Source: an optimization exercise on an open RTL-to-GDS flow (aim: small area, a short achievable clock period and few clock cycles per item). Production flows keep margins and buffers that such runs may drop.
At most, simulation tests tie the RTL to the original design; equivalence was not proved.
The series may have gaps, and a smaller design here may also do less where the tests do not look.
For runs 1 to 5 and 14 to 16, only the layout was checked, not whether the RTL still works.

<file path="flow/design.v">
module multiplier #(MANT_BITS=23, EXP_BITS=8)(
	input wire clk,
	input wire reset_n,
	input wire input_valid,
	input logic [EXP_BITS+MANT_BITS:0] in_a,
	input logic [EXP_BITS+MANT_BITS:0] in_b,
	output logic [EXP_BITS+MANT_BITS:0] data_out,
	output logic output_valid
);
localparam [1:0] IDLE = 2'd0, SHIFT = 2'd1, MUL = 2'd2;
logic [1:0] st;
logic [7:0] ea, eb;
logic za, zb;
logic [9:0] esum;               
logic slow;
assign ea = in_a[30:23];
assign eb = in_b[30:23];
assign za = (ea == 8'd0);
assign zb = (eb == 8'd0);
assign esum = {2'b0, ea | {7'b0, za}} + {2'b0, eb | {7'b0, zb}};
assign slow = (za & ~zb & (|in_a[22:0])) | (zb & ~za & (|in_b[22:0]));
logic [23:0] sh;                
logic        sh_a;              
logic [8:0]  e;                 
logic        s126_r;
wire shifting = (st == SHIFT) && !sh[23] && !e[8] && !s126_r;
always_ff @(posedge clk) begin
	if (st == IDLE) begin
		sh <= {1'b0, za ? in_a[22:0] : in_b[22:0]};
		sh_a <= za;
	end else if (shifting)
		sh <= sh << 1;
end
wire use_sh = (st == MUL);
wire [23:0] x = (use_sh && sh_a) ? sh : {~za, in_a[22:0]};
wire [23:0] y = (use_sh && !sh_a) ? sh : {~zb, in_b[22:0]};
	wire one0 = y[0] ^ 1'b0;
	wire two0 = (y[1] & ~y[0] & ~1'b0) | (~y[1] & y[0] & 1'b0);
	wire neg0 = y[1];
	wire pp1 = ((one0 & x[0]) | (two0 & 1'b0)) ^ neg0;
	wire pp2;
	mul_bpp upp2 (one0, two0, neg0, x[1], x[0], pp2);
	wire pp3;
	mul_bpp upp3 (one0, two0, neg0, x[2], x[1], pp3);
	wire pp4;
	mul_bpp upp4 (one0, two0, neg0, x[3], x[2], pp4);
	wire pp5;
	mul_bpp upp5 (one0, two0, neg0, x[4], x[3], pp5);
	wire pp6;
	mul_bpp upp6 (one0, two0, neg0, x[5], x[4], pp6);
	wire pp7;
	mul_bpp upp7 (one0, two0, neg0, x[6], x[5], pp7);
	wire pp8;
	mul_bpp upp8 (one0, two0, neg0, x[7], x[6], pp8);
	wire pp9;
	mul_bpp upp9 (one0, two0, neg0, x[8], x[7], pp9);
	wire pp10;
	mul_bpp upp10 (one0, two0, neg0, x[9], x[8], pp10);
	wire pp11;
	mul_bpp upp11 (one0, two0, neg0, x[10], x[9], pp11);
	wire pp12;
	mul_bpp upp12 (one0, two0, neg0, x[11], x[10], pp12);
	wire pp13;
	mul_bpp upp13 (one0, two0, neg0, x[12], x[11], pp13);
	wire pp14;
	mul_bpp upp14 (one0, two0, neg0, x[13], x[12], pp14);
	wire pp15;
	mul_bpp upp15 (one0, two0, neg0, x[14], x[13], pp15);
	wire pp16;
	mul_bpp upp16 (one0, two0, neg0, x[15], x[14], pp16);
	wire pp17;
	mul_bpp upp17 (one0, two0, neg0, x[16], x[15], pp17);
	wire pp18;
	mul_bpp upp18 (one0, two0, neg0, x[17], x[16], pp18);
	wire pp19;
	mul_bpp upp19 (one0, two0, neg0, x[18], x[17], pp19);
	wire pp20;
	mul_bpp upp20 (one0, two0, neg0, x[19], x[18], pp20);
	wire pp21;
	mul_bpp upp21 (one0, two0, neg0, x[20], x[19], pp21);
	wire pp22;
	mul_bpp upp22 (one0, two0, neg0, x[21], x[20], pp22);
	wire pp23;
	mul_bpp upp23 (one0, two0, neg0, x[22], x[21], pp23);
	wire pp24;
	mul_bpp upp24 (one0, two0, neg0, x[23], x[22], pp24);
	wire pp25 = ((one0 & 1'b0) | (two0 & x[23])) ^ neg0;
	wire pp26 = ~neg0;
	wire one1 = y[2] ^ y[1];
	wire two1 = (y[3] & ~y[2] & ~y[1]) | (~y[3] & y[2] & y[1]);
	wire neg1 = y[3];
	wire pp27 = ((one1 & x[0]) | (two1 & 1'b0)) ^ neg1;
	wire pp28;
	mul_bpp upp28 (one1, two1, neg1, x[1], x[0], pp28);
	wire pp29;
	mul_bpp upp29 (one1, two1, neg1, x[2], x[1], pp29);
	wire pp30;
	mul_bpp upp30 (one1, two1, neg1, x[3], x[2], pp30);
	wire pp31;
	mul_bpp upp31 (one1, two1, neg1, x[4], x[3], pp31);
	wire pp32;
	mul_bpp upp32 (one1, two1, neg1, x[5], x[4], pp32);
	wire pp33;
	mul_bpp upp33 (one1, two1, neg1, x[6], x[5], pp33);
	wire pp34;
	mul_bpp upp34 (one1, two1, neg1, x[7], x[6], pp34);
	wire pp35;
	mul_bpp upp35 (one1, two1, neg1, x[8], x[7], pp35);
	wire pp36;
	mul_bpp upp36 (one1, two1, neg1, x[9], x[8], pp36);
	wire pp37;
	mul_bpp upp37 (one1, two1, neg1, x[10], x[9], pp37);
	wire pp38;
	mul_bpp upp38 (one1, two1, neg1, x[11], x[10], pp38);
	wire pp39;
	mul_bpp upp39 (one1, two1, neg1, x[12], x[11], pp39);
	wire pp40;
	mul_bpp upp40 (one1, two1, neg1, x[13], x[12], pp40);
	wire pp41;
	mul_bpp upp41 (one1, two1, neg1, x[14], x[13], pp41);
	wire pp42;
	mul_bpp upp42 (one1, two1, neg1, x[15], x[14], pp42);
	wire pp43;
	mul_bpp upp43 (one1, two1, neg1, x[16], x[15], pp43);
	wire pp44;
	mul_bpp upp44 (one1, two1, neg1, x[17], x[16], pp44);
	wire pp45;
	mul_bpp upp45 (one1, two1, neg1, x[18], x[17], pp45);
	wire pp46;
	mul_bpp upp46 (one1, two1, neg1, x[19], x[18], pp46);
	wire pp47;
	mul_bpp upp47 (one1, two1, neg1, x[20], x[19], pp47);
	wire pp48;
	mul_bpp upp48 (one1, two1, neg1, x[21], x[20], pp48);
	wire pp49;
	mul_bpp upp49 (one1, two1, neg1, x[22], x[21], pp49);
	wire pp50;
	mul_bpp upp50 (one1, two1, neg1, x[23], x[22], pp50);
	wire pp51 = ((one1 & 1'b0) | (two1 & x[23])) ^ neg1;
	wire pp52 = ~neg1;
	wire one2 = y[4] ^ y[3];
	wire two2 = (y[5] & ~y[4] & ~y[3]) | (~y[5] & y[4] & y[3]);
	wire neg2 = y[5];
	wire pp53 = ((one2 & x[0]) | (two2 & 1'b0)) ^ neg2;
	wire pp54;
	mul_bpp upp54 (one2, two2, neg2, x[1], x[0], pp54);
	wire pp55;
	mul_bpp upp55 (one2, two2, neg2, x[2], x[1], pp55);
	wire pp56;
	mul_bpp upp56 (one2, two2, neg2, x[3], x[2], pp56);
	wire pp57;
	mul_bpp upp57 (one2, two2, neg2, x[4], x[3], pp57);
	wire pp58;
	mul_bpp upp58 (one2, two2, neg2, x[5], x[4], pp58);
	wire pp59;
	mul_bpp upp59 (one2, two2, neg2, x[6], x[5], pp59);
	wire pp60;
	mul_bpp upp60 (one2, two2, neg2, x[7], x[6], pp60);
	wire pp61;
	mul_bpp upp61 (one2, two2, neg2, x[8], x[7], pp61);
	wire pp62;
	mul_bpp upp62 (one2, two2, neg2, x[9], x[8], pp62);
	wire pp63;
	mul_bpp upp63 (one2, two2, neg2, x[10], x[9], pp63);
	wire pp64;
	mul_bpp upp64 (one2, two2, neg2, x[11], x[10], pp64);
	wire pp65;
	mul_bpp upp65 (one2, two2, neg2, x[12], x[11], pp65);
	wire pp66;
	mul_bpp upp66 (one2, two2, neg2, x[13], x[12], pp66);
	wire pp67;
	mul_bpp upp67 (one2, two2, neg2, x[14], x[13], pp67);
	wire pp68;
	mul_bpp upp68 (one2, two2, neg2, x[15], x[14], pp68);
	wire pp69;
	mul_bpp upp69 (one2, two2, neg2, x[16], x[15], pp69);
	wire pp70;
	mul_bpp upp70 (one2, two2, neg2, x[17], x[16], pp70);
	wire pp71;
	mul_bpp upp71 (one2, two2, neg2, x[18], x[17], pp71);
	wire pp72;
	mul_bpp upp72 (one2, two2, neg2, x[19], x[18], pp72);
	wire pp73;
	mul_bpp upp73 (one2, two2, neg2, x[20], x[19], pp73);
	wire pp74;
	mul_bpp upp74 (one2, two2, neg2, x[21], x[20], pp74);
	wire pp75;
	mul_bpp upp75 (one2, two2, neg2, x[22], x[21], pp75);
	wire pp76;
	mul_bpp upp76 (one2, two2, neg2, x[23], x[22], pp76);
	wire pp77 = ((one2 & 1'b0) | (two2 & x[23])) ^ neg2;
	wire pp78 = ~neg2;
	wire one3 = y[6] ^ y[5];
	wire two3 = (y[7] & ~y[6] & ~y[5]) | (~y[7] & y[6] & y[5]);
	wire neg3 = y[7];
	wire pp79 = ((one3 & x[0]) | (two3 & 1'b0)) ^ neg3;
	wire pp80;
	mul_bpp upp80 (one3, two3, neg3, x[1], x[0], pp80);
	wire pp81;
	mul_bpp upp81 (one3, two3, neg3, x[2], x[1], pp81);
	wire pp82;
	mul_bpp upp82 (one3, two3, neg3, x[3], x[2], pp82);
	wire pp83;
	mul_bpp upp83 (one3, two3, neg3, x[4], x[3], pp83);
	wire pp84;
	mul_bpp upp84 (one3, two3, neg3, x[5], x[4], pp84);
	wire pp85;
	mul_bpp upp85 (one3, two3, neg3, x[6], x[5], pp85);
	wire pp86;
	mul_bpp upp86 (one3, two3, neg3, x[7], x[6], pp86);
	wire pp87;
	mul_bpp upp87 (one3, two3, neg3, x[8], x[7], pp87);
	wire pp88;
	mul_bpp upp88 (one3, two3, neg3, x[9], x[8], pp88);
	wire pp89;
	mul_bpp upp89 (one3, two3, neg3, x[10], x[9], pp89);
	wire pp90;
	mul_bpp upp90 (one3, two3, neg3, x[11], x[10], pp90);
	wire pp91;
	mul_bpp upp91 (one3, two3, neg3, x[12], x[11], pp91);
	wire pp92;
	mul_bpp upp92 (one3, two3, neg3, x[13], x[12], pp92);
	wire pp93;
	mul_bpp upp93 (one3, two3, neg3, x[14], x[13], pp93);
	wire pp94;
	mul_bpp upp94 (one3, two3, neg3, x[15], x[14], pp94);
	wire pp95;
	mul_bpp upp95 (one3, two3, neg3, x[16], x[15], pp95);
	wire pp96;
	mul_bpp upp96 (one3, two3, neg3, x[17], x[16], pp96);
	wire pp97;
	mul_bpp upp97 (one3, two3, neg3, x[18], x[17], pp97);
	wire pp98;
	mul_bpp upp98 (one3, two3, neg3, x[19], x[18], pp98);
	wire pp99;
	mul_bpp upp99 (one3, two3, neg3, x[20], x[19], pp99);
	wire pp100;
	mul_bpp upp100 (one3, two3, neg3, x[21], x[20], pp100);
	wire pp101;
	mul_bpp upp101 (one3, two3, neg3, x[22], x[21], pp101);
	wire pp102;
	mul_bpp upp102 (one3, two3, neg3, x[23], x[22], pp102);
	wire pp103 = ((one3 & 1'b0) | (two3 & x[23])) ^ neg3;
	wire pp104 = ~neg3;
	wire one4 = y[8] ^ y[7];
	wire two4 = (y[9] & ~y[8] & ~y[7]) | (~y[9] & y[8] & y[7]);
	wire neg4 = y[9];
	wire pp105 = ((one4 & x[0]) | (two4 & 1'b0)) ^ neg4;
	wire pp106;
	mul_bpp upp106 (one4, two4, neg4, x[1], x[0], pp106);
	wire pp107;
	mul_bpp upp107 (one4, two4, neg4, x[2], x[1], pp107);
	wire pp108;
	mul_bpp upp108 (one4, two4, neg4, x[3], x[2], pp108);
	wire pp109;
	mul_bpp upp109 (one4, two4, neg4, x[4], x[3], pp109);
	wire pp110;
	mul_bpp upp110 (one4, two4, neg4, x[5], x[4], pp110);
	wire pp111;
	mul_bpp upp111 (one4, two4, neg4, x[6], x[5], pp111);
	wire pp112;
	mul_bpp upp112 (one4, two4, neg4, x[7], x[6], pp112);
	wire pp113;
	mul_bpp upp113 (one4, two4, neg4, x[8], x[7], pp113);
	wire pp114;
	mul_bpp upp114 (one4, two4, neg4, x[9], x[8], pp114);
	wire pp115;
	mul_bpp upp115 (one4, two4, neg4, x[10], x[9], pp115);
	wire pp116;
	mul_bpp upp116 (one4, two4, neg4, x[11], x[10], pp116);
	wire pp117;
	mul_bpp upp117 (one4, two4, neg4, x[12], x[11], pp117);
	wire pp118;
	mul_bpp upp118 (one4, two4, neg4, x[13], x[12], pp118);
	wire pp119;
	mul_bpp upp119 (one4, two4, neg4, x[14], x[13], pp119);
	wire pp120;
	mul_bpp upp120 (one4, two4, neg4, x[15], x[14], pp120);
	wire pp121;
	mul_bpp upp121 (one4, two4, neg4, x[16], x[15], pp121);
	wire pp122;
	mul_bpp upp122 (one4, two4, neg4, x[17], x[16], pp122);
	wire pp123;
	mul_bpp upp123 (one4, two4, neg4, x[18], x[17], pp123);
	wire pp124;
	mul_bpp upp124 (one4, two4, neg4, x[19], x[18], pp124);
	wire pp125;
	mul_bpp upp125 (one4, two4, neg4, x[20], x[19], pp125);
	wire pp126;
	mul_bpp upp126 (one4, two4, neg4, x[21], x[20], pp126);
	wire pp127;
	mul_bpp upp127 (one4, two4, neg4, x[22], x[21], pp127);
	wire pp128;
	mul_bpp upp128 (one4, two4, neg4, x[23], x[22], pp128);
	wire pp129 = ((one4 & 1'b0) | (two4 & x[23])) ^ neg4;
	wire pp130 = ~neg4;
	wire one5 = y[10] ^ y[9];
	wire two5 = (y[11] & ~y[10] & ~y[9]) | (~y[11] & y[10] & y[9]);
	wire neg5 = y[11];
	wire pp131 = ((one5 & x[0]) | (two5 & 1'b0)) ^ neg5;
	wire pp132;
	mul_bpp upp132 (one5, two5, neg5, x[1], x[0], pp132);
	wire pp133;
	mul_bpp upp133 (one5, two5, neg5, x[2], x[1], pp133);
	wire pp134;
	mul_bpp upp134 (one5, two5, neg5, x[3], x[2], pp134);
	wire pp135;
	mul_bpp upp135 (one5, two5, neg5, x[4], x[3], pp135);
	wire pp136;
	mul_bpp upp136 (one5, two5, neg5, x[5], x[4], pp136);
	wire pp137;
	mul_bpp upp137 (one5, two5, neg5, x[6], x[5], pp137);
	wire pp138;
	mul_bpp upp138 (one5, two5, neg5, x[7], x[6], pp138);
	wire pp139;
	mul_bpp upp139 (one5, two5, neg5, x[8], x[7], pp139);
	wire pp140;
	mul_bpp upp140 (one5, two5, neg5, x[9], x[8], pp140);
	wire pp141;
	mul_bpp upp141 (one5, two5, neg5, x[10], x[9], pp141);
	wire pp142;
	mul_bpp upp142 (one5, two5, neg5, x[11], x[10], pp142);
	wire pp143;
	mul_bpp upp143 (one5, two5, neg5, x[12], x[11], pp143);
	wire pp144;
	mul_bpp upp144 (one5, two5, neg5, x[13], x[12], pp144);
	wire pp145;
	mul_bpp upp145 (one5, two5, neg5, x[14], x[13], pp145);
	wire pp146;
	mul_bpp upp146 (one5, two5, neg5, x[15], x[14], pp146);
	wire pp147;
	mul_bpp upp147 (one5, two5, neg5, x[16], x[15], pp147);
	wire pp148;
	mul_bpp upp148 (one5, two5, neg5, x[17], x[16], pp148);
	wire pp149;
	mul_bpp upp149 (one5, two5, neg5, x[18], x[17], pp149);
	wire pp150;
	mul_bpp upp150 (one5, two5, neg5, x[19], x[18], pp150);
	wire pp151;
	mul_bpp upp151 (one5, two5, neg5, x[20], x[19], pp151);
	wire pp152;
	mul_bpp upp152 (one5, two5, neg5, x[21], x[20], pp152);
	wire pp153;
	mul_bpp upp153 (one5, two5, neg5, x[22], x[21], pp153);
	wire pp154;
	mul_bpp upp154 (one5, two5, neg5, x[23], x[22], pp154);
	wire pp155 = ((one5 & 1'b0) | (two5 & x[23])) ^ neg5;
	wire pp156 = ~neg5;
	wire one6 = y[12] ^ y[11];
	wire two6 = (y[13] & ~y[12] & ~y[11]) | (~y[13] & y[12] & y[11]);
	wire neg6 = y[13];
	wire pp157 = ((one6 & x[0]) | (two6 & 1'b0)) ^ neg6;
	wire pp158;
	mul_bpp upp158 (one6, two6, neg6, x[1], x[0], pp158);
	wire pp159;
	mul_bpp upp159 (one6, two6, neg6, x[2], x[1], pp159);
	wire pp160;
	mul_bpp upp160 (one6, two6, neg6, x[3], x[2], pp160);
	wire pp161;
	mul_bpp upp161 (one6, two6, neg6, x[4], x[3], pp161);
	wire pp162;
	mul_bpp upp162 (one6, two6, neg6, x[5], x[4], pp162);
	wire pp163;
	mul_bpp upp163 (one6, two6, neg6, x[6], x[5], pp163);
	wire pp164;
	mul_bpp upp164 (one6, two6, neg6, x[7], x[6], pp164);
	wire pp165;
	mul_bpp upp165 (one6, two6, neg6, x[8], x[7], pp165);
	wire pp166;
	mul_bpp upp166 (one6, two6, neg6, x[9], x[8], pp166);
	wire pp167;
	mul_bpp upp167 (one6, two6, neg6, x[10], x[9], pp167);
	wire pp168;
	mul_bpp upp168 (one6, two6, neg6, x[11], x[10], pp168);
	wire pp169;
	mul_bpp upp169 (one6, two6, neg6, x[12], x[11], pp169);
	wire pp170;
	mul_bpp upp170 (one6, two6, neg6, x[13], x[12], pp170);
	wire pp171;
	mul_bpp upp171 (one6, two6, neg6, x[14], x[13], pp171);
	wire pp172;
	mul_bpp upp172 (one6, two6, neg6, x[15], x[14], pp172);
	wire pp173;
	mul_bpp upp173 (one6, two6, neg6, x[16], x[15], pp173);
	wire pp174;
	mul_bpp upp174 (one6, two6, neg6, x[17], x[16], pp174);
	wire pp175;
	mul_bpp upp175 (one6, two6, neg6, x[18], x[17], pp175);
	wire pp176;
	mul_bpp upp176 (one6, two6, neg6, x[19], x[18], pp176);
	wire pp177;
	mul_bpp upp177 (one6, two6, neg6, x[20], x[19], pp177);
	wire pp178;
	mul_bpp upp178 (one6, two6, neg6, x[21], x[20], pp178);
	wire pp179;
	mul_bpp upp179 (one6, two6, neg6, x[22], x[21], pp179);
	wire pp180;
	mul_bpp upp180 (one6, two6, neg6, x[23], x[22], pp180);
	wire pp181 = ((one6 & 1'b0) | (two6 & x[23])) ^ neg6;
	wire pp182 = ~neg6;
	wire one7 = y[14] ^ y[13];
	wire two7 = (y[15] & ~y[14] & ~y[13]) | (~y[15] & y[14] & y[13]);
	wire neg7 = y[15];
	wire pp183 = ((one7 & x[0]) | (two7 & 1'b0)) ^ neg7;
	wire pp184;
	mul_bpp upp184 (one7, two7, neg7, x[1], x[0], pp184);
	wire pp185;
	mul_bpp upp185 (one7, two7, neg7, x[2], x[1], pp185);
	wire pp186;
	mul_bpp upp186 (one7, two7, neg7, x[3], x[2], pp186);
	wire pp187;
	mul_bpp upp187 (one7, two7, neg7, x[4], x[3], pp187);
	wire pp188;
	mul_bpp upp188 (one7, two7, neg7, x[5], x[4], pp188);
	wire pp189;
	mul_bpp upp189 (one7, two7, neg7, x[6], x[5], pp189);
	wire pp190;
	mul_bpp upp190 (one7, two7, neg7, x[7], x[6], pp190);
	wire pp191;
	mul_bpp upp191 (one7, two7, neg7, x[8], x[7], pp191);
	wire pp192;
	mul_bpp upp192 (one7, two7, neg7, x[9], x[8], pp192);
	wire pp193;
	mul_bpp upp193 (one7, two7, neg7, x[10], x[9], pp193);
	wire pp194;
	mul_bpp upp194 (one7, two7, neg7, x[11], x[10], pp194);
	wire pp195;
	mul_bpp upp195 (one7, two7, neg7, x[12], x[11], pp195);
	wire pp196;
	mul_bpp upp196 (one7, two7, neg7, x[13], x[12], pp196);
	wire pp197;
	mul_bpp upp197 (one7, two7, neg7, x[14], x[13], pp197);
	wire pp198;
	mul_bpp upp198 (one7, two7, neg7, x[15], x[14], pp198);
	wire pp199;
	mul_bpp upp199 (one7, two7, neg7, x[16], x[15], pp199);
	wire pp200;
	mul_bpp upp200 (one7, two7, neg7, x[17], x[16], pp200);
	wire pp201;
	mul_bpp upp201 (one7, two7, neg7, x[18], x[17], pp201);
	wire pp202;
	mul_bpp upp202 (one7, two7, neg7, x[19], x[18], pp202);
	wire pp203;
	mul_bpp upp203 (one7, two7, neg7, x[20], x[19], pp203);
	wire pp204;
	mul_bpp upp204 (one7, two7, neg7, x[21], x[20], pp204);
	wire pp205;
	mul_bpp upp205 (one7, two7, neg7, x[22], x[21], pp205);
	wire pp206;
	mul_bpp upp206 (one7, two7, neg7, x[23], x[22], pp206);
	wire pp207 = ((one7 & 1'b0) | (two7 & x[23])) ^ neg7;
	wire pp208 = ~neg7;
	wire one8 = y[16] ^ y[15];
	wire two8 = (y[17] & ~y[16] & ~y[15]) | (~y[17] & y[16] & y[15]);
	wire neg8 = y[17];
	wire pp209 = ((one8 & x[0]) | (two8 & 1'b0)) ^ neg8;
	wire pp210;
	mul_bpp upp210 (one8, two8, neg8, x[1], x[0], pp210);
	wire pp211;
	mul_bpp upp211 (one8, two8, neg8, x[2], x[1], pp211);
	wire pp212;
	mul_bpp upp212 (one8, two8, neg8, x[3], x[2], pp212);
	wire pp213;
	mul_bpp upp213 (one8, two8, neg8, x[4], x[3], pp213);
	wire pp214;
	mul_bpp upp214 (one8, two8, neg8, x[5], x[4], pp214);
	wire pp215;
	mul_bpp upp215 (one8, two8, neg8, x[6], x[5], pp215);
	wire pp216;
	mul_bpp upp216 (one8, two8, neg8, x[7], x[6], pp216);
	wire pp217;
	mul_bpp upp217 (one8, two8, neg8, x[8], x[7], pp217);
	wire pp218;
	mul_bpp upp218 (one8, two8, neg8, x[9], x[8], pp218);
	wire pp219;
	mul_bpp upp219 (one8, two8, neg8, x[10], x[9], pp219);
	wire pp220;
	mul_bpp upp220 (one8, two8, neg8, x[11], x[10], pp220);
	wire pp221;
	mul_bpp upp221 (one8, two8, neg8, x[12], x[11], pp221);
	wire pp222;
	mul_bpp upp222 (one8, two8, neg8, x[13], x[12], pp222);
	wire pp223;
	mul_bpp upp223 (one8, two8, neg8, x[14], x[13], pp223);
	wire pp224;
	mul_bpp upp224 (one8, two8, neg8, x[15], x[14], pp224);
	wire pp225;
	mul_bpp upp225 (one8, two8, neg8, x[16], x[15], pp225);
	wire pp226;
	mul_bpp upp226 (one8, two8, neg8, x[17], x[16], pp226);
	wire pp227;
	mul_bpp upp227 (one8, two8, neg8, x[18], x[17], pp227);
	wire pp228;
	mul_bpp upp228 (one8, two8, neg8, x[19], x[18], pp228);
	wire pp229;
	mul_bpp upp229 (one8, two8, neg8, x[20], x[19], pp229);
	wire pp230;
	mul_bpp upp230 (one8, two8, neg8, x[21], x[20], pp230);
	wire pp231;
	mul_bpp upp231 (one8, two8, neg8, x[22], x[21], pp231);
	wire pp232;
	mul_bpp upp232 (one8, two8, neg8, x[23], x[22], pp232);
	wire pp233 = ((one8 & 1'b0) | (two8 & x[23])) ^ neg8;
	wire pp234 = ~neg8;
	wire one9 = y[18] ^ y[17];
	wire two9 = (y[19] & ~y[18] & ~y[17]) | (~y[19] & y[18] & y[17]);
	wire neg9 = y[19];
	wire pp235 = ((one9 & x[0]) | (two9 & 1'b0)) ^ neg9;
	wire pp236;
	mul_bpp upp236 (one9, two9, neg9, x[1], x[0], pp236);
	wire pp237;
	mul_bpp upp237 (one9, two9, neg9, x[2], x[1], pp237);
	wire pp238;
	mul_bpp upp238 (one9, two9, neg9, x[3], x[2], pp238);
	wire pp239;
	mul_bpp upp239 (one9, two9, neg9, x[4], x[3], pp239);
	wire pp240;
	mul_bpp upp240 (one9, two9, neg9, x[5], x[4], pp240);
	wire pp241;
	mul_bpp upp241 (one9, two9, neg9, x[6], x[5], pp241);
	wire pp242;
	mul_bpp upp242 (one9, two9, neg9, x[7], x[6], pp242);
	wire pp243;
	mul_bpp upp243 (one9, two9, neg9, x[8], x[7], pp243);
	wire pp244;
	mul_bpp upp244 (one9, two9, neg9, x[9], x[8], pp244);
	wire pp245;
	mul_bpp upp245 (one9, two9, neg9, x[10], x[9], pp245);
	wire pp246;
	mul_bpp upp246 (one9, two9, neg9, x[11], x[10], pp246);
	wire pp247;
	mul_bpp upp247 (one9, two9, neg9, x[12], x[11], pp247);
	wire pp248;
	mul_bpp upp248 (one9, two9, neg9, x[13], x[12], pp248);
	wire pp249;
	mul_bpp upp249 (one9, two9, neg9, x[14], x[13], pp249);
	wire pp250;
	mul_bpp upp250 (one9, two9, neg9, x[15], x[14], pp250);
	wire pp251;
	mul_bpp upp251 (one9, two9, neg9, x[16], x[15], pp251);
	wire pp252;
	mul_bpp upp252 (one9, two9, neg9, x[17], x[16], pp252);
	wire pp253;
	mul_bpp upp253 (one9, two9, neg9, x[18], x[17], pp253);
	wire pp254;
	mul_bpp upp254 (one9, two9, neg9, x[19], x[18], pp254);
	wire pp255;
	mul_bpp upp255 (one9, two9, neg9, x[20], x[19], pp255);
	wire pp256;
	mul_bpp upp256 (one9, two9, neg9, x[21], x[20], pp256);
	wire pp257;
	mul_bpp upp257 (one9, two9, neg9, x[22], x[21], pp257);
	wire pp258;
	mul_bpp upp258 (one9, two9, neg9, x[23], x[22], pp258);
	wire pp259 = ((one9 & 1'b0) | (two9 & x[23])) ^ neg9;
	wire pp260 = ~neg9;
	wire one10 = y[20] ^ y[19];
	wire two10 = (y[21] & ~y[20] & ~y[19]) | (~y[21] & y[20] & y[19]);
	wire neg10 = y[21];
	wire pp261 = ((one10 & x[0]) | (two10 & 1'b0)) ^ neg10;
	wire pp262;
	mul_bpp upp262 (one10, two10, neg10, x[1], x[0], pp262);
	wire pp263;
	mul_bpp upp263 (one10, two10, neg10, x[2], x[1], pp263);
	wire pp264;
	mul_bpp upp264 (one10, two10, neg10, x[3], x[2], pp264);
	wire pp265;
	mul_bpp upp265 (one10, two10, neg10, x[4], x[3], pp265);
	wire pp266;
	mul_bpp upp266 (one10, two10, neg10, x[5], x[4], pp266);
	wire pp267;
	mul_bpp upp267 (one10, two10, neg10, x[6], x[5], pp267);
	wire pp268;
	mul_bpp upp268 (one10, two10, neg10, x[7], x[6], pp268);
	wire pp269;
	mul_bpp upp269 (one10, two10, neg10, x[8], x[7], pp269);
	wire pp270;
	mul_bpp upp270 (one10, two10, neg10, x[9], x[8], pp270);
	wire pp271;
	mul_bpp upp271 (one10, two10, neg10, x[10], x[9], pp271);
	wire pp272;
	mul_bpp upp272 (one10, two10, neg10, x[11], x[10], pp272);
	wire pp273;
	mul_bpp upp273 (one10, two10, neg10, x[12], x[11], pp273);
	wire pp274;
	mul_bpp upp274 (one10, two10, neg10, x[13], x[12], pp274);
	wire pp275;
	mul_bpp upp275 (one10, two10, neg10, x[14], x[13], pp275);
	wire pp276;
	mul_bpp upp276 (one10, two10, neg10, x[15], x[14], pp276);
	wire pp277;
	mul_bpp upp277 (one10, two10, neg10, x[16], x[15], pp277);
	wire pp278;
	mul_bpp upp278 (one10, two10, neg10, x[17], x[16], pp278);
	wire pp279;
	mul_bpp upp279 (one10, two10, neg10, x[18], x[17], pp279);
	wire pp280;
	mul_bpp upp280 (one10, two10, neg10, x[19], x[18], pp280);
	wire pp281;
	mul_bpp upp281 (one10, two10, neg10, x[20], x[19], pp281);
	wire pp282;
	mul_bpp upp282 (one10, two10, neg10, x[21], x[20], pp282);
	wire pp283;
	mul_bpp upp283 (one10, two10, neg10, x[22], x[21], pp283);
	wire pp284;
	mul_bpp upp284 (one10, two10, neg10, x[23], x[22], pp284);
	wire pp285 = ((one10 & 1'b0) | (two10 & x[23])) ^ neg10;
	wire pp286 = ~neg10;
	wire one11 = y[22] ^ y[21];
	wire two11 = (y[23] & ~y[22] & ~y[21]) | (~y[23] & y[22] & y[21]);
	wire neg11 = y[23];
	wire pp287 = ((one11 & x[0]) | (two11 & 1'b0)) ^ neg11;
	wire pp288;
	mul_bpp upp288 (one11, two11, neg11, x[1], x[0], pp288);
	wire pp289;
	mul_bpp upp289 (one11, two11, neg11, x[2], x[1], pp289);
	wire pp290;
	mul_bpp upp290 (one11, two11, neg11, x[3], x[2], pp290);
	wire pp291;
	mul_bpp upp291 (one11, two11, neg11, x[4], x[3], pp291);
	wire pp292;
	mul_bpp upp292 (one11, two11, neg11, x[5], x[4], pp292);
	wire pp293;
	mul_bpp upp293 (one11, two11, neg11, x[6], x[5], pp293);
	wire pp294;
	mul_bpp upp294 (one11, two11, neg11, x[7], x[6], pp294);
	wire pp295;
	mul_bpp upp295 (one11, two11, neg11, x[8], x[7], pp295);
	wire pp296;
	mul_bpp upp296 (one11, two11, neg11, x[9], x[8], pp296);
	wire pp297;
	mul_bpp upp297 (one11, two11, neg11, x[10], x[9], pp297);
	wire pp298;
	mul_bpp upp298 (one11, two11, neg11, x[11], x[10], pp298);
	wire pp299;
	mul_bpp upp299 (one11, two11, neg11, x[12], x[11], pp299);
	wire pp300;
	mul_bpp upp300 (one11, two11, neg11, x[13], x[12], pp300);
	wire pp301;
	mul_bpp upp301 (one11, two11, neg11, x[14], x[13], pp301);
	wire pp302;
	mul_bpp upp302 (one11, two11, neg11, x[15], x[14], pp302);
	wire pp303;
	mul_bpp upp303 (one11, two11, neg11, x[16], x[15], pp303);
	wire pp304;
	mul_bpp upp304 (one11, two11, neg11, x[17], x[16], pp304);
	wire pp305;
	mul_bpp upp305 (one11, two11, neg11, x[18], x[17], pp305);
	wire pp306;
	mul_bpp upp306 (one11, two11, neg11, x[19], x[18], pp306);
	wire pp307;
	mul_bpp upp307 (one11, two11, neg11, x[20], x[19], pp307);
	wire pp308;
	mul_bpp upp308 (one11, two11, neg11, x[21], x[20], pp308);
	wire pp309;
	mul_bpp upp309 (one11, two11, neg11, x[22], x[21], pp309);
	wire pp310;
	mul_bpp upp310 (one11, two11, neg11, x[23], x[22], pp310);
	wire pp311 = ((one11 & 1'b0) | (two11 & x[23])) ^ neg11;
	wire pp312 = ~neg11;
	wire pp313 = y[23] & x[0];
	wire pp314 = y[23] & x[1];
	wire pp315 = y[23] & x[2];
	wire pp316 = y[23] & x[3];
	wire pp317 = y[23] & x[4];
	wire pp318 = y[23] & x[5];
	wire pp319 = y[23] & x[6];
	wire pp320 = y[23] & x[7];
	wire pp321 = y[23] & x[8];
	wire pp322 = y[23] & x[9];
	wire pp323 = y[23] & x[10];
	wire pp324 = y[23] & x[11];
	wire pp325 = y[23] & x[12];
	wire pp326 = y[23] & x[13];
	wire pp327 = y[23] & x[14];
	wire pp328 = y[23] & x[15];
	wire pp329 = y[23] & x[16];
	wire pp330 = y[23] & x[17];
	wire pp331 = y[23] & x[18];
	wire pp332 = y[23] & x[19];
	wire pp333 = y[23] & x[20];
	wire pp334 = y[23] & x[21];
	wire pp335 = y[23] & x[22];
	wire pp336 = y[23] & x[23];
	wire s337, c338;
	mul_ha us337 (neg1, pp27, s337, c338);
	wire s339, c340;
	mul_ha us339 (pp28, pp4, s339, c340);
	wire s341, c342;
	mul_fa us341 (neg2, pp29, pp5, s341, c342);
	wire s343, c344;
	mul_ha us343 (pp53, c340, s343, c344);
	wire s345, c346;
	mul_fa us345 (pp30, pp54, pp6, s345, c346);
	wire s347, c348;
	mul_ha us347 (c342, c344, s347, c348);
	wire s349, c350;
	mul_fa us349 (neg3, pp31, pp55, s349, c350);
	wire s351, c352;
	mul_fa us351 (pp7, pp79, c346, s351, c352);
	wire s353, c354;
	mul_ha us353 (s349, c348, s353, c354);
	wire s355, c356;
	mul_fa us355 (pp32, pp56, pp8, s355, c356);
	wire s357, c358;
	mul_fa us357 (pp80, c350, s355, s357, c358);
	wire s359, c360;
	mul_ha us359 (c352, c354, s359, c360);
	wire s361, c362;
	mul_fa us361 (neg4, pp105, pp33, s361, c362);
	wire s363, c364;
	mul_fa us363 (pp57, pp81, pp9, s363, c364);
	wire s365, c366;
	mul_fa us365 (c356, s361, s363, s365, c366);
	wire s367, c368;
	mul_ha us367 (c358, s365, s367, c368);
	wire s369, c370;
	mul_fa us369 (pp10, pp106, pp34, s369, c370);
	wire s371, c372;
	mul_fa us371 (pp58, pp82, c362, s371, c372);
	wire s373, c374;
	mul_fa us373 (c364, s369, c366, s373, c374);
	wire s375, c376;
	mul_ha us375 (s371, c368, s375, c376);
	wire s377, c378;
	mul_fa us377 (neg5, pp107, pp11, s377, c378);
	wire s379, c380;
	mul_fa us379 (pp131, pp35, pp59, s379, c380);
	wire s381, c382;
	mul_fa us381 (pp83, c370, s377, s381, c382);
	wire s383, c384;
	mul_fa us383 (s379, c372, s381, s383, c384);
	wire s385, c386;
	mul_ha us385 (c374, c376, s385, c386);
	wire s387, c388;
	mul_fa us387 (pp108, pp12, pp132, s387, c388);
	wire s389, c390;
	mul_fa us389 (pp36, pp60, pp84, s389, c390);
	wire s391, c392;
	mul_fa us391 (c378, c380, s387, s391, c392);
	wire s393, c394;
	mul_fa us393 (s389, c382, s391, s393, c394);
	wire s395, c396;
	mul_ha us395 (c384, s393, s395, c396);
	wire s397, c398;
	mul_fa us397 (neg6, pp109, pp13, s397, c398);
	wire s399, c400;
	mul_fa us399 (pp133, pp157, pp37, s399, c400);
	wire s401, c402;
	mul_fa us401 (pp61, pp85, c388, s401, c402);
	wire s403, c404;
	mul_fa us403 (c390, s397, s399, s403, c404);
	wire s405, c406;
	mul_fa us405 (c392, s401, s403, s405, c406);
	wire s407, c408;
	mul_ha us407 (c394, s405, s407, c408);
	wire s409, c410;
	mul_fa us409 (pp110, pp134, pp14, s409, c410);
	wire s411, c412;
	mul_fa us411 (pp158, pp38, pp62, s411, c412);
	wire s413, c414;
	mul_fa us413 (pp86, c398, c400, s413, c414);
	wire s415, c416;
	mul_fa us415 (s409, s411, c402, s415, c416);
	wire s417, c418;
	mul_fa us417 (c404, s413, s415, s417, c418);
	wire s419, c420;
	mul_ha us419 (c406, c408, s419, c420);
	wire s421, c422;
	mul_fa us421 (neg7, pp111, pp135, s421, c422);
	wire s423, c424;
	mul_fa us423 (pp15, pp159, pp183, s423, c424);
	wire s425, c426;
	mul_fa us425 (pp39, pp63, pp87, s425, c426);
	wire s427, c428;
	mul_fa us427 (c410, c412, s421, s427, c428);
	wire s429, c430;
	mul_fa us429 (s423, s425, c414, s429, c430);
	wire s431, c432;
	mul_fa us431 (s427, c416, s429, s431, c432);
	wire s433, c434;
	mul_ha us433 (c418, s431, s433, c434);
	wire s435, c436;
	mul_fa us435 (pp112, pp136, pp16, s435, c436);
	wire s437, c438;
	mul_fa us437 (pp160, pp184, pp40, s437, c438);
	wire s439, c440;
	mul_fa us439 (pp64, pp88, c422, s439, c440);
	wire s441, c442;
	mul_fa us441 (c424, c426, s435, s441, c442);
	wire s443, c444;
	mul_fa us443 (s437, c428, s439, s443, c444);
	wire s445, c446;
	mul_fa us445 (s441, c430, s443, s445, c446);
	wire s447, c448;
	mul_ha us447 (c432, s445, s447, c448);
	wire s449, c450;
	mul_fa us449 (neg8, pp113, pp137, s449, c450);
	wire s451, c452;
	mul_fa us451 (pp161, pp17, pp185, s451, c452);
	wire s453, c454;
	mul_fa us453 (pp209, pp41, pp65, s453, c454);
	wire s455, c456;
	mul_fa us455 (pp89, c436, c438, s455, c456);
	wire s457, c458;
	mul_fa us457 (s449, s451, s453, s457, c458);
	wire s459, c460;
	mul_fa us459 (c440, c442, s455, s459, c460);
	wire s461, c462;
	mul_fa us461 (s457, c444, s459, s461, c462);
	wire s463, c464;
	mul_ha us463 (c446, s461, s463, c464);
	wire s465, c466;
	mul_fa us465 (pp114, pp138, pp162, s465, c466);
	wire s467, c468;
	mul_fa us467 (pp18, pp186, pp210, s467, c468);
	wire s469, c470;
	mul_fa us469 (pp42, pp66, pp90, s469, c470);
	wire s471, c472;
	mul_fa us471 (c450, c452, c454, s471, c472);
	wire s473, c474;
	mul_fa us473 (s465, s467, s469, s473, c474);
	wire s475, c476;
	mul_fa us475 (c456, c458, s471, s475, c476);
	wire s477, c478;
	mul_fa us477 (s473, c460, s475, s477, c478);
	wire s479, c480;
	mul_ha us479 (c462, s477, s479, c480);
	wire s481, c482;
	mul_fa us481 (neg9, pp115, pp139, s481, c482);
	wire s483, c484;
	mul_fa us483 (pp163, pp187, pp19, s483, c484);
	wire s485, c486;
	mul_fa us485 (pp211, pp235, pp43, s485, c486);
	wire s487, c488;
	mul_fa us487 (pp67, pp91, c466, s487, c488);
	wire s489, c490;
	mul_fa us489 (c468, c470, s481, s489, c490);
	wire s491, c492;
	mul_fa us491 (s483, s485, c472, s491, c492);
	wire s493, c494;
	mul_fa us493 (c474, s487, s489, s493, c494);
	wire s495, c496;
	mul_fa us495 (c476, s491, s493, s495, c496);
	wire s497, c498;
	mul_ha us497 (c478, s495, s497, c498);
	wire s499, c500;
	mul_fa us499 (pp116, pp140, pp164, s499, c500);
	wire s501, c502;
	mul_fa us501 (pp188, pp20, pp212, s501, c502);
	wire s503, c504;
	mul_fa us503 (pp236, pp44, pp68, s503, c504);
	wire s505, c506;
	mul_fa us505 (pp92, c482, c484, s505, c506);
	wire s507, c508;
	mul_fa us507 (c486, s499, s501, s507, c508);
	wire s509, c510;
	mul_fa us509 (s503, c488, c490, s509, c510);
	wire s511, c512;
	mul_fa us511 (s505, s507, c492, s511, c512);
	wire s513, c514;
	mul_fa us513 (c494, s509, s511, s513, c514);
	wire s515, c516;
	mul_ha us515 (c496, s513, s515, c516);
	wire s517, c518;
	mul_fa us517 (neg10, pp117, pp141, s517, c518);
	wire s519, c520;
	mul_fa us519 (pp165, pp189, pp21, s519, c520);
	wire s521, c522;
	mul_fa us521 (pp213, pp237, pp261, s521, c522);
	wire s523, c524;
	mul_fa us523 (pp45, pp69, pp93, s523, c524);
	wire s525, c526;
	mul_fa us525 (c500, c502, c504, s525, c526);
	wire s527, c528;
	mul_fa us527 (s517, s519, s521, s527, c528);
	wire s529, c530;
	mul_fa us529 (s523, c506, c508, s529, c530);
	wire s531, c532;
	mul_fa us531 (s525, s527, c510, s531, c532);
	wire s533, c534;
	mul_fa us533 (s529, c512, s531, s533, c534);
	wire s535, c536;
	mul_ha us535 (c514, s533, s535, c536);
	wire s537, c538;
	mul_fa us537 (pp118, pp142, pp166, s537, c538);
	wire s539, c540;
	mul_fa us539 (pp190, pp214, pp22, s539, c540);
	wire s541, c542;
	mul_fa us541 (pp238, pp262, pp46, s541, c542);
	wire s543, c544;
	mul_fa us543 (pp70, pp94, c518, s543, c544);
	wire s545, c546;
	mul_fa us545 (c520, c522, c524, s545, c546);
	wire s547, c548;
	mul_fa us547 (s537, s539, s541, s547, c548);
	wire s549, c550;
	mul_fa us549 (c526, c528, s543, s549, c550);
	wire s551, c552;
	mul_fa us551 (s545, s547, c530, s551, c552);
	wire s553, c554;
	mul_fa us553 (s549, c532, s551, s553, c554);
	wire s555, c556;
	mul_ha us555 (c534, s553, s555, c556);
	wire s557, c558;
	mul_fa us557 (neg11, pp119, pp143, s557, c558);
	wire s559, c560;
	mul_fa us559 (pp167, pp191, pp215, s559, c560);
	wire s561, c562;
	mul_fa us561 (pp23, pp239, pp263, s561, c562);
	wire s563, c564;
	mul_fa us563 (pp287, pp47, pp71, s563, c564);
	wire s565, c566;
	mul_fa us565 (pp95, c538, c540, s565, c566);
	wire s567, c568;
	mul_fa us567 (c542, s557, s559, s567, c568);
	wire s569, c570;
	mul_fa us569 (s561, s563, c544, s569, c570);
	wire s571, c572;
	mul_fa us571 (c546, c548, s565, s571, c572);
	wire s573, c574;
	mul_fa us573 (s567, c550, s569, s573, c574);
	wire s575, c576;
	mul_fa us575 (s571, c552, s573, s575, c576);
	wire s577, c578;
	mul_ha us577 (c554, s575, s577, c578);
	wire s579, c580;
	mul_fa us579 (pp120, pp144, pp168, s579, c580);
	wire s581, c582;
	mul_fa us581 (pp192, pp216, pp24, s581, c582);
	wire s583, c584;
	mul_fa us583 (pp240, pp264, pp288, s583, c584);
	wire s585, c586;
	mul_fa us585 (pp48, pp72, pp96, s585, c586);
	wire s587, c588;
	mul_fa us587 (c558, c560, c562, s587, c588);
	wire s589, c590;
	mul_fa us589 (c564, s579, s581, s589, c590);
	wire s591, c592;
	mul_fa us591 (s583, s585, c566, s591, c592);
	wire s593, c594;
	mul_fa us593 (c568, s587, s589, s593, c594);
	wire s595, c596;
	mul_fa us595 (c570, c572, s591, s595, c596);
	wire s597, c598;
	mul_fa us597 (s593, c574, s595, s597, c598);
	wire s599, c600;
	mul_ha us599 (c576, s597, s599, c600);
	wire s601, c602;
	mul_fa us601 (pp313, pp121, pp145, s601, c602);
	wire s603, c604;
	mul_fa us603 (pp169, pp193, pp217, s603, c604);
	wire s605, c606;
	mul_fa us605 (pp241, pp25, pp265, s605, c606);
	wire s607, c608;
	mul_fa us607 (pp289, pp49, pp73, s607, c608);
	wire s609, c610;
	mul_fa us609 (pp97, c580, c582, s609, c610);
	wire s611, c612;
	mul_fa us611 (c584, c586, s601, s611, c612);
	wire s613, c614;
	mul_fa us613 (s603, s605, s607, s613, c614);
	wire s615, c616;
	mul_fa us615 (c588, c590, s609, s615, c616);
	wire s617, c618;
	mul_fa us617 (s611, s613, c592, s617, c618);
	wire s619, c620;
	mul_fa us619 (c594, s615, c596, s619, c620);
	wire s621, c622;
	mul_fa us621 (s617, c598, s619, s621, c622);
	wire s623, c624;
	mul_fa us623 (1'b1, pp314, pp26, s623, c624);
	wire s625, c626;
	mul_fa us625 (pp122, pp146, pp170, s625, c626);
	wire s627, c628;
	mul_fa us627 (pp194, pp218, pp242, s627, c628);
	wire s629, c630;
	mul_fa us629 (pp266, pp290, pp50, s629, c630);
	wire s631, c632;
	mul_fa us631 (pp74, pp98, s623, s631, c632);
	wire s633, c634;
	mul_fa us633 (c602, c604, c606, s633, c634);
	wire s635, c636;
	mul_fa us635 (c608, s625, s627, s635, c636);
	wire s637, c638;
	mul_fa us637 (s629, s631, c610, s637, c638);
	wire s639, c640;
	mul_fa us639 (c612, c614, s633, s639, c640);
	wire s641, c642;
	mul_fa us641 (s635, c616, s637, s641, c642);
	wire s643, c644;
	mul_fa us643 (s639, c618, s641, s643, c644);
	wire s645, c646;
	mul_ha us645 (c620, s643, s645, c646);
	wire s647, c648;
	mul_fa us647 (1'b1, pp315, pp123, s647, c648);
	wire s649, c650;
	mul_fa us649 (pp147, pp171, pp195, s649, c650);
	wire s651, c652;
	mul_fa us651 (pp219, pp243, pp267, s651, c652);
	wire s653, c654;
	mul_fa us653 (pp291, pp51, pp75, s653, c654);
	wire s655, c656;
	mul_fa us655 (pp99, c624, c626, s655, c656);
	wire s657, c658;
	mul_fa us657 (c628, c630, s647, s657, c658);
	wire s659, c660;
	mul_fa us659 (s649, s651, s653, s659, c660);
	wire s661, c662;
	mul_fa us661 (c632, c634, c636, s661, c662);
	wire s663, c664;
	mul_fa us663 (s655, s657, s659, s663, c664);
	wire s665, c666;
	mul_fa us665 (c638, c640, s661, s665, c666);
	wire s667, c668;
	mul_fa us667 (s663, c642, s665, s667, c668);
	wire s669, c670;
	mul_ha us669 (c644, s667, s669, c670);
	wire s671, c672;
	mul_fa us671 (pp316, pp52, pp100, s671, c672);
	wire s673, c674;
	mul_fa us673 (pp124, pp148, pp172, s673, c674);
	wire s675, c676;
	mul_fa us675 (pp196, pp220, pp244, s675, c676);
	wire s677, c678;
	mul_fa us677 (pp268, pp292, pp76, s677, c678);
	wire s679, c680;
	mul_fa us679 (c648, c650, c652, s679, c680);
	wire s681, c682;
	mul_fa us681 (c654, s671, s673, s681, c682);
	wire s683, c684;
	mul_fa us683 (s675, s677, c656, s683, c684);
	wire s685, c686;
	mul_fa us685 (c658, c660, s679, s685, c686);
	wire s687, c688;
	mul_fa us687 (s681, c662, s683, s687, c688);
	wire s689, c690;
	mul_fa us689 (c664, s685, c666, s689, c690);
	wire s691, c692;
	mul_fa us691 (s687, c668, s689, s691, c692);
	wire s693, c694;
	mul_fa us693 (1'b1, pp317, pp101, s693, c694);
	wire s695, c696;
	mul_fa us695 (pp125, pp149, pp173, s695, c696);
	wire s697, c698;
	mul_fa us697 (pp197, pp221, pp245, s697, c698);
	wire s699, c700;
	mul_fa us699 (pp269, pp293, pp77, s699, c700);
	wire s701, c702;
	mul_fa us701 (c672, c674, c676, s701, c702);
	wire s703, c704;
	mul_fa us703 (c678, s693, s695, s703, c704);
	wire s705, c706;
	mul_fa us705 (s697, s699, c680, s705, c706);
	wire s707, c708;
	mul_fa us707 (c682, s701, s703, s707, c708);
	wire s709, c710;
	mul_fa us709 (c684, c686, s705, s709, c710);
	wire s711, c712;
	mul_fa us711 (s707, c688, s709, s711, c712);
	wire s713, c714;
	mul_ha us713 (c690, s711, s713, c714);
	wire s715, c716;
	mul_fa us715 (pp318, pp78, pp102, s715, c716);
	wire s717, c718;
	mul_fa us717 (pp126, pp150, pp174, s717, c718);
	wire s719, c720;
	mul_fa us719 (pp198, pp222, pp246, s719, c720);
	wire s721, c722;
	mul_fa us721 (pp270, pp294, c694, s721, c722);
	wire s723, c724;
	mul_fa us723 (c696, c698, c700, s723, c724);
	wire s725, c726;
	mul_fa us725 (s715, s717, s719, s725, c726);
	wire s727, c728;
	mul_fa us727 (c702, c704, s721, s727, c728);
	wire s729, c730;
	mul_fa us729 (s723, s725, c706, s729, c730);
	wire s731, c732;
	mul_fa us731 (c708, s727, c710, s731, c732);
	wire s733, c734;
	mul_fa us733 (s729, c712, s731, s733, c734);
	wire s735, c736;
	mul_fa us735 (1'b1, pp319, pp103, s735, c736);
	wire s737, c738;
	mul_fa us737 (pp127, pp151, pp175, s737, c738);
	wire s739, c740;
	mul_fa us739 (pp199, pp223, pp247, s739, c740);
	wire s741, c742;
	mul_fa us741 (pp271, pp295, c716, s741, c742);
	wire s743, c744;
	mul_fa us743 (c718, c720, s735, s743, c744);
	wire s745, c746;
	mul_fa us745 (s737, s739, c722, s745, c746);
	wire s747, c748;
	mul_fa us747 (c724, c726, s741, s747, c748);
	wire s749, c750;
	mul_fa us749 (s743, c728, s745, s749, c750);
	wire s751, c752;
	mul_fa us751 (s747, c730, s749, s751, c752);
	wire s753, c754;
	mul_ha us753 (c732, s751, s753, c754);
	wire s755, c756;
	mul_fa us755 (pp320, pp104, pp128, s755, c756);
	wire s757, c758;
	mul_fa us757 (pp152, pp176, pp200, s757, c758);
	wire s759, c760;
	mul_fa us759 (pp224, pp248, pp272, s759, c760);
	wire s761, c762;
	mul_fa us761 (pp296, c736, c738, s761, c762);
	wire s763, c764;
	mul_fa us763 (c740, s755, s757, s763, c764);
	wire s765, c766;
	mul_fa us765 (s759, c742, c744, s765, c766);
	wire s767, c768;
	mul_fa us767 (s761, s763, c746, s767, c768);
	wire s769, c770;
	mul_fa us769 (c748, s765, c750, s769, c770);
	wire s771, c772;
	mul_fa us771 (s767, c752, s769, s771, c772);
	wire s773, c774;
	mul_fa us773 (1'b1, pp321, pp129, s773, c774);
	wire s775, c776;
	mul_fa us775 (pp153, pp177, pp201, s775, c776);
	wire s777, c778;
	mul_fa us777 (pp225, pp249, pp273, s777, c778);
	wire s779, c780;
	mul_fa us779 (pp297, c756, c758, s779, c780);
	wire s781, c782;
	mul_fa us781 (c760, s773, s775, s781, c782);
	wire s783, c784;
	mul_fa us783 (s777, c762, c764, s783, c784);
	wire s785, c786;
	mul_fa us785 (s779, s781, c766, s785, c786);
	wire s787, c788;
	mul_fa us787 (s783, c768, s785, s787, c788);
	wire s789, c790;
	mul_ha us789 (c770, s787, s789, c790);
	wire s791, c792;
	mul_fa us791 (pp322, pp130, pp154, s791, c792);
	wire s793, c794;
	mul_fa us793 (pp178, pp202, pp226, s793, c794);
	wire s795, c796;
	mul_fa us795 (pp250, pp274, pp298, s795, c796);
	wire s797, c798;
	mul_fa us797 (c774, c776, c778, s797, c798);
	wire s799, c800;
	mul_fa us799 (s791, s793, s795, s799, c800);
	wire s801, c802;
	mul_fa us801 (c780, c782, s797, s801, c802);
	wire s803, c804;
	mul_fa us803 (s799, c784, s801, s803, c804);
	wire s805, c806;
	mul_fa us805 (c786, s803, c788, s805, c806);
	wire s807, c808;
	mul_fa us807 (1'b1, pp323, pp155, s807, c808);
	wire s809, c810;
	mul_fa us809 (pp179, pp203, pp227, s809, c810);
	wire s811, c812;
	mul_fa us811 (pp251, pp275, pp299, s811, c812);
	wire s813, c814;
	mul_fa us813 (c792, c794, c796, s813, c814);
	wire s815, c816;
	mul_fa us815 (s807, s809, s811, s815, c816);
	wire s817, c818;
	mul_fa us817 (c798, c800, s813, s817, c818);
	wire s819, c820;
	mul_fa us819 (s815, c802, s817, s819, c820);
	wire s821, c822;
	mul_ha us821 (c804, s819, s821, c822);
	wire s823, c824;
	mul_fa us823 (pp324, pp156, pp180, s823, c824);
	wire s825, c826;
	mul_fa us825 (pp204, pp228, pp252, s825, c826);
	wire s827, c828;
	mul_fa us827 (pp276, pp300, c808, s827, c828);
	wire s829, c830;
	mul_fa us829 (c810, c812, s823, s829, c830);
	wire s831, c832;
	mul_fa us831 (s825, c814, c816, s831, c832);
	wire s833, c834;
	mul_fa us833 (s827, s829, c818, s833, c834);
	wire s835, c836;
	mul_fa us835 (s831, c820, s833, s835, c836);
	wire s837, c838;
	mul_fa us837 (1'b1, pp325, pp181, s837, c838);
	wire s839, c840;
	mul_fa us839 (pp205, pp229, pp253, s839, c840);
	wire s841, c842;
	mul_fa us841 (pp277, pp301, c824, s841, c842);
	wire s843, c844;
	mul_fa us843 (c826, s837, s839, s843, c844);
	wire s845, c846;
	mul_fa us845 (c828, c830, s841, s845, c846);
	wire s847, c848;
	mul_fa us847 (s843, c832, s845, s847, c848);
	wire s849, c850;
	mul_ha us849 (c834, s847, s849, c850);
	wire s851, c852;
	mul_fa us851 (pp326, pp182, pp206, s851, c852);
	wire s853, c854;
	mul_fa us853 (pp230, pp254, pp278, s853, c854);
	wire s855, c856;
	mul_fa us855 (pp302, c838, c840, s855, c856);
	wire s857, c858;
	mul_fa us857 (s851, s853, c842, s857, c858);
	wire s859, c860;
	mul_fa us859 (c844, s855, c846, s859, c860);
	wire s861, c862;
	mul_fa us861 (s857, c848, s859, s861, c862);
	wire s863, c864;
	mul_fa us863 (1'b1, pp327, pp207, s863, c864);
	wire s865, c866;
	mul_fa us865 (pp231, pp255, pp279, s865, c866);
	wire s867, c868;
	mul_fa us867 (pp303, c852, c854, s867, c868);
	wire s869, c870;
	mul_fa us869 (s863, s865, c856, s869, c870);
	wire s871, c872;
	mul_fa us871 (s867, c858, s869, s871, c872);
	wire s873, c874;
	mul_ha us873 (c860, s871, s873, c874);
	wire s875, c876;
	mul_fa us875 (pp328, pp208, pp232, s875, c876);
	wire s877, c878;
	mul_fa us877 (pp256, pp280, pp304, s877, c878);
	wire s879, c880;
	mul_fa us879 (c864, c866, s875, s879, c880);
	wire s881, c882;
	mul_fa us881 (s877, c868, s879, s881, c882);
	wire s883, c884;
	mul_fa us883 (c870, s881, c872, s883, c884);
	wire s885, c886;
	mul_fa us885 (1'b1, pp329, pp233, s885, c886);
	wire s887, c888;
	mul_fa us887 (pp257, pp281, pp305, s887, c888);
	wire s889, c890;
	mul_fa us889 (c876, c878, s885, s889, c890);
	wire s891, c892;
	mul_fa us891 (s887, c880, s889, s891, c892);
	wire s893, c894;
	mul_ha us893 (c882, s891, s893, c894);
	wire s895, c896;
	mul_fa us895 (pp330, pp234, pp258, s895, c896);
	wire s897, c898;
	mul_fa us897 (pp282, pp306, c886, s897, c898);
	wire s899, c900;
	mul_fa us899 (c888, s895, c890, s899, c900);
	wire s901, c902;
	mul_fa us901 (s897, c892, s899, s901, c902);
	wire s903, c904;
	mul_fa us903 (1'b1, pp331, pp259, s903, c904);
	wire s905, c906;
	mul_fa us905 (pp283, pp307, c896, s905, c906);
	wire s907, c908;
	mul_fa us907 (s903, c898, s905, s907, c908);
	wire s909, c910;
	mul_ha us909 (c900, s907, s909, c910);
	wire s911, c912;
	mul_fa us911 (pp332, pp260, pp284, s911, c912);
	wire s913, c914;
	mul_fa us913 (pp308, c904, s911, s913, c914);
	wire s915, c916;
	mul_fa us915 (c906, s913, c908, s915, c916);
	wire s917, c918;
	mul_fa us917 (1'b1, pp333, pp285, s917, c918);
	wire s919, c920;
	mul_fa us919 (pp309, c912, s917, s919, c920);
	wire s921, c922;
	mul_ha us921 (c914, s919, s921, c922);
	wire s923, c924;
	mul_fa us923 (pp334, pp286, pp310, s923, c924);
	wire s925, c926;
	mul_fa us925 (c918, s923, c920, s925, c926);
	wire s927, c928;
	mul_fa us927 (1'b1, pp335, pp311, s927, c928);
	wire s929, c930;
	mul_ha us929 (c924, s927, s929, c930);
	wire s931, c932;
	mul_fa us931 (pp336, pp312, c928, s931, c932);
wire [16:0] lo_sum = {1'b0, {c434, c420, s417, c396, c386, s383, s373, c360, s357, s351, s345, s341, c338, pp3, pp2, neg0}} + {1'b0, {s447, s433, s419, s407, s395, s385, s375, s367, s359, s353, s347, s343, s339, s337, 1'b0, pp1}};
logic [31:0] ra, rb;
logic rc;
logic sgn, inf_r, zero_r;
always_ff @(posedge clk) begin
	ra <= {c930, s929, c922, s921, c910, s909, c894, s893, c874, s873, c850, c836, c822, s821, c790, c772, c754, c734, c714, s713, c670, c646, c622, c600, c578, c556, c536, c516, c498, c480, c464, c448};
	rb <= {s931, c926, s925, c916, s915, c902, s901, c884, s883, c862, s861, s849, s835, c806, s805, s789, s771, s753, s733, c692, s691, s669, s645, s621, s599, s577, s555, s535, s515, s497, s479, s463};
	rc <= lo_sum[16];
	sgn <= in_a[31] ^ in_b[31];
	inf_r <= (ea == 8'hff) || (eb == 8'hff) || (esum >= 10'd382);
	zero_r <= (za && in_a[22:0] == 0) || (zb && in_b[22:0] == 0) || (esum < 10'd128);
	if (st == IDLE) begin
		e <= 9'(esum - 10'd127);
		s126_r <= (esum == 10'd128);
	end else if (shifting)
		e <= e - 9'd1;
end
always_ff @(posedge clk, negedge reset_n) begin
	if (!reset_n) begin
		st <= IDLE;
		output_valid <= 1'b0;
	end else begin
		output_valid <= (st == MUL) || (st == IDLE && input_valid && !slow);
		case (st)
			IDLE: if (input_valid && slow) st <= SHIFT;
			SHIFT: if (!shifting) st <= MUL;
			default: st <= IDLE;
		endcase
	end
end
wire [32:0] ps = {ra, 1'b1} + {rb, rc};    
wire [31:0] p = ps[32:1];                     
wire p47 = p[31];
wire p46 = p[30];
wire [22:0] mo = p47 ? p[30:8] : p[29:7];
wire [7:0] e1 = e[7:0] + 8'd1;
wire [7:0] eo = p47 ? e1 : (s126_r && !p46) ? 8'd0 : e[7:0];
assign data_out = {sgn, inf_r ? {8'hff, 23'd0} : zero_r ? 31'd0 : {eo, mo}};
endmodule
module mul_fa(input a, input b, input c, output s, output co);
	assign s = a ^ b ^ c;
	assign co = (a & b) | (a & c) | (b & c);
endmodule
module mul_bpp(input one, input two, input neg, input xi, input xim, output pp);
	assign pp = ((one & xi) | (two & xim)) ^ neg;
endmodule
module mul_ha(input a, input b, output s, output co);
	assign s = a ^ b;
	assign co = a & b;
endmodule
</file>
<file path="flow/run.sh">
#!/bin/bash
# synth_recipe.tcl (not shown) runs the flow's synth.tcl, then flattens the netlist and writes it again
# the make line also repeats each setting of config.mk as NAME=value (left out here)
make -C /OpenROAD-flow-scripts/flow DESIGN_CONFIG=/design/flow/config.mk WORK_HOME=/design/flow/orfs CLKGATE_MAP_FILE= SYNTH_SCRIPT=/design/flow/synth_recipe.tcl finish
</file>
<file path="flow/config.mk">
export PLATFORM = sky130hd
export DESIGN_NAME = multiplier
export DESIGN_NICKNAME = multiplier
export VERILOG_FILES = /design/flow/design.v
export SDC_FILE = /design/flow/constraint.sdc
export NUM_CORES = 4
export LEC_CHECK = 0
export CAP_MARGIN = 20
export CORE_MARGIN = 2
export CORE_UTILIZATION = 40
export SLEW_MARGIN = 20
export SYNTH_HIERARCHICAL = 1
</file>
<file path="flow/constraint.sdc">
create_clock -name core_clock -period 8.0 [get_ports {clk}]
set_input_delay 1.6000 -clock core_clock [delete_from_list [all_inputs] [get_ports {clk}]]
set_output_delay 1.6000 -clock core_clock [all_outputs]
set_load 0.01 [all_outputs]
</file>
Figure 1. Nets reached from selected ports (run 1).
Scale: 2 px per um.
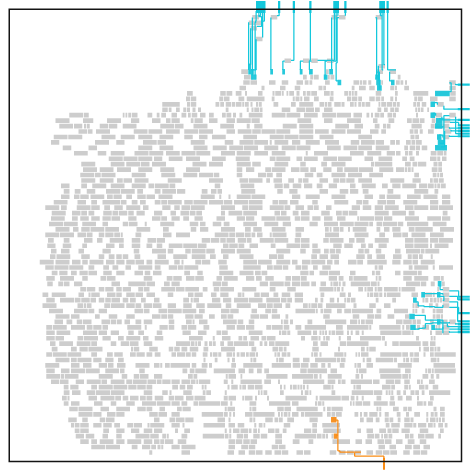
- `data_out`: cyan (bits 32; direction output; edge 16 top, 16 right; end cells 32; wire 789 um)
- `input_valid`: orange (bits 1; direction input; edge bottom; end cells 2; wire 48.1 um)
I/O Buffers: 99
num ports: 100

Figure 2. The metal 2 layer (run 1).
Scale: 2 px per um.
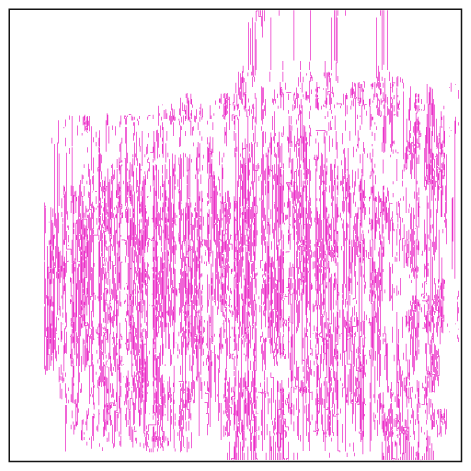
- longest straight run: 86.0 um
- share of all routed wire: 48%
- main direction: vertical
- wire length on this layer: 30.1 mm
- nets with wire on the layer: 2085
DR vias: 15610
routed wire length: 62940 um
met2 Use GR: 0.4279

Figure 3. Finished layout with every layer on (run 1).
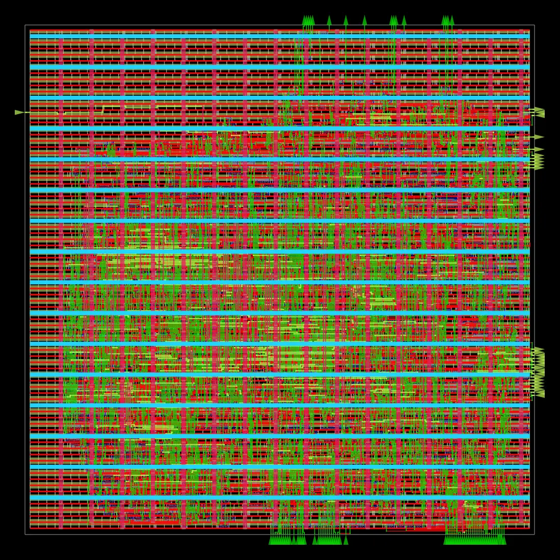
design area: 22300 sq um
Die Width: 225.3 um
Util after Layout: 0.4583
Non-Filler Instances: 2578
Die ar.: 50770 sq um

==> impl_metrics.ini, run 1 <==
[placement]
placed_cell_area_sq_um = 21960
gp_congestion = 0.8986
dp_hpwl_um = 46180

[route]
drtIter0Drc = 1109
dr_wl_met2_um = 30090
first_pass_iters = 5
drt-met1-wl_um = 26200
wl_per_cell_um = 24.42
route.met3.wl_um = 3448
drc = 0
highest_layer = met4
detail-route-antenna-nets = 0
via_per_inst = 6.054

[synthesis]
synth_most_common_cell = xnor2_1
synth_compound_area_frac = 0.2552
syn_avg_cell_area_sq_um = 10.86
syn_inst = 1804
yosys-top-cells-count = xnor2_1 (319), a22oi_2 (276), fa_1 (265), nand2_1 (106), ha_1 (91)
synthArstFlopShare = 0.02830
synth_top_family_by_area = adder cells
yosys.area.top_type_share = 0.2708
synth_cell_types = 70
synth-xor-area-share = 0.1493
synth_edf_count = 34
synthAdderAreaFrac = 0.3289
syn_area_sq_um = 19590
synth_area_leaders = fa_1 (27%), a22oi_2 (18%), xnor2_1 (14%)
yosysSeqAreaShare = 0.1264
yosys.area.top_type = fa_1
synthSimpleGateAreaFrac = 0.08755
yosys_warnings = 7

[global_route]
use_met1 = 0.3293
antenna_found_initial = 0
grt_max_degree = 65
overflow = 0
grt_pass1_wl_um = 99460
track_usage = 0.2583
grt_busiest_layer = met2
use_met3 = 0.03937
grt_pass1_vias = 16450

[clock_tree]
numCtsBuffers = 9
clock_sinks = 106
cts_setup_buffers = 0
clockBufferDepth = 2
ctsHoldBuffers = 0
clock_tree.root_cell = clkbuf_16
cts_tree = built
cts_resized = 0
ctsHtreeMaxLevel = 3

[setup_path]
crit_slowest_cell = clkdlybuf4s50_1
path_max_fanout = 26
worstSetupEndpoint = rb[17]
critPathKind = input pin to flop
r2r_cells = 20
r2r_start = st[1]
arrival_ns = 7.02
worstPathCellList = clkdlybuf4s50_1 -> mux2i_1 -> buf_4 -> clkinv_1 -> buf_4 -> nand3_1 -> o21ai_2 -> buf_4 -> a22oi_2 -> xnor2_1 -> fa_1 -> fa_1 -> fa_1 -> fa_1 -> fa_1 -> fa_1
crit_start = in_b[15]
cp.depth = 16
required_ns = 8.28
startpoint_type = input pin
cp_slowest_stage_delay_ns = 0.56
cp.buffers_inverters = 5
path_delay_family = adder cells
crit_top_cell = fa_1
r2r-end = rc

[timing]
worstMarginPinSlew_ns = 1.082
skew_ns = 0.01515
period_minus_slack_ns = 6.741
setup-tns-final_ns = 0
hold_violations = 0
max_clock_freq_mhz = 148.3
finalSetupViolCount = 0
post-route-period-util = 0.8426
maxSlewViolCount = 0

[hold_path]
min_path_cells = 2
min-delay-start = sh[23]
hold_class = flop to flop
holdPathEnd = sh[23]

[die]
core-area_sq_um = 48650
placementRows = 81

[cells_and_area]
antennaDiodeCount = 0
layout_commonest_cell = xnor2_1
layout_common_cells = xnor2_1 (308), a22oi_2 (276), fa_1 (265), nand2_1 (106), clkdlybuf4s50_1 (99)
fillers = 4551
layout-drive-gt1-share = 0.2198
nNetsFinal = 2374

[run]
drv_cap = 0

[status]
status = timing/DRC/antenna clean

[power_and_ir_drop]
run 1: tightest hold or removal path, stage by stage (launching register included):
cell,delay (ns)
dfxtp_1,0.41
a31oi_1,0.06
nor2_1,0.08
run 1: registers in the layout (all words and copies together) (netlist names):
signal,cells
zero_r,1
sh,24
sgn,1
rc,1
ra,32
st,2
rb,32
s126_r,1
sh_a,1
e,9
output_valid,1
inf_r,1
run 1: stage by stage:
step	std cells	hold WS, ns	setup WS, ns	utilization
after floorplan	1815	0.4913	-0.06826	-
after global placement	2561	0.5435	0.8673	0.4515
after detailed placement	2561	0.5661	0.8205	0.4515
after CTS	2577	0.5844	1.253	0.4576
after global routing	2578	0.6540	0.9678	0.4583
final	2578	0.5851	1.259	0.4583
run 1: layout make-up:
cell class	count	area (sq um)	share of cell area
clock inverter	7	72.57	0.003255
timing repair buffer	171	1551	0.06959
sequential	106	2477	0.1111
clock buffer	9	225.2	0.01010
tap	622	778.2	0.03491
inverter	32	120.1	0.005388
multi-input combinational	1631	17070	0.7656
Figure 4. Sequential cells grouped by signal name (run 1).
Scale: 1.5 px per um.
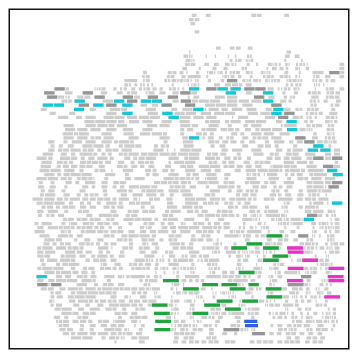

## Run 2: files that changed since run 1, shown whole
removed: flow/run.sh
==> flow/design.v <==
module multiplier #(MANT_BITS=23, EXP_BITS=8)(
	input wire clk,
	input wire reset_n,
	input wire input_valid,
	input logic [EXP_BITS+MANT_BITS:0] in_a,
	input logic [EXP_BITS+MANT_BITS:0] in_b,
	output logic [EXP_BITS+MANT_BITS:0] data_out,
	output logic output_valid
);
localparam [1:0] IDLE = 2'd0, SHIFT = 2'd1, MUL = 2'd2;
logic [1:0] st;
logic [7:0] ea, eb;
logic za, zb;
logic [9:0] esum;               
logic slow;
assign ea = in_a[30:23];
assign eb = in_b[30:23];
assign za = (ea == 8'd0);
assign zb = (eb == 8'd0);
assign esum = {2'b0, ea | {7'b0, za}} + {2'b0, eb | {7'b0, zb}};
assign slow = (za & ~zb & (|in_a[22:0])) | (zb & ~za & (|in_b[22:0]));
logic [23:0] sh;                
logic        sh_a;              
logic [8:0]  e;                 
logic        s126_r;
wire shifting = (st == SHIFT) && !sh[23] && !e[8] && !s126_r;
always_ff @(posedge clk) begin
	if (st == IDLE) begin
		sh <= {1'b0, za ? in_a[22:0] : in_b[22:0]};
		sh_a <= za;
	end else if (shifting)
		sh <= sh << 1;
end
wire use_sh = (st == MUL);
wire [23:0] x = (use_sh && sh_a) ? sh : {~za, in_a[22:0]};
wire [23:0] y = (use_sh && !sh_a) ? sh : {~zb, in_b[22:0]};
	wire one0 = y[0] ^ 1'b0;
	wire two0 = (y[1] & ~y[0] & ~1'b0) | (~y[1] & y[0] & 1'b0);
	wire neg0 = y[1];
	wire pp1 = ((one0 & x[0]) | (two0 & 1'b0)) ^ neg0;
	wire pp2n;
	mul_bsel upp2 (one0, two0, x[1], x[0], pp2n);
	wire pp2 = pp2n ^ ~neg0;
	wire pp3n;
	mul_bsel upp3 (one0, two0, x[2], x[1], pp3n);
	wire pp3 = pp3n ^ ~neg0;
	wire pp4n;
	mul_bsel upp4 (one0, two0, x[3], x[2], pp4n);
	wire pp4 = pp4n ^ ~neg0;
	wire pp5n;
	mul_bsel upp5 (one0, two0, x[4], x[3], pp5n);
	wire pp5 = pp5n ^ ~neg0;
	wire pp6n;
	mul_bsel upp6 (one0, two0, x[5], x[4], pp6n);
	wire pp6 = pp6n ^ ~neg0;
	wire pp7n;
	mul_bsel upp7 (one0, two0, x[6], x[5], pp7n);
	wire pp7 = pp7n ^ ~neg0;
	wire pp8n;
	mul_bsel upp8 (one0, two0, x[7], x[6], pp8n);
	wire pp8 = pp8n ^ ~neg0;
	wire pp9n;
	mul_bsel upp9 (one0, two0, x[8], x[7], pp9n);
	wire pp9 = pp9n ^ ~neg0;
	wire pp10n;
	mul_bsel upp10 (one0, two0, x[9], x[8], pp10n);
	wire pp10 = pp10n ^ ~neg0;
	wire pp11n;
	mul_bsel upp11 (one0, two0, x[10], x[9], pp11n);
	wire pp11 = pp11n ^ ~neg0;
	wire pp12n;
	mul_bsel upp12 (one0, two0, x[11], x[10], pp12n);
	wire pp12 = pp12n ^ ~neg0;
	wire pp13n;
	mul_bsel upp13 (one0, two0, x[12], x[11], pp13n);
	wire pp13 = pp13n ^ ~neg0;
	wire pp14n;
	mul_bsel upp14 (one0, two0, x[13], x[12], pp14n);
	wire pp14 = pp14n ^ ~neg0;
	wire pp15n;
	mul_bsel upp15 (one0, two0, x[14], x[13], pp15n);
	wire pp15 = pp15n ^ ~neg0;
	wire pp16n;
	mul_bsel upp16 (one0, two0, x[15], x[14], pp16n);
	wire pp16 = pp16n ^ ~neg0;
	wire pp17n;
	mul_bsel upp17 (one0, two0, x[16], x[15], pp17n);
	wire pp17 = pp17n ^ ~neg0;
	wire pp18n;
	mul_bsel upp18 (one0, two0, x[17], x[16], pp18n);
	wire pp18 = pp18n ^ ~neg0;
	wire pp19n;
	mul_bsel upp19 (one0, two0, x[18], x[17], pp19n);
	wire pp19 = pp19n ^ ~neg0;
	wire pp20n;
	mul_bsel upp20 (one0, two0, x[19], x[18], pp20n);
	wire pp20 = pp20n ^ ~neg0;
	wire pp21n;
	mul_bsel upp21 (one0, two0, x[20], x[19], pp21n);
	wire pp21 = pp21n ^ ~neg0;
	wire pp22n;
	mul_bsel upp22 (one0, two0, x[21], x[20], pp22n);
	wire pp22 = pp22n ^ ~neg0;
	wire pp23n;
	mul_bsel upp23 (one0, two0, x[22], x[21], pp23n);
	wire pp23 = pp23n ^ ~neg0;
	wire pp24n;
	mul_bsel upp24 (one0, two0, x[23], x[22], pp24n);
	wire pp24 = pp24n ^ ~neg0;
	wire pp25 = ((one0 & 1'b0) | (two0 & x[23])) ^ neg0;
	wire pp26 = ~neg0;
	wire one1 = y[2] ^ y[1];
	wire two1 = (y[3] & ~y[2] & ~y[1]) | (~y[3] & y[2] & y[1]);
	wire neg1 = y[3];
	wire pp27 = ((one1 & x[0]) | (two1 & 1'b0)) ^ neg1;
	wire pp28n;
	mul_bsel upp28 (one1, two1, x[1], x[0], pp28n);
	wire pp28 = pp28n ^ ~neg1;
	wire pp29n;
	mul_bsel upp29 (one1, two1, x[2], x[1], pp29n);
	wire pp29 = pp29n ^ ~neg1;
	wire pp30n;
	mul_bsel upp30 (one1, two1, x[3], x[2], pp30n);
	wire pp30 = pp30n ^ ~neg1;
	wire pp31n;
	mul_bsel upp31 (one1, two1, x[4], x[3], pp31n);
	wire pp31 = pp31n ^ ~neg1;
	wire pp32n;
	mul_bsel upp32 (one1, two1, x[5], x[4], pp32n);
	wire pp32 = pp32n ^ ~neg1;
	wire pp33n;
	mul_bsel upp33 (one1, two1, x[6], x[5], pp33n);
	wire pp33 = pp33n ^ ~neg1;
	wire pp34n;
	mul_bsel upp34 (one1, two1, x[7], x[6], pp34n);
	wire pp34 = pp34n ^ ~neg1;
	wire pp35n;
	mul_bsel upp35 (one1, two1, x[8], x[7], pp35n);
	wire pp35 = pp35n ^ ~neg1;
	wire pp36n;
	mul_bsel upp36 (one1, two1, x[9], x[8], pp36n);
	wire pp36 = pp36n ^ ~neg1;
	wire pp37n;
	mul_bsel upp37 (one1, two1, x[10], x[9], pp37n);
	wire pp37 = pp37n ^ ~neg1;
	wire pp38n;
	mul_bsel upp38 (one1, two1, x[11], x[10], pp38n);
	wire pp38 = pp38n ^ ~neg1;
	wire pp39n;
	mul_bsel upp39 (one1, two1, x[12], x[11], pp39n);
	wire pp39 = pp39n ^ ~neg1;
	wire pp40n;
	mul_bsel upp40 (one1, two1, x[13], x[12], pp40n);
	wire pp40 = pp40n ^ ~neg1;
	wire pp41n;
	mul_bsel upp41 (one1, two1, x[14], x[13], pp41n);
	wire pp41 = pp41n ^ ~neg1;
	wire pp42n;
	mul_bsel upp42 (one1, two1, x[15], x[14], pp42n);
	wire pp42 = pp42n ^ ~neg1;
	wire pp43n;
	mul_bsel upp43 (one1, two1, x[16], x[15], pp43n);
	wire pp43 = pp43n ^ ~neg1;
	wire pp44n;
	mul_bsel upp44 (one1, two1, x[17], x[16], pp44n);
	wire pp44 = pp44n ^ ~neg1;
	wire pp45n;
	mul_bsel upp45 (one1, two1, x[18], x[17], pp45n);
	wire pp45 = pp45n ^ ~neg1;
	wire pp46n;
	mul_bsel upp46 (one1, two1, x[19], x[18], pp46n);
	wire pp46 = pp46n ^ ~neg1;
	wire pp47n;
	mul_bsel upp47 (one1, two1, x[20], x[19], pp47n);
	wire pp47 = pp47n ^ ~neg1;
	wire pp48n;
	mul_bsel upp48 (one1, two1, x[21], x[20], pp48n);
	wire pp48 = pp48n ^ ~neg1;
	wire pp49n;
	mul_bsel upp49 (one1, two1, x[22], x[21], pp49n);
	wire pp49 = pp49n ^ ~neg1;
	wire pp50n;
	mul_bsel upp50 (one1, two1, x[23], x[22], pp50n);
	wire pp50 = pp50n ^ ~neg1;
	wire pp51 = ((one1 & 1'b0) | (two1 & x[23])) ^ neg1;
	wire pp52 = ~neg1;
	wire one2 = y[4] ^ y[3];
	wire two2 = (y[5] & ~y[4] & ~y[3]) | (~y[5] & y[4] & y[3]);
	wire neg2 = y[5];
	wire pp53 = ((one2 & x[0]) | (two2 & 1'b0)) ^ neg2;
	wire pp54n;
	mul_bsel upp54 (one2, two2, x[1], x[0], pp54n);
	wire pp54 = pp54n ^ ~neg2;
	wire pp55n;
	mul_bsel upp55 (one2, two2, x[2], x[1], pp55n);
	wire pp55 = pp55n ^ ~neg2;
	wire pp56n;
	mul_bsel upp56 (one2, two2, x[3], x[2], pp56n);
	wire pp56 = pp56n ^ ~neg2;
	wire pp57n;
	mul_bsel upp57 (one2, two2, x[4], x[3], pp57n);
	wire pp57 = pp57n ^ ~neg2;
	wire pp58n;
	mul_bsel upp58 (one2, two2, x[5], x[4], pp58n);
	wire pp58 = pp58n ^ ~neg2;
	wire pp59n;
	mul_bsel upp59 (one2, two2, x[6], x[5], pp59n);
	wire pp59 = pp59n ^ ~neg2;
	wire pp60n;
	mul_bsel upp60 (one2, two2, x[7], x[6], pp60n);
	wire pp60 = pp60n ^ ~neg2;
	wire pp61n;
	mul_bsel upp61 (one2, two2, x[8], x[7], pp61n);
	wire pp61 = pp61n ^ ~neg2;
	wire pp62n;
	mul_bsel upp62 (one2, two2, x[9], x[8], pp62n);
	wire pp62 = pp62n ^ ~neg2;
	wire pp63n;
	mul_bsel upp63 (one2, two2, x[10], x[9], pp63n);
	wire pp63 = pp63n ^ ~neg2;
	wire pp64n;
	mul_bsel upp64 (one2, two2, x[11], x[10], pp64n);
	wire pp64 = pp64n ^ ~neg2;
	wire pp65n;
	mul_bsel upp65 (one2, two2, x[12], x[11], pp65n);
	wire pp65 = pp65n ^ ~neg2;
	wire pp66n;
	mul_bsel upp66 (one2, two2, x[13], x[12], pp66n);
	wire pp66 = pp66n ^ ~neg2;
	wire pp67n;
	mul_bsel upp67 (one2, two2, x[14], x[13], pp67n);
	wire pp67 = pp67n ^ ~neg2;
	wire pp68n;
	mul_bsel upp68 (one2, two2, x[15], x[14], pp68n);
	wire pp68 = pp68n ^ ~neg2;
	wire pp69n;
	mul_bsel upp69 (one2, two2, x[16], x[15], pp69n);
	wire pp69 = pp69n ^ ~neg2;
	wire pp70n;
	mul_bsel upp70 (one2, two2, x[17], x[16], pp70n);
	wire pp70 = pp70n ^ ~neg2;
	wire pp71n;
	mul_bsel upp71 (one2, two2, x[18], x[17], pp71n);
	wire pp71 = pp71n ^ ~neg2;
	wire pp72n;
	mul_bsel upp72 (one2, two2, x[19], x[18], pp72n);
	wire pp72 = pp72n ^ ~neg2;
	wire pp73n;
	mul_bsel upp73 (one2, two2, x[20], x[19], pp73n);
	wire pp73 = pp73n ^ ~neg2;
	wire pp74n;
	mul_bsel upp74 (one2, two2, x[21], x[20], pp74n);
	wire pp74 = pp74n ^ ~neg2;
	wire pp75n;
	mul_bsel upp75 (one2, two2, x[22], x[21], pp75n);
	wire pp75 = pp75n ^ ~neg2;
	wire pp76n;
	mul_bsel upp76 (one2, two2, x[23], x[22], pp76n);
	wire pp76 = pp76n ^ ~neg2;
	wire pp77 = ((one2 & 1'b0) | (two2 & x[23])) ^ neg2;
	wire pp78 = ~neg2;
	wire one3 = y[6] ^ y[5];
	wire two3 = (y[7] & ~y[6] & ~y[5]) | (~y[7] & y[6] & y[5]);
	wire neg3 = y[7];
	wire pp79 = ((one3 & x[0]) | (two3 & 1'b0)) ^ neg3;
	wire pp80n;
	mul_bsel upp80 (one3, two3, x[1], x[0], pp80n);
	wire pp80 = pp80n ^ ~neg3;
	wire pp81n;
	mul_bsel upp81 (one3, two3, x[2], x[1], pp81n);
	wire pp81 = pp81n ^ ~neg3;
	wire pp82n;
	mul_bsel upp82 (one3, two3, x[3], x[2], pp82n);
	wire pp82 = pp82n ^ ~neg3;
	wire pp83n;
	mul_bsel upp83 (one3, two3, x[4], x[3], pp83n);
	wire pp83 = pp83n ^ ~neg3;
	wire pp84n;
	mul_bsel upp84 (one3, two3, x[5], x[4], pp84n);
	wire pp84 = pp84n ^ ~neg3;
	wire pp85n;
	mul_bsel upp85 (one3, two3, x[6], x[5], pp85n);
	wire pp85 = pp85n ^ ~neg3;
	wire pp86n;
	mul_bsel upp86 (one3, two3, x[7], x[6], pp86n);
	wire pp86 = pp86n ^ ~neg3;
	wire pp87n;
	mul_bsel upp87 (one3, two3, x[8], x[7], pp87n);
	wire pp87 = pp87n ^ ~neg3;
	wire pp88n;
	mul_bsel upp88 (one3, two3, x[9], x[8], pp88n);
	wire pp88 = pp88n ^ ~neg3;
	wire pp89n;
	mul_bsel upp89 (one3, two3, x[10], x[9], pp89n);
	wire pp89 = pp89n ^ ~neg3;
	wire pp90n;
	mul_bsel upp90 (one3, two3, x[11], x[10], pp90n);
	wire pp90 = pp90n ^ ~neg3;
	wire pp91n;
	mul_bsel upp91 (one3, two3, x[12], x[11], pp91n);
	wire pp91 = pp91n ^ ~neg3;
	wire pp92n;
	mul_bsel upp92 (one3, two3, x[13], x[12], pp92n);
	wire pp92 = pp92n ^ ~neg3;
	wire pp93n;
	mul_bsel upp93 (one3, two3, x[14], x[13], pp93n);
	wire pp93 = pp93n ^ ~neg3;
	wire pp94n;
	mul_bsel upp94 (one3, two3, x[15], x[14], pp94n);
	wire pp94 = pp94n ^ ~neg3;
	wire pp95n;
	mul_bsel upp95 (one3, two3, x[16], x[15], pp95n);
	wire pp95 = pp95n ^ ~neg3;
	wire pp96n;
	mul_bsel upp96 (one3, two3, x[17], x[16], pp96n);
	wire pp96 = pp96n ^ ~neg3;
	wire pp97n;
	mul_bsel upp97 (one3, two3, x[18], x[17], pp97n);
	wire pp97 = pp97n ^ ~neg3;
	wire pp98n;
	mul_bsel upp98 (one3, two3, x[19], x[18], pp98n);
	wire pp98 = pp98n ^ ~neg3;
	wire pp99n;
	mul_bsel upp99 (one3, two3, x[20], x[19], pp99n);
	wire pp99 = pp99n ^ ~neg3;
	wire pp100n;
	mul_bsel upp100 (one3, two3, x[21], x[20], pp100n);
	wire pp100 = pp100n ^ ~neg3;
	wire pp101n;
	mul_bsel upp101 (one3, two3, x[22], x[21], pp101n);
	wire pp101 = pp101n ^ ~neg3;
	wire pp102n;
	mul_bsel upp102 (one3, two3, x[23], x[22], pp102n);
	wire pp102 = pp102n ^ ~neg3;
	wire pp103 = ((one3 & 1'b0) | (two3 & x[23])) ^ neg3;
	wire pp104 = ~neg3;
	wire one4 = y[8] ^ y[7];
	wire two4 = (y[9] & ~y[8] & ~y[7]) | (~y[9] & y[8] & y[7]);
	wire neg4 = y[9];
	wire pp105 = ((one4 & x[0]) | (two4 & 1'b0)) ^ neg4;
	wire pp106n;
	mul_bsel upp106 (one4, two4, x[1], x[0], pp106n);
	wire pp106 = pp106n ^ ~neg4;
	wire pp107n;
	mul_bsel upp107 (one4, two4, x[2], x[1], pp107n);
	wire pp107 = pp107n ^ ~neg4;
	wire pp108n;
	mul_bsel upp108 (one4, two4, x[3], x[2], pp108n);
	wire pp108 = pp108n ^ ~neg4;
	wire pp109n;
	mul_bsel upp109 (one4, two4, x[4], x[3], pp109n);
	wire pp109 = pp109n ^ ~neg4;
	wire pp110n;
	mul_bsel upp110 (one4, two4, x[5], x[4], pp110n);
	wire pp110 = pp110n ^ ~neg4;
	wire pp111n;
	mul_bsel upp111 (one4, two4, x[6], x[5], pp111n);
	wire pp111 = pp111n ^ ~neg4;
	wire pp112n;
	mul_bsel upp112 (one4, two4, x[7], x[6], pp112n);
	wire pp112 = pp112n ^ ~neg4;
	wire pp113n;
	mul_bsel upp113 (one4, two4, x[8], x[7], pp113n);
	wire pp113 = pp113n ^ ~neg4;
	wire pp114n;
	mul_bsel upp114 (one4, two4, x[9], x[8], pp114n);
	wire pp114 = pp114n ^ ~neg4;
	wire pp115n;
	mul_bsel upp115 (one4, two4, x[10], x[9], pp115n);
	wire pp115 = pp115n ^ ~neg4;
	wire pp116n;
	mul_bsel upp116 (one4, two4, x[11], x[10], pp116n);
	wire pp116 = pp116n ^ ~neg4;
	wire pp117n;
	mul_bsel upp117 (one4, two4, x[12], x[11], pp117n);
	wire pp117 = pp117n ^ ~neg4;
	wire pp118n;
	mul_bsel upp118 (one4, two4, x[13], x[12], pp118n);
	wire pp118 = pp118n ^ ~neg4;
	wire pp119n;
	mul_bsel upp119 (one4, two4, x[14], x[13], pp119n);
	wire pp119 = pp119n ^ ~neg4;
	wire pp120n;
	mul_bsel upp120 (one4, two4, x[15], x[14], pp120n);
	wire pp120 = pp120n ^ ~neg4;
	wire pp121n;
	mul_bsel upp121 (one4, two4, x[16], x[15], pp121n);
	wire pp121 = pp121n ^ ~neg4;
	wire pp122n;
	mul_bsel upp122 (one4, two4, x[17], x[16], pp122n);
	wire pp122 = pp122n ^ ~neg4;
	wire pp123n;
	mul_bsel upp123 (one4, two4, x[18], x[17], pp123n);
	wire pp123 = pp123n ^ ~neg4;
	wire pp124n;
	mul_bsel upp124 (one4, two4, x[19], x[18], pp124n);
	wire pp124 = pp124n ^ ~neg4;
	wire pp125n;
	mul_bsel upp125 (one4, two4, x[20], x[19], pp125n);
	wire pp125 = pp125n ^ ~neg4;
	wire pp126n;
	mul_bsel upp126 (one4, two4, x[21], x[20], pp126n);
	wire pp126 = pp126n ^ ~neg4;
	wire pp127n;
	mul_bsel upp127 (one4, two4, x[22], x[21], pp127n);
	wire pp127 = pp127n ^ ~neg4;
	wire pp128n;
	mul_bsel upp128 (one4, two4, x[23], x[22], pp128n);
	wire pp128 = pp128n ^ ~neg4;
	wire pp129 = ((one4 & 1'b0) | (two4 & x[23])) ^ neg4;
	wire pp130 = ~neg4;
	wire one5 = y[10] ^ y[9];
	wire two5 = (y[11] & ~y[10] & ~y[9]) | (~y[11] & y[10] & y[9]);
	wire neg5 = y[11];
	wire pp131 = ((one5 & x[0]) | (two5 & 1'b0)) ^ neg5;
	wire pp132n;
	mul_bsel upp132 (one5, two5, x[1], x[0], pp132n);
	wire pp132 = pp132n ^ ~neg5;
	wire pp133n;
	mul_bsel upp133 (one5, two5, x[2], x[1], pp133n);
	wire pp133 = pp133n ^ ~neg5;
	wire pp134n;
	mul_bsel upp134 (one5, two5, x[3], x[2], pp134n);
	wire pp134 = pp134n ^ ~neg5;
	wire pp135n;
	mul_bsel upp135 (one5, two5, x[4], x[3], pp135n);
	wire pp135 = pp135n ^ ~neg5;
	wire pp136n;
	mul_bsel upp136 (one5, two5, x[5], x[4], pp136n);
	wire pp136 = pp136n ^ ~neg5;
	wire pp137n;
	mul_bsel upp137 (one5, two5, x[6], x[5], pp137n);
	wire pp137 = pp137n ^ ~neg5;
	wire pp138n;
	mul_bsel upp138 (one5, two5, x[7], x[6], pp138n);
	wire pp138 = pp138n ^ ~neg5;
	wire pp139n;
	mul_bsel upp139 (one5, two5, x[8], x[7], pp139n);
	wire pp139 = pp139n ^ ~neg5;
	wire pp140n;
	mul_bsel upp140 (one5, two5, x[9], x[8], pp140n);
	wire pp140 = pp140n ^ ~neg5;
	wire pp141n;
	mul_bsel upp141 (one5, two5, x[10], x[9], pp141n);
	wire pp141 = pp141n ^ ~neg5;
	wire pp142n;
	mul_bsel upp142 (one5, two5, x[11], x[10], pp142n);
	wire pp142 = pp142n ^ ~neg5;
	wire pp143n;
	mul_bsel upp143 (one5, two5, x[12], x[11], pp143n);
	wire pp143 = pp143n ^ ~neg5;
	wire pp144n;
	mul_bsel upp144 (one5, two5, x[13], x[12], pp144n);
	wire pp144 = pp144n ^ ~neg5;
	wire pp145n;
	mul_bsel upp145 (one5, two5, x[14], x[13], pp145n);
	wire pp145 = pp145n ^ ~neg5;
	wire pp146n;
	mul_bsel upp146 (one5, two5, x[15], x[14], pp146n);
	wire pp146 = pp146n ^ ~neg5;
	wire pp147n;
	mul_bsel upp147 (one5, two5, x[16], x[15], pp147n);
	wire pp147 = pp147n ^ ~neg5;
	wire pp148n;
	mul_bsel upp148 (one5, two5, x[17], x[16], pp148n);
	wire pp148 = pp148n ^ ~neg5;
	wire pp149n;
	mul_bsel upp149 (one5, two5, x[18], x[17], pp149n);
	wire pp149 = pp149n ^ ~neg5;
	wire pp150n;
	mul_bsel upp150 (one5, two5, x[19], x[18], pp150n);
	wire pp150 = pp150n ^ ~neg5;
	wire pp151n;
	mul_bsel upp151 (one5, two5, x[20], x[19], pp151n);
	wire pp151 = pp151n ^ ~neg5;
	wire pp152n;
	mul_bsel upp152 (one5, two5, x[21], x[20], pp152n);
	wire pp152 = pp152n ^ ~neg5;
	wire pp153n;
	mul_bsel upp153 (one5, two5, x[22], x[21], pp153n);
	wire pp153 = pp153n ^ ~neg5;
	wire pp154n;
	mul_bsel upp154 (one5, two5, x[23], x[22], pp154n);
	wire pp154 = pp154n ^ ~neg5;
	wire pp155 = ((one5 & 1'b0) | (two5 & x[23])) ^ neg5;
	wire pp156 = ~neg5;
	wire one6 = y[12] ^ y[11];
	wire two6 = (y[13] & ~y[12] & ~y[11]) | (~y[13] & y[12] & y[11]);
	wire neg6 = y[13];
	wire pp157 = ((one6 & x[0]) | (two6 & 1'b0)) ^ neg6;
	wire pp158n;
	mul_bsel upp158 (one6, two6, x[1], x[0], pp158n);
	wire pp158 = pp158n ^ ~neg6;
	wire pp159n;
	mul_bsel upp159 (one6, two6, x[2], x[1], pp159n);
	wire pp159 = pp159n ^ ~neg6;
	wire pp160n;
	mul_bsel upp160 (one6, two6, x[3], x[2], pp160n);
	wire pp160 = pp160n ^ ~neg6;
	wire pp161n;
	mul_bsel upp161 (one6, two6, x[4], x[3], pp161n);
	wire pp161 = pp161n ^ ~neg6;
	wire pp162n;
	mul_bsel upp162 (one6, two6, x[5], x[4], pp162n);
	wire pp162 = pp162n ^ ~neg6;
	wire pp163n;
	mul_bsel upp163 (one6, two6, x[6], x[5], pp163n);
	wire pp163 = pp163n ^ ~neg6;
	wire pp164n;
	mul_bsel upp164 (one6, two6, x[7], x[6], pp164n);
	wire pp164 = pp164n ^ ~neg6;
	wire pp165n;
	mul_bsel upp165 (one6, two6, x[8], x[7], pp165n);
	wire pp165 = pp165n ^ ~neg6;
	wire pp166n;
	mul_bsel upp166 (one6, two6, x[9], x[8], pp166n);
	wire pp166 = pp166n ^ ~neg6;
	wire pp167n;
	mul_bsel upp167 (one6, two6, x[10], x[9], pp167n);
	wire pp167 = pp167n ^ ~neg6;
	wire pp168n;
	mul_bsel upp168 (one6, two6, x[11], x[10], pp168n);
	wire pp168 = pp168n ^ ~neg6;
	wire pp169n;
	mul_bsel upp169 (one6, two6, x[12], x[11], pp169n);
	wire pp169 = pp169n ^ ~neg6;
	wire pp170n;
	mul_bsel upp170 (one6, two6, x[13], x[12], pp170n);
	wire pp170 = pp170n ^ ~neg6;
	wire pp171n;
	mul_bsel upp171 (one6, two6, x[14], x[13], pp171n);
	wire pp171 = pp171n ^ ~neg6;
	wire pp172n;
	mul_bsel upp172 (one6, two6, x[15], x[14], pp172n);
	wire pp172 = pp172n ^ ~neg6;
	wire pp173n;
	mul_bsel upp173 (one6, two6, x[16], x[15], pp173n);
	wire pp173 = pp173n ^ ~neg6;
	wire pp174n;
	mul_bsel upp174 (one6, two6, x[17], x[16], pp174n);
	wire pp174 = pp174n ^ ~neg6;
	wire pp175n;
	mul_bsel upp175 (one6, two6, x[18], x[17], pp175n);
	wire pp175 = pp175n ^ ~neg6;
	wire pp176n;
	mul_bsel upp176 (one6, two6, x[19], x[18], pp176n);
	wire pp176 = pp176n ^ ~neg6;
	wire pp177n;
	mul_bsel upp177 (one6, two6, x[20], x[19], pp177n);
	wire pp177 = pp177n ^ ~neg6;
	wire pp178n;
	mul_bsel upp178 (one6, two6, x[21], x[20], pp178n);
	wire pp178 = pp178n ^ ~neg6;
	wire pp179n;
	mul_bsel upp179 (one6, two6, x[22], x[21], pp179n);
	wire pp179 = pp179n ^ ~neg6;
	wire pp180n;
	mul_bsel upp180 (one6, two6, x[23], x[22], pp180n);
	wire pp180 = pp180n ^ ~neg6;
	wire pp181 = ((one6 & 1'b0) | (two6 & x[23])) ^ neg6;
	wire pp182 = ~neg6;
	wire one7 = y[14] ^ y[13];
	wire two7 = (y[15] & ~y[14] & ~y[13]) | (~y[15] & y[14] & y[13]);
	wire neg7 = y[15];
	wire pp183 = ((one7 & x[0]) | (two7 & 1'b0)) ^ neg7;
	wire pp184n;
	mul_bsel upp184 (one7, two7, x[1], x[0], pp184n);
	wire pp184 = pp184n ^ ~neg7;
	wire pp185n;
	mul_bsel upp185 (one7, two7, x[2], x[1], pp185n);
	wire pp185 = pp185n ^ ~neg7;
	wire pp186n;
	mul_bsel upp186 (one7, two7, x[3], x[2], pp186n);
	wire pp186 = pp186n ^ ~neg7;
	wire pp187n;
	mul_bsel upp187 (one7, two7, x[4], x[3], pp187n);
	wire pp187 = pp187n ^ ~neg7;
	wire pp188n;
	mul_bsel upp188 (one7, two7, x[5], x[4], pp188n);
	wire pp188 = pp188n ^ ~neg7;
	wire pp189n;
	mul_bsel upp189 (one7, two7, x[6], x[5], pp189n);
	wire pp189 = pp189n ^ ~neg7;
	wire pp190n;
	mul_bsel upp190 (one7, two7, x[7], x[6], pp190n);
	wire pp190 = pp190n ^ ~neg7;
	wire pp191n;
	mul_bsel upp191 (one7, two7, x[8], x[7], pp191n);
	wire pp191 = pp191n ^ ~neg7;
	wire pp192n;
	mul_bsel upp192 (one7, two7, x[9], x[8], pp192n);
	wire pp192 = pp192n ^ ~neg7;
	wire pp193n;
	mul_bsel upp193 (one7, two7, x[10], x[9], pp193n);
	wire pp193 = pp193n ^ ~neg7;
	wire pp194n;
	mul_bsel upp194 (one7, two7, x[11], x[10], pp194n);
	wire pp194 = pp194n ^ ~neg7;
	wire pp195n;
	mul_bsel upp195 (one7, two7, x[12], x[11], pp195n);
	wire pp195 = pp195n ^ ~neg7;
	wire pp196n;
	mul_bsel upp196 (one7, two7, x[13], x[12], pp196n);
	wire pp196 = pp196n ^ ~neg7;
	wire pp197n;
	mul_bsel upp197 (one7, two7, x[14], x[13], pp197n);
	wire pp197 = pp197n ^ ~neg7;
	wire pp198n;
	mul_bsel upp198 (one7, two7, x[15], x[14], pp198n);
	wire pp198 = pp198n ^ ~neg7;
	wire pp199n;
	mul_bsel upp199 (one7, two7, x[16], x[15], pp199n);
	wire pp199 = pp199n ^ ~neg7;
	wire pp200n;
	mul_bsel upp200 (one7, two7, x[17], x[16], pp200n);
	wire pp200 = pp200n ^ ~neg7;
	wire pp201n;
	mul_bsel upp201 (one7, two7, x[18], x[17], pp201n);
	wire pp201 = pp201n ^ ~neg7;
	wire pp202n;
	mul_bsel upp202 (one7, two7, x[19], x[18], pp202n);
	wire pp202 = pp202n ^ ~neg7;
	wire pp203n;
	mul_bsel upp203 (one7, two7, x[20], x[19], pp203n);
	wire pp203 = pp203n ^ ~neg7;
	wire pp204n;
	mul_bsel upp204 (one7, two7, x[21], x[20], pp204n);
	wire pp204 = pp204n ^ ~neg7;
	wire pp205n;
	mul_bsel upp205 (one7, two7, x[22], x[21], pp205n);
	wire pp205 = pp205n ^ ~neg7;
	wire pp206n;
	mul_bsel upp206 (one7, two7, x[23], x[22], pp206n);
	wire pp206 = pp206n ^ ~neg7;
	wire pp207 = ((one7 & 1'b0) | (two7 & x[23])) ^ neg7;
	wire pp208 = ~neg7;
	wire one8 = y[16] ^ y[15];
	wire two8 = (y[17] & ~y[16] & ~y[15]) | (~y[17] & y[16] & y[15]);
	wire neg8 = y[17];
	wire pp209 = ((one8 & x[0]) | (two8 & 1'b0)) ^ neg8;
	wire pp210n;
	mul_bsel upp210 (one8, two8, x[1], x[0], pp210n);
	wire pp210 = pp210n ^ ~neg8;
	wire pp211n;
	mul_bsel upp211 (one8, two8, x[2], x[1], pp211n);
	wire pp211 = pp211n ^ ~neg8;
	wire pp212n;
	mul_bsel upp212 (one8, two8, x[3], x[2], pp212n);
	wire pp212 = pp212n ^ ~neg8;
	wire pp213n;
	mul_bsel upp213 (one8, two8, x[4], x[3], pp213n);
	wire pp213 = pp213n ^ ~neg8;
	wire pp214n;
	mul_bsel upp214 (one8, two8, x[5], x[4], pp214n);
	wire pp214 = pp214n ^ ~neg8;
	wire pp215n;
	mul_bsel upp215 (one8, two8, x[6], x[5], pp215n);
	wire pp215 = pp215n ^ ~neg8;
	wire pp216n;
	mul_bsel upp216 (one8, two8, x[7], x[6], pp216n);
	wire pp216 = pp216n ^ ~neg8;
	wire pp217n;
	mul_bsel upp217 (one8, two8, x[8], x[7], pp217n);
	wire pp217 = pp217n ^ ~neg8;
	wire pp218n;
	mul_bsel upp218 (one8, two8, x[9], x[8], pp218n);
	wire pp218 = pp218n ^ ~neg8;
	wire pp219n;
	mul_bsel upp219 (one8, two8, x[10], x[9], pp219n);
	wire pp219 = pp219n ^ ~neg8;
	wire pp220n;
	mul_bsel upp220 (one8, two8, x[11], x[10], pp220n);
	wire pp220 = pp220n ^ ~neg8;
	wire pp221n;
	mul_bsel upp221 (one8, two8, x[12], x[11], pp221n);
	wire pp221 = pp221n ^ ~neg8;
	wire pp222n;
	mul_bsel upp222 (one8, two8, x[13], x[12], pp222n);
	wire pp222 = pp222n ^ ~neg8;
	wire pp223n;
	mul_bsel upp223 (one8, two8, x[14], x[13], pp223n);
	wire pp223 = pp223n ^ ~neg8;
	wire pp224n;
	mul_bsel upp224 (one8, two8, x[15], x[14], pp224n);
	wire pp224 = pp224n ^ ~neg8;
	wire pp225n;
	mul_bsel upp225 (one8, two8, x[16], x[15], pp225n);
	wire pp225 = pp225n ^ ~neg8;
	wire pp226n;
	mul_bsel upp226 (one8, two8, x[17], x[16], pp226n);
	wire pp226 = pp226n ^ ~neg8;
	wire pp227n;
	mul_bsel upp227 (one8, two8, x[18], x[17], pp227n);
	wire pp227 = pp227n ^ ~neg8;
	wire pp228n;
	mul_bsel upp228 (one8, two8, x[19], x[18], pp228n);
	wire pp228 = pp228n ^ ~neg8;
	wire pp229n;
	mul_bsel upp229 (one8, two8, x[20], x[19], pp229n);
	wire pp229 = pp229n ^ ~neg8;
	wire pp230n;
	mul_bsel upp230 (one8, two8, x[21], x[20], pp230n);
	wire pp230 = pp230n ^ ~neg8;
	wire pp231n;
	mul_bsel upp231 (one8, two8, x[22], x[21], pp231n);
	wire pp231 = pp231n ^ ~neg8;
	wire pp232n;
	mul_bsel upp232 (one8, two8, x[23], x[22], pp232n);
	wire pp232 = pp232n ^ ~neg8;
	wire pp233 = ((one8 & 1'b0) | (two8 & x[23])) ^ neg8;
	wire pp234 = ~neg8;
	wire one9 = y[18] ^ y[17];
	wire two9 = (y[19] & ~y[18] & ~y[17]) | (~y[19] & y[18] & y[17]);
	wire neg9 = y[19];
	wire pp235 = ((one9 & x[0]) | (two9 & 1'b0)) ^ neg9;
	wire pp236n;
	mul_bsel upp236 (one9, two9, x[1], x[0], pp236n);
	wire pp236 = pp236n ^ ~neg9;
	wire pp237n;
	mul_bsel upp237 (one9, two9, x[2], x[1], pp237n);
	wire pp237 = pp237n ^ ~neg9;
	wire pp238n;
	mul_bsel upp238 (one9, two9, x[3], x[2], pp238n);
	wire pp238 = pp238n ^ ~neg9;
	wire pp239n;
	mul_bsel upp239 (one9, two9, x[4], x[3], pp239n);
	wire pp239 = pp239n ^ ~neg9;
	wire pp240n;
	mul_bsel upp240 (one9, two9, x[5], x[4], pp240n);
	wire pp240 = pp240n ^ ~neg9;
	wire pp241n;
	mul_bsel upp241 (one9, two9, x[6], x[5], pp241n);
	wire pp241 = pp241n ^ ~neg9;
	wire pp242n;
	mul_bsel upp242 (one9, two9, x[7], x[6], pp242n);
	wire pp242 = pp242n ^ ~neg9;
	wire pp243n;
	mul_bsel upp243 (one9, two9, x[8], x[7], pp243n);
	wire pp243 = pp243n ^ ~neg9;
	wire pp244n;
	mul_bsel upp244 (one9, two9, x[9], x[8], pp244n);
	wire pp244 = pp244n ^ ~neg9;
	wire pp245n;
	mul_bsel upp245 (one9, two9, x[10], x[9], pp245n);
	wire pp245 = pp245n ^ ~neg9;
	wire pp246n;
	mul_bsel upp246 (one9, two9, x[11], x[10], pp246n);
	wire pp246 = pp246n ^ ~neg9;
	wire pp247n;
	mul_bsel upp247 (one9, two9, x[12], x[11], pp247n);
	wire pp247 = pp247n ^ ~neg9;
	wire pp248n;
	mul_bsel upp248 (one9, two9, x[13], x[12], pp248n);
	wire pp248 = pp248n ^ ~neg9;
	wire pp249n;
	mul_bsel upp249 (one9, two9, x[14], x[13], pp249n);
	wire pp249 = pp249n ^ ~neg9;
	wire pp250n;
	mul_bsel upp250 (one9, two9, x[15], x[14], pp250n);
	wire pp250 = pp250n ^ ~neg9;
	wire pp251n;
	mul_bsel upp251 (one9, two9, x[16], x[15], pp251n);
	wire pp251 = pp251n ^ ~neg9;
	wire pp252n;
	mul_bsel upp252 (one9, two9, x[17], x[16], pp252n);
	wire pp252 = pp252n ^ ~neg9;
	wire pp253n;
	mul_bsel upp253 (one9, two9, x[18], x[17], pp253n);
	wire pp253 = pp253n ^ ~neg9;
	wire pp254n;
	mul_bsel upp254 (one9, two9, x[19], x[18], pp254n);
	wire pp254 = pp254n ^ ~neg9;
	wire pp255n;
	mul_bsel upp255 (one9, two9, x[20], x[19], pp255n);
	wire pp255 = pp255n ^ ~neg9;
	wire pp256n;
	mul_bsel upp256 (one9, two9, x[21], x[20], pp256n);
	wire pp256 = pp256n ^ ~neg9;
	wire pp257n;
	mul_bsel upp257 (one9, two9, x[22], x[21], pp257n);
	wire pp257 = pp257n ^ ~neg9;
	wire pp258n;
	mul_bsel upp258 (one9, two9, x[23], x[22], pp258n);
	wire pp258 = pp258n ^ ~neg9;
	wire pp259 = ((one9 & 1'b0) | (two9 & x[23])) ^ neg9;
	wire pp260 = ~neg9;
	wire one10 = y[20] ^ y[19];
	wire two10 = (y[21] & ~y[20] & ~y[19]) | (~y[21] & y[20] & y[19]);
	wire neg10 = y[21];
	wire pp261 = ((one10 & x[0]) | (two10 & 1'b0)) ^ neg10;
	wire pp262n;
	mul_bsel upp262 (one10, two10, x[1], x[0], pp262n);
	wire pp262 = pp262n ^ ~neg10;
	wire pp263n;
	mul_bsel upp263 (one10, two10, x[2], x[1], pp263n);
	wire pp263 = pp263n ^ ~neg10;
	wire pp264n;
	mul_bsel upp264 (one10, two10, x[3], x[2], pp264n);
	wire pp264 = pp264n ^ ~neg10;
	wire pp265n;
	mul_bsel upp265 (one10, two10, x[4], x[3], pp265n);
	wire pp265 = pp265n ^ ~neg10;
	wire pp266n;
	mul_bsel upp266 (one10, two10, x[5], x[4], pp266n);
	wire pp266 = pp266n ^ ~neg10;
	wire pp267n;
	mul_bsel upp267 (one10, two10, x[6], x[5], pp267n);
	wire pp267 = pp267n ^ ~neg10;
	wire pp268n;
	mul_bsel upp268 (one10, two10, x[7], x[6], pp268n);
	wire pp268 = pp268n ^ ~neg10;
	wire pp269n;
	mul_bsel upp269 (one10, two10, x[8], x[7], pp269n);
	wire pp269 = pp269n ^ ~neg10;
	wire pp270n;
	mul_bsel upp270 (one10, two10, x[9], x[8], pp270n);
	wire pp270 = pp270n ^ ~neg10;
	wire pp271n;
	mul_bsel upp271 (one10, two10, x[10], x[9], pp271n);
	wire pp271 = pp271n ^ ~neg10;
	wire pp272n;
	mul_bsel upp272 (one10, two10, x[11], x[10], pp272n);
	wire pp272 = pp272n ^ ~neg10;
	wire pp273n;
	mul_bsel upp273 (one10, two10, x[12], x[11], pp273n);
	wire pp273 = pp273n ^ ~neg10;
	wire pp274n;
	mul_bsel upp274 (one10, two10, x[13], x[12], pp274n);
	wire pp274 = pp274n ^ ~neg10;
	wire pp275n;
	mul_bsel upp275 (one10, two10, x[14], x[13], pp275n);
	wire pp275 = pp275n ^ ~neg10;
	wire pp276n;
	mul_bsel upp276 (one10, two10, x[15], x[14], pp276n);
	wire pp276 = pp276n ^ ~neg10;
	wire pp277n;
	mul_bsel upp277 (one10, two10, x[16], x[15], pp277n);
	wire pp277 = pp277n ^ ~neg10;
	wire pp278n;
	mul_bsel upp278 (one10, two10, x[17], x[16], pp278n);
	wire pp278 = pp278n ^ ~neg10;
	wire pp279n;
	mul_bsel upp279 (one10, two10, x[18], x[17], pp279n);
	wire pp279 = pp279n ^ ~neg10;
	wire pp280n;
	mul_bsel upp280 (one10, two10, x[19], x[18], pp280n);
	wire pp280 = pp280n ^ ~neg10;
	wire pp281n;
	mul_bsel upp281 (one10, two10, x[20], x[19], pp281n);
	wire pp281 = pp281n ^ ~neg10;
	wire pp282n;
	mul_bsel upp282 (one10, two10, x[21], x[20], pp282n);
	wire pp282 = pp282n ^ ~neg10;
	wire pp283n;
	mul_bsel upp283 (one10, two10, x[22], x[21], pp283n);
	wire pp283 = pp283n ^ ~neg10;
	wire pp284n;
	mul_bsel upp284 (one10, two10, x[23], x[22], pp284n);
	wire pp284 = pp284n ^ ~neg10;
	wire pp285 = ((one10 & 1'b0) | (two10 & x[23])) ^ neg10;
	wire pp286 = ~neg10;
	wire one11 = y[22] ^ y[21];
	wire two11 = (y[23] & ~y[22] & ~y[21]) | (~y[23] & y[22] & y[21]);
	wire neg11 = y[23];
	wire pp287 = ((one11 & x[0]) | (two11 & 1'b0)) ^ neg11;
	wire pp288n;
	mul_bsel upp288 (one11, two11, x[1], x[0], pp288n);
	wire pp288 = pp288n ^ ~neg11;
	wire pp289n;
	mul_bsel upp289 (one11, two11, x[2], x[1], pp289n);
	wire pp289 = pp289n ^ ~neg11;
	wire pp290n;
	mul_bsel upp290 (one11, two11, x[3], x[2], pp290n);
	wire pp290 = pp290n ^ ~neg11;
	wire pp291n;
	mul_bsel upp291 (one11, two11, x[4], x[3], pp291n);
	wire pp291 = pp291n ^ ~neg11;
	wire pp292n;
	mul_bsel upp292 (one11, two11, x[5], x[4], pp292n);
	wire pp292 = pp292n ^ ~neg11;
	wire pp293n;
	mul_bsel upp293 (one11, two11, x[6], x[5], pp293n);
	wire pp293 = pp293n ^ ~neg11;
	wire pp294n;
	mul_bsel upp294 (one11, two11, x[7], x[6], pp294n);
	wire pp294 = pp294n ^ ~neg11;
	wire pp295n;
	mul_bsel upp295 (one11, two11, x[8], x[7], pp295n);
	wire pp295 = pp295n ^ ~neg11;
	wire pp296n;
	mul_bsel upp296 (one11, two11, x[9], x[8], pp296n);
	wire pp296 = pp296n ^ ~neg11;
	wire pp297n;
	mul_bsel upp297 (one11, two11, x[10], x[9], pp297n);
	wire pp297 = pp297n ^ ~neg11;
	wire pp298n;
	mul_bsel upp298 (one11, two11, x[11], x[10], pp298n);
	wire pp298 = pp298n ^ ~neg11;
	wire pp299n;
	mul_bsel upp299 (one11, two11, x[12], x[11], pp299n);
	wire pp299 = pp299n ^ ~neg11;
	wire pp300n;
	mul_bsel upp300 (one11, two11, x[13], x[12], pp300n);
	wire pp300 = pp300n ^ ~neg11;
	wire pp301n;
	mul_bsel upp301 (one11, two11, x[14], x[13], pp301n);
	wire pp301 = pp301n ^ ~neg11;
	wire pp302n;
	mul_bsel upp302 (one11, two11, x[15], x[14], pp302n);
	wire pp302 = pp302n ^ ~neg11;
	wire pp303n;
	mul_bsel upp303 (one11, two11, x[16], x[15], pp303n);
	wire pp303 = pp303n ^ ~neg11;
	wire pp304n;
	mul_bsel upp304 (one11, two11, x[17], x[16], pp304n);
	wire pp304 = pp304n ^ ~neg11;
	wire pp305n;
	mul_bsel upp305 (one11, two11, x[18], x[17], pp305n);
	wire pp305 = pp305n ^ ~neg11;
	wire pp306n;
	mul_bsel upp306 (one11, two11, x[19], x[18], pp306n);
	wire pp306 = pp306n ^ ~neg11;
	wire pp307n;
	mul_bsel upp307 (one11, two11, x[20], x[19], pp307n);
	wire pp307 = pp307n ^ ~neg11;
	wire pp308n;
	mul_bsel upp308 (one11, two11, x[21], x[20], pp308n);
	wire pp308 = pp308n ^ ~neg11;
	wire pp309n;
	mul_bsel upp309 (one11, two11, x[22], x[21], pp309n);
	wire pp309 = pp309n ^ ~neg11;
	wire pp310n;
	mul_bsel upp310 (one11, two11, x[23], x[22], pp310n);
	wire pp310 = pp310n ^ ~neg11;
	wire pp311 = ((one11 & 1'b0) | (two11 & x[23])) ^ neg11;
	wire pp312 = ~neg11;
	wire pp313 = y[23] & x[0];
	wire pp314 = y[23] & x[1];
	wire pp315 = y[23] & x[2];
	wire pp316 = y[23] & x[3];
	wire pp317 = y[23] & x[4];
	wire pp318 = y[23] & x[5];
	wire pp319 = y[23] & x[6];
	wire pp320 = y[23] & x[7];
	wire pp321 = y[23] & x[8];
	wire pp322 = y[23] & x[9];
	wire pp323 = y[23] & x[10];
	wire pp324 = y[23] & x[11];
	wire pp325 = y[23] & x[12];
	wire pp326 = y[23] & x[13];
	wire pp327 = y[23] & x[14];
	wire pp328 = y[23] & x[15];
	wire pp329 = y[23] & x[16];
	wire pp330 = y[23] & x[17];
	wire pp331 = y[23] & x[18];
	wire pp332 = y[23] & x[19];
	wire pp333 = y[23] & x[20];
	wire pp334 = y[23] & x[21];
	wire pp335 = y[23] & x[22];
	wire pp336 = y[23] & x[23];
	wire s337, c338;
	mul_ha us337 (1'b1, pp314, s337, c338);
	wire s339, c340;
	mul_ha us339 (1'b1, pp315, s339, c340);
	wire s341, c342;
	mul_ha us341 (neg8, pp113, s341, c342);
	wire s343, c344;
	mul_ha us343 (pp114, pp138, s343, c344);
	wire s345, c346;
	mul_fa us345 (neg9, pp115, pp139, s345, c346);
	wire s347, c348;
	mul_ha us347 (pp163, pp187, s347, c348);
	wire s349, c350;
	mul_fa us349 (pp116, pp140, pp164, s349, c350);
	wire s351, c352;
	mul_ha us351 (pp188, pp20, s351, c352);
	wire s353, c354;
	mul_fa us353 (neg10, pp117, pp141, s353, c354);
	wire s355, c356;
	mul_fa us355 (pp165, pp189, pp21, s355, c356);
	wire s357, c358;
	mul_ha us357 (pp213, pp237, s357, c358);
	wire s359, c360;
	mul_fa us359 (pp118, pp142, pp166, s359, c360);
	wire s361, c362;
	mul_fa us361 (pp190, pp214, pp22, s361, c362);
	wire s363, c364;
	mul_ha us363 (pp238, pp262, s363, c364);
	wire s365, c366;
	mul_fa us365 (neg11, pp119, pp143, s365, c366);
	wire s367, c368;
	mul_fa us367 (pp167, pp191, pp215, s367, c368);
	wire s369, c370;
	mul_fa us369 (pp23, pp239, pp263, s369, c370);
	wire s371, c372;
	mul_ha us371 (pp287, pp47, s371, c372);
	wire s373, c374;
	mul_fa us373 (pp120, pp144, pp168, s373, c374);
	wire s375, c376;
	mul_fa us375 (pp192, pp216, pp24, s375, c376);
	wire s377, c378;
	mul_fa us377 (pp240, pp264, pp288, s377, c378);
	wire s379, c380;
	mul_ha us379 (pp48, pp72, s379, c380);
	wire s381, c382;
	mul_fa us381 (pp313, pp121, pp145, s381, c382);
	wire s383, c384;
	mul_fa us383 (pp169, pp193, pp217, s383, c384);
	wire s385, c386;
	mul_fa us385 (pp241, pp25, pp265, s385, c386);
	wire s387, c388;
	mul_fa us387 (pp289, pp49, pp73, s387, c388);
	wire s389, c390;
	mul_fa us389 (pp26, s337, pp122, s389, c390);
	wire s391, c392;
	mul_fa us391 (pp146, pp170, pp194, s391, c392);
	wire s393, c394;
	mul_fa us393 (pp218, pp242, pp266, s393, c394);
	wire s395, c396;
	mul_fa us395 (pp290, pp50, pp74, s395, c396);
	wire s397, c398;
	mul_fa us397 (c338, s339, pp123, s397, c398);
	wire s399, c400;
	mul_fa us399 (pp147, pp171, pp195, s399, c400);
	wire s401, c402;
	mul_fa us401 (pp219, pp243, pp267, s401, c402);
	wire s403, c404;
	mul_fa us403 (pp291, pp51, pp75, s403, c404);
	wire s405, c406;
	mul_fa us405 (pp316, pp52, c340, s405, c406);
	wire s407, c408;
	mul_fa us407 (pp100, pp124, pp148, s407, c408);
	wire s409, c410;
	mul_fa us409 (pp172, pp196, pp220, s409, c410);
	wire s411, c412;
	mul_fa us411 (pp244, pp268, pp292, s411, c412);
	wire s413, c414;
	mul_fa us413 (1'b1, pp317, pp101, s413, c414);
	wire s415, c416;
	mul_fa us415 (pp125, pp149, pp173, s415, c416);
	wire s417, c418;
	mul_fa us417 (pp197, pp221, pp245, s417, c418);
	wire s419, c420;
	mul_ha us419 (pp269, pp293, s419, c420);
	wire s421, c422;
	mul_fa us421 (pp318, pp78, pp102, s421, c422);
	wire s423, c424;
	mul_fa us423 (pp126, pp150, pp174, s423, c424);
	wire s425, c426;
	mul_fa us425 (pp198, pp222, pp246, s425, c426);
	wire s427, c428;
	mul_fa us427 (1'b1, pp319, pp103, s427, c428);
	wire s429, c430;
	mul_fa us429 (pp127, pp151, pp175, s429, c430);
	wire s431, c432;
	mul_ha us431 (pp199, pp223, s431, c432);
	wire s433, c434;
	mul_fa us433 (pp320, pp104, pp128, s433, c434);
	wire s435, c436;
	mul_fa us435 (pp152, pp176, pp200, s435, c436);
	wire s437, c438;
	mul_fa us437 (1'b1, pp321, pp129, s437, c438);
	wire s439, c440;
	mul_ha us439 (pp153, pp177, s439, c440);
	wire s441, c442;
	mul_fa us441 (pp322, pp130, pp154, s441, c442);
	wire s443, c444;
	mul_ha us443 (1'b1, pp323, s443, c444);
	wire s445, c446;
	mul_ha us445 (neg5, pp107, s445, c446);
	wire s447, c448;
	mul_ha us447 (pp108, pp12, s447, c448);
	wire s449, c450;
	mul_fa us449 (neg6, pp109, pp13, s449, c450);
	wire s451, c452;
	mul_ha us451 (pp133, pp157, s451, c452);
	wire s453, c454;
	mul_fa us453 (pp110, pp134, pp14, s453, c454);
	wire s455, c456;
	mul_ha us455 (pp158, pp38, s455, c456);
	wire s457, c458;
	mul_fa us457 (neg7, pp111, pp135, s457, c458);
	wire s459, c460;
	mul_fa us459 (pp15, pp159, pp183, s459, c460);
	wire s461, c462;
	mul_ha us461 (pp39, pp63, s461, c462);
	wire s463, c464;
	mul_fa us463 (pp112, pp136, pp16, s463, c464);
	wire s465, c466;
	mul_fa us465 (pp160, pp184, pp40, s465, c466);
	wire s467, c468;
	mul_ha us467 (pp64, pp88, s467, c468);
	wire s469, c470;
	mul_fa us469 (pp137, pp161, pp17, s469, c470);
	wire s471, c472;
	mul_fa us471 (pp185, pp209, pp41, s471, c472);
	wire s473, c474;
	mul_fa us473 (pp65, pp89, s341, s473, c474);
	wire s475, c476;
	mul_fa us475 (pp162, pp18, pp186, s475, c476);
	wire s477, c478;
	mul_fa us477 (pp210, pp42, pp66, s477, c478);
	wire s479, c480;
	mul_fa us479 (pp90, c342, s343, s479, c480);
	wire s481, c482;
	mul_fa us481 (pp19, pp211, pp235, s481, c482);
	wire s483, c484;
	mul_fa us483 (pp43, pp67, pp91, s483, c484);
	wire s485, c486;
	mul_fa us485 (c344, s347, s345, s485, c486);
	wire s487, c488;
	mul_fa us487 (pp212, pp236, pp44, s487, c488);
	wire s489, c490;
	mul_fa us489 (pp68, pp92, c348, s489, c490);
	wire s491, c492;
	mul_fa us491 (s351, c346, s349, s491, c492);
	wire s493, c494;
	mul_fa us493 (pp261, pp45, pp69, s493, c494);
	wire s495, c496;
	mul_fa us495 (pp93, c352, s357, s495, c496);
	wire s497, c498;
	mul_fa us497 (c350, s353, s355, s497, c498);
	wire s499, c500;
	mul_fa us499 (pp46, pp70, pp94, s499, c500);
	wire s501, c502;
	mul_fa us501 (c358, s363, c354, s501, c502);
	wire s503, c504;
	mul_fa us503 (c356, s359, s361, s503, c504);
	wire s505, c506;
	mul_fa us505 (pp71, pp95, c364, s505, c506);
	wire s507, c508;
	mul_fa us507 (s371, c360, c362, s507, c508);
	wire s509, c510;
	mul_fa us509 (s365, s367, s369, s509, c510);
	wire s511, c512;
	mul_fa us511 (pp96, c372, s379, s511, c512);
	wire s513, c514;
	mul_fa us513 (c366, c368, c370, s513, c514);
	wire s515, c516;
	mul_fa us515 (s373, s375, s377, s515, c516);
	wire s517, c518;
	mul_fa us517 (pp97, c380, c374, s517, c518);
	wire s519, c520;
	mul_fa us519 (c376, c378, s381, s519, c520);
	wire s521, c522;
	mul_fa us521 (s383, s385, s387, s521, c522);
	wire s523, c524;
	mul_fa us523 (pp98, c382, c384, s523, c524);
	wire s525, c526;
	mul_fa us525 (c386, c388, s389, s525, c526);
	wire s527, c528;
	mul_fa us527 (s391, s393, s395, s527, c528);
	wire s529, c530;
	mul_fa us529 (pp99, c390, c392, s529, c530);
	wire s531, c532;
	mul_fa us531 (c394, c396, s397, s531, c532);
	wire s533, c534;
	mul_fa us533 (s399, s401, s403, s533, c534);
	wire s535, c536;
	mul_fa us535 (pp76, s405, c398, s535, c536);
	wire s537, c538;
	mul_fa us537 (c400, c402, c404, s537, c538);
	wire s539, c540;
	mul_fa us539 (s407, s409, s411, s539, c540);
	wire s541, c542;
	mul_fa us541 (pp77, s419, c406, s541, c542);
	wire s543, c544;
	mul_fa us543 (c408, c410, c412, s543, c544);
	wire s545, c546;
	mul_fa us545 (s413, s415, s417, s545, c546);
	wire s547, c548;
	mul_fa us547 (pp270, pp294, c420, s547, c548);
	wire s549, c550;
	mul_fa us549 (c414, c416, c418, s549, c550);
	wire s551, c552;
	mul_fa us551 (s421, s423, s425, s551, c552);
	wire s553, c554;
	mul_fa us553 (pp247, pp271, pp295, s553, c554);
	wire s555, c556;
	mul_fa us555 (s431, c422, c424, s555, c556);
	wire s557, c558;
	mul_fa us557 (c426, s427, s429, s557, c558);
	wire s559, c560;
	mul_fa us559 (pp224, pp248, pp272, s559, c560);
	wire s561, c562;
	mul_fa us561 (pp296, c432, c428, s561, c562);
	wire s563, c564;
	mul_fa us563 (c430, s433, s435, s563, c564);
	wire s565, c566;
	mul_fa us565 (pp201, pp225, pp249, s565, c566);
	wire s567, c568;
	mul_fa us567 (pp273, pp297, s439, s567, c568);
	wire s569, c570;
	mul_fa us569 (c434, c436, s437, s569, c570);
	wire s571, c572;
	mul_fa us571 (pp178, pp202, pp226, s571, c572);
	wire s573, c574;
	mul_fa us573 (pp250, pp274, pp298, s573, c574);
	wire s575, c576;
	mul_fa us575 (c440, c438, s441, s575, c576);
	wire s577, c578;
	mul_fa us577 (s443, pp155, pp179, s577, c578);
	wire s579, c580;
	mul_fa us579 (pp203, pp227, pp251, s579, c580);
	wire s581, c582;
	mul_fa us581 (pp275, pp299, c442, s581, c582);
	wire s583, c584;
	mul_fa us583 (pp324, pp156, c444, s583, c584);
	wire s585, c586;
	mul_fa us585 (pp180, pp204, pp228, s585, c586);
	wire s587, c588;
	mul_fa us587 (pp252, pp276, pp300, s587, c588);
	wire s589, c590;
	mul_fa us589 (1'b1, pp325, pp181, s589, c590);
	wire s591, c592;
	mul_fa us591 (pp205, pp229, pp253, s591, c592);
	wire s593, c594;
	mul_ha us593 (pp277, pp301, s593, c594);
	wire s595, c596;
	mul_fa us595 (pp326, pp182, pp206, s595, c596);
	wire s597, c598;
	mul_fa us597 (pp230, pp254, pp278, s597, c598);
	wire s599, c600;
	mul_fa us599 (1'b1, pp327, pp207, s599, c600);
	wire s601, c602;
	mul_ha us601 (pp231, pp255, s601, c602);
	wire s603, c604;
	mul_fa us603 (pp328, pp208, pp232, s603, c604);
	wire s605, c606;
	mul_ha us605 (1'b1, pp329, s605, c606);
	wire s607, c608;
	mul_ha us607 (neg3, pp31, s607, c608);
	wire s609, c610;
	mul_ha us609 (pp32, pp56, s609, c610);
	wire s611, c612;
	mul_fa us611 (neg4, pp105, pp33, s611, c612);
	wire s613, c614;
	mul_ha us613 (pp57, pp81, s613, c614);
	wire s615, c616;
	mul_fa us615 (pp10, pp106, pp34, s615, c616);
	wire s617, c618;
	mul_ha us617 (pp58, pp82, s617, c618);
	wire s619, c620;
	mul_fa us619 (pp11, pp131, pp35, s619, c620);
	wire s621, c622;
	mul_fa us621 (pp59, pp83, s445, s621, c622);
	wire s623, c624;
	mul_fa us623 (pp132, pp36, pp60, s623, c624);
	wire s625, c626;
	mul_fa us625 (pp84, c446, s447, s625, c626);
	wire s627, c628;
	mul_fa us627 (pp37, pp61, pp85, s627, c628);
	wire s629, c630;
	mul_fa us629 (c448, s451, s449, s629, c630);
	wire s631, c632;
	mul_fa us631 (pp62, pp86, c452, s631, c632);
	wire s633, c634;
	mul_fa us633 (s455, c450, s453, s633, c634);
	wire s635, c636;
	mul_fa us635 (pp87, c456, s461, s635, c636);
	wire s637, c638;
	mul_fa us637 (c454, s457, s459, s637, c638);
	wire s639, c640;
	mul_fa us639 (c462, s467, c458, s639, c640);
	wire s641, c642;
	mul_fa us641 (c460, s463, s465, s641, c642);
	wire s643, c644;
	mul_fa us643 (c468, c464, c466, s643, c644);
	wire s645, c646;
	mul_fa us645 (s469, s471, s473, s645, c646);
	wire s647, c648;
	mul_fa us647 (c470, c472, s475, s647, c648);
	wire s649, c650;
	mul_fa us649 (s477, c474, s479, s649, c650);
	wire s651, c652;
	mul_fa us651 (c476, c478, s481, s651, c652);
	wire s653, c654;
	mul_fa us653 (s483, c480, s485, s653, c654);
	wire s655, c656;
	mul_fa us655 (c482, c484, s487, s655, c656);
	wire s657, c658;
	mul_fa us657 (s489, c486, s491, s657, c658);
	wire s659, c660;
	mul_fa us659 (c488, s493, c490, s659, c660);
	wire s661, c662;
	mul_fa us661 (s495, c492, s497, s661, c662);
	wire s663, c664;
	mul_fa us663 (c494, s499, c496, s663, c664);
	wire s665, c666;
	mul_fa us665 (c498, s501, s503, s665, c666);
	wire s667, c668;
	mul_fa us667 (c500, s505, c502, s667, c668);
	wire s669, c670;
	mul_fa us669 (c504, s507, s509, s669, c670);
	wire s671, c672;
	mul_fa us671 (c506, s511, c508, s671, c672);
	wire s673, c674;
	mul_fa us673 (c510, s513, s515, s673, c674);
	wire s675, c676;
	mul_fa us675 (c512, c514, c516, s675, c676);
	wire s677, c678;
	mul_fa us677 (s517, s519, s521, s677, c678);
	wire s679, c680;
	mul_fa us679 (c518, c520, c522, s679, c680);
	wire s681, c682;
	mul_fa us681 (s523, s525, s527, s681, c682);
	wire s683, c684;
	mul_fa us683 (c524, c526, c528, s683, c684);
	wire s685, c686;
	mul_fa us685 (s529, s531, s533, s685, c686);
	wire s687, c688;
	mul_fa us687 (c530, c532, c534, s687, c688);
	wire s689, c690;
	mul_fa us689 (s535, s537, s539, s689, c690);
	wire s691, c692;
	mul_fa us691 (s541, c536, c538, s691, c692);
	wire s693, c694;
	mul_fa us693 (c540, s543, s545, s693, c694);
	wire s695, c696;
	mul_fa us695 (s547, c542, c544, s695, c696);
	wire s697, c698;
	mul_fa us697 (c546, s549, s551, s697, c698);
	wire s699, c700;
	mul_fa us699 (s553, c548, c550, s699, c700);
	wire s701, c702;
	mul_fa us701 (c552, s555, s557, s701, c702);
	wire s703, c704;
	mul_fa us703 (c554, s559, c556, s703, c704);
	wire s705, c706;
	mul_fa us705 (c558, s561, s563, s705, c706);
	wire s707, c708;
	mul_fa us707 (c560, s565, s567, s707, c708);
	wire s709, c710;
	mul_fa us709 (c562, c564, s569, s709, c710);
	wire s711, c712;
	mul_fa us711 (c566, s571, s573, s711, c712);
	wire s713, c714;
	mul_fa us713 (c568, c570, s575, s713, c714);
	wire s715, c716;
	mul_fa us715 (c572, c574, s577, s715, c716);
	wire s717, c718;
	mul_fa us717 (s579, c576, s581, s717, c718);
	wire s719, c720;
	mul_fa us719 (s583, c578, c580, s719, c720);
	wire s721, c722;
	mul_fa us721 (s585, s587, c582, s721, c722);
	wire s723, c724;
	mul_fa us723 (s593, c584, c586, s723, c724);
	wire s725, c726;
	mul_fa us725 (c588, s589, s591, s725, c726);
	wire s727, c728;
	mul_fa us727 (pp302, c594, c590, s727, c728);
	wire s729, c730;
	mul_fa us729 (c592, s595, s597, s729, c730);
	wire s731, c732;
	mul_fa us731 (pp279, pp303, s601, s731, c732);
	wire s733, c734;
	mul_fa us733 (c596, c598, s599, s733, c734);
	wire s735, c736;
	mul_fa us735 (pp256, pp280, pp304, s735, c736);
	wire s737, c738;
	mul_fa us737 (c602, c600, s603, s737, c738);
	wire s739, c740;
	mul_fa us739 (s605, pp233, pp257, s739, c740);
	wire s741, c742;
	mul_fa us741 (pp281, pp305, c604, s741, c742);
	wire s743, c744;
	mul_fa us743 (pp330, pp234, c606, s743, c744);
	wire s745, c746;
	mul_fa us745 (pp258, pp282, pp306, s745, c746);
	wire s747, c748;
	mul_fa us747 (1'b1, pp331, pp259, s747, c748);
	wire s749, c750;
	mul_ha us749 (pp283, pp307, s749, c750);
	wire s751, c752;
	mul_fa us751 (pp332, pp260, pp284, s751, c752);
	wire s753, c754;
	mul_ha us753 (1'b1, pp333, s753, c754);
	wire s755, c756;
	mul_ha us755 (neg2, pp29, s755, c756);
	wire s757, c758;
	mul_ha us757 (pp30, pp54, s757, c758);
	wire s759, c760;
	mul_fa us759 (pp55, pp7, pp79, s759, c760);
	wire s761, c762;
	mul_fa us761 (pp8, pp80, c608, s761, c762);
	wire s763, c764;
	mul_fa us763 (pp9, c610, s613, s763, c764);
	wire s765, c766;
	mul_fa us765 (c614, s617, c612, s765, c766);
	wire s767, c768;
	mul_fa us767 (c618, c616, s619, s767, c768);
	wire s769, c770;
	mul_fa us769 (c620, s623, c622, s769, c770);
	wire s771, c772;
	mul_fa us771 (c624, s627, c626, s771, c772);
	wire s773, c774;
	mul_fa us773 (c628, s631, c630, s773, c774);
	wire s775, c776;
	mul_fa us775 (c632, s635, c634, s775, c776);
	wire s777, c778;
	mul_fa us777 (c636, c638, s639, s777, c778);
	wire s779, c780;
	mul_fa us779 (c640, c642, s643, s779, c780);
	wire s781, c782;
	mul_fa us781 (c644, s647, c646, s781, c782);
	wire s783, c784;
	mul_fa us783 (c648, s651, c650, s783, c784);
	wire s785, c786;
	mul_fa us785 (c652, s655, c654, s785, c786);
	wire s787, c788;
	mul_fa us787 (c656, s659, c658, s787, c788);
	wire s789, c790;
	mul_fa us789 (c660, s663, c662, s789, c790);
	wire s791, c792;
	mul_fa us791 (c664, c666, s667, s791, c792);
	wire s793, c794;
	mul_fa us793 (c668, c670, s671, s793, c794);
	wire s795, c796;
	mul_fa us795 (c672, c674, s675, s795, c796);
	wire s797, c798;
	mul_fa us797 (c676, c678, s679, s797, c798);
	wire s799, c800;
	mul_fa us799 (c680, c682, s683, s799, c800);
	wire s801, c802;
	mul_fa us801 (c684, c686, s687, s801, c802);
	wire s803, c804;
	mul_fa us803 (c688, c690, s691, s803, c804);
	wire s805, c806;
	mul_fa us805 (c692, c694, s695, s805, c806);
	wire s807, c808;
	mul_fa us807 (c696, c698, s699, s807, c808);
	wire s809, c810;
	mul_fa us809 (c700, c702, s703, s809, c810);
	wire s811, c812;
	mul_fa us811 (s707, c704, c706, s811, c812);
	wire s813, c814;
	mul_fa us813 (s711, c708, c710, s813, c814);
	wire s815, c816;
	mul_fa us815 (c712, s715, c714, s815, c816);
	wire s817, c818;
	mul_fa us817 (c716, s719, c718, s817, c818);
	wire s819, c820;
	mul_fa us819 (c720, s723, s725, s819, c820);
	wire s821, c822;
	mul_fa us821 (c724, c726, s727, s821, c822);
	wire s823, c824;
	mul_fa us823 (s731, c728, c730, s823, c824);
	wire s825, c826;
	mul_fa us825 (s735, c732, c734, s825, c826);
	wire s827, c828;
	mul_fa us827 (c736, s739, c738, s827, c828);
	wire s829, c830;
	mul_fa us829 (s743, c740, s745, s829, c830);
	wire s831, c832;
	mul_fa us831 (s749, c744, c746, s831, c832);
	wire s833, c834;
	mul_fa us833 (pp308, c750, c748, s833, c834);
	wire s835, c836;
	mul_fa us835 (s753, pp285, pp309, s835, c836);
	wire s837, c838;
	mul_fa us837 (pp334, pp286, c754, s837, c838);
	wire s839, c840;
	mul_ha us839 (1'b1, pp335, s839, c840);
	wire s841, c842;
	mul_ha us841 (neg1, pp27, s841, c842);
	wire s843, c844;
	mul_ha us843 (pp28, pp4, s843, c844);
	wire s845, c846;
	mul_fa us845 (pp5, pp53, s755, s845, c846);
	wire s847, c848;
	mul_fa us847 (pp6, c756, s757, s847, c848);
	wire s849, c850;
	mul_fa us849 (c758, s607, s759, s849, c850);
	wire s851, c852;
	mul_fa us851 (s609, c760, s761, s851, c852);
	wire s853, c854;
	mul_fa us853 (s611, c762, s763, s853, c854);
	wire s855, c856;
	mul_fa us855 (s615, c764, s765, s855, c856);
	wire s857, c858;
	mul_fa us857 (s621, c766, s767, s857, c858);
	wire s859, c860;
	mul_fa us859 (s625, c768, s769, s859, c860);
	wire s861, c862;
	mul_fa us861 (s629, c770, s771, s861, c862);
	wire s863, c864;
	mul_fa us863 (s633, c772, s773, s863, c864);
	wire s865, c866;
	mul_fa us865 (s637, c774, s775, s865, c866);
	wire s867, c868;
	mul_fa us867 (s641, c776, s777, s867, c868);
	wire s869, c870;
	mul_fa us869 (s645, c778, s779, s869, c870);
	wire s871, c872;
	mul_fa us871 (s649, c780, s781, s871, c872);
	wire s873, c874;
	mul_fa us873 (s653, c782, s783, s873, c874);
	wire s875, c876;
	mul_fa us875 (s657, c784, s785, s875, c876);
	wire s877, c878;
	mul_fa us877 (s661, c786, s787, s877, c878);
	wire s879, c880;
	mul_fa us879 (s665, c788, s789, s879, c880);
	wire s881, c882;
	mul_fa us881 (s669, c790, s791, s881, c882);
	wire s883, c884;
	mul_fa us883 (s673, c792, s793, s883, c884);
	wire s885, c886;
	mul_fa us885 (s677, c794, s795, s885, c886);
	wire s887, c888;
	mul_fa us887 (s681, c796, s797, s887, c888);
	wire s889, c890;
	mul_fa us889 (s685, c798, s799, s889, c890);
	wire s891, c892;
	mul_fa us891 (s689, c800, s801, s891, c892);
	wire s893, c894;
	mul_fa us893 (s693, c802, s803, s893, c894);
	wire s895, c896;
	mul_fa us895 (s697, c804, s805, s895, c896);
	wire s897, c898;
	mul_fa us897 (s701, c806, s807, s897, c898);
	wire s899, c900;
	mul_fa us899 (s705, c808, s809, s899, c900);
	wire s901, c902;
	mul_fa us901 (s709, c810, s811, s901, c902);
	wire s903, c904;
	mul_fa us903 (s713, c812, s813, s903, c904);
	wire s905, c906;
	mul_fa us905 (s717, c814, s815, s905, c906);
	wire s907, c908;
	mul_fa us907 (s721, c816, s817, s907, c908);
	wire s909, c910;
	mul_fa us909 (c722, s819, c818, s909, c910);
	wire s911, c912;
	mul_fa us911 (s729, c820, s821, s911, c912);
	wire s913, c914;
	mul_fa us913 (s733, c822, s823, s913, c914);
	wire s915, c916;
	mul_fa us915 (s737, c824, s825, s915, c916);
	wire s917, c918;
	mul_fa us917 (s741, c826, s827, s917, c918);
	wire s919, c920;
	mul_fa us919 (c742, s829, c828, s919, c920);
	wire s921, c922;
	mul_fa us921 (s747, c830, s831, s921, c922);
	wire s923, c924;
	mul_fa us923 (s751, c832, s833, s923, c924);
	wire s925, c926;
	mul_fa us925 (c752, s835, c834, s925, c926);
	wire s927, c928;
	mul_fa us927 (pp310, s837, c836, s927, c928);
	wire s929, c930;
	mul_fa us929 (s839, pp311, c838, s929, c930);
	wire s931, c932;
	mul_fa us931 (pp336, pp312, c840, s931, c932);
wire [16:0] lo_sum = {1'b0, {c866, c864, c862, c860, c858, c856, c854, c852, c850, c848, c846, c844, c842, pp3, pp2, neg0}} + {1'b0, {s867, s865, s863, s861, s859, s857, s855, s853, s851, s849, s847, s845, s843, s841, 1'b0, pp1}};
logic [31:0] ra, rb;
logic rc;
logic sgn, inf_r, zero_r;
always_ff @(posedge clk) begin
	ra <= {s931, s929, s927, c924, c922, s921, c918, c916, c914, c912, s911, c908, c906, c904, c902, c900, c898, c896, c894, c892, c890, c888, c886, c884, c882, c880, c878, c876, c874, c872, c870, c868};
	rb <= {c930, c928, c926, s925, s923, c920, s919, s917, s915, s913, c910, s909, s907, s905, s903, s901, s899, s897, s895, s893, s891, s889, s887, s885, s883, s881, s879, s877, s875, s873, s871, s869};
	rc <= lo_sum[16];
	sgn <= in_a[31] ^ in_b[31];
	inf_r <= (ea == 8'hff) || (eb == 8'hff) || (esum >= 10'd382);
	zero_r <= (za && in_a[22:0] == 0) || (zb && in_b[22:0] == 0) || (esum < 10'd128);
	if (st == IDLE) begin
		e <= 9'(esum - 10'd127);
		s126_r <= (esum == 10'd128);
	end else if (shifting)
		e <= e - 9'd1;
end
always_ff @(posedge clk, negedge reset_n) begin
	if (!reset_n) begin
		st <= IDLE;
		output_valid <= 1'b0;
	end else begin
		output_valid <= (st == MUL) || (st == IDLE && input_valid && !slow);
		case (st)
			IDLE: if (input_valid && slow) st <= SHIFT;
			SHIFT: if (!shifting) st <= MUL;
			default: st <= IDLE;
		endcase
	end
end
wire [32:0] ps = {ra, 1'b1} + {rb, rc};    
wire [31:0] p = ps[32:1];                     
wire p47 = p[31];
wire p46 = p[30];
wire [22:0] mo = p47 ? p[30:8] : p[29:7];
wire [7:0] e1 = e[7:0] + 8'd1;
wire [7:0] eo = p47 ? e1 : (s126_r && !p46) ? 8'd0 : e[7:0];
assign data_out = {sgn, inf_r ? {8'hff, 23'd0} : zero_r ? 31'd0 : {eo, mo}};
endmodule
module mul_fa(input a, input b, input c, output s, output co);
	assign s = a ^ b ^ c;
	assign co = (a & b) | (a & c) | (b & c);
endmodule
module mul_bsel(input one, input two, input xi, input xim, output tn);
	assign tn = ~((one & xi) | (two & xim));
endmodule
module mul_bpp(input one, input two, input neg, input xi, input xim, output pp);
	assign pp = ((one & xi) | (two & xim)) ^ neg;
endmodule
module mul_ha(input a, input b, output s, output co);
	assign s = a ^ b;
	assign co = a & b;
endmodule
==> flow/flow/run.sh <==
#!/bin/bash
set -euo pipefail
export BUFFER_PORTS_ARGS="-buffer_cell sky130_fd_sc_hd__buf_4"
bash standard.sh > standard.log 2>&1
==> flow/standard.sh <==
#!/bin/bash
# synth_recipe.tcl (not shown) runs the flow's synth.tcl, then flattens the netlist and writes it again
# the make line also repeats each setting of config.mk as NAME=value (left out here)
make -C /OpenROAD-flow-scripts/flow DESIGN_CONFIG=/design/flow/config.mk WORK_HOME=/design/flow/orfs CLKGATE_MAP_FILE= SYNTH_SCRIPT=/design/flow/synth_recipe.tcl "${@:-finish}"
==> flow/config.mk <==
export PLATFORM = sky130hd
export DESIGN_NAME = multiplier
export DESIGN_NICKNAME = multiplier
export VERILOG_FILES = /design/flow/design.v
export SDC_FILE = /design/flow/constraint.sdc
export NUM_CORES = 4
export LEC_CHECK = 0
export CAP_MARGIN = 20
export CORE_MARGIN = 2
export CORE_UTILIZATION = 55
export SETUP_SLACK_MARGIN = 2.5
export SLEW_MARGIN = 20
export SYNTH_HIERARCHICAL = 1
Figure 5. Sequential cells grouped by signal name (run 2).
Scale: 2 px per um.
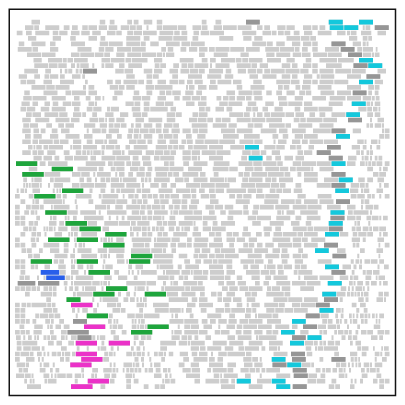
- `e`: magenta (flops 9; where lower left)
- `sh`: green (flops 24)
- `st`: blue (flops 2)
- `rb`: cyan (flops 32; where a column on the right)
register area: 2480 sq um
Util after Layout: 0.6672

Figure 6. Pin placement (run 2).
Scale: 2 px per um. Pins as bars across the die edge, other pins in grey.
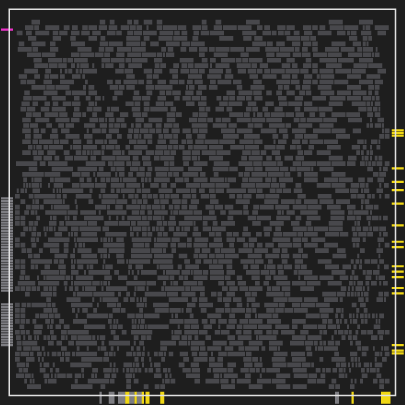
- `data_out`: yellow (pins 32; direction output; edge 18 right, 14 bottom)
- `clk`: magenta (pins 1; direction input; edge left)
Die Width: 192.4 um
Die H: 192.4 um

Figure 7. Nets reached from selected ports (run 2).
Scale: 3 px per um.
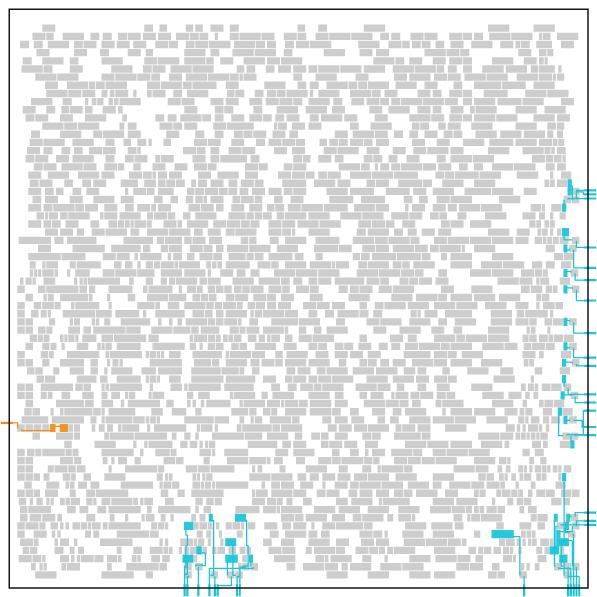

==> run 2 against run 1 <==
Compared with the run above:
- still clean
- die area decreased by 27%
- utilization grew 21 points
- global-route usage increased by 9.1 points
- cell count decreased by 4.5%
- non-clock buffer count rose by 76
- first-iteration DRC count up 26%
- clock-buffer cell count is 1 higher
- worst hold slack worse by 0.015 ns
- sequential cell count did not move
- register-to-register slack improved by 1.1 ns
- critical endpoint is now rc
- largest cell class unchanged
- highest routed layer is now met5
==> impl_metrics.ini, run 2 <==
[cells_and_area]
seq_cell_count = 106
nonClockBufferCount = 247
antennaDiodeCount = 0
layout-drive-gt1-share = 0.3385
clkCellAreaFrac = 0.01188
reg_top3 = ra (32), rb (32), sh (24)
fillers = 2770
bufAreaShareNonClock = 0.09610
clock_buffers = 10
instances_no_fill = 2461
layout_commonest_cell = a22oi_2
inverters = 36
multi_input_area_sq_um = 17440
layout_common_cells = a22oi_2 (276), xnor2_1 (270), fa_1 (244), buf_4 (217), nand2_1 (107)
seq_share = 0.1071
multi_input_area_share = 0.7528
num-multi-input-gates = 1601
final_area_sq_um = 23160
dominant_cells = multi-input combinational cells

[synthesis]
synthAdderAreaFrac = 0.3301
yosys_warnings = 7
synth_edf_count = 34
yosysSeqAreaShare = 0.1269
yosys-top-cells-count = xnor2_1 (281), a22oi_2 (276), fa_1 (265), nand2_1 (109), ha_1 (91)
syn_area_sq_um = 19520
synthArstFlopShare = 0.02830
syn_avg_cell_area_sq_um = 10.83
synth_top_family_by_area = adder cells
synth_compound_area_frac = 0.2388
synth-xor-area-share = 0.1566

[global_route]
use_met3 = 0.07892
overflow = 0
grt_max_degree = 51
grt_busiest_layer = met2
use_met1 = 0.4863
grt_pass1_wl_um = 96520
grt_pass1_vias = 16270
antenna_found_initial = 1
track_usage = 0.3496

[placement]
gp_congestion = 0.9133
dp_hpwl_um = 43290
numPlacedInstances = 2336
placed_cell_area_sq_um = 21460
pre_cts_ws_ns = 1.397
portBuffers = 99

[setup_path]
critPathKind = input pin to flop
crit_start = in_b[7]
cp.depth = 21
arrival_ns = 5.71
crit_top_cell = fa_1
required_ns = 8.28
r2r_cells = 23
crit_slowest_cell = fa_1
path_delay_family = adder cells
path_max_fanout = 29
cp_slowest_stage_delay_ns = 0.51
worstPathCellList = buf_4 -> mux2i_4 -> inv_1 -> buf_12 -> nand2_1 -> o21ai_4 -> buf_12 -> a22oi_2 -> xnor2_1 -> ha_1 -> fa_1 -> fa_1 -> fa_1 -> ha_1 -> nor2b_1 -> o21ai_0 -> nand2b_1 -> a21oi_1 -> o21ai_0 -> nor3_1 -> a21oi_1
cp.buffers_inverters = 4
r2r_start = st[0]

[route]
route.met3.wl_um = 6478
highest_layer = met5
drc = 0
wl_per_cell_um = 26.07
detail_route.wirelength_um = 64170
detail-route-antenna-nets = 0
via_per_inst = 6.502
dr_wl_met2_um = 28360
vias = 16000
drtIter0Drc = 1399

[timing]
worstMarginPinSlew_ns = 1.136
period_minus_slack_ns = 5.425
finalSetupViolCount = 0
skew_ns = 0.02424
hold_violations = 0
max_clock_freq_mhz = 184.3
post-route-period-util = 0.6781
setup_ws_ns = 2.575

[clock_tree]
clock_tree.root_cell = clkbuf_16
cts_tree = built
clockBufferDepth = 2
clock_sinks = 106
numCtsBuffers = 9

[hold_path]
hold_class = flop to flop
min_path_cells = 1

[run]
drv_cap = 0

[status]
status = timing/DRC/antenna clean

[die]
core-area_sq_um = 34710
die_area_sq_um = 37010
nWellTaps = 455
==> run 2: changes by cell type after synthesis, moves of 5 or more <==
cell	previous run	this run
and3_1	17	7
xor2_1	15	68
buf_2	5	38
a21o_1	31	24
o22ai_1	7	1
o21ai_1	7	2
nor4_1	21	16
o21ai_0	47	39
a21oi_1	60	50
xnor2_1	319	281
clkinv_1	9	0
a31o_2	6	1
nor2_1	66	88
inv_1	22	33
==> run 2: kinds of logic (layout without fill, tap and decap cells) <==
| family | Yosys count | after routing |
|---|---|---|
| xor gates and xnor gates | 349 | 350 |
| other | 1 | 12 |
| and+or+nand+nor | 348 | 350 |
| AOI/OAI and AO/OA | 464 | 464 |
| DFF | 106 | 106 |
| adders and majority gates | 356 | 356 |
| muxes | 68 | 69 |
| buffers and inverters | 110 | 299 |
==> run 2: final timing paths <==
kind | to
max | rc
min | st[0]
max reg2reg | rc
min reg2reg | st[0]
max in group asynchronous | st[0]
min in group asynchronous | st[1]
==> run 2: repair_timing <==
| item | CTS | global route |
|---|---|---|
| setup buffers | 76 | 24 |
| gates cloned | 4 | 5 |
| gates resized for setup | 40 | 33 |
| hold buffers | 0 | 0 |
| endpoints found under the setup margin | 82 | 33 |
| pin swaps | 28 | 8 |
Figure 8. Finished layout with every layer on (run 2).
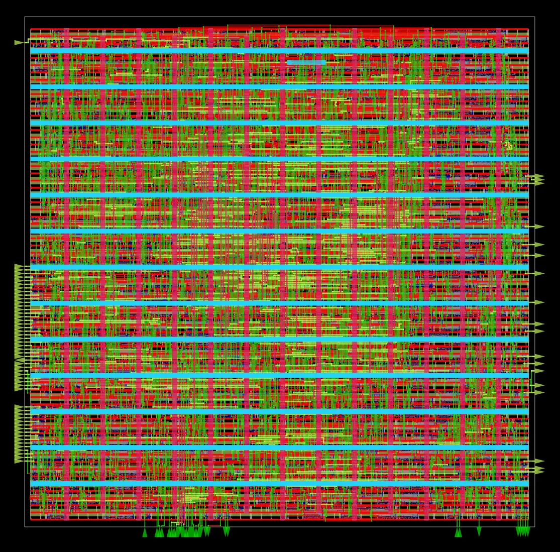

## Run 3: large edit since run 2, in outline
flow/design.v: 1609 -> 1612 lines; modules unchanged: 4
  multiplier: edited, 1595 -> 1595 lines
  mul_bselp: new, 3 lines
==> module mul_bselp as of run 3 <==
module mul_bselp(input one, input two, input xi, input xim, output t);
	assign t = (one & xi) | (two & xim);
endmodule
--- a/flow/config.mk
+++ b/flow/config.mk
@@ -8,5 +8,5 @@
 export CAP_MARGIN = 20
 export CORE_MARGIN = 2
-export CORE_UTILIZATION = 55
+export CORE_UTILIZATION = 60
 export SETUP_SLACK_MARGIN = 2.5
 export SLEW_MARGIN = 20
Figure 9. Finished layout with every layer on (run 3).
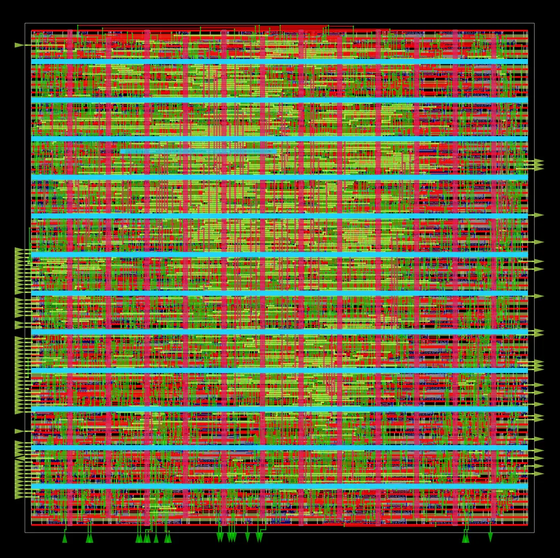
Die Width: 179.4 um
routed wire length: 63680 um
Die H: 179.4 um
design area: 22150 sq um

Figure 10. The metal 2 layer (run 3).
Scale: 3 px per um.
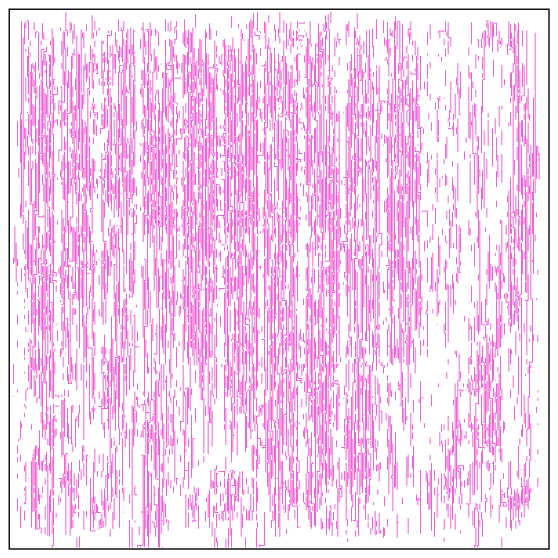
- share of all routed wire: 43%
- longest straight run: 79.2 um
- wire length on this layer: 27.7 mm
- main direction: vertical
met2 Use GR: 0.5427
DR vias: 16300

Figure 11. Nets reached from selected ports (run 3).
Scale: 3 px per um.
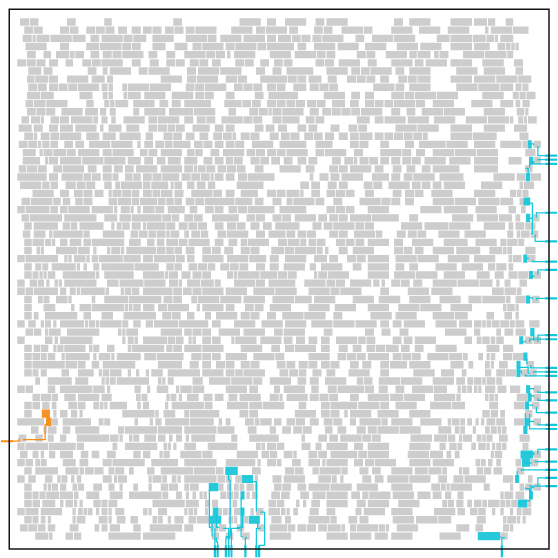

==> run 3 against run 2 <==
Compared with the run above:
- still clean
- sequential cell count unchanged
- utilization increased by 6.1 points
- wire length decreased by 0.76%
- largest cell class unchanged
==> impl_metrics.ini, run 3 <==
[status]
status = timing/DRC/antenna clean

[synthesis]
yosysSeqAreaShare = 0.1341
synth_top_family_by_area = adder cells
synth_compound_area_frac = 0.1952
synthArstFlopShare = 0.02830
yosys-top-cells-count = xnor2_1 (326), a22o_1 (276), fa_1 (265), nand2_1 (111), ha_1 (91)
syn_area_sq_um = 18470
syn_avg_cell_area_sq_um = 10.29
synth_area_leaders = fa_1 (29%), xnor2_1 (15%), a22o_1 (13%)
synthAdderAreaFrac = 0.3489
synth_edf_count = 34
ys.flop_type = dfxtp_1
yosys_warnings = 7
synth-xor-area-share = 0.1655

[cells_and_area]
num-multi-input-gates = 1615
final_util = 0.7280
multi_input_area_sq_um = 16620
layout_common_cells = xnor2_1 (308), a22o_1 (276), fa_1 (254), buf_4 (185), nand2_1 (106)
reg_top3 = ra (32), rb (32), sh (24)
clock_buffers = 10
fillers = 2252
nonClockBufferCount = 221
seq_cell_count = 106
instances_no_fill = 2386
seq_share = 0.1119
layout-drive-gt1-share = 0.1940
inverters = 32
bufAreaShareNonClock = 0.09562
clkCellAreaFrac = 0.01248
multi_input_area_share = 0.7503
antennaDiodeCount = 0
layout_commonest_cell = xnor2_1
seq_area_sq_um = 2479
dominant_cells = multi-input combinational cells

[timing]
setup_ws_ns = 2.550
worstMarginPinSlew_ns = 1.037
max_clock_freq_mhz = 183.5
setup-tns-final_ns = 0
skew_ns = 0.02739
hold_violations = 0
finalSetupViolCount = 0
period_minus_slack_ns = 5.450
post-route-period-util = 0.6812

[global_route]
grt_pass1_wl_um = 91630
track_usage = 0.3661
grt_busiest_layer = met2
grt_pass1_vias = 15990
antenna_found_initial = 0
overflow = 0
grt_max_degree = 50
use_met1 = 0.5033
use_met3 = 0.1090

[clock_tree]
cts_tree = built
clockBufferDepth = 2
cts_resized = 26
cts_setup_buffers = 9
ctsHoldBuffers = 0
numCtsBuffers = 9
clock_tree.root_cell = clkbuf_16
clock_sinks = 106

[setup_path]
crit_top_cell = fa_2
critPathKind = input pin to flop
r2r_start = st[0]
cp.buffers_inverters = 2
path_max_fanout = 9
cp_slowest_stage_delay_ns = 0.59
worstPathCellList = buf_4 -> nor4_4 -> nand2_2 -> mux2i_4 -> inv_4 -> or3_4 -> nand2_8 -> a22o_1 -> xnor2_2 -> fa_2 -> fa_2 -> fa_2 -> fa_1 -> fa_1
r2r-end = rb[4]
path_delay_family = adder cells
r2r_cells = 13
arrival_ns = 5.69
crit_slowest_cell = fa_2
required_ns = 8.24

[route]
via_per_inst = 6.833
drc = 0
wl_per_cell_um = 26.69
drtIter0Drc = 1995
detail-route-antenna-nets = 0

[hold_path]
min-delay-start = st[1]
min_path_cells = 1
hold_class = flop to flop
holdPathEnd = st[0]

[die]
die_area_sq_um = 32200
core-area_sq_um = 30430
placementRows = 64
nWellTaps = 396

[placement]
pre_cts_ws_ns = 1.621
placed_cell_area_sq_um = 20210
numPlacedInstances = 2263
dp_hpwl_um = 40450
portBuffers = 99
gp_congestion = 0.8829

[run]
drv_cap = 0
==> run 3: worst max path at each step <==
stage / start / endpoint / slack (ns) / depth (start not counted)
after floorplan: in_b[3] / rc / 2.47 / 19
after global placement: in_b[9] / rc / 1.67 / 17
after detailed placement: in_b[9] / rc / 1.62 / 17
after CTS: in_b[3] / rc / 2.42 / 21
after global routing: st[0] / rc / 2.41 / 18
final: in_b[29] / rb[11] / 2.55 / 14
==> run 3: metal layers <==
layer | vias up | wire, um
li1 | 6920 | -
met1 | 8058 | 24580
met2 | 1123 | 27680
met3 | 200 | 8882
met4 | 2 | 2493
met5 | - | 53
==> run 3: per-module statistics from Yosys (local to each module, per instance) <==
module      flops+latches  cells inside  area, sq um  times used
mul_ha                  0             1        12.51          34
mul_fa                  0             1        20.02         264
mul_bselp               0             1        8.758         276
multiplier            106          1220        10340           1
Figure 12. Pin placement (run 3).
Scale: 3 px per um. Pins as bars across the die edge, other pins in grey.
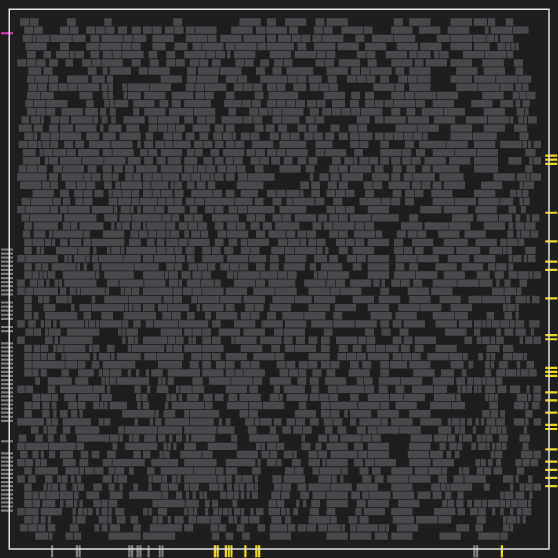

--- run 4 (diff from run 3) ---
--- a/flow/config.mk
+++ b/flow/config.mk
@@ -9,3 +9,3 @@
 export CORE_MARGIN = 2
-export CORE_UTILIZATION = 60
+export CORE_UTILIZATION = 70
 export SETUP_SLACK_MARGIN = 2.5
Figure 13. Pin placement (run 4).
Scale: 3 px per um. Pins as bars across the die edge, other pins in grey.
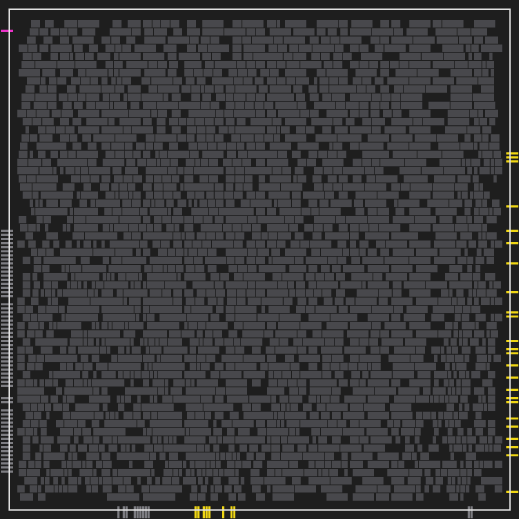
- `data_out`: yellow (pins 32; direction output; edge 24 right, 8 bottom)
- `clk`: magenta (pins 1; direction input; edge left)
- all pins by edge: 57 left, 24 right, 19 bottom
Die Width: 166.4 um
Die H: 166.4 um

Figure 14. Sequential cells grouped by signal name (run 4).
Scale: 2 px per um.
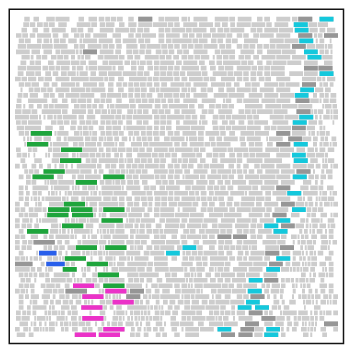
- `sh`: green (flops 24)
- `rb`: cyan (flops 32; where a column on the right)
- `st`: blue (flops 2)
- `e`: magenta (flops 9; where lower left)
register area: 2479 sq um
Util after Layout: 0.8408
sequential cell area share: 0.1134

==> run 4 against run 3 <==
Compared with the run above:
- clock-buffer cell count fell by 1
- via count rose by 3.7%
==> impl_metrics.ini, run 4 <==
[synthesis]
synth_top_family_by_area = adder cells
synth_edf_count = 34
syn_area_sq_um = 18470
synth_area_leaders = fa_1 (29%), xnor2_1 (15%), a22o_1 (13%)
ys_seq_elements = 106
synth-xor-area-share = 0.1655
yosysSeqAreaShare = 0.1341
syn_avg_cell_area_sq_um = 10.29
synthArstFlopShare = 0.02830
yosys-top-cells-count = xnor2_1 (326), a22o_1 (276), fa_1 (265), nand2_1 (111), ha_1 (91)
synthAdderAreaFrac = 0.3489
yosys_warnings = 7
ys.flop_type = dfxtp_1
synth_compound_area_frac = 0.1952
synthMuxAreaShare = 0.04024

[setup_path]
required_ns = 8.26
critPathKind = input pin to flop
path_max_fanout = 8
worstPathCellList = buf_4 -> mux2i_4 -> clkinv_4 -> nand2_2 -> o21ai_4 -> buf_4 -> buf_4 -> a22o_1 -> xnor2_1 -> fa_1 -> fa_1 -> fa_1 -> fa_1 -> fa_1
path_delay_family = adder cells
cp.buffers_inverters = 4
crit_slowest_cell = fa_1
crit_start = in_b[7]
r2r_start = st[0]
crit_top_cell = fa_1
arrival_ns = 5.94
cp_slowest_stage_delay_ns = 0.55

[clock_tree]
clock_latency_ns = 0.40
clockBufferDepth = 2
clock_sinks = 106
cts_tree = built
ctsHoldBuffers = 0
numCtsBuffers = 9
clock_tree.root_cell = clkbuf_16

[global_route]
grt_pass1_vias = 16710
track_usage = 0.4262
use_met1 = 0.5560
grt_busiest_layer = met2
use_met3 = 0.1552
antenna_found_initial = 0
grt_pass1_wl_um = 92150
overflow = 0
grt_max_degree = 65

[timing]
finalSetupViolCount = 0
setup-tns-final_ns = 0
hold_violations = 0
worstMarginPinSlew_ns = 1.072
skew_ns = 0.02694
whs_ns = 0.5782
post-route-period-util = 0.7105
max_clock_freq_mhz = 175.9
setup_ws_ns = 2.316
period_minus_slack_ns = 5.684

[cells_and_area]
area_delta_synth_final_pct = 18.30
reg_top3 = ra (32), rb (32), sh (24)
instances_no_fill = 2327
final_area_sq_um = 21850
layout_commonest_cell = xnor2_1
antennaDiodeCount = 0
nNetsFinal = 2410
layout-drive-gt1-share = 0.1948
layout_common_cells = xnor2_1 (313), a22o_1 (276), fa_1 (255), buf_4 (207), nand2_1 (106)

[die]
placementRows = 59
core-area_sq_um = 25980
die_area_sq_um = 27700

[route]
detail-route-antenna-nets = 0
drtIter0Drc = 2510
wl_per_cell_um = 27.20
drc = 0
via_per_inst = 7.262

[placement]
gp_congestion = 0.9367
dp_hpwl_um = 40210
placed_cell_area_sq_um = 20140
pre_cts_ws_ns = 1.698
numPlacedInstances = 2206
portBuffers = 99

[hold_path]
hold_class = flop to flop
min-delay-start = st[1]

[run]
drv_cap = 0

[status]
status = timing/DRC/antenna clean
Figure 15. The metal 2 layer (run 4).
Scale: 3 px per um.
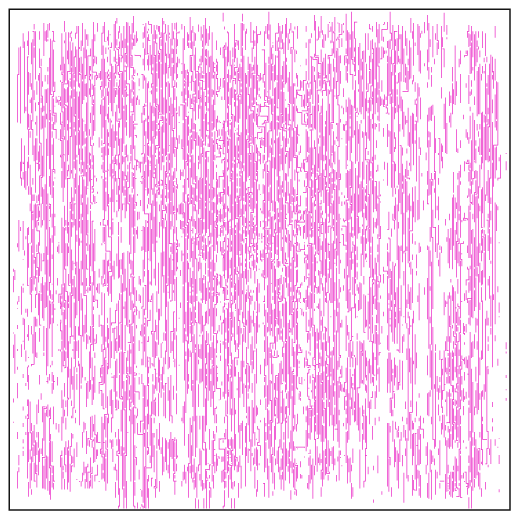
met2 Use GR: 0.6419
routed wire length: 63300 um
DR vias: 16900

-- run 4: cell counts after synthesis --
No cell type changed its count.
-- run 4: final timing paths --
check	to	slack, ns	depth (start not counted)
worst max-delay path	rb[7]	2.32	14
worst min-delay path	st[0]	0.58	1
worst max register to register	rb[7]	2.38	15
worst min register to register	st[0]	0.58	1
max in group asynchronous	st[1]	6.91	1
min in group asynchronous	output_valid	0.98	1
-- run 4: per-layer routing --
layer | vias up | share of wire
met3 | 455 | 0.16
met5 | - | 0.0012
met2 | 1480 | 0.42
met4 | 2 | 0.070
met1 | 8078 | 0.35
li1 | 6884 | -
-- run 4: what timing repair did --
action | CTS | global route
cloned | 7 | 9
buffers inserted | 25 | 64
resized for setup | 34 | 58
endpoints found under the setup margin | 43 | 27
pin swaps | 13 | 24
-- run 4: cell type report --
class                      instances  area (sq um)
clock buffer                       9         225.2
clock inverter                     7         70.07
fill                            1498          4136
inverter                          32         166.4
multi-input combinational       1609         16510
sequential                       106          2479
tap                              335         419.2
timing repair buffer             228          1973
timing repair inverter             1         5.005
Figure 16. Nets reached from selected ports (run 4).
Scale: 3 px per um.
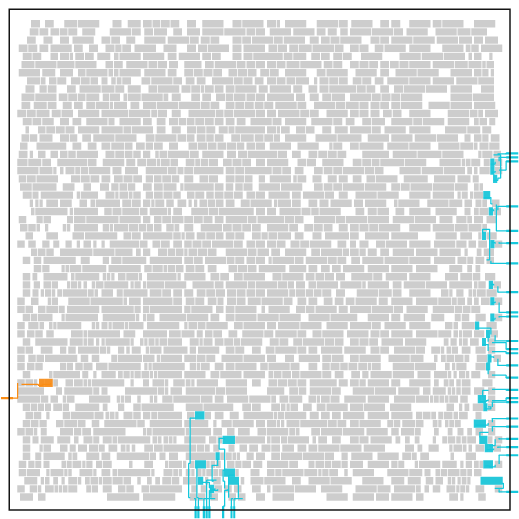

--- run 5 (diff from run 4) ---
--- a/flow/config.mk
+++ b/flow/config.mk
@@ -9,4 +9,4 @@
 export CORE_MARGIN = 2
-export CORE_UTILIZATION = 70
-export SETUP_SLACK_MARGIN = 2.5
+export CORE_UTILIZATION = 60
+export SETUP_SLACK_MARGIN = 2.0
 export SLEW_MARGIN = 20
Figure 17. Nets reached from selected ports (run 5).
Scale: 3 px per um.
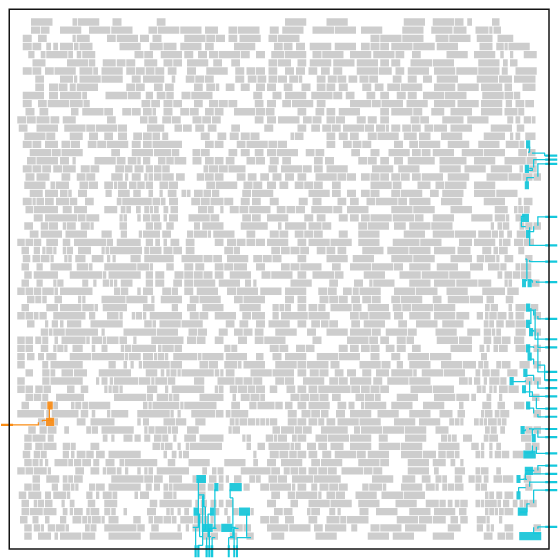
- `data_out`: cyan (bits 32; direction output; edge 24 right, 8 bottom; end cells 32; wire 416 um)
- `input_valid`: orange (bits 1; direction input; edge left; end cells 2; wire 18.9 um)

Figure 18. Pin placement (run 5).
Scale: 3 px per um. Pins as bars across the die edge, other pins in grey.
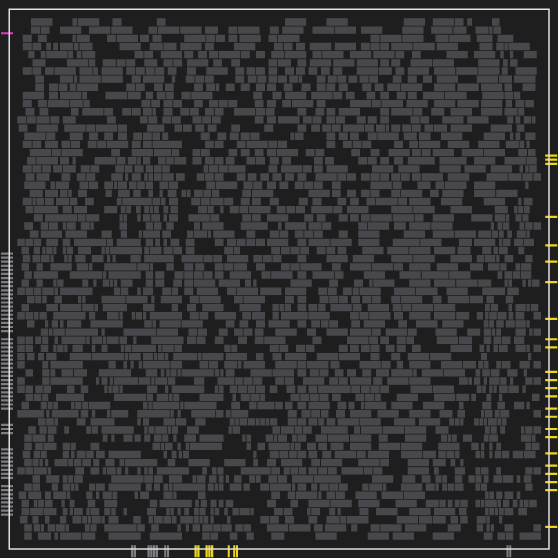
- `clk`: magenta (pins 1; direction input; edge left)
- `data_out`: yellow (pins 32; direction output; edge 24 right, 8 bottom)
- all pins by edge: 58 left, 24 right, 18 bottom
Die Width: 179.4 um
Die H: 179.4 um

Figure 19. The metal 2 layer (run 5).
Scale: 3 px per um.
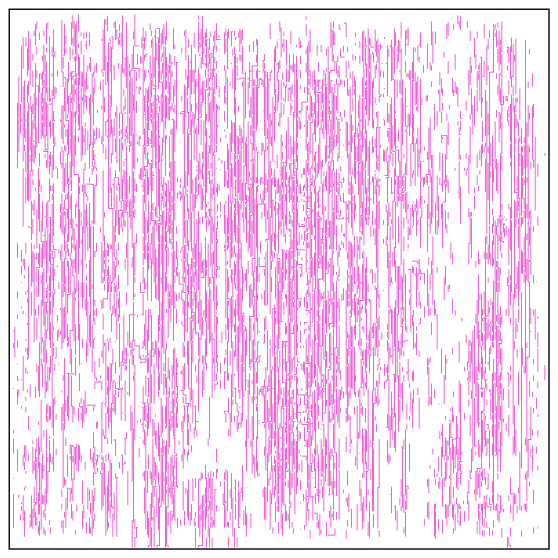
- share of all routed wire: 43%
- wire length on this layer: 25.1 mm
DR vias: 15510
routed wire length: 59050 um

==> run 5 against run 4 <==
Compared with the run above:
- still clean
- fmax fell by 3.1%
- first-iteration DRC count fell by 26%
- cell count rose by 0.17%
- non-clock buffer count fell by 50
- via count fell by 8.2%
- wire length fell by 6.7%
- final area fell by 4.7%
- utilization fell by 16 points
- sequential cell count did not move
- clock skew fell by 0.0027 ns
==> impl_metrics.ini, run 5 <==
[status]
status = timing/DRC/antenna clean

[hold_path]
holdPathEnd = st[0]
min-delay-start = st[1]

[route]
route.met3.wl_um = 8312
drtIter0Drc = 1855
wl_per_cell_um = 25.33

[global_route]
use_met2 = 0.5266
antenna_found_initial = 0
track_usage = 0.3603

[timing]
hold_violations = 0
skew_ns = 0.02428
setup-tns-final_ns = 0
finalSetupViolCount = 0
max_clock_freq_mhz = 170.5
setup_ws_ns = 2.134

[placement]
gp_congestion = 0.9521

[die]
die_area_sq_um = 32200
nWellTaps = 396
core-area_sq_um = 30430

[clock_tree]
clock_tree.root_cell = clkbuf_16
clock_sinks = 106
clockBufferDepth = 2

[setup_path]
r2r_start = st[0]
crit_slowest_cell = xnor2_2
crit_top_cell = fa_1
cp.buffers_inverters = 3
cp.depth = 12
path_max_fanout = 14
r2r-end = rb[15]
r2r_cells = 13
arrival_ns = 6.10

[synthesis]
ys_seq_elements = 106
synth_area_leaders = fa_1 (29%), xnor2_1 (15%), a22o_1 (13%)
yosys-top-cells-count = xnor2_1 (326), a22o_1 (276), fa_1 (265), nand2_1 (111), ha_1 (91)
synthMuxAreaShare = 0.04024
yosysSeqAreaShare = 0.1341
synth_top_family_by_area = adder cells
ys.flop_type = dfxtp_1
syn_area_sq_um = 18470
synth_edf_count = 34

[cells_and_area]
nNetsFinal = 2353
clock_buffers = 10
layout_commonest_cell = xnor2_1
dominant_cells = multi-input combinational cells
seq_cell_count = 106
num-multi-input-gates = 1602
antennaDiodeCount = 0
multi_input_area_share = 0.7658
==> run 5: cell counts after synthesis <==
Identical to the previous run, type by type.
==> run 5: timing repair <==
action                                 4_1_cts  5_1_grt
pin swaps                                    0        3
resized for setup                           10       35
gates cloned                                 0        5
setup endpoints to repair                   26       17
endpoints found under the hold margin        0        0
buffers inserted                             0       30
==> run 5: cells by family after synthesis <==
logic type               Yosys count
other                              1
buffers and inverters            100
adder cells (fa/ha/maj)          356
XOR/XNOR                         349
AO/OA/AOI/OAI                    460
multiplexers                      68
flip-flops                       106
AND/OR/NAND/NOR                  354
==> run 5: metrics by stage <==
step / utilization / area [sq um] / hold slack, ns
floorplan: - / 18580 / 0.4971
global placement: 0.6581 / 20030 / 0.5630
detailed placement: 0.6585 / 20040 / 0.5730
CTS: 0.6699 / 20390 / 0.6060
global route: 0.6846 / 20830 / 0.5995
finish: 0.6846 / 20830 / 0.5770
==> run 5: Yosys stat by module (local to each module, per instance) <==
module	flops+latches	area [sq um]	cells
mul_ha	0	12.51	1
mul_fa	0	20.02	1
mul_bselp	0	8.758	1
multiplier	106	10340	1220
Figure 20. Finished layout with every layer on (run 5).
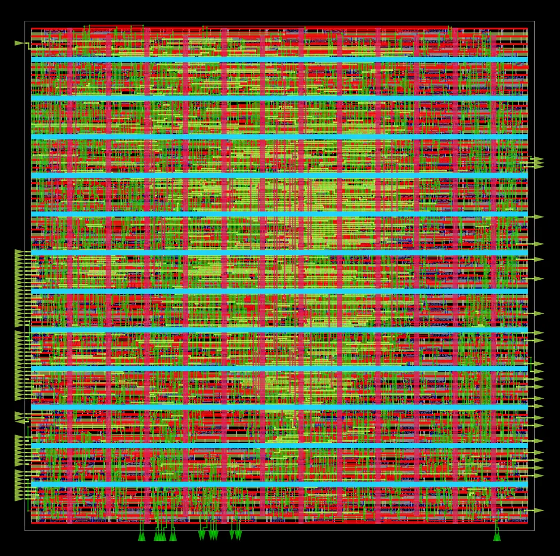

==> run 6: too many edits to list; what changed since run 5 <==
flow/design.v: 1612 -> 1610 lines; modules unchanged: 5
  multiplier: edited, 1595 -> 1593 lines
--- a/flow/config.mk
+++ b/flow/config.mk
@@ -9,5 +9,5 @@
 export CORE_MARGIN = 2
 export CORE_UTILIZATION = 60
-export SETUP_SLACK_MARGIN = 2.0
+export SETUP_SLACK_MARGIN = 2.5
 export SLEW_MARGIN = 20
 export SYNTH_HIERARCHICAL = 1
Figure 21. Finished layout with every layer on (run 6).
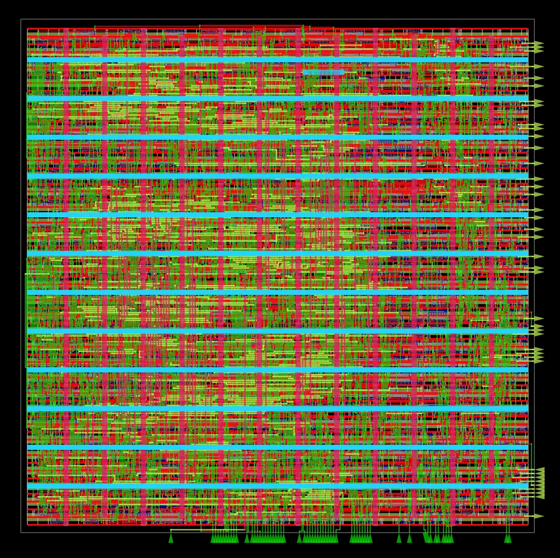
Die H: 180.2 um
Die ar.: 32460 sq um
Util after Layout: 0.7116
Non-Filler Instances: 2361
Die Width: 180.2 um

Figure 22. Nets reached from selected ports (run 6).
Scale: 3 px per um.
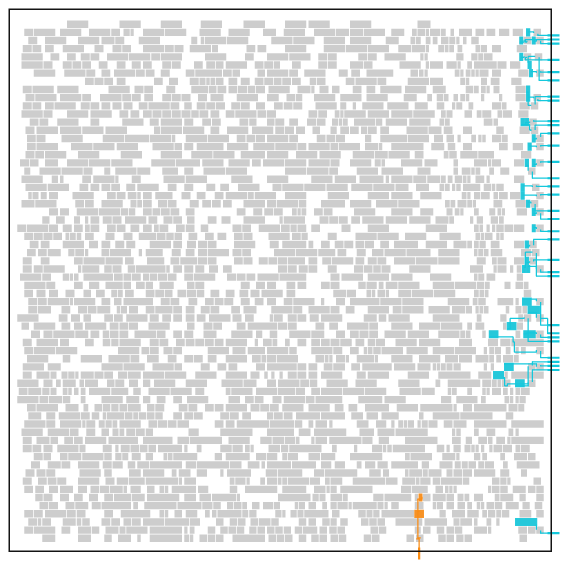
- `data_out`: cyan (bits 32; direction output; edge right; end cells 32; wire 345 um)
- `input_valid`: orange (bits 1; direction input; edge bottom; end cells 2; wire 20.9 um)

==> run 6 against run 5 <==
Compared with the run above:
- critical path depth is 1 lower
- die area grew 0.82%
- critical endpoint is now rb[13]
- sequential share of layout area decreased by 0.52 points
- final area rose by 4.5%
- clock-buffer cell count shrank 1
==> impl_metrics.ini, run 6 <==
[global_route]
antenna_found_initial = 1
track_usage = 0.3768
use_met3 = 0.09438

[cells_and_area]
num-multi-input-gates = 1591
layout-drive-gt1-share = 0.1883
seq_cell_count = 106
dominant_cells = multi-input combinational cells
bufAreaShareNonClock = 0.08134
final_area_sq_um = 21770
reg_top3 = ra (32), rb (32), sh (24)
multi_input_area_share = 0.7599
layout_commonest_cell = xnor2_1
clock_buffers = 9
layout_common_cells = xnor2_1 (313), a22o_1 (276), fa_1 (256), buf_4 (189)
nNetsFinal = 2385
nonClockBufferCount = 211
antennaDiodeCount = 0

[route]
route.met3.wl_um = 7004
wl_per_cell_um = 26.11
detail-route-antenna-nets = 0
drtIter0Drc = 1854
dr_wl_met2_um = 28260
highest_layer = met5

[placement]
portBuffers = 99
placed_cell_area_sq_um = 20200
dp_hpwl_um = 42590
gp_congestion = 0.9428

[die]
core-area_sq_um = 30590
nWellTaps = 396
ios = 100

[timing]
slew_headroom = 0.3123
setup_ws_ns = 2.553
whs_ns = 0.6136
max_clock_freq_mhz = 183.6
hold_violations = 0
skew_ns = 0.01672
finalSetupViolCount = 0
setup-tns-final_ns = 0

[setup_path]
arrival_ns = 5.70
path_max_fanout = 14
crit_top_cell = fa_1
crit_slowest_cell = fa_1
cp_slowest_stage_delay_ns = 0.55
startpoint_type = input pin
worstPathCellList = buf_4 -> mux2i_2 -> xor2_4 -> buf_4 -> a22o_1 -> xnor2_1 -> fa_1 -> fa_1 -> fa_1 -> fa_1 -> fa_1

[synthesis]
synthSimpleGateAreaFrac = 0.07861
synth-xor-area-share = 0.1604
yosysSeqAreaShare = 0.1330
synth_top_family_by_area = adder cells
ys.flop_type = dfxtp_1
ys_seq_elements = 106
synth_edf_count = 34
yosys.area.top_type = fa_1
synth_area_leaders = fa_1 (28%), xnor2_1 (15%), a22o_1 (13%)
syn_area_sq_um = 18620
yosys-top-cells-count = xnor2_1 (326), a22o_1 (276), fa_1 (265), nor2_1 (95), ha_1 (93)
synthMuxAreaShare = 0.05603
syn_avg_cell_area_sq_um = 10.46
synthArstFlopShare = 0.02830

[clock_tree]
clock_sinks = 106
cts_setup_buffers = 29
clock_tree.root_cell = clkbuf_16
ctsHtreeMaxLevel = 3
cts.clk_slew.worst_paths_ns = 0.08
clockBufferDepth = 2
cts_resized = 38
ctsHoldBuffers = 0
clock_latency_ns = 0.38

[status]
status = timing/DRC/antenna clean
Testbench counts for the RTL of run 6, summed over its fixed seeds: cycles 3,200, items 3,200.
Figure 23. The metal 2 layer (run 6).
Scale: 2 px per um.
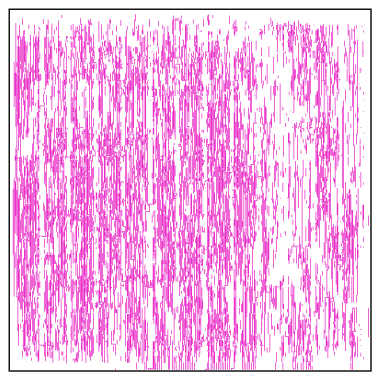
routed wire length: 61650 um
DR vias: 15950
met2 Use GR: 0.6012

[run 6: cell types whose count changed in the layout (fill, tap and decap cells not counted), moves of 9 or more]
cell     change
mux2i_1     +19
and3_1      +10
fa_2         +9
fa_1         -9
buf_4       +22
xor2_1      -10
nand2_1     -58
a21oi_1     +42
a21o_1      -14
inv_1       +10
o21ai_4     +11
a31oi_1     -25
[run 6: worst paths after layout]
kind,startpoint,endpoint,depth (start not counted)
max,in_b[22],rb[13],11
min,sh[22],sh[23],2
max reg2reg,sh_a,rb[13],14
min reg2reg,sh[22],sh[23],2
max in group asynchronous,reset_n,st[0],1
min in group asynchronous,reset_n,output_valid,1
[run 6: worst max-delay path: cells and delay by family]
family,cells,cell delay [ns]
AOI/OAI and AO/OA,1,0.19
xor gates and xnor gates,2,0.65
adders and majority gates,5,2.32
buffers and inverters,2,0.44
muxes,1,0.48
Figure 24. Pin placement (run 6).
Scale: 2 px per um. Pins as bars across the die edge, other pins in grey.
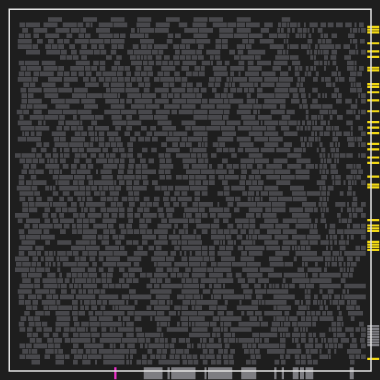

--- run 7 (diff from run 6) ---
--- a/flow/config.mk
+++ b/flow/config.mk
@@ -10,3 +10,3 @@
 export CORE_UTILIZATION = 60
-export SETUP_SLACK_MARGIN = 2.5
+export SETUP_SLACK_MARGIN = 2.7
 export SLEW_MARGIN = 20
Figure 25. Pin placement (run 7).
Scale: 2 px per um. Pins as bars across the die edge, other pins in grey.
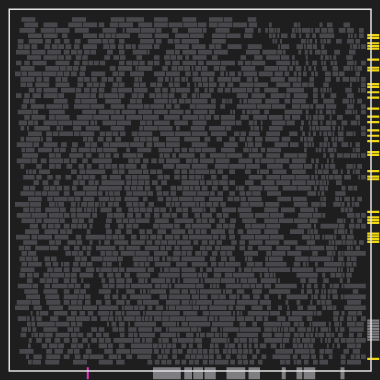
- `clk`: magenta (pins 1; direction input; edge bottom)
- `data_out`: yellow (pins 32; direction output; edge right)
- all pins by edge: 60 bottom, 40 right

Figure 26. The metal 2 layer (run 7).
Scale: 2 px per um.
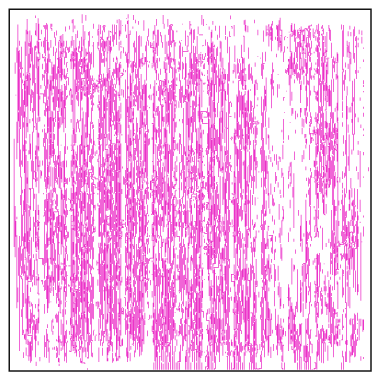
- longest straight run: 75.8 um
- share of all routed wire: 45%
- wire length on this layer: 28.2 mm
- main direction: vertical
- nets with wire on the layer: 2048
DR vias: 16160
met2 Use GR: 0.6063
routed wire length: 63040 um

Figure 27. Nets reached from selected ports (run 7).
Scale: 3 px per um.
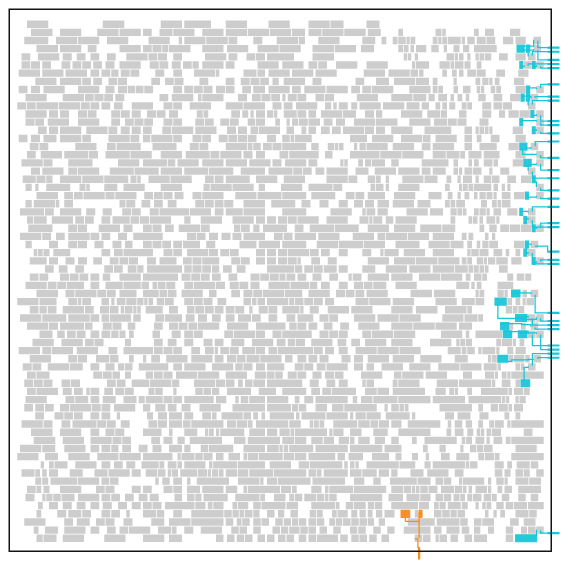

==> run 7 against run 6 <==
Compared with the run above:
- still clean
- wire length is 2.2% higher
- worst hold slack better by 0.015 ns
- non-clock buffer count is 2 higher
- final area is 2.1% higher
- critical endpoint is now rb[10]
- highest routed layer is now met4
==> impl_metrics.ini, run 7 <==
[clock_tree]
ctsHoldBuffers = 0
clock_sinks = 106
cts_setup_buffers = 67
cts.clk_slew.worst_paths_ns = 0.08
cts_tree = built
clock_tree.root_cell = clkbuf_16
clock_latency_ns = 0.39
clockBufferDepth = 2
ctsHtreeMaxLevel = 3
cts_resized = 70

[setup_path]
r2r_cells = 16
end_kind = flop
startpoint_type = input pin
cp.buffers_inverters = 2
worstPathCellList = buf_8 -> nor4_4 -> nand3_2 -> o21ai_4 -> inv_2 -> or3_4 -> nand2_8 -> a22o_1 -> xnor2_1 -> fa_2 -> fa_2 -> fa_2 -> fa_1 -> fa_2
crit_top_cell = fa_2
path_delay_family = adder cells
r2r-end = rb[13]
required_ns = 8.25
path_max_fanout = 6
cp_slowest_stage_delay_ns = 0.60
r2r_start = st[0]
arrival_ns = 5.64
crit_slowest_cell = fa_2
cp.depth = 14

[synthesis]
ys.flop_type = dfxtp_1
synthMuxAreaShare = 0.05603
yosys.area.top_type_share = 0.2849
yosys-top-cells-count = xnor2_1 (326), a22o_1 (276), fa_1 (265), nor2_1 (95), ha_1 (93)
ys_seq_elements = 106
synth_top_family_by_area = adder cells
synth_edf_count = 34
synth_cell_types = 69
syn_area_sq_um = 18620
synthSimpleGateAreaFrac = 0.07861
synth_area_leaders = fa_1 (28%), xnor2_1 (15%), a22o_1 (13%)
synthArstFlopShare = 0.02830
syn_avg_cell_area_sq_um = 10.46
yosysSeqAreaShare = 0.1330
yosys.area.top_type = fa_1
synthAdderAreaFrac = 0.3474
synth-xor-area-share = 0.1604
synth_compound_area_frac = 0.1983

[timing]
setup-tns-final_ns = 0
finalSetupViolCount = 0
post-route-period-util = 0.6746
max_clock_freq_mhz = 185.3
whs_ns = 0.6283
maxSlewViolCount = 0
skew_ns = 0.02160
worstMarginPinSlew_ns = 0.8782
hold_violations = 0
slew_headroom = 0.4145

[cells_and_area]
antennaDiodeCount = 0
reg_top3 = ra (32), rb (32), sh (24)
layout-drive-gt1-share = 0.2142
area_delta_synth_final_pct = 19.37
nNetsFinal = 2395
layout_common_cells = xnor2_1 (306), a22o_1 (276), fa_1 (230), buf_4 (186)
instances_no_fill = 2371
layout_commonest_cell = xnor2_1

[run]
drv_cap = 0

[hold_path]
min_path_cells = 2
holdPathEnd = sh[23]
hold_class = flop to flop
min-delay-start = sh[22]

[global_route]
antenna_found_initial = 0
grt_busiest_layer = met2
use_met1 = 0.5301
overflow = 0
use_met3 = 0.09256
track_usage = 0.3898

[route]
wl_per_cell_um = 26.59
drc = 0
dr_wl_met2_um = 28170
first_pass_iters = 7
route.met3.wl_um = 7845
detail-route-antenna-nets = 0
via_per_inst = 6.814
highest_layer = met4
drtIter0Drc = 2159

[placement]
dp_hpwl_um = 41870
portBuffers = 99
gp_congestion = 0.9330

[die]
ios = 100
die_h_um = 180.2
core-area_sq_um = 30590
die_area_sq_um = 32460
fp.dieW_um = 180.2

[status]
status = timing/DRC/antenna clean
## run 7: worst max-delay path by stage
stage,to,startpoint
finish,rb[10],in_b[27]
global route,rc,in_b[7]
CTS,rc,in_b[6]
detailed placement,rc,sh_a
global placement,rc,sh_a
floorplan,rc,in_b[7]
## run 7: final cells by class
class / instances / area, sq um / area share
multi-input combinational: 1598 / 16850 / 0.7579
sequential: 106 / 2477 / 0.1114
timing repair buffer: 213 / 1926 / 0.08662
tap: 396 / 495.5 / 0.02229
clock buffer: 9 / 225.2 / 0.01013
inverter: 41 / 176.4 / 0.007936
clock inverter: 7 / 75.07 / 0.003377
timing repair inverter: 1 / 6.256 / 0.0002814
## run 7: logic make-up after synthesis
group | Yosys count
buffers and inverters | 103
xor gates and xnor gates | 341
DFF | 106
other | 1
and+or+nand+nor | 298
adders and majority gates | 358
muxes | 95
AOI/OAI and AO/OA | 479
## run 7: metrics by stage
stage | utilization | area, sq um | setup slack [ns]
4_1_cts | 0.7131 | 21810 | 2.650
3_3_place_gp | 0.6630 | 20280 | 1.602
5_1_grt | 0.7267 | 22230 | 2.481
6_report | 0.7267 | 22230 | 2.603
2_1_floorplan | - | 19180 | 2.562
3_5_place_dp | 0.6630 | 20280 | 1.537
Figure 28. Finished layout with every layer on (run 7).
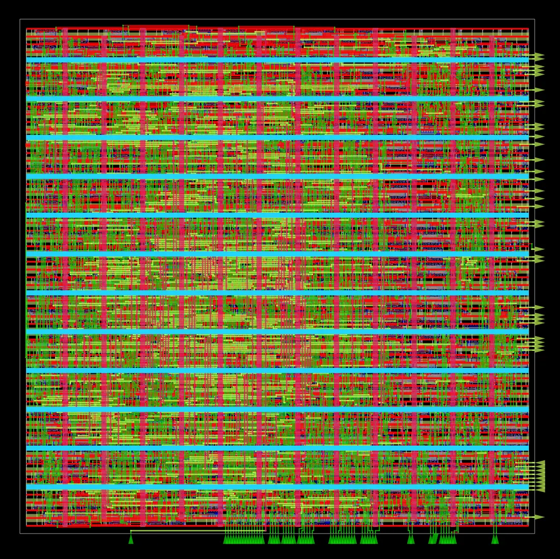

--- run 8 (diff from run 7) ---
--- a/flow/config.mk
+++ b/flow/config.mk
@@ -10,3 +10,3 @@
 export CORE_UTILIZATION = 60
-export SETUP_SLACK_MARGIN = 2.7
+export SETUP_SLACK_MARGIN = 2.3
 export SLEW_MARGIN = 20
Figure 29. Finished layout with every layer on (run 8).
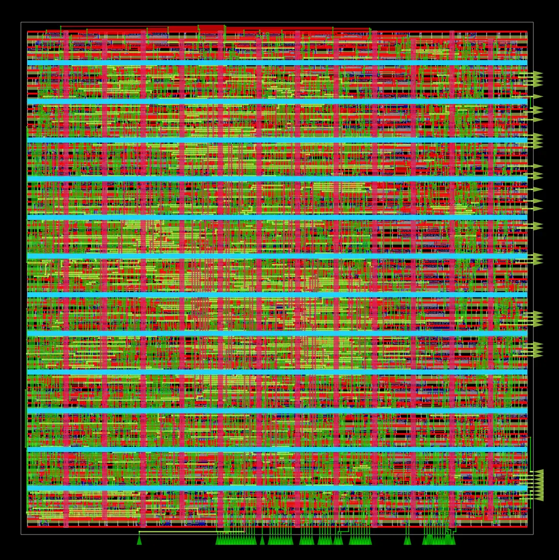
design area: 21170 sq um
Non-Filler Instances: 2321
Util after Layout: 0.6920

Figure 30. Sequential cells grouped by signal name (run 8).
Scale: 2 px per um.
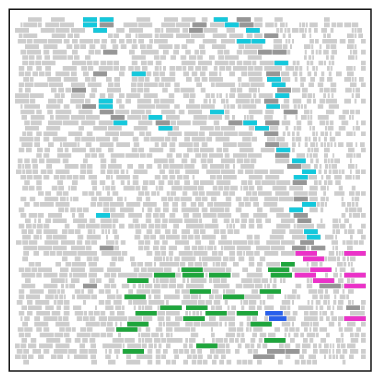
sequential cell area share: 0.1170
register area: 2477 sq um

==> run 8 against run 7 <==
Compared with the run above:
- register-to-register slack got worse by 0.17 ns
- utilization decreased by 3.5 points
- clock-buffer cell count increased by 1
==> impl_metrics.ini, run 8 <==
[synthesis]
synthAdderAreaFrac = 0.3474
synth_cell_types = 69
synth_area_leaders = fa_1 (28%), xnor2_1 (15%), a22o_1 (13%)
yosysSeqAreaShare = 0.1330
synthMuxAreaShare = 0.05603
yosys.area.top_type_share = 0.2849
synth_compound_area_frac = 0.1983
synthSimpleGateAreaFrac = 0.07861
yosys.area.top_type = fa_1
yosys-top-cells-count = xnor2_1 (326), a22o_1 (276), fa_1 (265), nor2_1 (95), ha_1 (93)
synthArstFlopShare = 0.02830
synth_top_family_by_area = adder cells
syn_avg_cell_area_sq_um = 10.46
syn_area_sq_um = 18620
synth_edf_count = 34
synth-xor-area-share = 0.1604

[timing]
slew_headroom = 0.4531
setup_ws_ns = 2.359
setup-tns-final_ns = 0
maxSlewViolCount = 0
hold_violations = 0
skew_ns = 0.01634
post-route-period-util = 0.7052
worstMarginPinSlew_ns = 0.8203

[cells_and_area]
reg_top3 = ra (32), rb (32), sh (24)
nNetsFinal = 2345
multi_input_area_sq_um = 16200
antennaDiodeCount = 0
layout_common_cells = xnor2_1 (313), a22o_1 (276), fa_1 (262), buf_4 (160)
layout_commonest_cell = xnor2_1
area_delta_synth_final_pct = 13.67
layout-drive-gt1-share = 0.1610

[hold_path]
hold_class = flop to flop
min-delay-start = sh[22]
min_path_cells = 2
holdPathEnd = sh[23]

[placement]
placed_cell_area_sq_um = 20130
dp_hpwl_um = 41750
gp_congestion = 0.9159

[clock_tree]
ctsHtreeMaxLevel = 3
clock_tree.root_cell = clkbuf_16
clock_sinks = 106
cts_tree = built
clock_latency_ns = 0.38

[setup_path]
arrival_ns = 5.89
path_delay_family = adder cells
crit_start = in_a[24]
end_kind = flop
path_max_fanout = 6
crit_top_cell = fa_1
crit_slowest_cell = or4_4
cp.depth = 15
worstSetupEndpoint = rb[11]
cp_slowest_stage_delay_ns = 0.55
r2r_start = st[0]
r2r_cells = 16
worstPathCellList = buf_4 -> or4_4 -> nor2_4 -> nand2_2 -> o21ai_4 -> clkinvlp_4 -> buf_4 -> buf_4 -> a21oi_1 -> a21o_1 -> fa_1 -> fa_1 -> fa_1 -> fa_1 -> fa_1

[die]
ios = 100
die_area_sq_um = 32460
fp.dieW_um = 180.2

[route]
via_per_inst = 6.655
wl_per_cell_um = 26.15
detail_route.wirelength_um = 60700
first_pass_iters = 5
drc = 0

[status]
status = timing/DRC/antenna clean

[run]
drv_cap = 0

[global_route]
track_usage = 0.3701
Figure 31. Nets reached from selected ports (run 8).
Scale: 3 px per um.
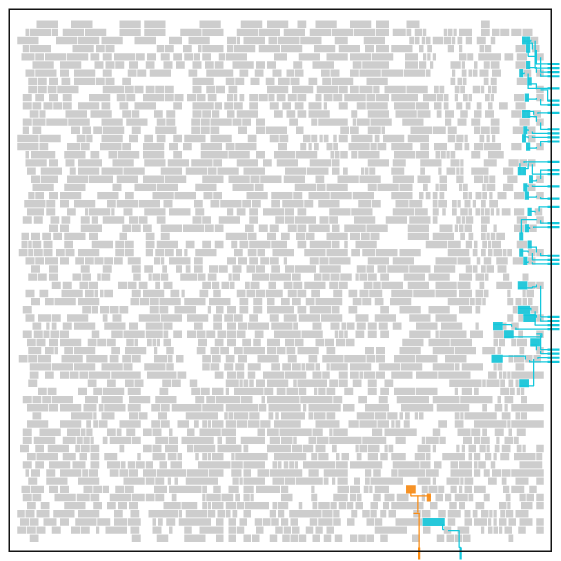
- `data_out`: cyan (bits 32; direction output; edge 31 right, 1 bottom; end cells 32; wire 362 um)
- `input_valid`: orange (bits 1; direction input; edge bottom; end cells 2; wire 27.5 um)

run 8: area by class of cell:
type | count | area share
clock buffer | 10 | 0.01082
tap | 396 | 0.02341
timing repair buffer | 179 | 0.07223
timing repair inverter | 1 | 0.0003547
sequential | 106 | 0.1170
multi-input combinational | 1582 | 0.7654
inverter | 41 | 0.007448
clock inverter | 6 | 0.003310
run 8: per-stage QoR:
| step | cells | hold WS [ns] |
|---|---|---|
| 6_report | 2321 | 0.6147 |
| 5_1_grt | 2321 | 0.6509 |
| 4_1_cts | 2299 | 0.6023 |
| 3_5_place_dp | 2267 | 0.5768 |
| 3_3_place_gp | 2266 | 0.5513 |
| 2_1_floorplan | 1790 | 0.4959 |
run 8: routing by layer:
metal	part of all wire	vias to the layer above	global-route usage
li1	-	6726	-
met1	0.39	7642	0.5007
met2	0.46	916	0.5798
met3	0.11	162	0.08407
met4	0.039	0	0.1474
met5	0	-	0
Figure 32. The metal 2 layer (run 8).
Scale: 2 px per um.
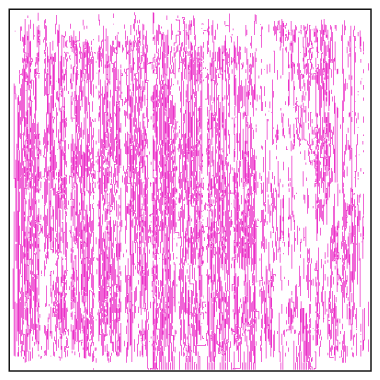

--- run 9 (diff from run 8) ---
--- a/flow/config.mk
+++ b/flow/config.mk
@@ -9,3 +9,3 @@
 export CORE_MARGIN = 2
-export CORE_UTILIZATION = 60
+export CORE_UTILIZATION = 55
 export SETUP_SLACK_MARGIN = 2.3
Figure 33. The metal 2 layer (run 9).
Scale: 2 px per um.
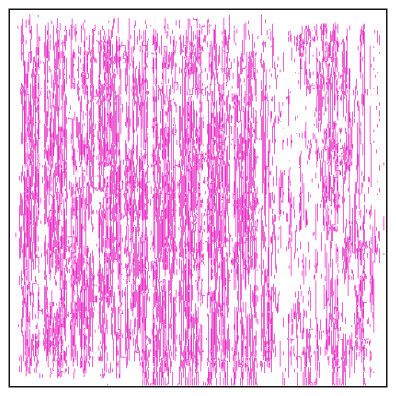
DR vias: 15480
met2 Use GR: 0.5498
routed wire length: 61960 um

Figure 34. Nets reached from selected ports (run 9).
Scale: 3 px per um.
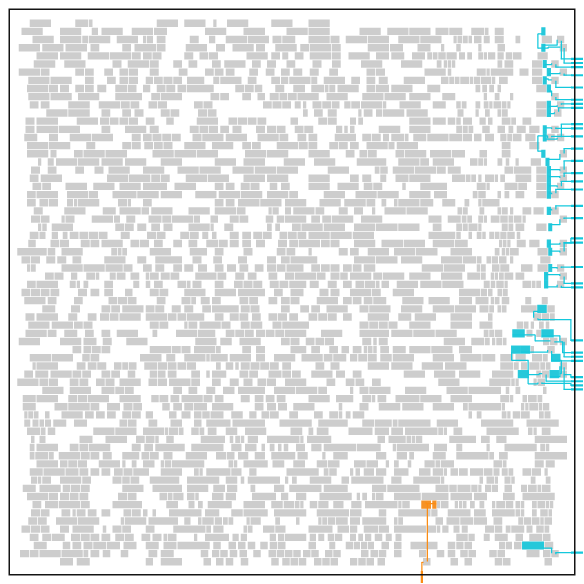

Figure 35. Sequential cells grouped by signal name (run 9).
Scale: 2 px per um.
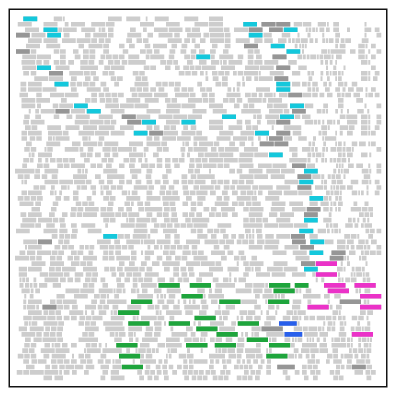
Util after Layout: 0.6406
sequential cell area share: 0.1156

==> run 9 against run 8 <==
Compared with the run above:
- still clean
- synthesized cell count stayed put
- fmax is 0.91% higher
- sequential share of layout area is 0.14 points lower
- final area is 1.2% higher
- global-route usage is 2.3 points lower
- clock-buffer cell count stayed put
- cell count is 2.6% higher
- area after synthesis stayed put
- critical endpoint is now rb[10]
- highest routed layer unchanged
==> impl_metrics.ini, run 9 <==
[cells_and_area]
clkCellAreaFrac = 0.01419
inverters = 42
reg_top3 = ra (32), rb (32), sh (24)
seq_cell_count = 106
multi_input_area_share = 0.7599
nNetsFinal = 2353
dominant_cells = multi-input combinational cells
antennaDiodeCount = 0
area_delta_synth_final_pct = 15.05
instances_no_fill = 2381
clock_buffers = 10
layout_commonest_cell = xnor2_1
num-multi-input-gates = 1584
seq_area_sq_um = 2477
multi_input_area_sq_um = 16280
layout-drive-gt1-share = 0.1655
layout_common_cells = xnor2_1 (314), a22o_1 (276), fa_1 (263), buf_4 (161)
final_area_sq_um = 21430
nonClockBufferCount = 185
bufAreaShareNonClock = 0.07592

[route]
wl_per_cell_um = 26.02
first_pass_iters = 5
via_per_inst = 6.503
drc = 0

[synthesis]
syn_avg_cell_area_sq_um = 10.46
yosys.area.top_type_share = 0.2849
synth_area_leaders = fa_1 (28%), xnor2_1 (15%), a22o_1 (13%)
synth_cell_types = 69
synthSimpleGateAreaFrac = 0.07861
synthMuxAreaShare = 0.05603
syn_area_sq_um = 18620
synthAdderAreaFrac = 0.3474
yosys_warnings = 7
synth_edf_count = 34
synth_compound_area_frac = 0.1983
synth_top_family_by_area = adder cells
yosysSeqAreaShare = 0.1330
yosys.area.top_type = fa_1
yosys-top-cells-count = xnor2_1 (326), a22o_1 (276), fa_1 (265), nor2_1 (95), ha_1 (93)

[hold_path]
hold_class = flop to flop
min_path_cells = 2
holdPathEnd = sh[23]
min-delay-start = sh[22]

[timing]
worstMarginPinSlew_ns = 0.9359
maxSlewViolCount = 0
skew_ns = 0.02822
setup-tns-final_ns = 0
whs_ns = 0.5994
setup_ws_ns = 2.409
slew_headroom = 0.3761
post-route-period-util = 0.6988
hold_violations = 0

[clock_tree]
cts_tree = built
clock_latency_ns = 0.39
clock_tree.root_cell = clkbuf_16
clock_sinks = 106
ctsHtreeMaxLevel = 3

[die]
nWellTaps = 448
ios = 100
fp.dieW_um = 188.0

[setup_path]
r2r_cells = 15
crit_start = in_b[29]
path_delay_family = adder cells
arrival_ns = 5.85
cp.depth = 14
crit_slowest_cell = fa_1
worstPathCellList = buf_4 -> nor4_4 -> nand3_1 -> o21ai_4 -> inv_1 -> or3_4 -> nand2_8 -> a22o_1 -> xnor2_1 -> fa_1 -> fa_1 -> fa_1 -> fa_1 -> fa_1
r2r-end = rb[8]
required_ns = 8.26
end_kind = flop
worstSetupEndpoint = rb[10]
r2r_start = sh_a
cp_slowest_stage_delay_ns = 0.60

[global_route]
grt_busiest_layer = met2
track_usage = 0.3474
use_met3 = 0.06719
grt_max_degree = 51
use_met1 = 0.4777

[placement]
dp_hpwl_um = 43180
numPlacedInstances = 2321
gp_congestion = 0.9144
placed_cell_area_sq_um = 20210

[run]
drv_cap = 0

[status]
status = timing/DRC/antenna clean
==> run 9: cell counts after synthesis <==
No cell type changed its count.
==> run 9: per-module statistics from Yosys (local to each module, per instance) <==
module	cells inside	area (sq um)	flip-flops and latches
mul_bselp	1	8.758	0
mul_fa	1	20.02	0
mul_ha	1	12.51	0
multiplier	1209	10520	106
==> run 9: layer usage <==
layer | up-vias | wire length (um)
met2 | 924 | 28460
met1 | 7683 | 24890
li1 | 6743 | -
met3 | 133 | 6664
met5 | - | 0
met4 | 0 | 1942
==> run 9: repair_timing <==
| action | in CTS | in global routing |
|---|---|---|
| pin swaps | 0 | 9 |
| gates resized for setup | 19 | 72 |
| hold buffers | 0 | 0 |
| buffers inserted | 10 | 26 |
| gates cloned | 1 | 6 |
| endpoints found under the setup margin | 51 | 33 |
Figure 36. Pin placement (run 9).
Scale: 2 px per um. Pins as bars across the die edge, other pins in grey.
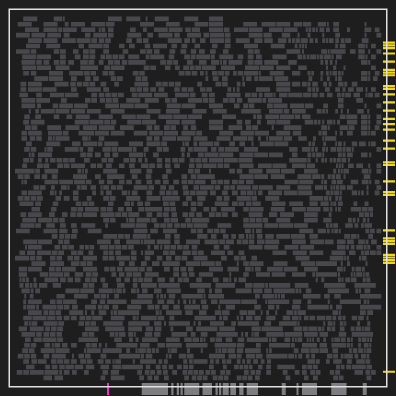

--- run 10 (diff from run 9) ---
--- a/flow/config.mk
+++ b/flow/config.mk
@@ -9,3 +9,4 @@
 export CORE_MARGIN = 2
-export CORE_UTILIZATION = 55
+export CORE_UTILIZATION = 65
+export GPL_ROUTABILITY_DRIVEN = 0
 export SETUP_SLACK_MARGIN = 2.3
Figure 37. Pin placement (run 10).
Scale: 3 px per um. Pins as bars across the die edge, other pins in grey.
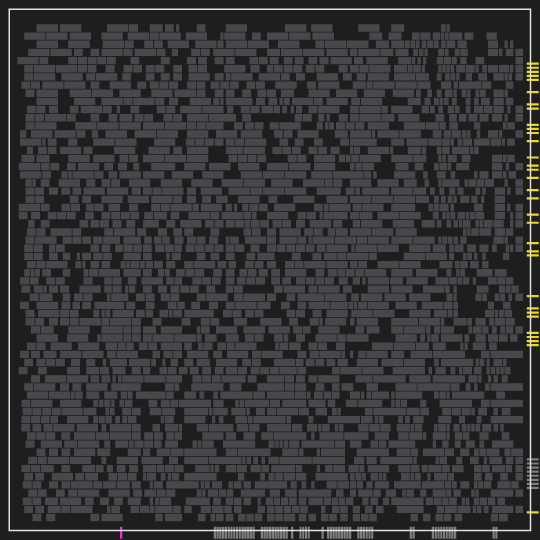
Die H: 173.3 um
Die Width: 173.3 um

Figure 38. The metal 2 layer (run 10).
Scale: 3 px per um.
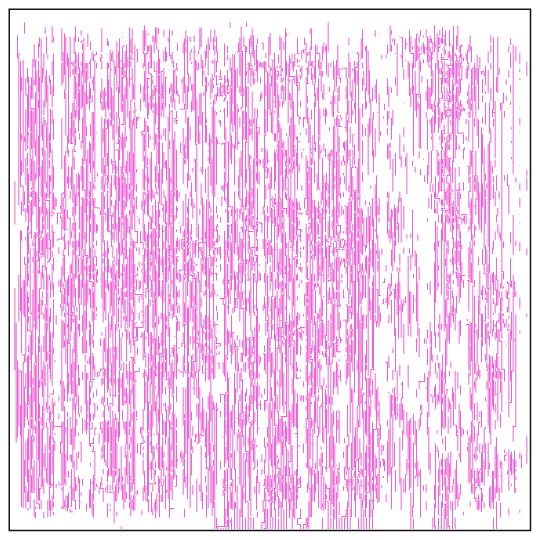
DR vias: 15810
met2 Use GR: 0.6282
routed wire length: 59640 um

Figure 39. Finished layout with every layer on (run 10).
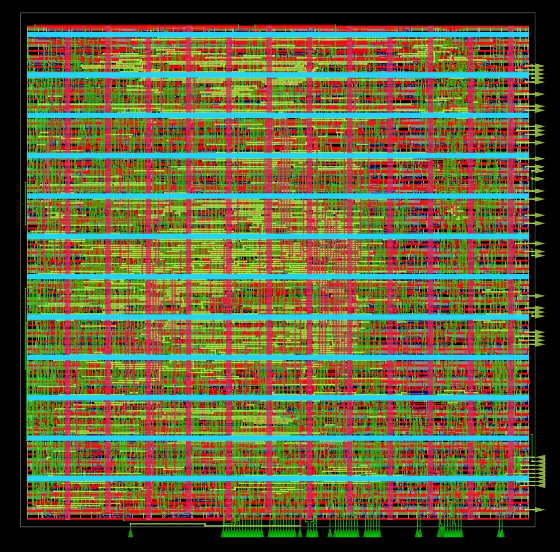
Non-Filler Instances: 2314
design area: 21180 sq um

==> run 10 against run 9 <==
Compared with the run above:
- still clean on timing, DRC and antenna
- worst hold slack better by 0.010 ns
- wire length is 3.7% lower
- utilization is 12 points higher
- non-clock buffer count increased by 3
- area after synthesis is the same
- synthesized cell count did not move
- global-route usage is 4.6 points higher
==> impl_metrics.ini, run 10 <==
[status]
status = timing/DRC/antenna clean

[route]
drt-met1-wl_um = 22600
first_pass_iters = 7
route.met3.wl_um = 7453
dr_wl_met2_um = 27280
via_per_inst = 6.830

[cells_and_area]
layout-drive-gt1-share = 0.1663
seq_cell_count = 106
clkCellAreaFrac = 0.01483
clock_buffers = 9
dominant_cells = multi-input combinational cells
nNetsFinal = 2356
inverters = 42
antennaDiodeCount = 0
reg_top3 = ra (32), rb (32), sh (24)
seq_share = 0.1170
layout_commonest_cell = xnor2_1
layout_common_cells = xnor2_1 (314), a22o_1 (276), fa_1 (261), buf_4 (169)
seq_area_sq_um = 2477
bufAreaShareNonClock = 0.07221
num-multi-input-gates = 1584
multi_input_area_share = 0.7657
area_delta_synth_final_pct = 13.71
nonClockBufferCount = 188
final_util = 0.7560
multi_input_area_sq_um = 16210

[synthesis]
syn_avg_cell_area_sq_um = 10.46
yosysSeqAreaShare = 0.1330
synth_edf_count = 34
synth_cell_types = 69
yosys-top-cells-count = xnor2_1 (326), a22o_1 (276), fa_1 (265), nor2_1 (95), ha_1 (93)
synth_area_leaders = fa_1 (28%), xnor2_1 (15%), a22o_1 (13%)
synth_top_family_by_area = adder cells
synthAdderAreaFrac = 0.3474
yosys.area.top_type_share = 0.2849
syn_area_sq_um = 18620
synth_compound_area_frac = 0.1983
synthSimpleGateAreaFrac = 0.07861
yosys.area.top_type = fa_1
yosys_warnings = 7
synthMuxAreaShare = 0.05603

[timing]
setup-tns-final_ns = 0
setup_ws_ns = 2.342
slew_headroom = 0.3292
maxSlewViolCount = 0
hold_violations = 0
skew_ns = 0.01748
post-route-period-util = 0.7073
worstMarginPinSlew_ns = 1.001
whs_ns = 0.6097

[placement]
pre_cts_ws_ns = 1.189
dp_hpwl_um = 41340
placed_cell_area_sq_um = 20080
numPlacedInstances = 2246

[setup_path]
path_delay_family = adder cells
end_kind = flop
required_ns = 8.24
cp.depth = 14
r2r_cells = 18
worstPathCellList = buf_4 -> or4_4 -> nor2_4 -> nand2_1 -> o21ai_4 -> clkinvlp_4 -> buf_6 -> and3_1 -> nor2_1 -> fa_1 -> fa_1 -> fa_1 -> fa_1 -> fa_1
crit_slowest_cell = or4_4
cp_slowest_stage_delay_ns = 0.54
arrival_ns = 5.90

[clock_tree]
clock_sinks = 106
clock_latency_ns = 0.37
ctsHoldBuffers = 0
cts.clk_slew.worst_paths_ns = 0.09
clock_tree.root_cell = clkbuf_16
ctsHtreeMaxLevel = 3
cts_tree = built

[global_route]
grt_busiest_layer = met2
use_met3 = 0.1077
track_usage = 0.3930
grt_max_degree = 51

[run]
drv_cap = 0

[die]
ios = 100

[hold_path]
hold_class = flop to flop
min_path_cells = 2
## run 10: cell counts after synthesis
No cell type changed its count.
## run 10: tightest hold or removal path: stages (launching register included)
cell and delay [ns]:
edfxtp_1 0.41, a21oi_1 0.09, nor2_1 0.08
## run 10: timing repair
action	4_1_cts	5_1_grt
setup endpoints to repair	52	25
buffers inserted	18	30
pin swaps	2	11
gates cloned	1	3
resized for setup	24	46
## run 10: Yosys stat by module (local to each module, per instance)
module / cells inside / copies in the design / flip-flops and latches
mul_ha: 1 / 32 / 0
multiplier: 1209 / 1 / 106
mul_bselp: 1 / 276 / 0
mul_fa: 1 / 264 / 0
## run 10: worst paths after layout
kind | from | to
setup / recovery | in_a[24] | rb[15]
hold / removal | sh[22] | sh[23]
setup reg to reg | st[0] | rb[12]
hold reg to reg | sh[22] | sh[23]
max in group asynchronous | reset_n | st[1]
min in group asynchronous | reset_n | output_valid
## run 10: kinds of logic (layout without fill, tap and decap cells)
family / Yosys count / in the layout
multiplexers: 95 / 95
adder cells (fa/ha/maj): 358 / 358
AND/OR/NAND/NOR: 298 / 299
flip-flops: 106 / 106
XOR/XNOR: 341 / 343
other: 1 / 10
buffers and inverters: 103 / 246
AO/OA/AOI/OAI: 479 / 479
Figure 40. Sequential cells grouped by signal name (run 10).
Scale: 2 px per um.
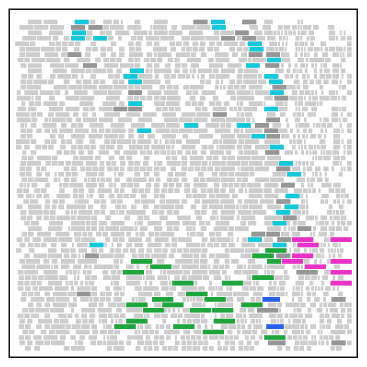

--- run 11 (diff from run 10) ---
--- a/flow/config.mk
+++ b/flow/config.mk
@@ -10,4 +10,3 @@
 export CORE_UTILIZATION = 65
-export GPL_ROUTABILITY_DRIVEN = 0
-export SETUP_SLACK_MARGIN = 2.3
+export SETUP_SLACK_MARGIN = 2.4
 export SLEW_MARGIN = 20
Figure 41. Sequential cells grouped by signal name (run 11).
Scale: 2 px per um.
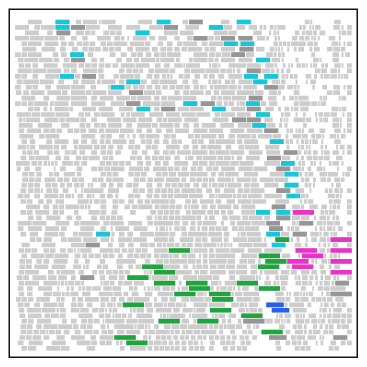
Util after Layout: 0.7633

Figure 42. Nets reached from selected ports (run 11).
Scale: 3 px per um.
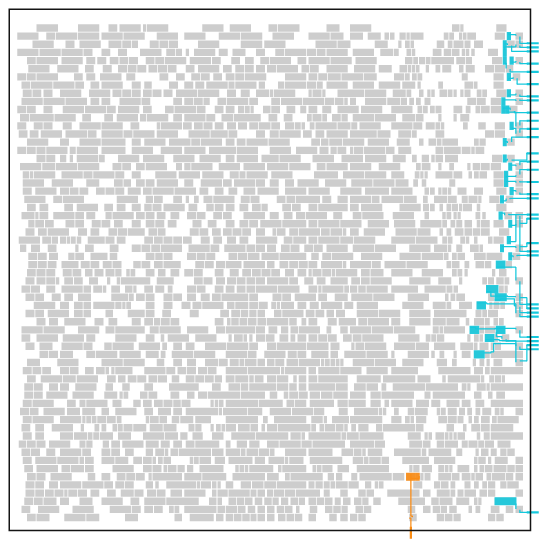

Figure 43. The metal 2 layer (run 11).
Scale: 3 px per um.
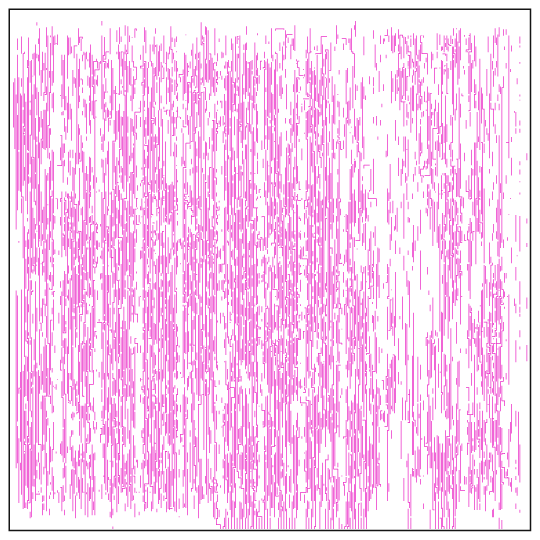
- share of all routed wire: 45%
- main direction: vertical
met2 Use GR: 0.6292
routed wire length: 61040 um
DR vias: 15920

==> run 11 against run 10 <==
Compared with the run above:
- wire length is 2.4% higher
- utilization increased by 0.73 points
- synthesized cell count did not move
- clock skew rose by 0.0029 ns
- sequential cell count stayed put
- via count up 0.70%
- still clean
- setup slack better by 0.094 ns
- cell count is the same
==> impl_metrics.ini, run 11 <==
[die]
die_h_um = 173.3
fp.dieW_um = 173.3

[setup_path]
cp_slowest_stage_delay_ns = 0.57
r2r_cells = 16
path_delay_family = adder cells
arrival_ns = 5.81
required_ns = 8.24
cp.depth = 14
r2r_start = st[0]
r2r-end = rb[11]
worstSetupEndpoint = rb[11]
worstPathCellList = buf_4 -> or4_4 -> nor2_4 -> nand2_2 -> o21ai_4 -> clkinvlp_4 -> buf_6 -> a22o_1 -> xnor2_2 -> fa_2 -> fa_1 -> fa_1 -> fa_1 -> fa_1

[hold_path]
min-delay-start = sh[22]
hold_class = flop to flop
holdPathEnd = sh[23]

[cells_and_area]
dominant_cells = multi-input combinational cells
antennaDiodeCount = 0
multi_input_area_sq_um = 16450
seq_cell_count = 106
num-multi-input-gates = 1590
bufAreaShareNonClock = 0.07035
layout_common_cells = xnor2_1 (313), a22o_1 (276), fa_1 (257), buf_4 (167)
inverters = 42
area_delta_synth_final_pct = 14.80
multi_input_area_share = 0.7694
layout-drive-gt1-share = 0.1730
layout_commonest_cell = xnor2_1

[timing]
post-route-period-util = 0.6955
skew_ns = 0.02041
hold_violations = 0
whs_ns = 0.6442
worstMarginPinSlew_ns = 0.8957
maxSlewViolCount = 0

[synthesis]
yosys_warnings = 7
syn_avg_cell_area_sq_um = 10.46
synth_cell_types = 69
synth_area_leaders = fa_1 (28%), xnor2_1 (15%), a22o_1 (13%)
syn_area_sq_um = 18620
yosys-top-cells-count = xnor2_1 (326), a22o_1 (276), fa_1 (265), nor2_1 (95), ha_1 (93)
yosysSeqAreaShare = 0.1330
yosys.area.top_type_share = 0.2849

[clock_tree]
cts.clk_slew.worst_paths_ns = 0.08
clock_sinks = 106
clock_tree.root_cell = clkbuf_16
ctsHoldBuffers = 0
cts_tree = built
cts_resized = 35
ctsHtreeMaxLevel = 3

[placement]
pre_cts_ws_ns = 1.389
dp_hpwl_um = 41590

[status]
status = timing/DRC/antenna clean

[global_route]
track_usage = 0.3987

[route]
via_per_inst = 6.878
-- run 11: cell counts after synthesis --
Identical to the previous run, type by type.
-- run 11: stage by stage --
step	utilization	instance area [sq um]	cells
5_1_grt	0.7633	21380	2314
4_1_cts	0.7448	20860	2284
3_5_place_dp	0.7174	20090	2238
6_report	0.7633	21380	2314
2_1_floorplan	-	18920	1790
3_3_place_gp	0.7174	20090	2238
-- run 11: cells by family (layout without fill, tap and decap cells) --
group                    after synthesis  in the layout  synth area share
AO/OA/AOI/OAI                        479            482            0.1983
XOR/XNOR                             341            345            0.1604
adder cells (fa/ha/maj)              358            358            0.3474
buffers and inverters                103            240           0.02614
flip-flops                           106            106            0.1330
multiplexers                          95             95           0.05603
other                                  1             10         0.0002014
AND/OR/NAND/NOR                      298            300           0.07861
-- run 11: per-layer routing --
layer,routed length [um],up-vias,global-route usage
li1,-,6774,-
met1,23140,7772,0.5276
met2,27640,1146,0.6292
met3,7412,221,0.1039
met4,2831,2,0.1589
met5,15,-,0
-- run 11: tightest hold or removal path: cells and delay by family (launching register included) --
kind / cells / cell delay, ns
DFF: 1 / 0.41
and+or+nand+nor: 1 / 0.11
AOI/OAI and AO/OA: 1 / 0.08
Figure 44. Pin placement (run 11).
Scale: 3 px per um. Pins as bars across the die edge, other pins in grey.
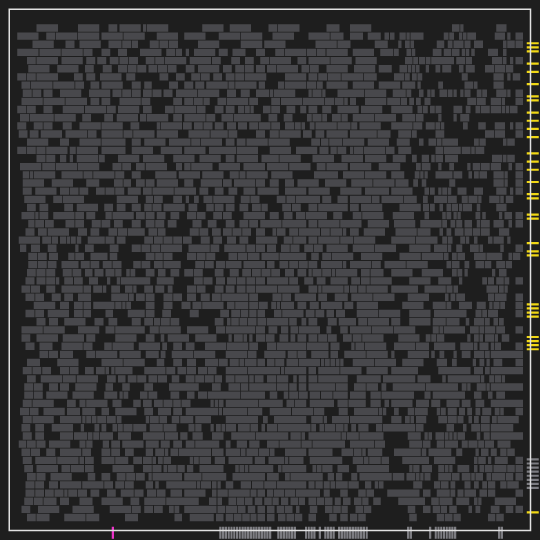

--- run 12 (diff from run 11) ---
--- a/flow/config.mk
+++ b/flow/config.mk
@@ -10,3 +10,3 @@
 export CORE_UTILIZATION = 65
-export SETUP_SLACK_MARGIN = 2.4
+export SETUP_SLACK_MARGIN = 2.2
 export SLEW_MARGIN = 20
Figure 45. Pin placement (run 12).
Scale: 3 px per um. Pins as bars across the die edge, other pins in grey.
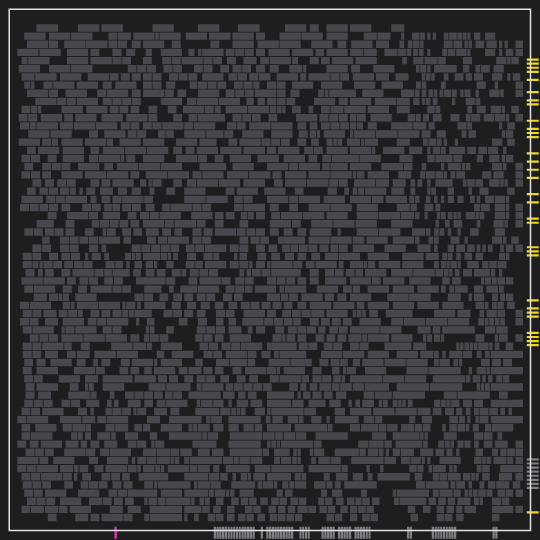
- `data_out`: yellow (pins 32; direction output; edge right)
- `clk`: magenta (pins 1; direction input; edge bottom)
- all pins by edge: 60 bottom, 40 right

Figure 46. The metal 2 layer (run 12).
Scale: 3 px per um.
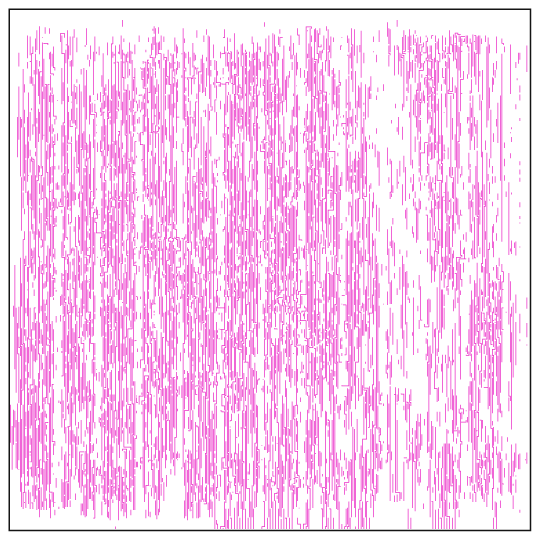
- main direction: vertical
- share of all routed wire: 45%
- nets with wire on the layer: 2019
- longest straight run: 62.6 um
met2 Use GR: 0.6268
DR vias: 15960
routed wire length: 61310 um

==> run 12 against run 11 <==
Compared with the run above:
- cell count fell by 0.43%
- highest routed layer unchanged
- non-clock buffer count down 7
- global-route usage about the same
- sequential cell count unchanged
- register-to-register slack worse by 0.20 ns
- utilization is 1.3 points lower
- still clean on timing, DRC and antenna
- final area fell by 1.7%
- first-iteration DRC count rose by 4.6%
- largest cell class unchanged
==> impl_metrics.ini, run 12 <==
[status]
status = timing/DRC/antenna clean

[global_route]
grt_pass1_vias = 15850
track_usage = 0.3983

[cells_and_area]
seq_cell_count = 106
multi_input_area_sq_um = 16180
area_delta_synth_final_pct = 12.89
layout-drive-gt1-share = 0.1543
bufAreaShareNonClock = 0.06648
clkCellAreaFrac = 0.01494
nonClockBufferCount = 175
num-multi-input-gates = 1585
multi_input_area_share = 0.7698
seq_share = 0.1178
final_util = 0.7505
dominant_cells = multi-input combinational cells
layout_commonest_cell = xnor2_1
antennaDiodeCount = 1
inverters = 43
layout_common_cells = xnor2_1 (315), a22o_1 (276), fa_1 (265), buf_4 (164)

[synthesis]
synthMuxAreaShare = 0.05603
synth_cell_types = 69
yosysSeqAreaShare = 0.1330
synth_most_common_cell = xnor2_1
yosys.area.top_type_share = 0.2849
syn_area_sq_um = 18620
yosys-top-cells-count = xnor2_1 (326), a22o_1 (276), fa_1 (265), nor2_1 (95), ha_1 (93)
syn_inst = 1781
synth_top_family_by_area = adder cells
synth-xor-area-share = 0.1604
synthAdderAreaFrac = 0.3474
yosys_warnings = 7
syn_avg_cell_area_sq_um = 10.46
synthSimpleGateAreaFrac = 0.07861
synth_area_leaders = fa_1 (28%), xnor2_1 (15%), a22o_1 (13%)
synth_compound_area_frac = 0.1983

[timing]
setup-tns-final_ns = 0
period_minus_slack_ns = 5.728
finalSetupViolCount = 0
worstMarginPinSlew_ns = 0.9007
skew_ns = 0.01537
post-route-period-util = 0.7160
maxSlewViolCount = 0
whs_ns = 0.5821
max_clock_freq_mhz = 174.6
hold_violations = 0

[placement]
dp_hpwl_um = 42130
placed_cell_area_sq_um = 20090

[setup_path]
r2r_cells = 15
crit_slowest_cell = fa_1
cp.buffers_inverters = 2
worstPathCellList = buf_4 -> nor4_4 -> nand3_1 -> o21ai_4 -> inv_1 -> nand3_1 -> nand2_8 -> a22o_1 -> xnor2_1 -> fa_1 -> fa_1 -> fa_1 -> fa_1 -> fa_1
required_ns = 8.23
arrival_ns = 5.96
path_delay_family = adder cells
crit_top_cell = fa_1
cp_slowest_stage_delay_ns = 0.53
cp.depth = 14

[route]
via_per_inst = 6.926
drc = 0
dr_wl_met2_um = 27520
highest_layer = met5
route.met3.wl_um = 7832
wl_per_cell_um = 26.61
drt-met1-wl_um = 22930

[clock_tree]
cts_tree = built
cts.clk_slew.worst_paths_ns = 0.09
ctsHoldBuffers = 0
ctsHtreeMaxLevel = 3
numCtsBuffers = 9
clock_sinks = 106
clock_latency_ns = 0.37
clock_tree.root_cell = clkbuf_16

[die]
fp.dieW_um = 173.3
ios = 100
die_h_um = 173.3
nWellTaps = 378

[hold_path]
hold_class = flop to flop
min_path_cells = 2

[run]
drv_cap = 0
Figure 47. Finished layout with every layer on (run 12).
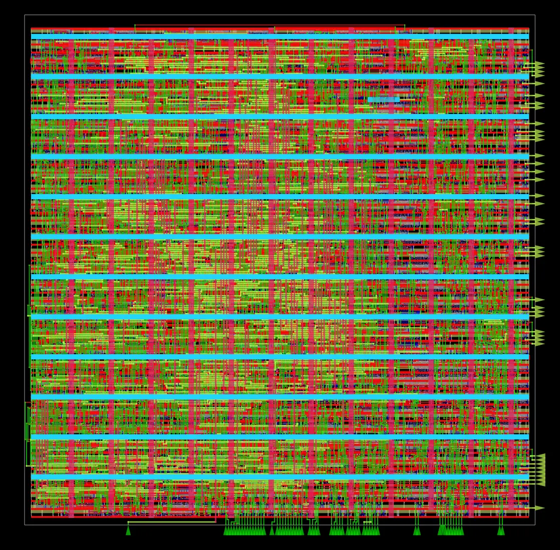
row count: 61
design area: 21020 sq um
Non-Filler Instances: 2304

[run 12: path summary, 6_finish.rpt]
path,startpoint,endpoint,slack [ns]
max in group asynchronous,reset_n,st[1],6.91
min reg2reg,sh[22],sh[23],0.58
min in group asynchronous,reset_n,output_valid,1.00
max,in_b[27],rb[11],2.27
min,sh[22],sh[23],0.58
max reg2reg,st[0],rb[11],2.35
[run 12: per-layer routing]
layer,up-vias,GRT usage
met5,-,0
met2,1170,0.6268
met3,266,0.09232
met4,2,0.1723
li1,6716,-
met1,7803,0.5310
[run 12: repair_timing]
item / CTS / global route
endpoints found under the setup margin: 51 / 32
gates cloned: 2 / 4
gates resized for setup: 16 / 35
setup buffers: 10 / 24
pin swaps: 1 / 5
[run 12: per-stage QoR]
stage          setup slack [ns]  cells
2_1_floorplan             2.217   1790
3_3_place_gp              1.233   2247
3_5_place_dp              1.202   2247
4_1_cts                   2.160   2275
5_1_grt                   2.194   2303
6_report                  2.272   2304
Figure 48. Sequential cells grouped by signal name (run 12).
Scale: 2 px per um.
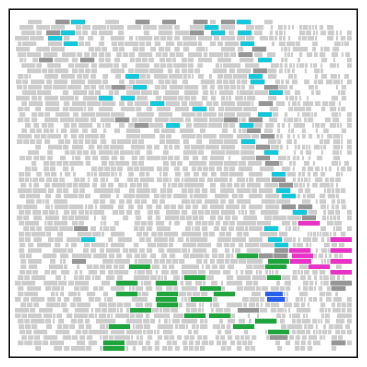

--- run 13 (diff from run 12) ---
--- a/flow/config.mk
+++ b/flow/config.mk
@@ -10,3 +10,3 @@
 export CORE_UTILIZATION = 65
-export SETUP_SLACK_MARGIN = 2.2
+export SETUP_SLACK_MARGIN = 2.3
 export SLEW_MARGIN = 20
Figure 49. Sequential cells grouped by signal name (run 13).
Scale: 2 px per um.
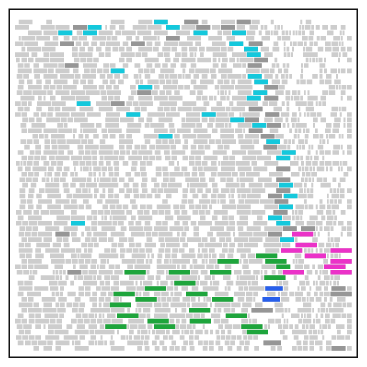
- `rb`: cyan (flops 32)
- `st`: blue (flops 2)
- `e`: magenta (flops 9)
- `sh`: green (flops 24)
Util after Layout: 0.7526
sequential cell area share: 0.1175

Figure 50. Pin placement (run 13).
Scale: 3 px per um. Pins as bars across the die edge, other pins in grey.
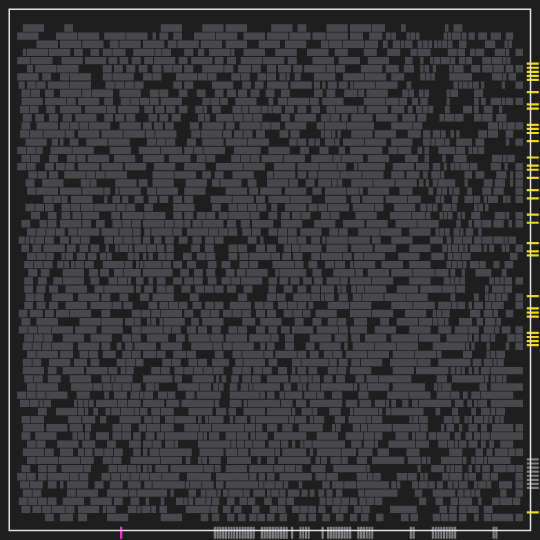
- `data_out`: yellow (pins 32; direction output; edge right)
- `clk`: magenta (pins 1; direction input; edge bottom)
- all pins by edge: 60 bottom, 40 right

Figure 51. The metal 2 layer (run 13).
Scale: 3 px per um.
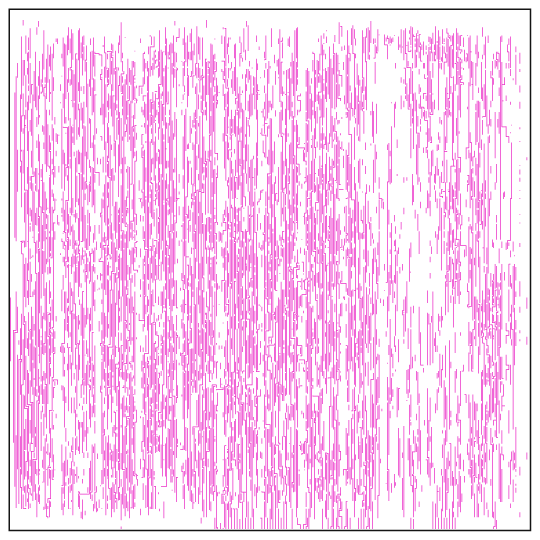
met2 Use GR: 0.6235
DR vias: 15860
routed wire length: 59750 um

==> run 13 against run 12 <==
Compared with the run above:
- sequential cell count did not move
- largest cell class unchanged
- fmax rose by 2.8%
- worst hold slack improved by 0.019 ns
- global-route usage fell by 0.56 points
- clock skew rose by 0.0056 ns
- non-clock buffer count rose by 5
- critical path depth fell by 2
==> impl_metrics.ini, run 13 <==
[setup_path]
r2r-end = rb[10]
crit_top_cell = fa_1
worstPathCellList = buf_6 -> nand2b_4 -> buf_4 -> mux2i_1 -> xor2_2 -> a22o_1 -> xnor2_1 -> fa_1 -> fa_1 -> fa_1 -> fa_1 -> fa_1
worstSetupEndpoint = rb[10]
cp.buffers_inverters = 2
arrival_ns = 5.81
crit_slowest_cell = mux2i_1
r2r_cells = 12

[global_route]
use_met3 = 0.09276
track_usage = 0.3927
grt_pass1_vias = 15840
use_met1 = 0.5247

[cells_and_area]
instances_no_fill = 2306
layout_commonest_cell = xnor2_1
area_delta_synth_final_pct = 13.20
layout_common_cells = xnor2_1 (315), a22o_1 (276), fa_1 (265), buf_4 (169)
final_area_sq_um = 21080

[status]
status = timing/DRC/antenna clean

[placement]
dp_hpwl_um = 41530
pre_cts_ws_ns = 1.213
numPlacedInstances = 2245

[timing]
maxSlewViolCount = 0
finalSetupViolCount = 0
setup-tns-final_ns = 0
post-route-period-util = 0.6968
setup_ws_ns = 2.426
skew_ns = 0.02096
period_minus_slack_ns = 5.574
whs_ns = 0.6012

[die]
die_h_um = 173.3
ios = 100

[synthesis]
synth_cell_types = 69
syn_avg_cell_area_sq_um = 10.46
yosys_warnings = 7
synth_area_leaders = fa_1 (28%), xnor2_1 (15%), a22o_1 (13%)
yosys-top-cells-count = xnor2_1 (326), a22o_1 (276), fa_1 (265), nor2_1 (95), ha_1 (93)

[clock_tree]
cts.clk_slew.worst_paths_ns = 0.08
numCtsBuffers = 9
ctsHoldBuffers = 0
cts_tree = built
clock_latency_ns = 0.37
cts_resized = 21
clock_sinks = 106

[route]
drc = 0
wl_per_cell_um = 25.91
route.met3.wl_um = 7678
highest_layer = met4
drt-met1-wl_um = 22460

[hold_path]
min_path_cells = 2
hold_class = flop to flop

[run]
drv_cap = 0
-- run 13: cell counts after synthesis --
Identical to the previous run, type by type.
-- run 13: area by class of cell --
cell class,count,area [sq um],share of cell area
multi-input cells,1584,16190,0.7680
clock buffers,9,225.2,0.01068
repair inverters,1,7.507,0.0003561
well taps,378,473.0,0.02244
flip-flops and latches,106,2477,0.1175
clock inverters,7,92.59,0.004392
inverters,41,161.4,0.007657
repair buffers,180,1454,0.06897
-- run 13: cells by family after synthesis --
logic type               synth area share
XOR/XNOR                           0.1604
flip-flops                         0.1330
adder cells (fa/ha/maj)            0.3474
AO/OA/AOI/OAI                      0.1983
multiplexers                      0.05603
AND/OR/NAND/NOR                   0.07861
other                           0.0002014
buffers and inverters             0.02614
Figure 52. Nets reached from selected ports (run 13).
Scale: 3 px per um.
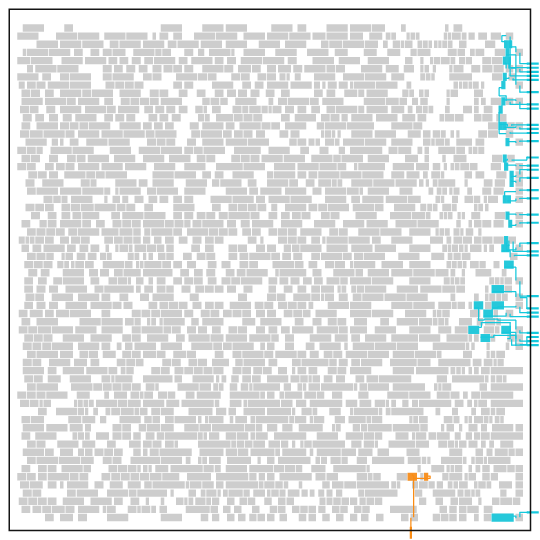

--- run 14 (diff from run 13) ---
--- a/flow/design.v
+++ b/flow/design.v
@@ -1553,4 +1553,4 @@
 	mul_fa us927 (pp336, pp312, c836, s927, c928);
-wire [16:0] lo_sum = {1'b0, {c862, c860, c858, c856, c854, c852, c850, c848, c846, c844, c842, c840, c838, pp3, pp2, neg0}} + {1'b0, {s863, s861, s859, s857, s855, s853, s851, s849, s847, s845, s843, s841, s839, s837, 1'b0, pp1}};
-logic [31:0] ra, rb;
+wire [18:0] lo_sum = {1'b0, {c866, c864, c862, c860, c858, c856, c854, c852, c850, c848, c846, c844, c842, c840, c838, pp3, pp2, neg0}} + {1'b0, {s867, s865, s863, s861, s859, s857, s855, s853, s851, s849, s847, s845, s843, s841, s839, s837, 1'b0, pp1}};
+logic [29:0] ra, rb;
 logic rc;
@@ -1558,5 +1558,5 @@
 always_ff @(posedge clk) begin
-	ra <= {s927, s925, s923, c920, c918, s917, c914, c912, c910, c908, s907, c904, c902, c900, c898, c896, c894, c892, c890, c888, c886, c884, c882, c880, c878, c876, c874, c872, c870, c868, c866, c864};
-	rb <= {c926, c924, c922, s921, s919, c916, s915, s913, s911, s909, c906, s905, s903, s901, s899, s897, s895, s893, s891, s889, s887, s885, s883, s881, s879, s877, s875, s873, s871, s869, s867, s865};
-	rc <= lo_sum[16];
+	ra <= {s927, s925, s923, c920, c918, s917, c914, c912, c910, c908, s907, c904, c902, c900, c898, c896, c894, c892, c890, c888, c886, c884, c882, c880, c878, c876, c874, c872, c870, c868};
+	rb <= {c926, c924, c922, s921, s919, c916, s915, s913, s911, s909, c906, s905, s903, s901, s899, s897, s895, s893, s891, s889, s887, s885, s883, s881, s879, s877, s875, s873, s871, s869};
+	rc <= lo_sum[18];
 	sgn <= in_a[31] ^ in_b[31];
@@ -1584,7 +1584,7 @@
 end
-wire [32:0] ps = {ra, 1'b1} + {rb, rc};    
-wire [31:0] p = ps[32:1];                     
-wire p47 = p[31];
-wire p46 = p[30];
-wire [22:0] mo = p47 ? p[30:8] : p[29:7];
+wire [30:0] ps = {ra, 1'b1} + {rb, rc};    
+wire [29:0] p = ps[30:1];                     
+wire p47 = p[29];
+wire p46 = p[28];
+wire [22:0] mo = p47 ? p[28:6] : p[27:5];
 wire [7:0] e1 = e[7:0] + 8'd1;
Figure 53. Nets reached from selected ports (run 14).
Scale: 3 px per um.
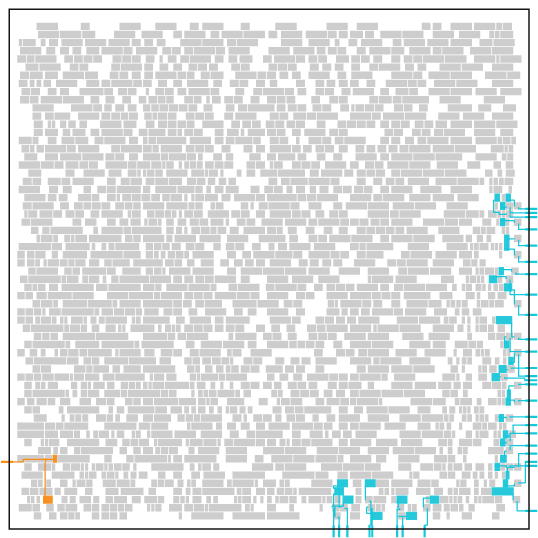
- `input_valid`: orange (bits 1; direction input; edge left; end cells 2; wire 31.7 um)
- `data_out`: cyan (bits 32; direction output; edge 24 right, 8 bottom; end cells 32; wire 348 um)

Figure 54. Sequential cells grouped by signal name (run 14).
Scale: 2 px per um.
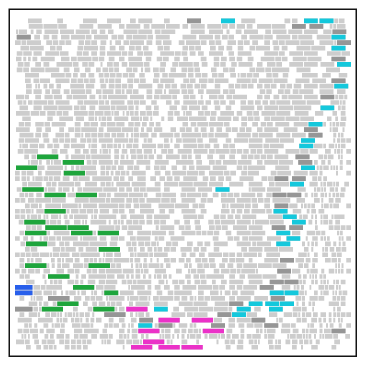
- `e`: magenta (flops 9; where bottom centre)
- `rb`: cyan (flops 30)
- `st`: blue (flops 2)
- `sh`: green (flops 24)
sequential cell area share: 0.1114
register area: 2397 sq um
Util after Layout: 0.7706

Figure 55. Finished layout with every layer on (run 14).
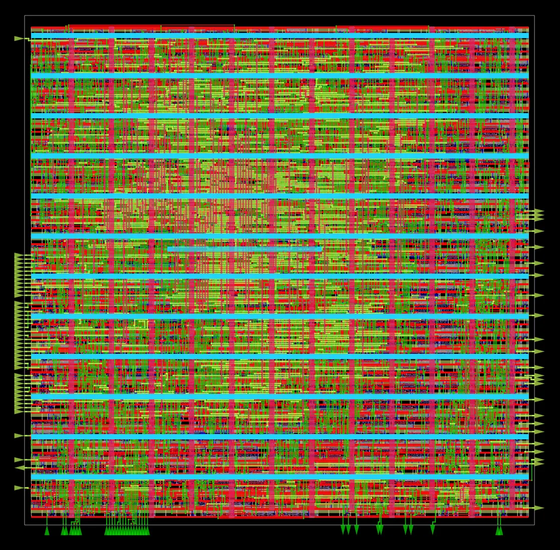
Die Width: 172.7 um
Die H: 172.7 um

==> run 14 against run 13 <==
Compared with the run above:
- area after synthesis decreased by 0.64%
- die area decreased by 0.63%
- highest routed layer is now met5
- utilization increased by 1.8 points
- still clean
- fmax decreased by 2.1%
==> impl_metrics.ini, run 14 <==
[timing]
setup-tns-final_ns = 0
finalSetupViolCount = 0
skew_ns = 0.02043
max_clock_freq_mhz = 175.6
worstMarginPinSlew_ns = 1.007
whs_ns = 0.5900
hold_violations = 0
setup_ws_ns = 2.305
maxSlewViolCount = 0
rsz0062_at_grt = yes
post-route-period-util = 0.7119
period_minus_slack_ns = 5.695

[setup_path]
worstPathCellList = buf_4 -> mux2i_4 -> clkinv_4 -> nand2_2 -> o21ai_4 -> a22o_1 -> xnor2_1 -> fa_1 -> fa_2 -> fa_1 -> fa_1 -> ha_1 -> nand4_1 -> nor2_1 -> a221oi_2 -> o221ai_1 -> a21o_1 -> a21oi_1 -> o21ai_0
arrival_ns = 5.97
required_ns = 8.27
cp.buffers_inverters = 2
cp_slowest_stage_delay_ns = 0.50
critPathKind = input pin to flop
crit_slowest_cell = fa_1
crit_top_cell = fa_1
end_kind = flop

[cells_and_area]
inverters = 36
multi_input_area_sq_um = 16400
num-multi-input-gates = 1601
layout_commonest_cell = xnor2_1
layout-drive-gt1-share = 0.1821
instances_no_fill = 2339
dominant_cells = multi-input combinational cells
fillers = 1979
multi_input_area_share = 0.7617
seq_cell_count = 102
nonClockBufferCount = 205
area_delta_synth_final_pct = 16.34
layout_common_cells = xnor2_1 (303), a22o_1 (277), fa_1 (261), buf_4 (184), a21oi_1 (104)
antennaDiodeCount = 1
clock_buffers = 10
clkCellAreaFrac = 0.01441
bufAreaShareNonClock = 0.08248
final_area_sq_um = 21530

[die]
die_area_sq_um = 29830
core-area_sq_um = 27930
nWellTaps = 378
ios = 100
start_util = 0.6624

[clock_tree]
ctsHoldBuffers = 0
clock_latency_ns = 0.38
numCtsBuffers = 9
cts_tree = built
cts_setup_buffers = 29
clock_tree.root_cell = clkbuf_16
clock_sinks = 102
ctsHtreeMaxLevel = 3
cts.clk_slew.worst_paths_ns = 0.09
cts_resized = 40

[synthesis]
yosys-top-cells-count = xnor2_1 (316), a22o_1 (277), fa_1 (265), a21oi_1 (104), ha_1 (93)
synth_most_common_cell = xnor2_1
yosys.area.top_type = fa_1
yosys.area.top_type_share = 0.2867
syn_inst = 1790
synth_area_leaders = fa_1 (29%), xnor2_1 (15%), a22o_1 (13%)
ys_seq_elements = 102
ys.flop_type = dfxtp_1
syn_avg_cell_area_sq_um = 10.34
synth_cell_types = 70
yosys_warnings = 7

[global_route]
grt_pass1_wl_um = 92980
grt_pass1_vias = 15960
use_met2 = 0.5838
antenna_found_initial = 2
track_usage = 0.4019
use_met3 = 0.1212
use_met1 = 0.5641

[placement]
gp_congestion = 0.9182
placed_cell_area_sq_um = 19980
numPlacedInstances = 2238
pre_cts_ws_ns = 1.262
dp_hpwl_um = 40250

[route]
drtIter0Drc = 2056
dr_wl_met2_um = 26520
first_pass_iters = 6
drt-met1-wl_um = 23970
detail_route.wirelength_um = 62050
route.met3.wl_um = 8664
wl_per_cell_um = 26.53
vias = 16310
highest_layer = met5
drc = 0
via_per_inst = 6.971

[run]
drv_cap = 0

[hold_path]
hold_class = flop to flop

[status]
status = timing/DRC/antenna clean
-- run 14: cell types whose count changed after synthesis, sizes merged, moves of 13 or more --
cell	change
a21oi	+13
inv	-13
mux2i	-17
nand2	+32
nor2	-22
-- run 14: worst paths after layout --
path                                end     from  cells past startpoint  slack [ns]
setup reg to reg                     rc    st[0]                     22        2.38
hold reg to reg                  sh[23]   sh[22]                      2        0.59
setup / recovery                     rc  in_b[7]                     19        2.30
min in group asynchronous         st[1]  reset_n                      1        0.99
hold / removal                   sh[23]   sh[22]                      2        0.59
max in group asynchronous  output_valid  reset_n                      1        6.92
-- run 14: cell families (layout without fill, tap and decap cells) --
kind of cell,count (synthesis),after routing,share of synthesized area
XOR/XNOR,341,346,0.1614
other,1,11,0.0002027
multiplexers,78,78,0.04700
buffers and inverters,106,257,0.02658
AO/OA/AOI/OAI,494,496,0.2026
AND/OR/NAND/NOR,310,313,0.08304
flip-flops,102,102,0.1296
adder cells (fa/ha/maj),358,358,0.3496
Figure 56. The metal 2 layer (run 14).
Scale: 3 px per um.
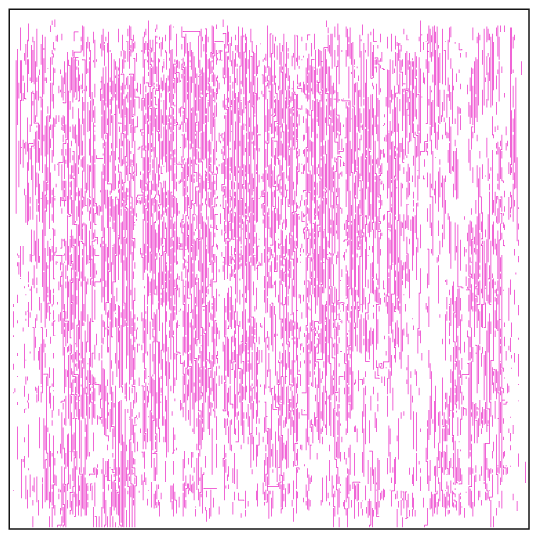

--- run 15 (diff from run 14) ---
--- a/flow/design.v
+++ b/flow/design.v
@@ -1553,4 +1553,4 @@
 	mul_fa us927 (pp336, pp312, c836, s927, c928);
-wire [18:0] lo_sum = {1'b0, {c866, c864, c862, c860, c858, c856, c854, c852, c850, c848, c846, c844, c842, c840, c838, pp3, pp2, neg0}} + {1'b0, {s867, s865, s863, s861, s859, s857, s855, s853, s851, s849, s847, s845, s843, s841, s839, s837, 1'b0, pp1}};
-logic [29:0] ra, rb;
+wire [16:0] lo_sum = {1'b0, {c862, c860, c858, c856, c854, c852, c850, c848, c846, c844, c842, c840, c838, pp3, pp2, neg0}} + {1'b0, {s863, s861, s859, s857, s855, s853, s851, s849, s847, s845, s843, s841, s839, s837, 1'b0, pp1}};
+logic [31:0] ra, rb;
 logic rc;
@@ -1558,5 +1558,5 @@
 always_ff @(posedge clk) begin
-	ra <= {s927, s925, s923, c920, c918, s917, c914, c912, c910, c908, s907, c904, c902, c900, c898, c896, c894, c892, c890, c888, c886, c884, c882, c880, c878, c876, c874, c872, c870, c868};
-	rb <= {c926, c924, c922, s921, s919, c916, s915, s913, s911, s909, c906, s905, s903, s901, s899, s897, s895, s893, s891, s889, s887, s885, s883, s881, s879, s877, s875, s873, s871, s869};
-	rc <= lo_sum[18];
+	ra <= {s927, s925, s923, c920, c918, s917, c914, c912, c910, c908, s907, c904, c902, c900, c898, c896, c894, c892, c890, c888, c886, c884, c882, c880, c878, c876, c874, c872, c870, c868, c866, c864};
+	rb <= {c926, c924, c922, s921, s919, c916, s915, s913, s911, s909, c906, s905, s903, s901, s899, s897, s895, s893, s891, s889, s887, s885, s883, s881, s879, s877, s875, s873, s871, s869, s867, s865};
+	rc <= lo_sum[16];
 	sgn <= in_a[31] ^ in_b[31];
@@ -1584,7 +1584,138 @@
 end
-wire [30:0] ps = {ra, 1'b1} + {rb, rc};    
-wire [29:0] p = ps[30:1];                     
-wire p47 = p[29];
-wire p46 = p[28];
-wire [22:0] mo = p47 ? p[28:6] : p[27:5];
+wire [31:0] ag = ra & rb;
+wire [31:0] ap = ra ^ rb;
+wire sg0_0 = ag[0] | (ap[0] & rc);
+wire sg1_1 = ag[1] | (ap[1] & sg0_0);
+wire sg1_3 = ag[3] | (ap[3] & ag[2]);
+wire sp1_3 = ap[3] & ap[2];
+wire sg1_5 = ag[5] | (ap[5] & ag[4]);
+wire sp1_5 = ap[5] & ap[4];
+wire sg1_7 = ag[7] | (ap[7] & ag[6]);
+wire sp1_7 = ap[7] & ap[6];
+wire sg1_9 = ag[9] | (ap[9] & ag[8]);
+wire sp1_9 = ap[9] & ap[8];
+wire sg1_11 = ag[11] | (ap[11] & ag[10]);
+wire sp1_11 = ap[11] & ap[10];
+wire sg1_13 = ag[13] | (ap[13] & ag[12]);
+wire sp1_13 = ap[13] & ap[12];
+wire sg1_15 = ag[15] | (ap[15] & ag[14]);
+wire sp1_15 = ap[15] & ap[14];
+wire sg1_17 = ag[17] | (ap[17] & ag[16]);
+wire sp1_17 = ap[17] & ap[16];
+wire sg1_19 = ag[19] | (ap[19] & ag[18]);
+wire sp1_19 = ap[19] & ap[18];
+wire sg1_21 = ag[21] | (ap[21] & ag[20]);
+wire sp1_21 = ap[21] & ap[20];
+wire sg1_23 = ag[23] | (ap[23] & ag[22]);
+wire sp1_23 = ap[23] & ap[22];
+wire sg1_25 = ag[25] | (ap[25] & ag[24]);
+wire sp1_25 = ap[25] & ap[24];
+wire sg1_27 = ag[27] | (ap[27] & ag[26]);
+wire sp1_27 = ap[27] & ap[26];
+wire sg1_29 = ag[29] | (ap[29] & ag[28]);
+wire sp1_29 = ap[29] & ap[28];
+wire sg1_31 = ag[31] | (ap[31] & ag[30]);
+wire sp1_31 = ap[31] & ap[30];
+wire sg2_2 = ag[2] | (ap[2] & sg1_1);
+wire sg2_3 = sg1_3 | (sp1_3 & sg1_1);
+wire sg2_6 = ag[6] | (ap[6] & sg1_5);
+wire sp2_6 = ap[6] & sp1_5;
+wire sg2_7 = sg1_7 | (sp1_7 & sg1_5);
+wire sp2_7 = sp1_7 & sp1_5;
+wire sg2_10 = ag[10] | (ap[10] & sg1_9);
+wire sp2_10 = ap[10] & sp1_9;
+wire sg2_11 = sg1_11 | (sp1_11 & sg1_9);
+wire sp2_11 = sp1_11 & sp1_9;
+wire sg2_14 = ag[14] | (ap[14] & sg1_13);
+wire sp2_14 = ap[14] & sp1_13;
+wire sg2_15 = sg1_15 | (sp1_15 & sg1_13);
+wire sp2_15 = sp1_15 & sp1_13;
+wire sg2_18 = ag[18] | (ap[18] & sg1_17);
+wire sp2_18 = ap[18] & sp1_17;
+wire sg2_19 = sg1_19 | (sp1_19 & sg1_17);
+wire sp2_19 = sp1_19 & sp1_17;
+wire sg2_22 = ag[22] | (ap[22] & sg1_21);
+wire sp2_22 = ap[22] & sp1_21;
+wire sg2_23 = sg1_23 | (sp1_23 & sg1_21);
+wire sp2_23 = sp1_23 & sp1_21;
+wire sg2_26 = ag[26] | (ap[26] & sg1_25);
+wire sp2_26 = ap[26] & sp1_25;
+wire sg2_27 = sg1_27 | (sp1_27 & sg1_25);
+wire sp2_27 = sp1_27 & sp1_25;
+wire sg2_30 = ag[30] | (ap[30] & sg1_29);
+wire sp2_30 = ap[30] & sp1_29;
+wire sg2_31 = sg1_31 | (sp1_31 & sg1_29);
+wire sp2_31 = sp1_31 & sp1_29;
+wire sg3_4 = ag[4] | (ap[4] & sg2_3);
+wire sg3_5 = sg1_5 | (sp1_5 & sg2_3);
+wire sg3_6 = sg2_6 | (sp2_6 & sg2_3);
+wire sg3_7 = sg2_7 | (sp2_7 & sg2_3);
+wire sg3_12 = ag[12] | (ap[12] & sg2_11);
+wire sp3_12 = ap[12] & sp2_11;
+wire sg3_13 = sg1_13 | (sp1_13 & sg2_11);
+wire sp3_13 = sp1_13 & sp2_11;
+wire sg3_14 = sg2_14 | (sp2_14 & sg2_11);
+wire sp3_14 = sp2_14 & sp2_11;
+wire sg3_15 = sg2_15 | (sp2_15 & sg2_11);
+wire sp3_15 = sp2_15 & sp2_11;
+wire sg3_20 = ag[20] | (ap[20] & sg2_19);
+wire sp3_20 = ap[20] & sp2_19;
+wire sg3_21 = sg1_21 | (sp1_21 & sg2_19);
+wire sp3_21 = sp1_21 & sp2_19;
+wire sg3_22 = sg2_22 | (sp2_22 & sg2_19);
+wire sp3_22 = sp2_22 & sp2_19;
+wire sg3_23 = sg2_23 | (sp2_23 & sg2_19);
+wire sp3_23 = sp2_23 & sp2_19;
+wire sg3_28 = ag[28] | (ap[28] & sg2_27);
+wire sp3_28 = ap[28] & sp2_27;
+wire sg3_29 = sg1_29 | (sp1_29 & sg2_27);
+wire sp3_29 = sp1_29 & sp2_27;
+wire sg3_30 = sg2_30 | (sp2_30 & sg2_27);
+wire sp3_30 = sp2_30 & sp2_27;
+wire sg3_31 = sg2_31 | (sp2_31 & sg2_27);
+wire sp3_31 = sp2_31 & sp2_27;
+wire sg4_8 = ag[8] | (ap[8] & sg3_7);
+wire sg4_9 = sg1_9 | (sp1_9 & sg3_7);
+wire sg4_10 = sg2_10 | (sp2_10 & sg3_7);
+wire sg4_11 = sg2_11 | (sp2_11 & sg3_7);
+wire sg4_12 = sg3_12 | (sp3_12 & sg3_7);
+wire sg4_13 = sg3_13 | (sp3_13 & sg3_7);
+wire sg4_14 = sg3_14 | (sp3_14 & sg3_7);
+wire sg4_15 = sg3_15 | (sp3_15 & sg3_7);
+wire sg4_24 = ag[24] | (ap[24] & sg3_23);
+wire sp4_24 = ap[24] & sp3_23;
+wire sg4_25 = sg1_25 | (sp1_25 & sg3_23);
+wire sp4_25 = sp1_25 & sp3_23;
+wire sg4_26 = sg2_26 | (sp2_26 & sg3_23);
+wire sp4_26 = sp2_26 & sp3_23;
+wire sg4_27 = sg2_27 | (sp2_27 & sg3_23);
+wire sp4_27 = sp2_27 & sp3_23;
+wire sg4_28 = sg3_28 | (sp3_28 & sg3_23);
+wire sp4_28 = sp3_28 & sp3_23;
+wire sg4_29 = sg3_29 | (sp3_29 & sg3_23);
+wire sp4_29 = sp3_29 & sp3_23;
+wire sg4_30 = sg3_30 | (sp3_30 & sg3_23);
+wire sp4_30 = sp3_30 & sp3_23;
+wire sg4_31 = sg3_31 | (sp3_31 & sg3_23);
+wire sp4_31 = sp3_31 & sp3_23;
+wire sg5_16 = ag[16] | (ap[16] & sg4_15);
+wire sg5_17 = sg1_17 | (sp1_17 & sg4_15);
+wire sg5_18 = sg2_18 | (sp2_18 & sg4_15);
+wire sg5_19 = sg2_19 | (sp2_19 & sg4_15);
+wire sg5_20 = sg3_20 | (sp3_20 & sg4_15);
+wire sg5_21 = sg3_21 | (sp3_21 & sg4_15);
+wire sg5_22 = sg3_22 | (sp3_22 & sg4_15);
+wire sg5_23 = sg3_23 | (sp3_23 & sg4_15);
+wire sg5_24 = sg4_24 | (sp4_24 & sg4_15);
+wire sg5_25 = sg4_25 | (sp4_25 & sg4_15);
+wire sg5_26 = sg4_26 | (sp4_26 & sg4_15);
+wire sg5_27 = sg4_27 | (sp4_27 & sg4_15);
+wire sg5_28 = sg4_28 | (sp4_28 & sg4_15);
+wire sg5_29 = sg4_29 | (sp4_29 & sg4_15);
+wire sg5_30 = sg4_30 | (sp4_30 & sg4_15);
+wire sg5_31 = sg4_31 | (sp4_31 & sg4_15);
+wire [31:0] p = {ap[31] ^ sg5_30, ap[30] ^ sg5_29, ap[29] ^ sg5_28, ap[28] ^ sg5_27, ap[27] ^ sg5_26, ap[26] ^ sg5_25, ap[25] ^ sg5_24, ap[24] ^ sg5_23, ap[23] ^ sg5_22, ap[22] ^ sg5_21, ap[21] ^ sg5_20, ap[20] ^ sg5_19, ap[19] ^ sg5_18, ap[18] ^ sg5_17, ap[17] ^ sg5_16, ap[16] ^ sg4_15, ap[15] ^ sg4_14, ap[14] ^ sg4_13, ap[13] ^ sg4_12, ap[12] ^ sg4_11, ap[11] ^ sg4_10, ap[10] ^ sg4_9, ap[9] ^ sg4_8, ap[8] ^ sg3_7, ap[7] ^ sg3_6, ap[6] ^ sg3_5, ap[5] ^ sg3_4, ap[4] ^ sg2_3, ap[3] ^ sg2_2, ap[2] ^ sg1_1, ap[1] ^ sg0_0, ap[0] ^ rc};
+wire p47 = p[31];
+wire p46 = p[30];
+wire [22:0] mo = p47 ? p[30:8] : p[29:7];
 wire [7:0] e1 = e[7:0] + 8'd1;
--- a/flow/config.mk
+++ b/flow/config.mk
@@ -9,3 +9,3 @@
 export CORE_MARGIN = 2
-export CORE_UTILIZATION = 65
+export CORE_UTILIZATION = 60
 export SETUP_SLACK_MARGIN = 2.3
Figure 57. The metal 2 layer (run 15).
Scale: 3 px per um.
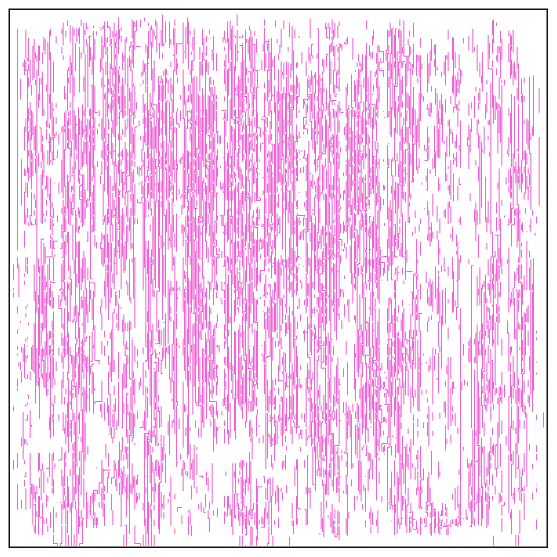
- wire length on this layer: 25.9 mm
- nets with wire on the layer: 1967
- longest straight run: 80.2 um
met2 Use GR: 0.5604
routed wire length: 60530 um
DR vias: 15640

Figure 58. Finished layout with every layer on (run 15).
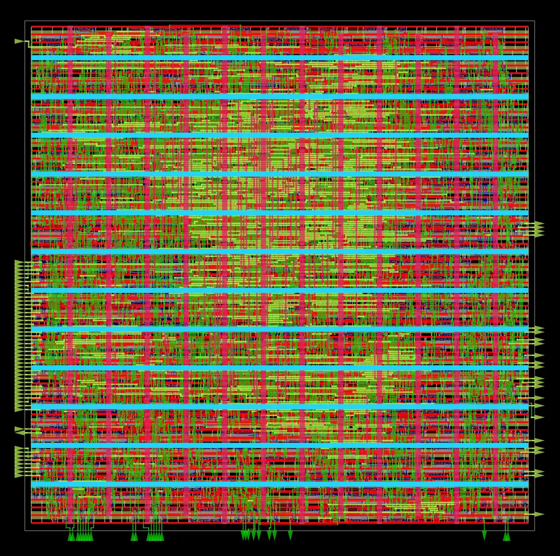
design area: 21280 sq um
Die Width: 178.9 um

==> run 15 against run 14 <==
Compared with the run above:
- still clean on timing, DRC and antenna
- global-route usage decreased by 2.3 points
- wire length shrank 2.4%
- sequential cell count is 4 higher
- clock skew fell by 0.0021 ns
- final area decreased by 1.1%
- non-clock buffer count shrank 20
- worst hold slack gained 0.020 ns
- critical endpoint is now rb[11]
- largest cell class unchanged
==> impl_metrics.ini, run 15 <==
[setup_path]
end_kind = flop
ff2ff_setup_slack_ns = 2.50
worstSetupEndpoint = rb[11]
r2r-end = rb[10]
crit_start = in_b[29]
arrival_ns = 5.89
r2r_cells = 17

[hold_path]
min-delay-start = sh[22]
holdPathEnd = sh[23]

[cells_and_area]
nonClockBufferCount = 185
instances_no_fill = 2303
num-multi-input-gates = 1556
multi_input_area_share = 0.7607
antennaDiodeCount = 0
layout_commonest_cell = xnor2_1
bufAreaShareNonClock = 0.07607
layout-drive-gt1-share = 0.1689

[timing]
setup_ws_ns = 2.364
post-route-period-util = 0.7045
worstMarginPinSlew_ns = 1.107
whs_ns = 0.6104
hold_violations = 0
rsz0062_at_grt = yes

[placement]
numPlacedInstances = 2229

[clock_tree]
clock_sinks = 106
clock_tree.root_cell = clkbuf_16

[die]
die_area_sq_um = 32000

[synthesis]
synthAdderAreaFrac = 0.3547
synthMuxAreaShare = 0.04419
yosys.area.top_type_share = 0.2913
synth_most_common_cell = xnor2_1
yosys.area.top_type = fa_1
synth-xor-area-share = 0.1585
yosys_warnings = 7

[status]
status = timing/DRC/antenna clean

[global_route]
track_usage = 0.3792

[route]
dr_wl_met2_um = 25900
drt-met1-wl_um = 24090
via_per_inst = 6.790
Figure 59. Pin placement (run 15).
Scale: 3 px per um. Pins as bars across the die edge, other pins in grey.
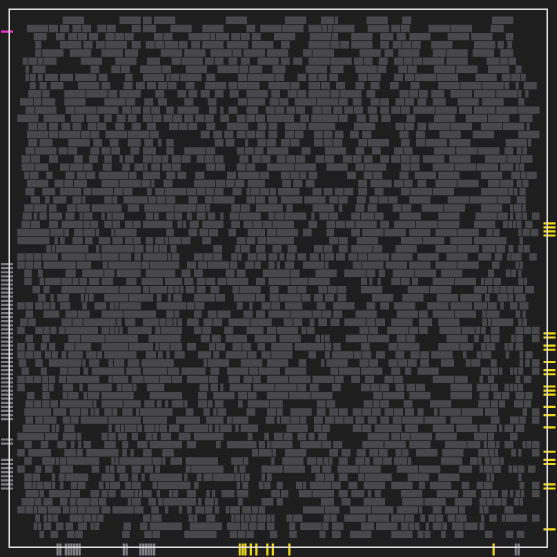
- `data_out`: yellow (pins 32; direction output; edge 23 right, 9 bottom)
- `clk`: magenta (pins 1; direction input; edge left)
- all pins by edge: 50 left, 27 bottom, 23 right
Die H: 178.9 um

run 15: cell count changes after synthesis, moves of 6 or more:
cell	before	now
buf_2	30	13
a21oi_1	104	74
a311o_1	6	0
o21ai_0	18	29
xnor2_1	316	310
nor3_1	15	21
clkbuf_1	27	46
o21ai_1	16	6
inv_1	25	35
nand2_1	89	70
nor2_1	74	65
nand2b_1	8	15
run 15: critical path, stage by stage:
cell	delay, ns
buf_4	0.13
nor4_4	0.37
nand3_2	0.17
o21ai_4	0.10
inv_1	0.16
or3_4	0.46
nand2_8	0.13
a22o_1	0.17
xnor2_1	0.10
fa_1	0.69
fa_1	0.47
fa_1	0.40
fa_1	0.53
fa_1	0.41
run 15: metrics by stage:
stage          utilization
3_3_place_gp        0.6614
4_1_cts             0.6840
2_1_floorplan            -
5_1_grt             0.7013
3_5_place_dp        0.6614
6_report            0.7013
run 15: timing repair:
| action | 4_1_cts | 5_1_grt |
|---|---|---|
| pin swaps | 6 | 12 |
| endpoints found under the setup margin | 48 | 23 |
| setup buffers | 13 | 32 |
| gates cloned | 6 | 7 |
| resized for setup | 31 | 35 |
Figure 60. Sequential cells grouped by signal name (run 15).
Scale: 2 px per um.
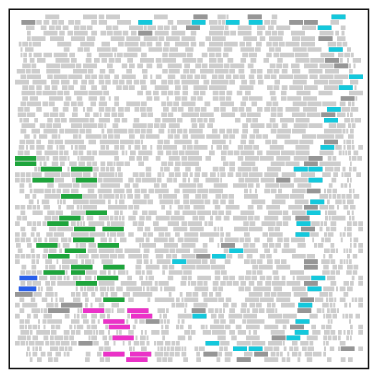

--- run 16 (diff from run 15) ---
--- a/flow/config.mk
+++ b/flow/config.mk
@@ -9,3 +9,3 @@
 export CORE_MARGIN = 2
-export CORE_UTILIZATION = 60
+export CORE_UTILIZATION = 65
 export SETUP_SLACK_MARGIN = 2.3
Figure 61. Sequential cells grouped by signal name (run 16).
Scale: 2 px per um.
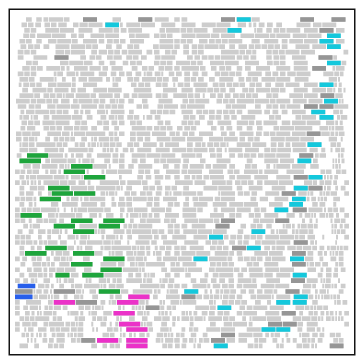
- `rb`: cyan (flops 32)
- `sh`: green (flops 24)
- `st`: blue (flops 2)
- `e`: magenta (flops 9)
Util after Layout: 0.7575
register area: 2477 sq um
sequential cell area share: 0.1177

Figure 62. Pin placement (run 16).
Scale: 3 px per um. Pins as bars across the die edge, other pins in grey.
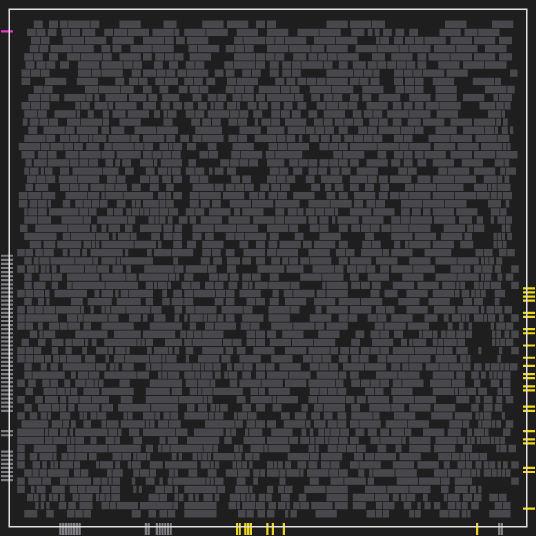
- `clk`: magenta (pins 1; direction input; edge left)
- `data_out`: yellow (pins 32; direction output; edge 23 right, 9 bottom)
Die Width: 172.0 um
Die H: 172.0 um

Figure 63. Nets reached from selected ports (run 16).
Scale: 3 px per um.
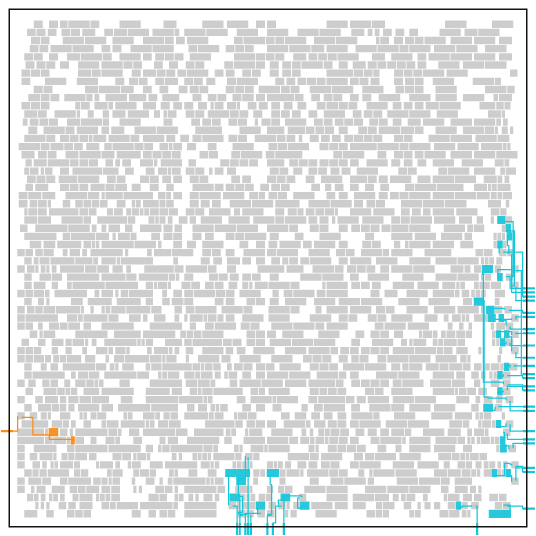
- `data_out`: cyan (bits 32; direction output; edge 23 right, 9 bottom; end cells 32; wire 581 um)
- `input_valid`: orange (bits 1; direction input; edge left; end cells 2; wire 33.7 um)

==> run 16 against run 15 <==
Compared with the run above:
- global-route usage is 1.9 points higher
- via count is 1.4% higher
- clock skew is 0.0094 ns higher
- clock-buffer cell count is 1 higher
- utilization is 5.6 points higher
- largest cell class unchanged
==> impl_metrics.ini, run 16 <==
[cells_and_area]
reg_top3 = ra (32), rb (32), sh (24)
multi_input_area_sq_um = 16190
instances_no_fill = 2267
nonClockBufferCount = 168
bufAreaShareNonClock = 0.06807
multi_input_area_share = 0.7693
layout-drive-gt1-share = 0.1636
num-multi-input-gates = 1555
antennaDiodeCount = 0
layout_commonest_cell = xnor2_1

[status]
status = timing/DRC/antenna clean

[synthesis]
syn_avg_cell_area_sq_um = 10.46
yosys-top-cells-count = xnor2_1 (310), a22o_1 (276), fa_1 (267), ha_1 (93), a21oi_1 (74)
synthAdderAreaFrac = 0.3547
synth_compound_area_frac = 0.1985
synth_most_common_cell = xnor2_1
synth_cell_types = 77
synthSimpleGateAreaFrac = 0.08490
synth-xor-area-share = 0.1585
yosys.area.top_type = fa_1
yosys.area.top_type_share = 0.2913
yosys_warnings = 7
synthMuxAreaShare = 0.04419
synth_edf_count = 34

[timing]
worstMarginPinSlew_ns = 1.001
post-route-period-util = 0.7079
hold_violations = 0
finalSetupViolCount = 0
rsz0062_at_grt = yes

[placement]
portBuffers = 99
numPlacedInstances = 2215

[clock_tree]
clock_tree.root_cell = clkbuf_16
cts_tree = built
clock_sinks = 106

[setup_path]
r2r_cells = 21
r2r-end = rc
cp_slowest_stage_delay_ns = 0.51
crit_start = in_b[5]
crit_top_cell = fa_1
worstPathCellList = buf_4 -> mux2i_4 -> clkbuf_8 -> nand3_1 -> o21ai_4 -> buf_6 -> a22o_1 -> xnor2_1 -> fa_1 -> fa_1 -> fa_1 -> ha_1 -> a21o_1 -> a21oi_1 -> nor2b_1 -> o21ai_0 -> nand2b_1 -> a221oi_1 -> o21ai_0
crit_slowest_cell = fa_1
path_delay_family = adder cells
arrival_ns = 5.93
worstSetupEndpoint = rc
cp.depth = 19
end_kind = flop
ff2ff_setup_slack_ns = 2.43
cp.buffers_inverters = 3

[route]
vias = 15850
detail_route.wirelength_um = 60370
wl_per_cell_um = 26.63
via_per_inst = 6.993
drtIter0Drc = 1937

[die]
nWellTaps = 378
core-area_sq_um = 27780
die_area_sq_um = 29590

[hold_path]
holdPathEnd = sh[23]
min-delay-start = sh[22]

[global_route]
use_met2 = 0.6056
track_usage = 0.3984
grt_pass1_vias = 15640
run 16: layer usage:
layer  share of wire  wire length (um)
met3            0.14              8539
met4           0.050              3043
met5               0                 0
met1            0.37             22620
met2            0.43             26170
run 16: stage by stage:
step | util | cell area, sq um | hold slack (ns) | worst slack (ns)
floorplan | - | 18790 | 0.4763 | 2.275
CTS | 0.7376 | 20490 | 0.5890 | 2.138
detailed placement | 0.7228 | 20080 | 0.5596 | 1.329
finish | 0.7575 | 21050 | 0.6050 | 2.337
global route | 0.7575 | 21050 | 0.6357 | 2.175
global placement | 0.7225 | 20070 | 0.5496 | 1.482
run 16: timing repair:
| action | CTS | global route |
|---|---|---|
| gates resized for setup | 16 | 49 |
| cloned | 1 | 9 |
| buffers inserted | 3 | 22 |
| pin swaps | 2 | 9 |
| setup endpoints to repair | 34 | 30 |

[re-timing with driven ports]
How much do the figures lean on ideal ports? The routed layouts below were timed once more, with nothing changed but the port constraints.
Step 1, drivers: a clkbuf_16 drives clk and a buf_2 each remaining input, both assumed.
Step 2 also shifts input and output timing later by t, the mid clock arrival at the registers, as if the neighbouring blocks saw the same clock.
a / b / c = ideal / step 1 / step 2; a / b = the first two.
run	shift t [ns]	slack for setup (ns)	worst setup path at the end	pins driven straight from the clock port
run 1	0.459	1.259 / 1.263 / 0.804	input to register	1
run 2	0.434	2.575 / 2.607 / 2.172	input to register	1
run 3	0.426	2.550 / 2.583 / 2.156	input to register	1
run 4	0.438	2.316 / 2.347 / 1.910	input to register	1
run 5	0.419	2.134 / 2.152 / 1.733	input to register	1
run 6	0.421	2.553 / 2.574 / 2.153	input to register	1
run 7	0.426	2.603 / 2.610 / 2.184	input to register	1
run 8	0.423	2.359 / 2.386 / 1.963	input to register	1
run 9	0.424	2.409 / 2.431 / 2.007	input to register	1
run 10	0.406	2.342 / 2.360 / 1.953	input to register	1
run 11	0.413	2.436 / 2.452 / 2.039	input to register	1
run 12	0.412	2.272 / 2.299 / 1.887	input to register	1
run 13	0.406	2.426 / 2.426 / 2.053	input to register	1
run 14	0.424	2.305 / 2.335 / 1.910	input to register	1
run 15	0.440	2.364 / 2.384 / 1.958	input to register	1
run 16	0.435	2.337 / 2.368 / 1.933	input to register	1
After both steps setup and hold are still met in every run listed. For run 1, which loses most, drivers alone change the setup slack by +0.004 ns; drivers and shift together by -0.455 ns.
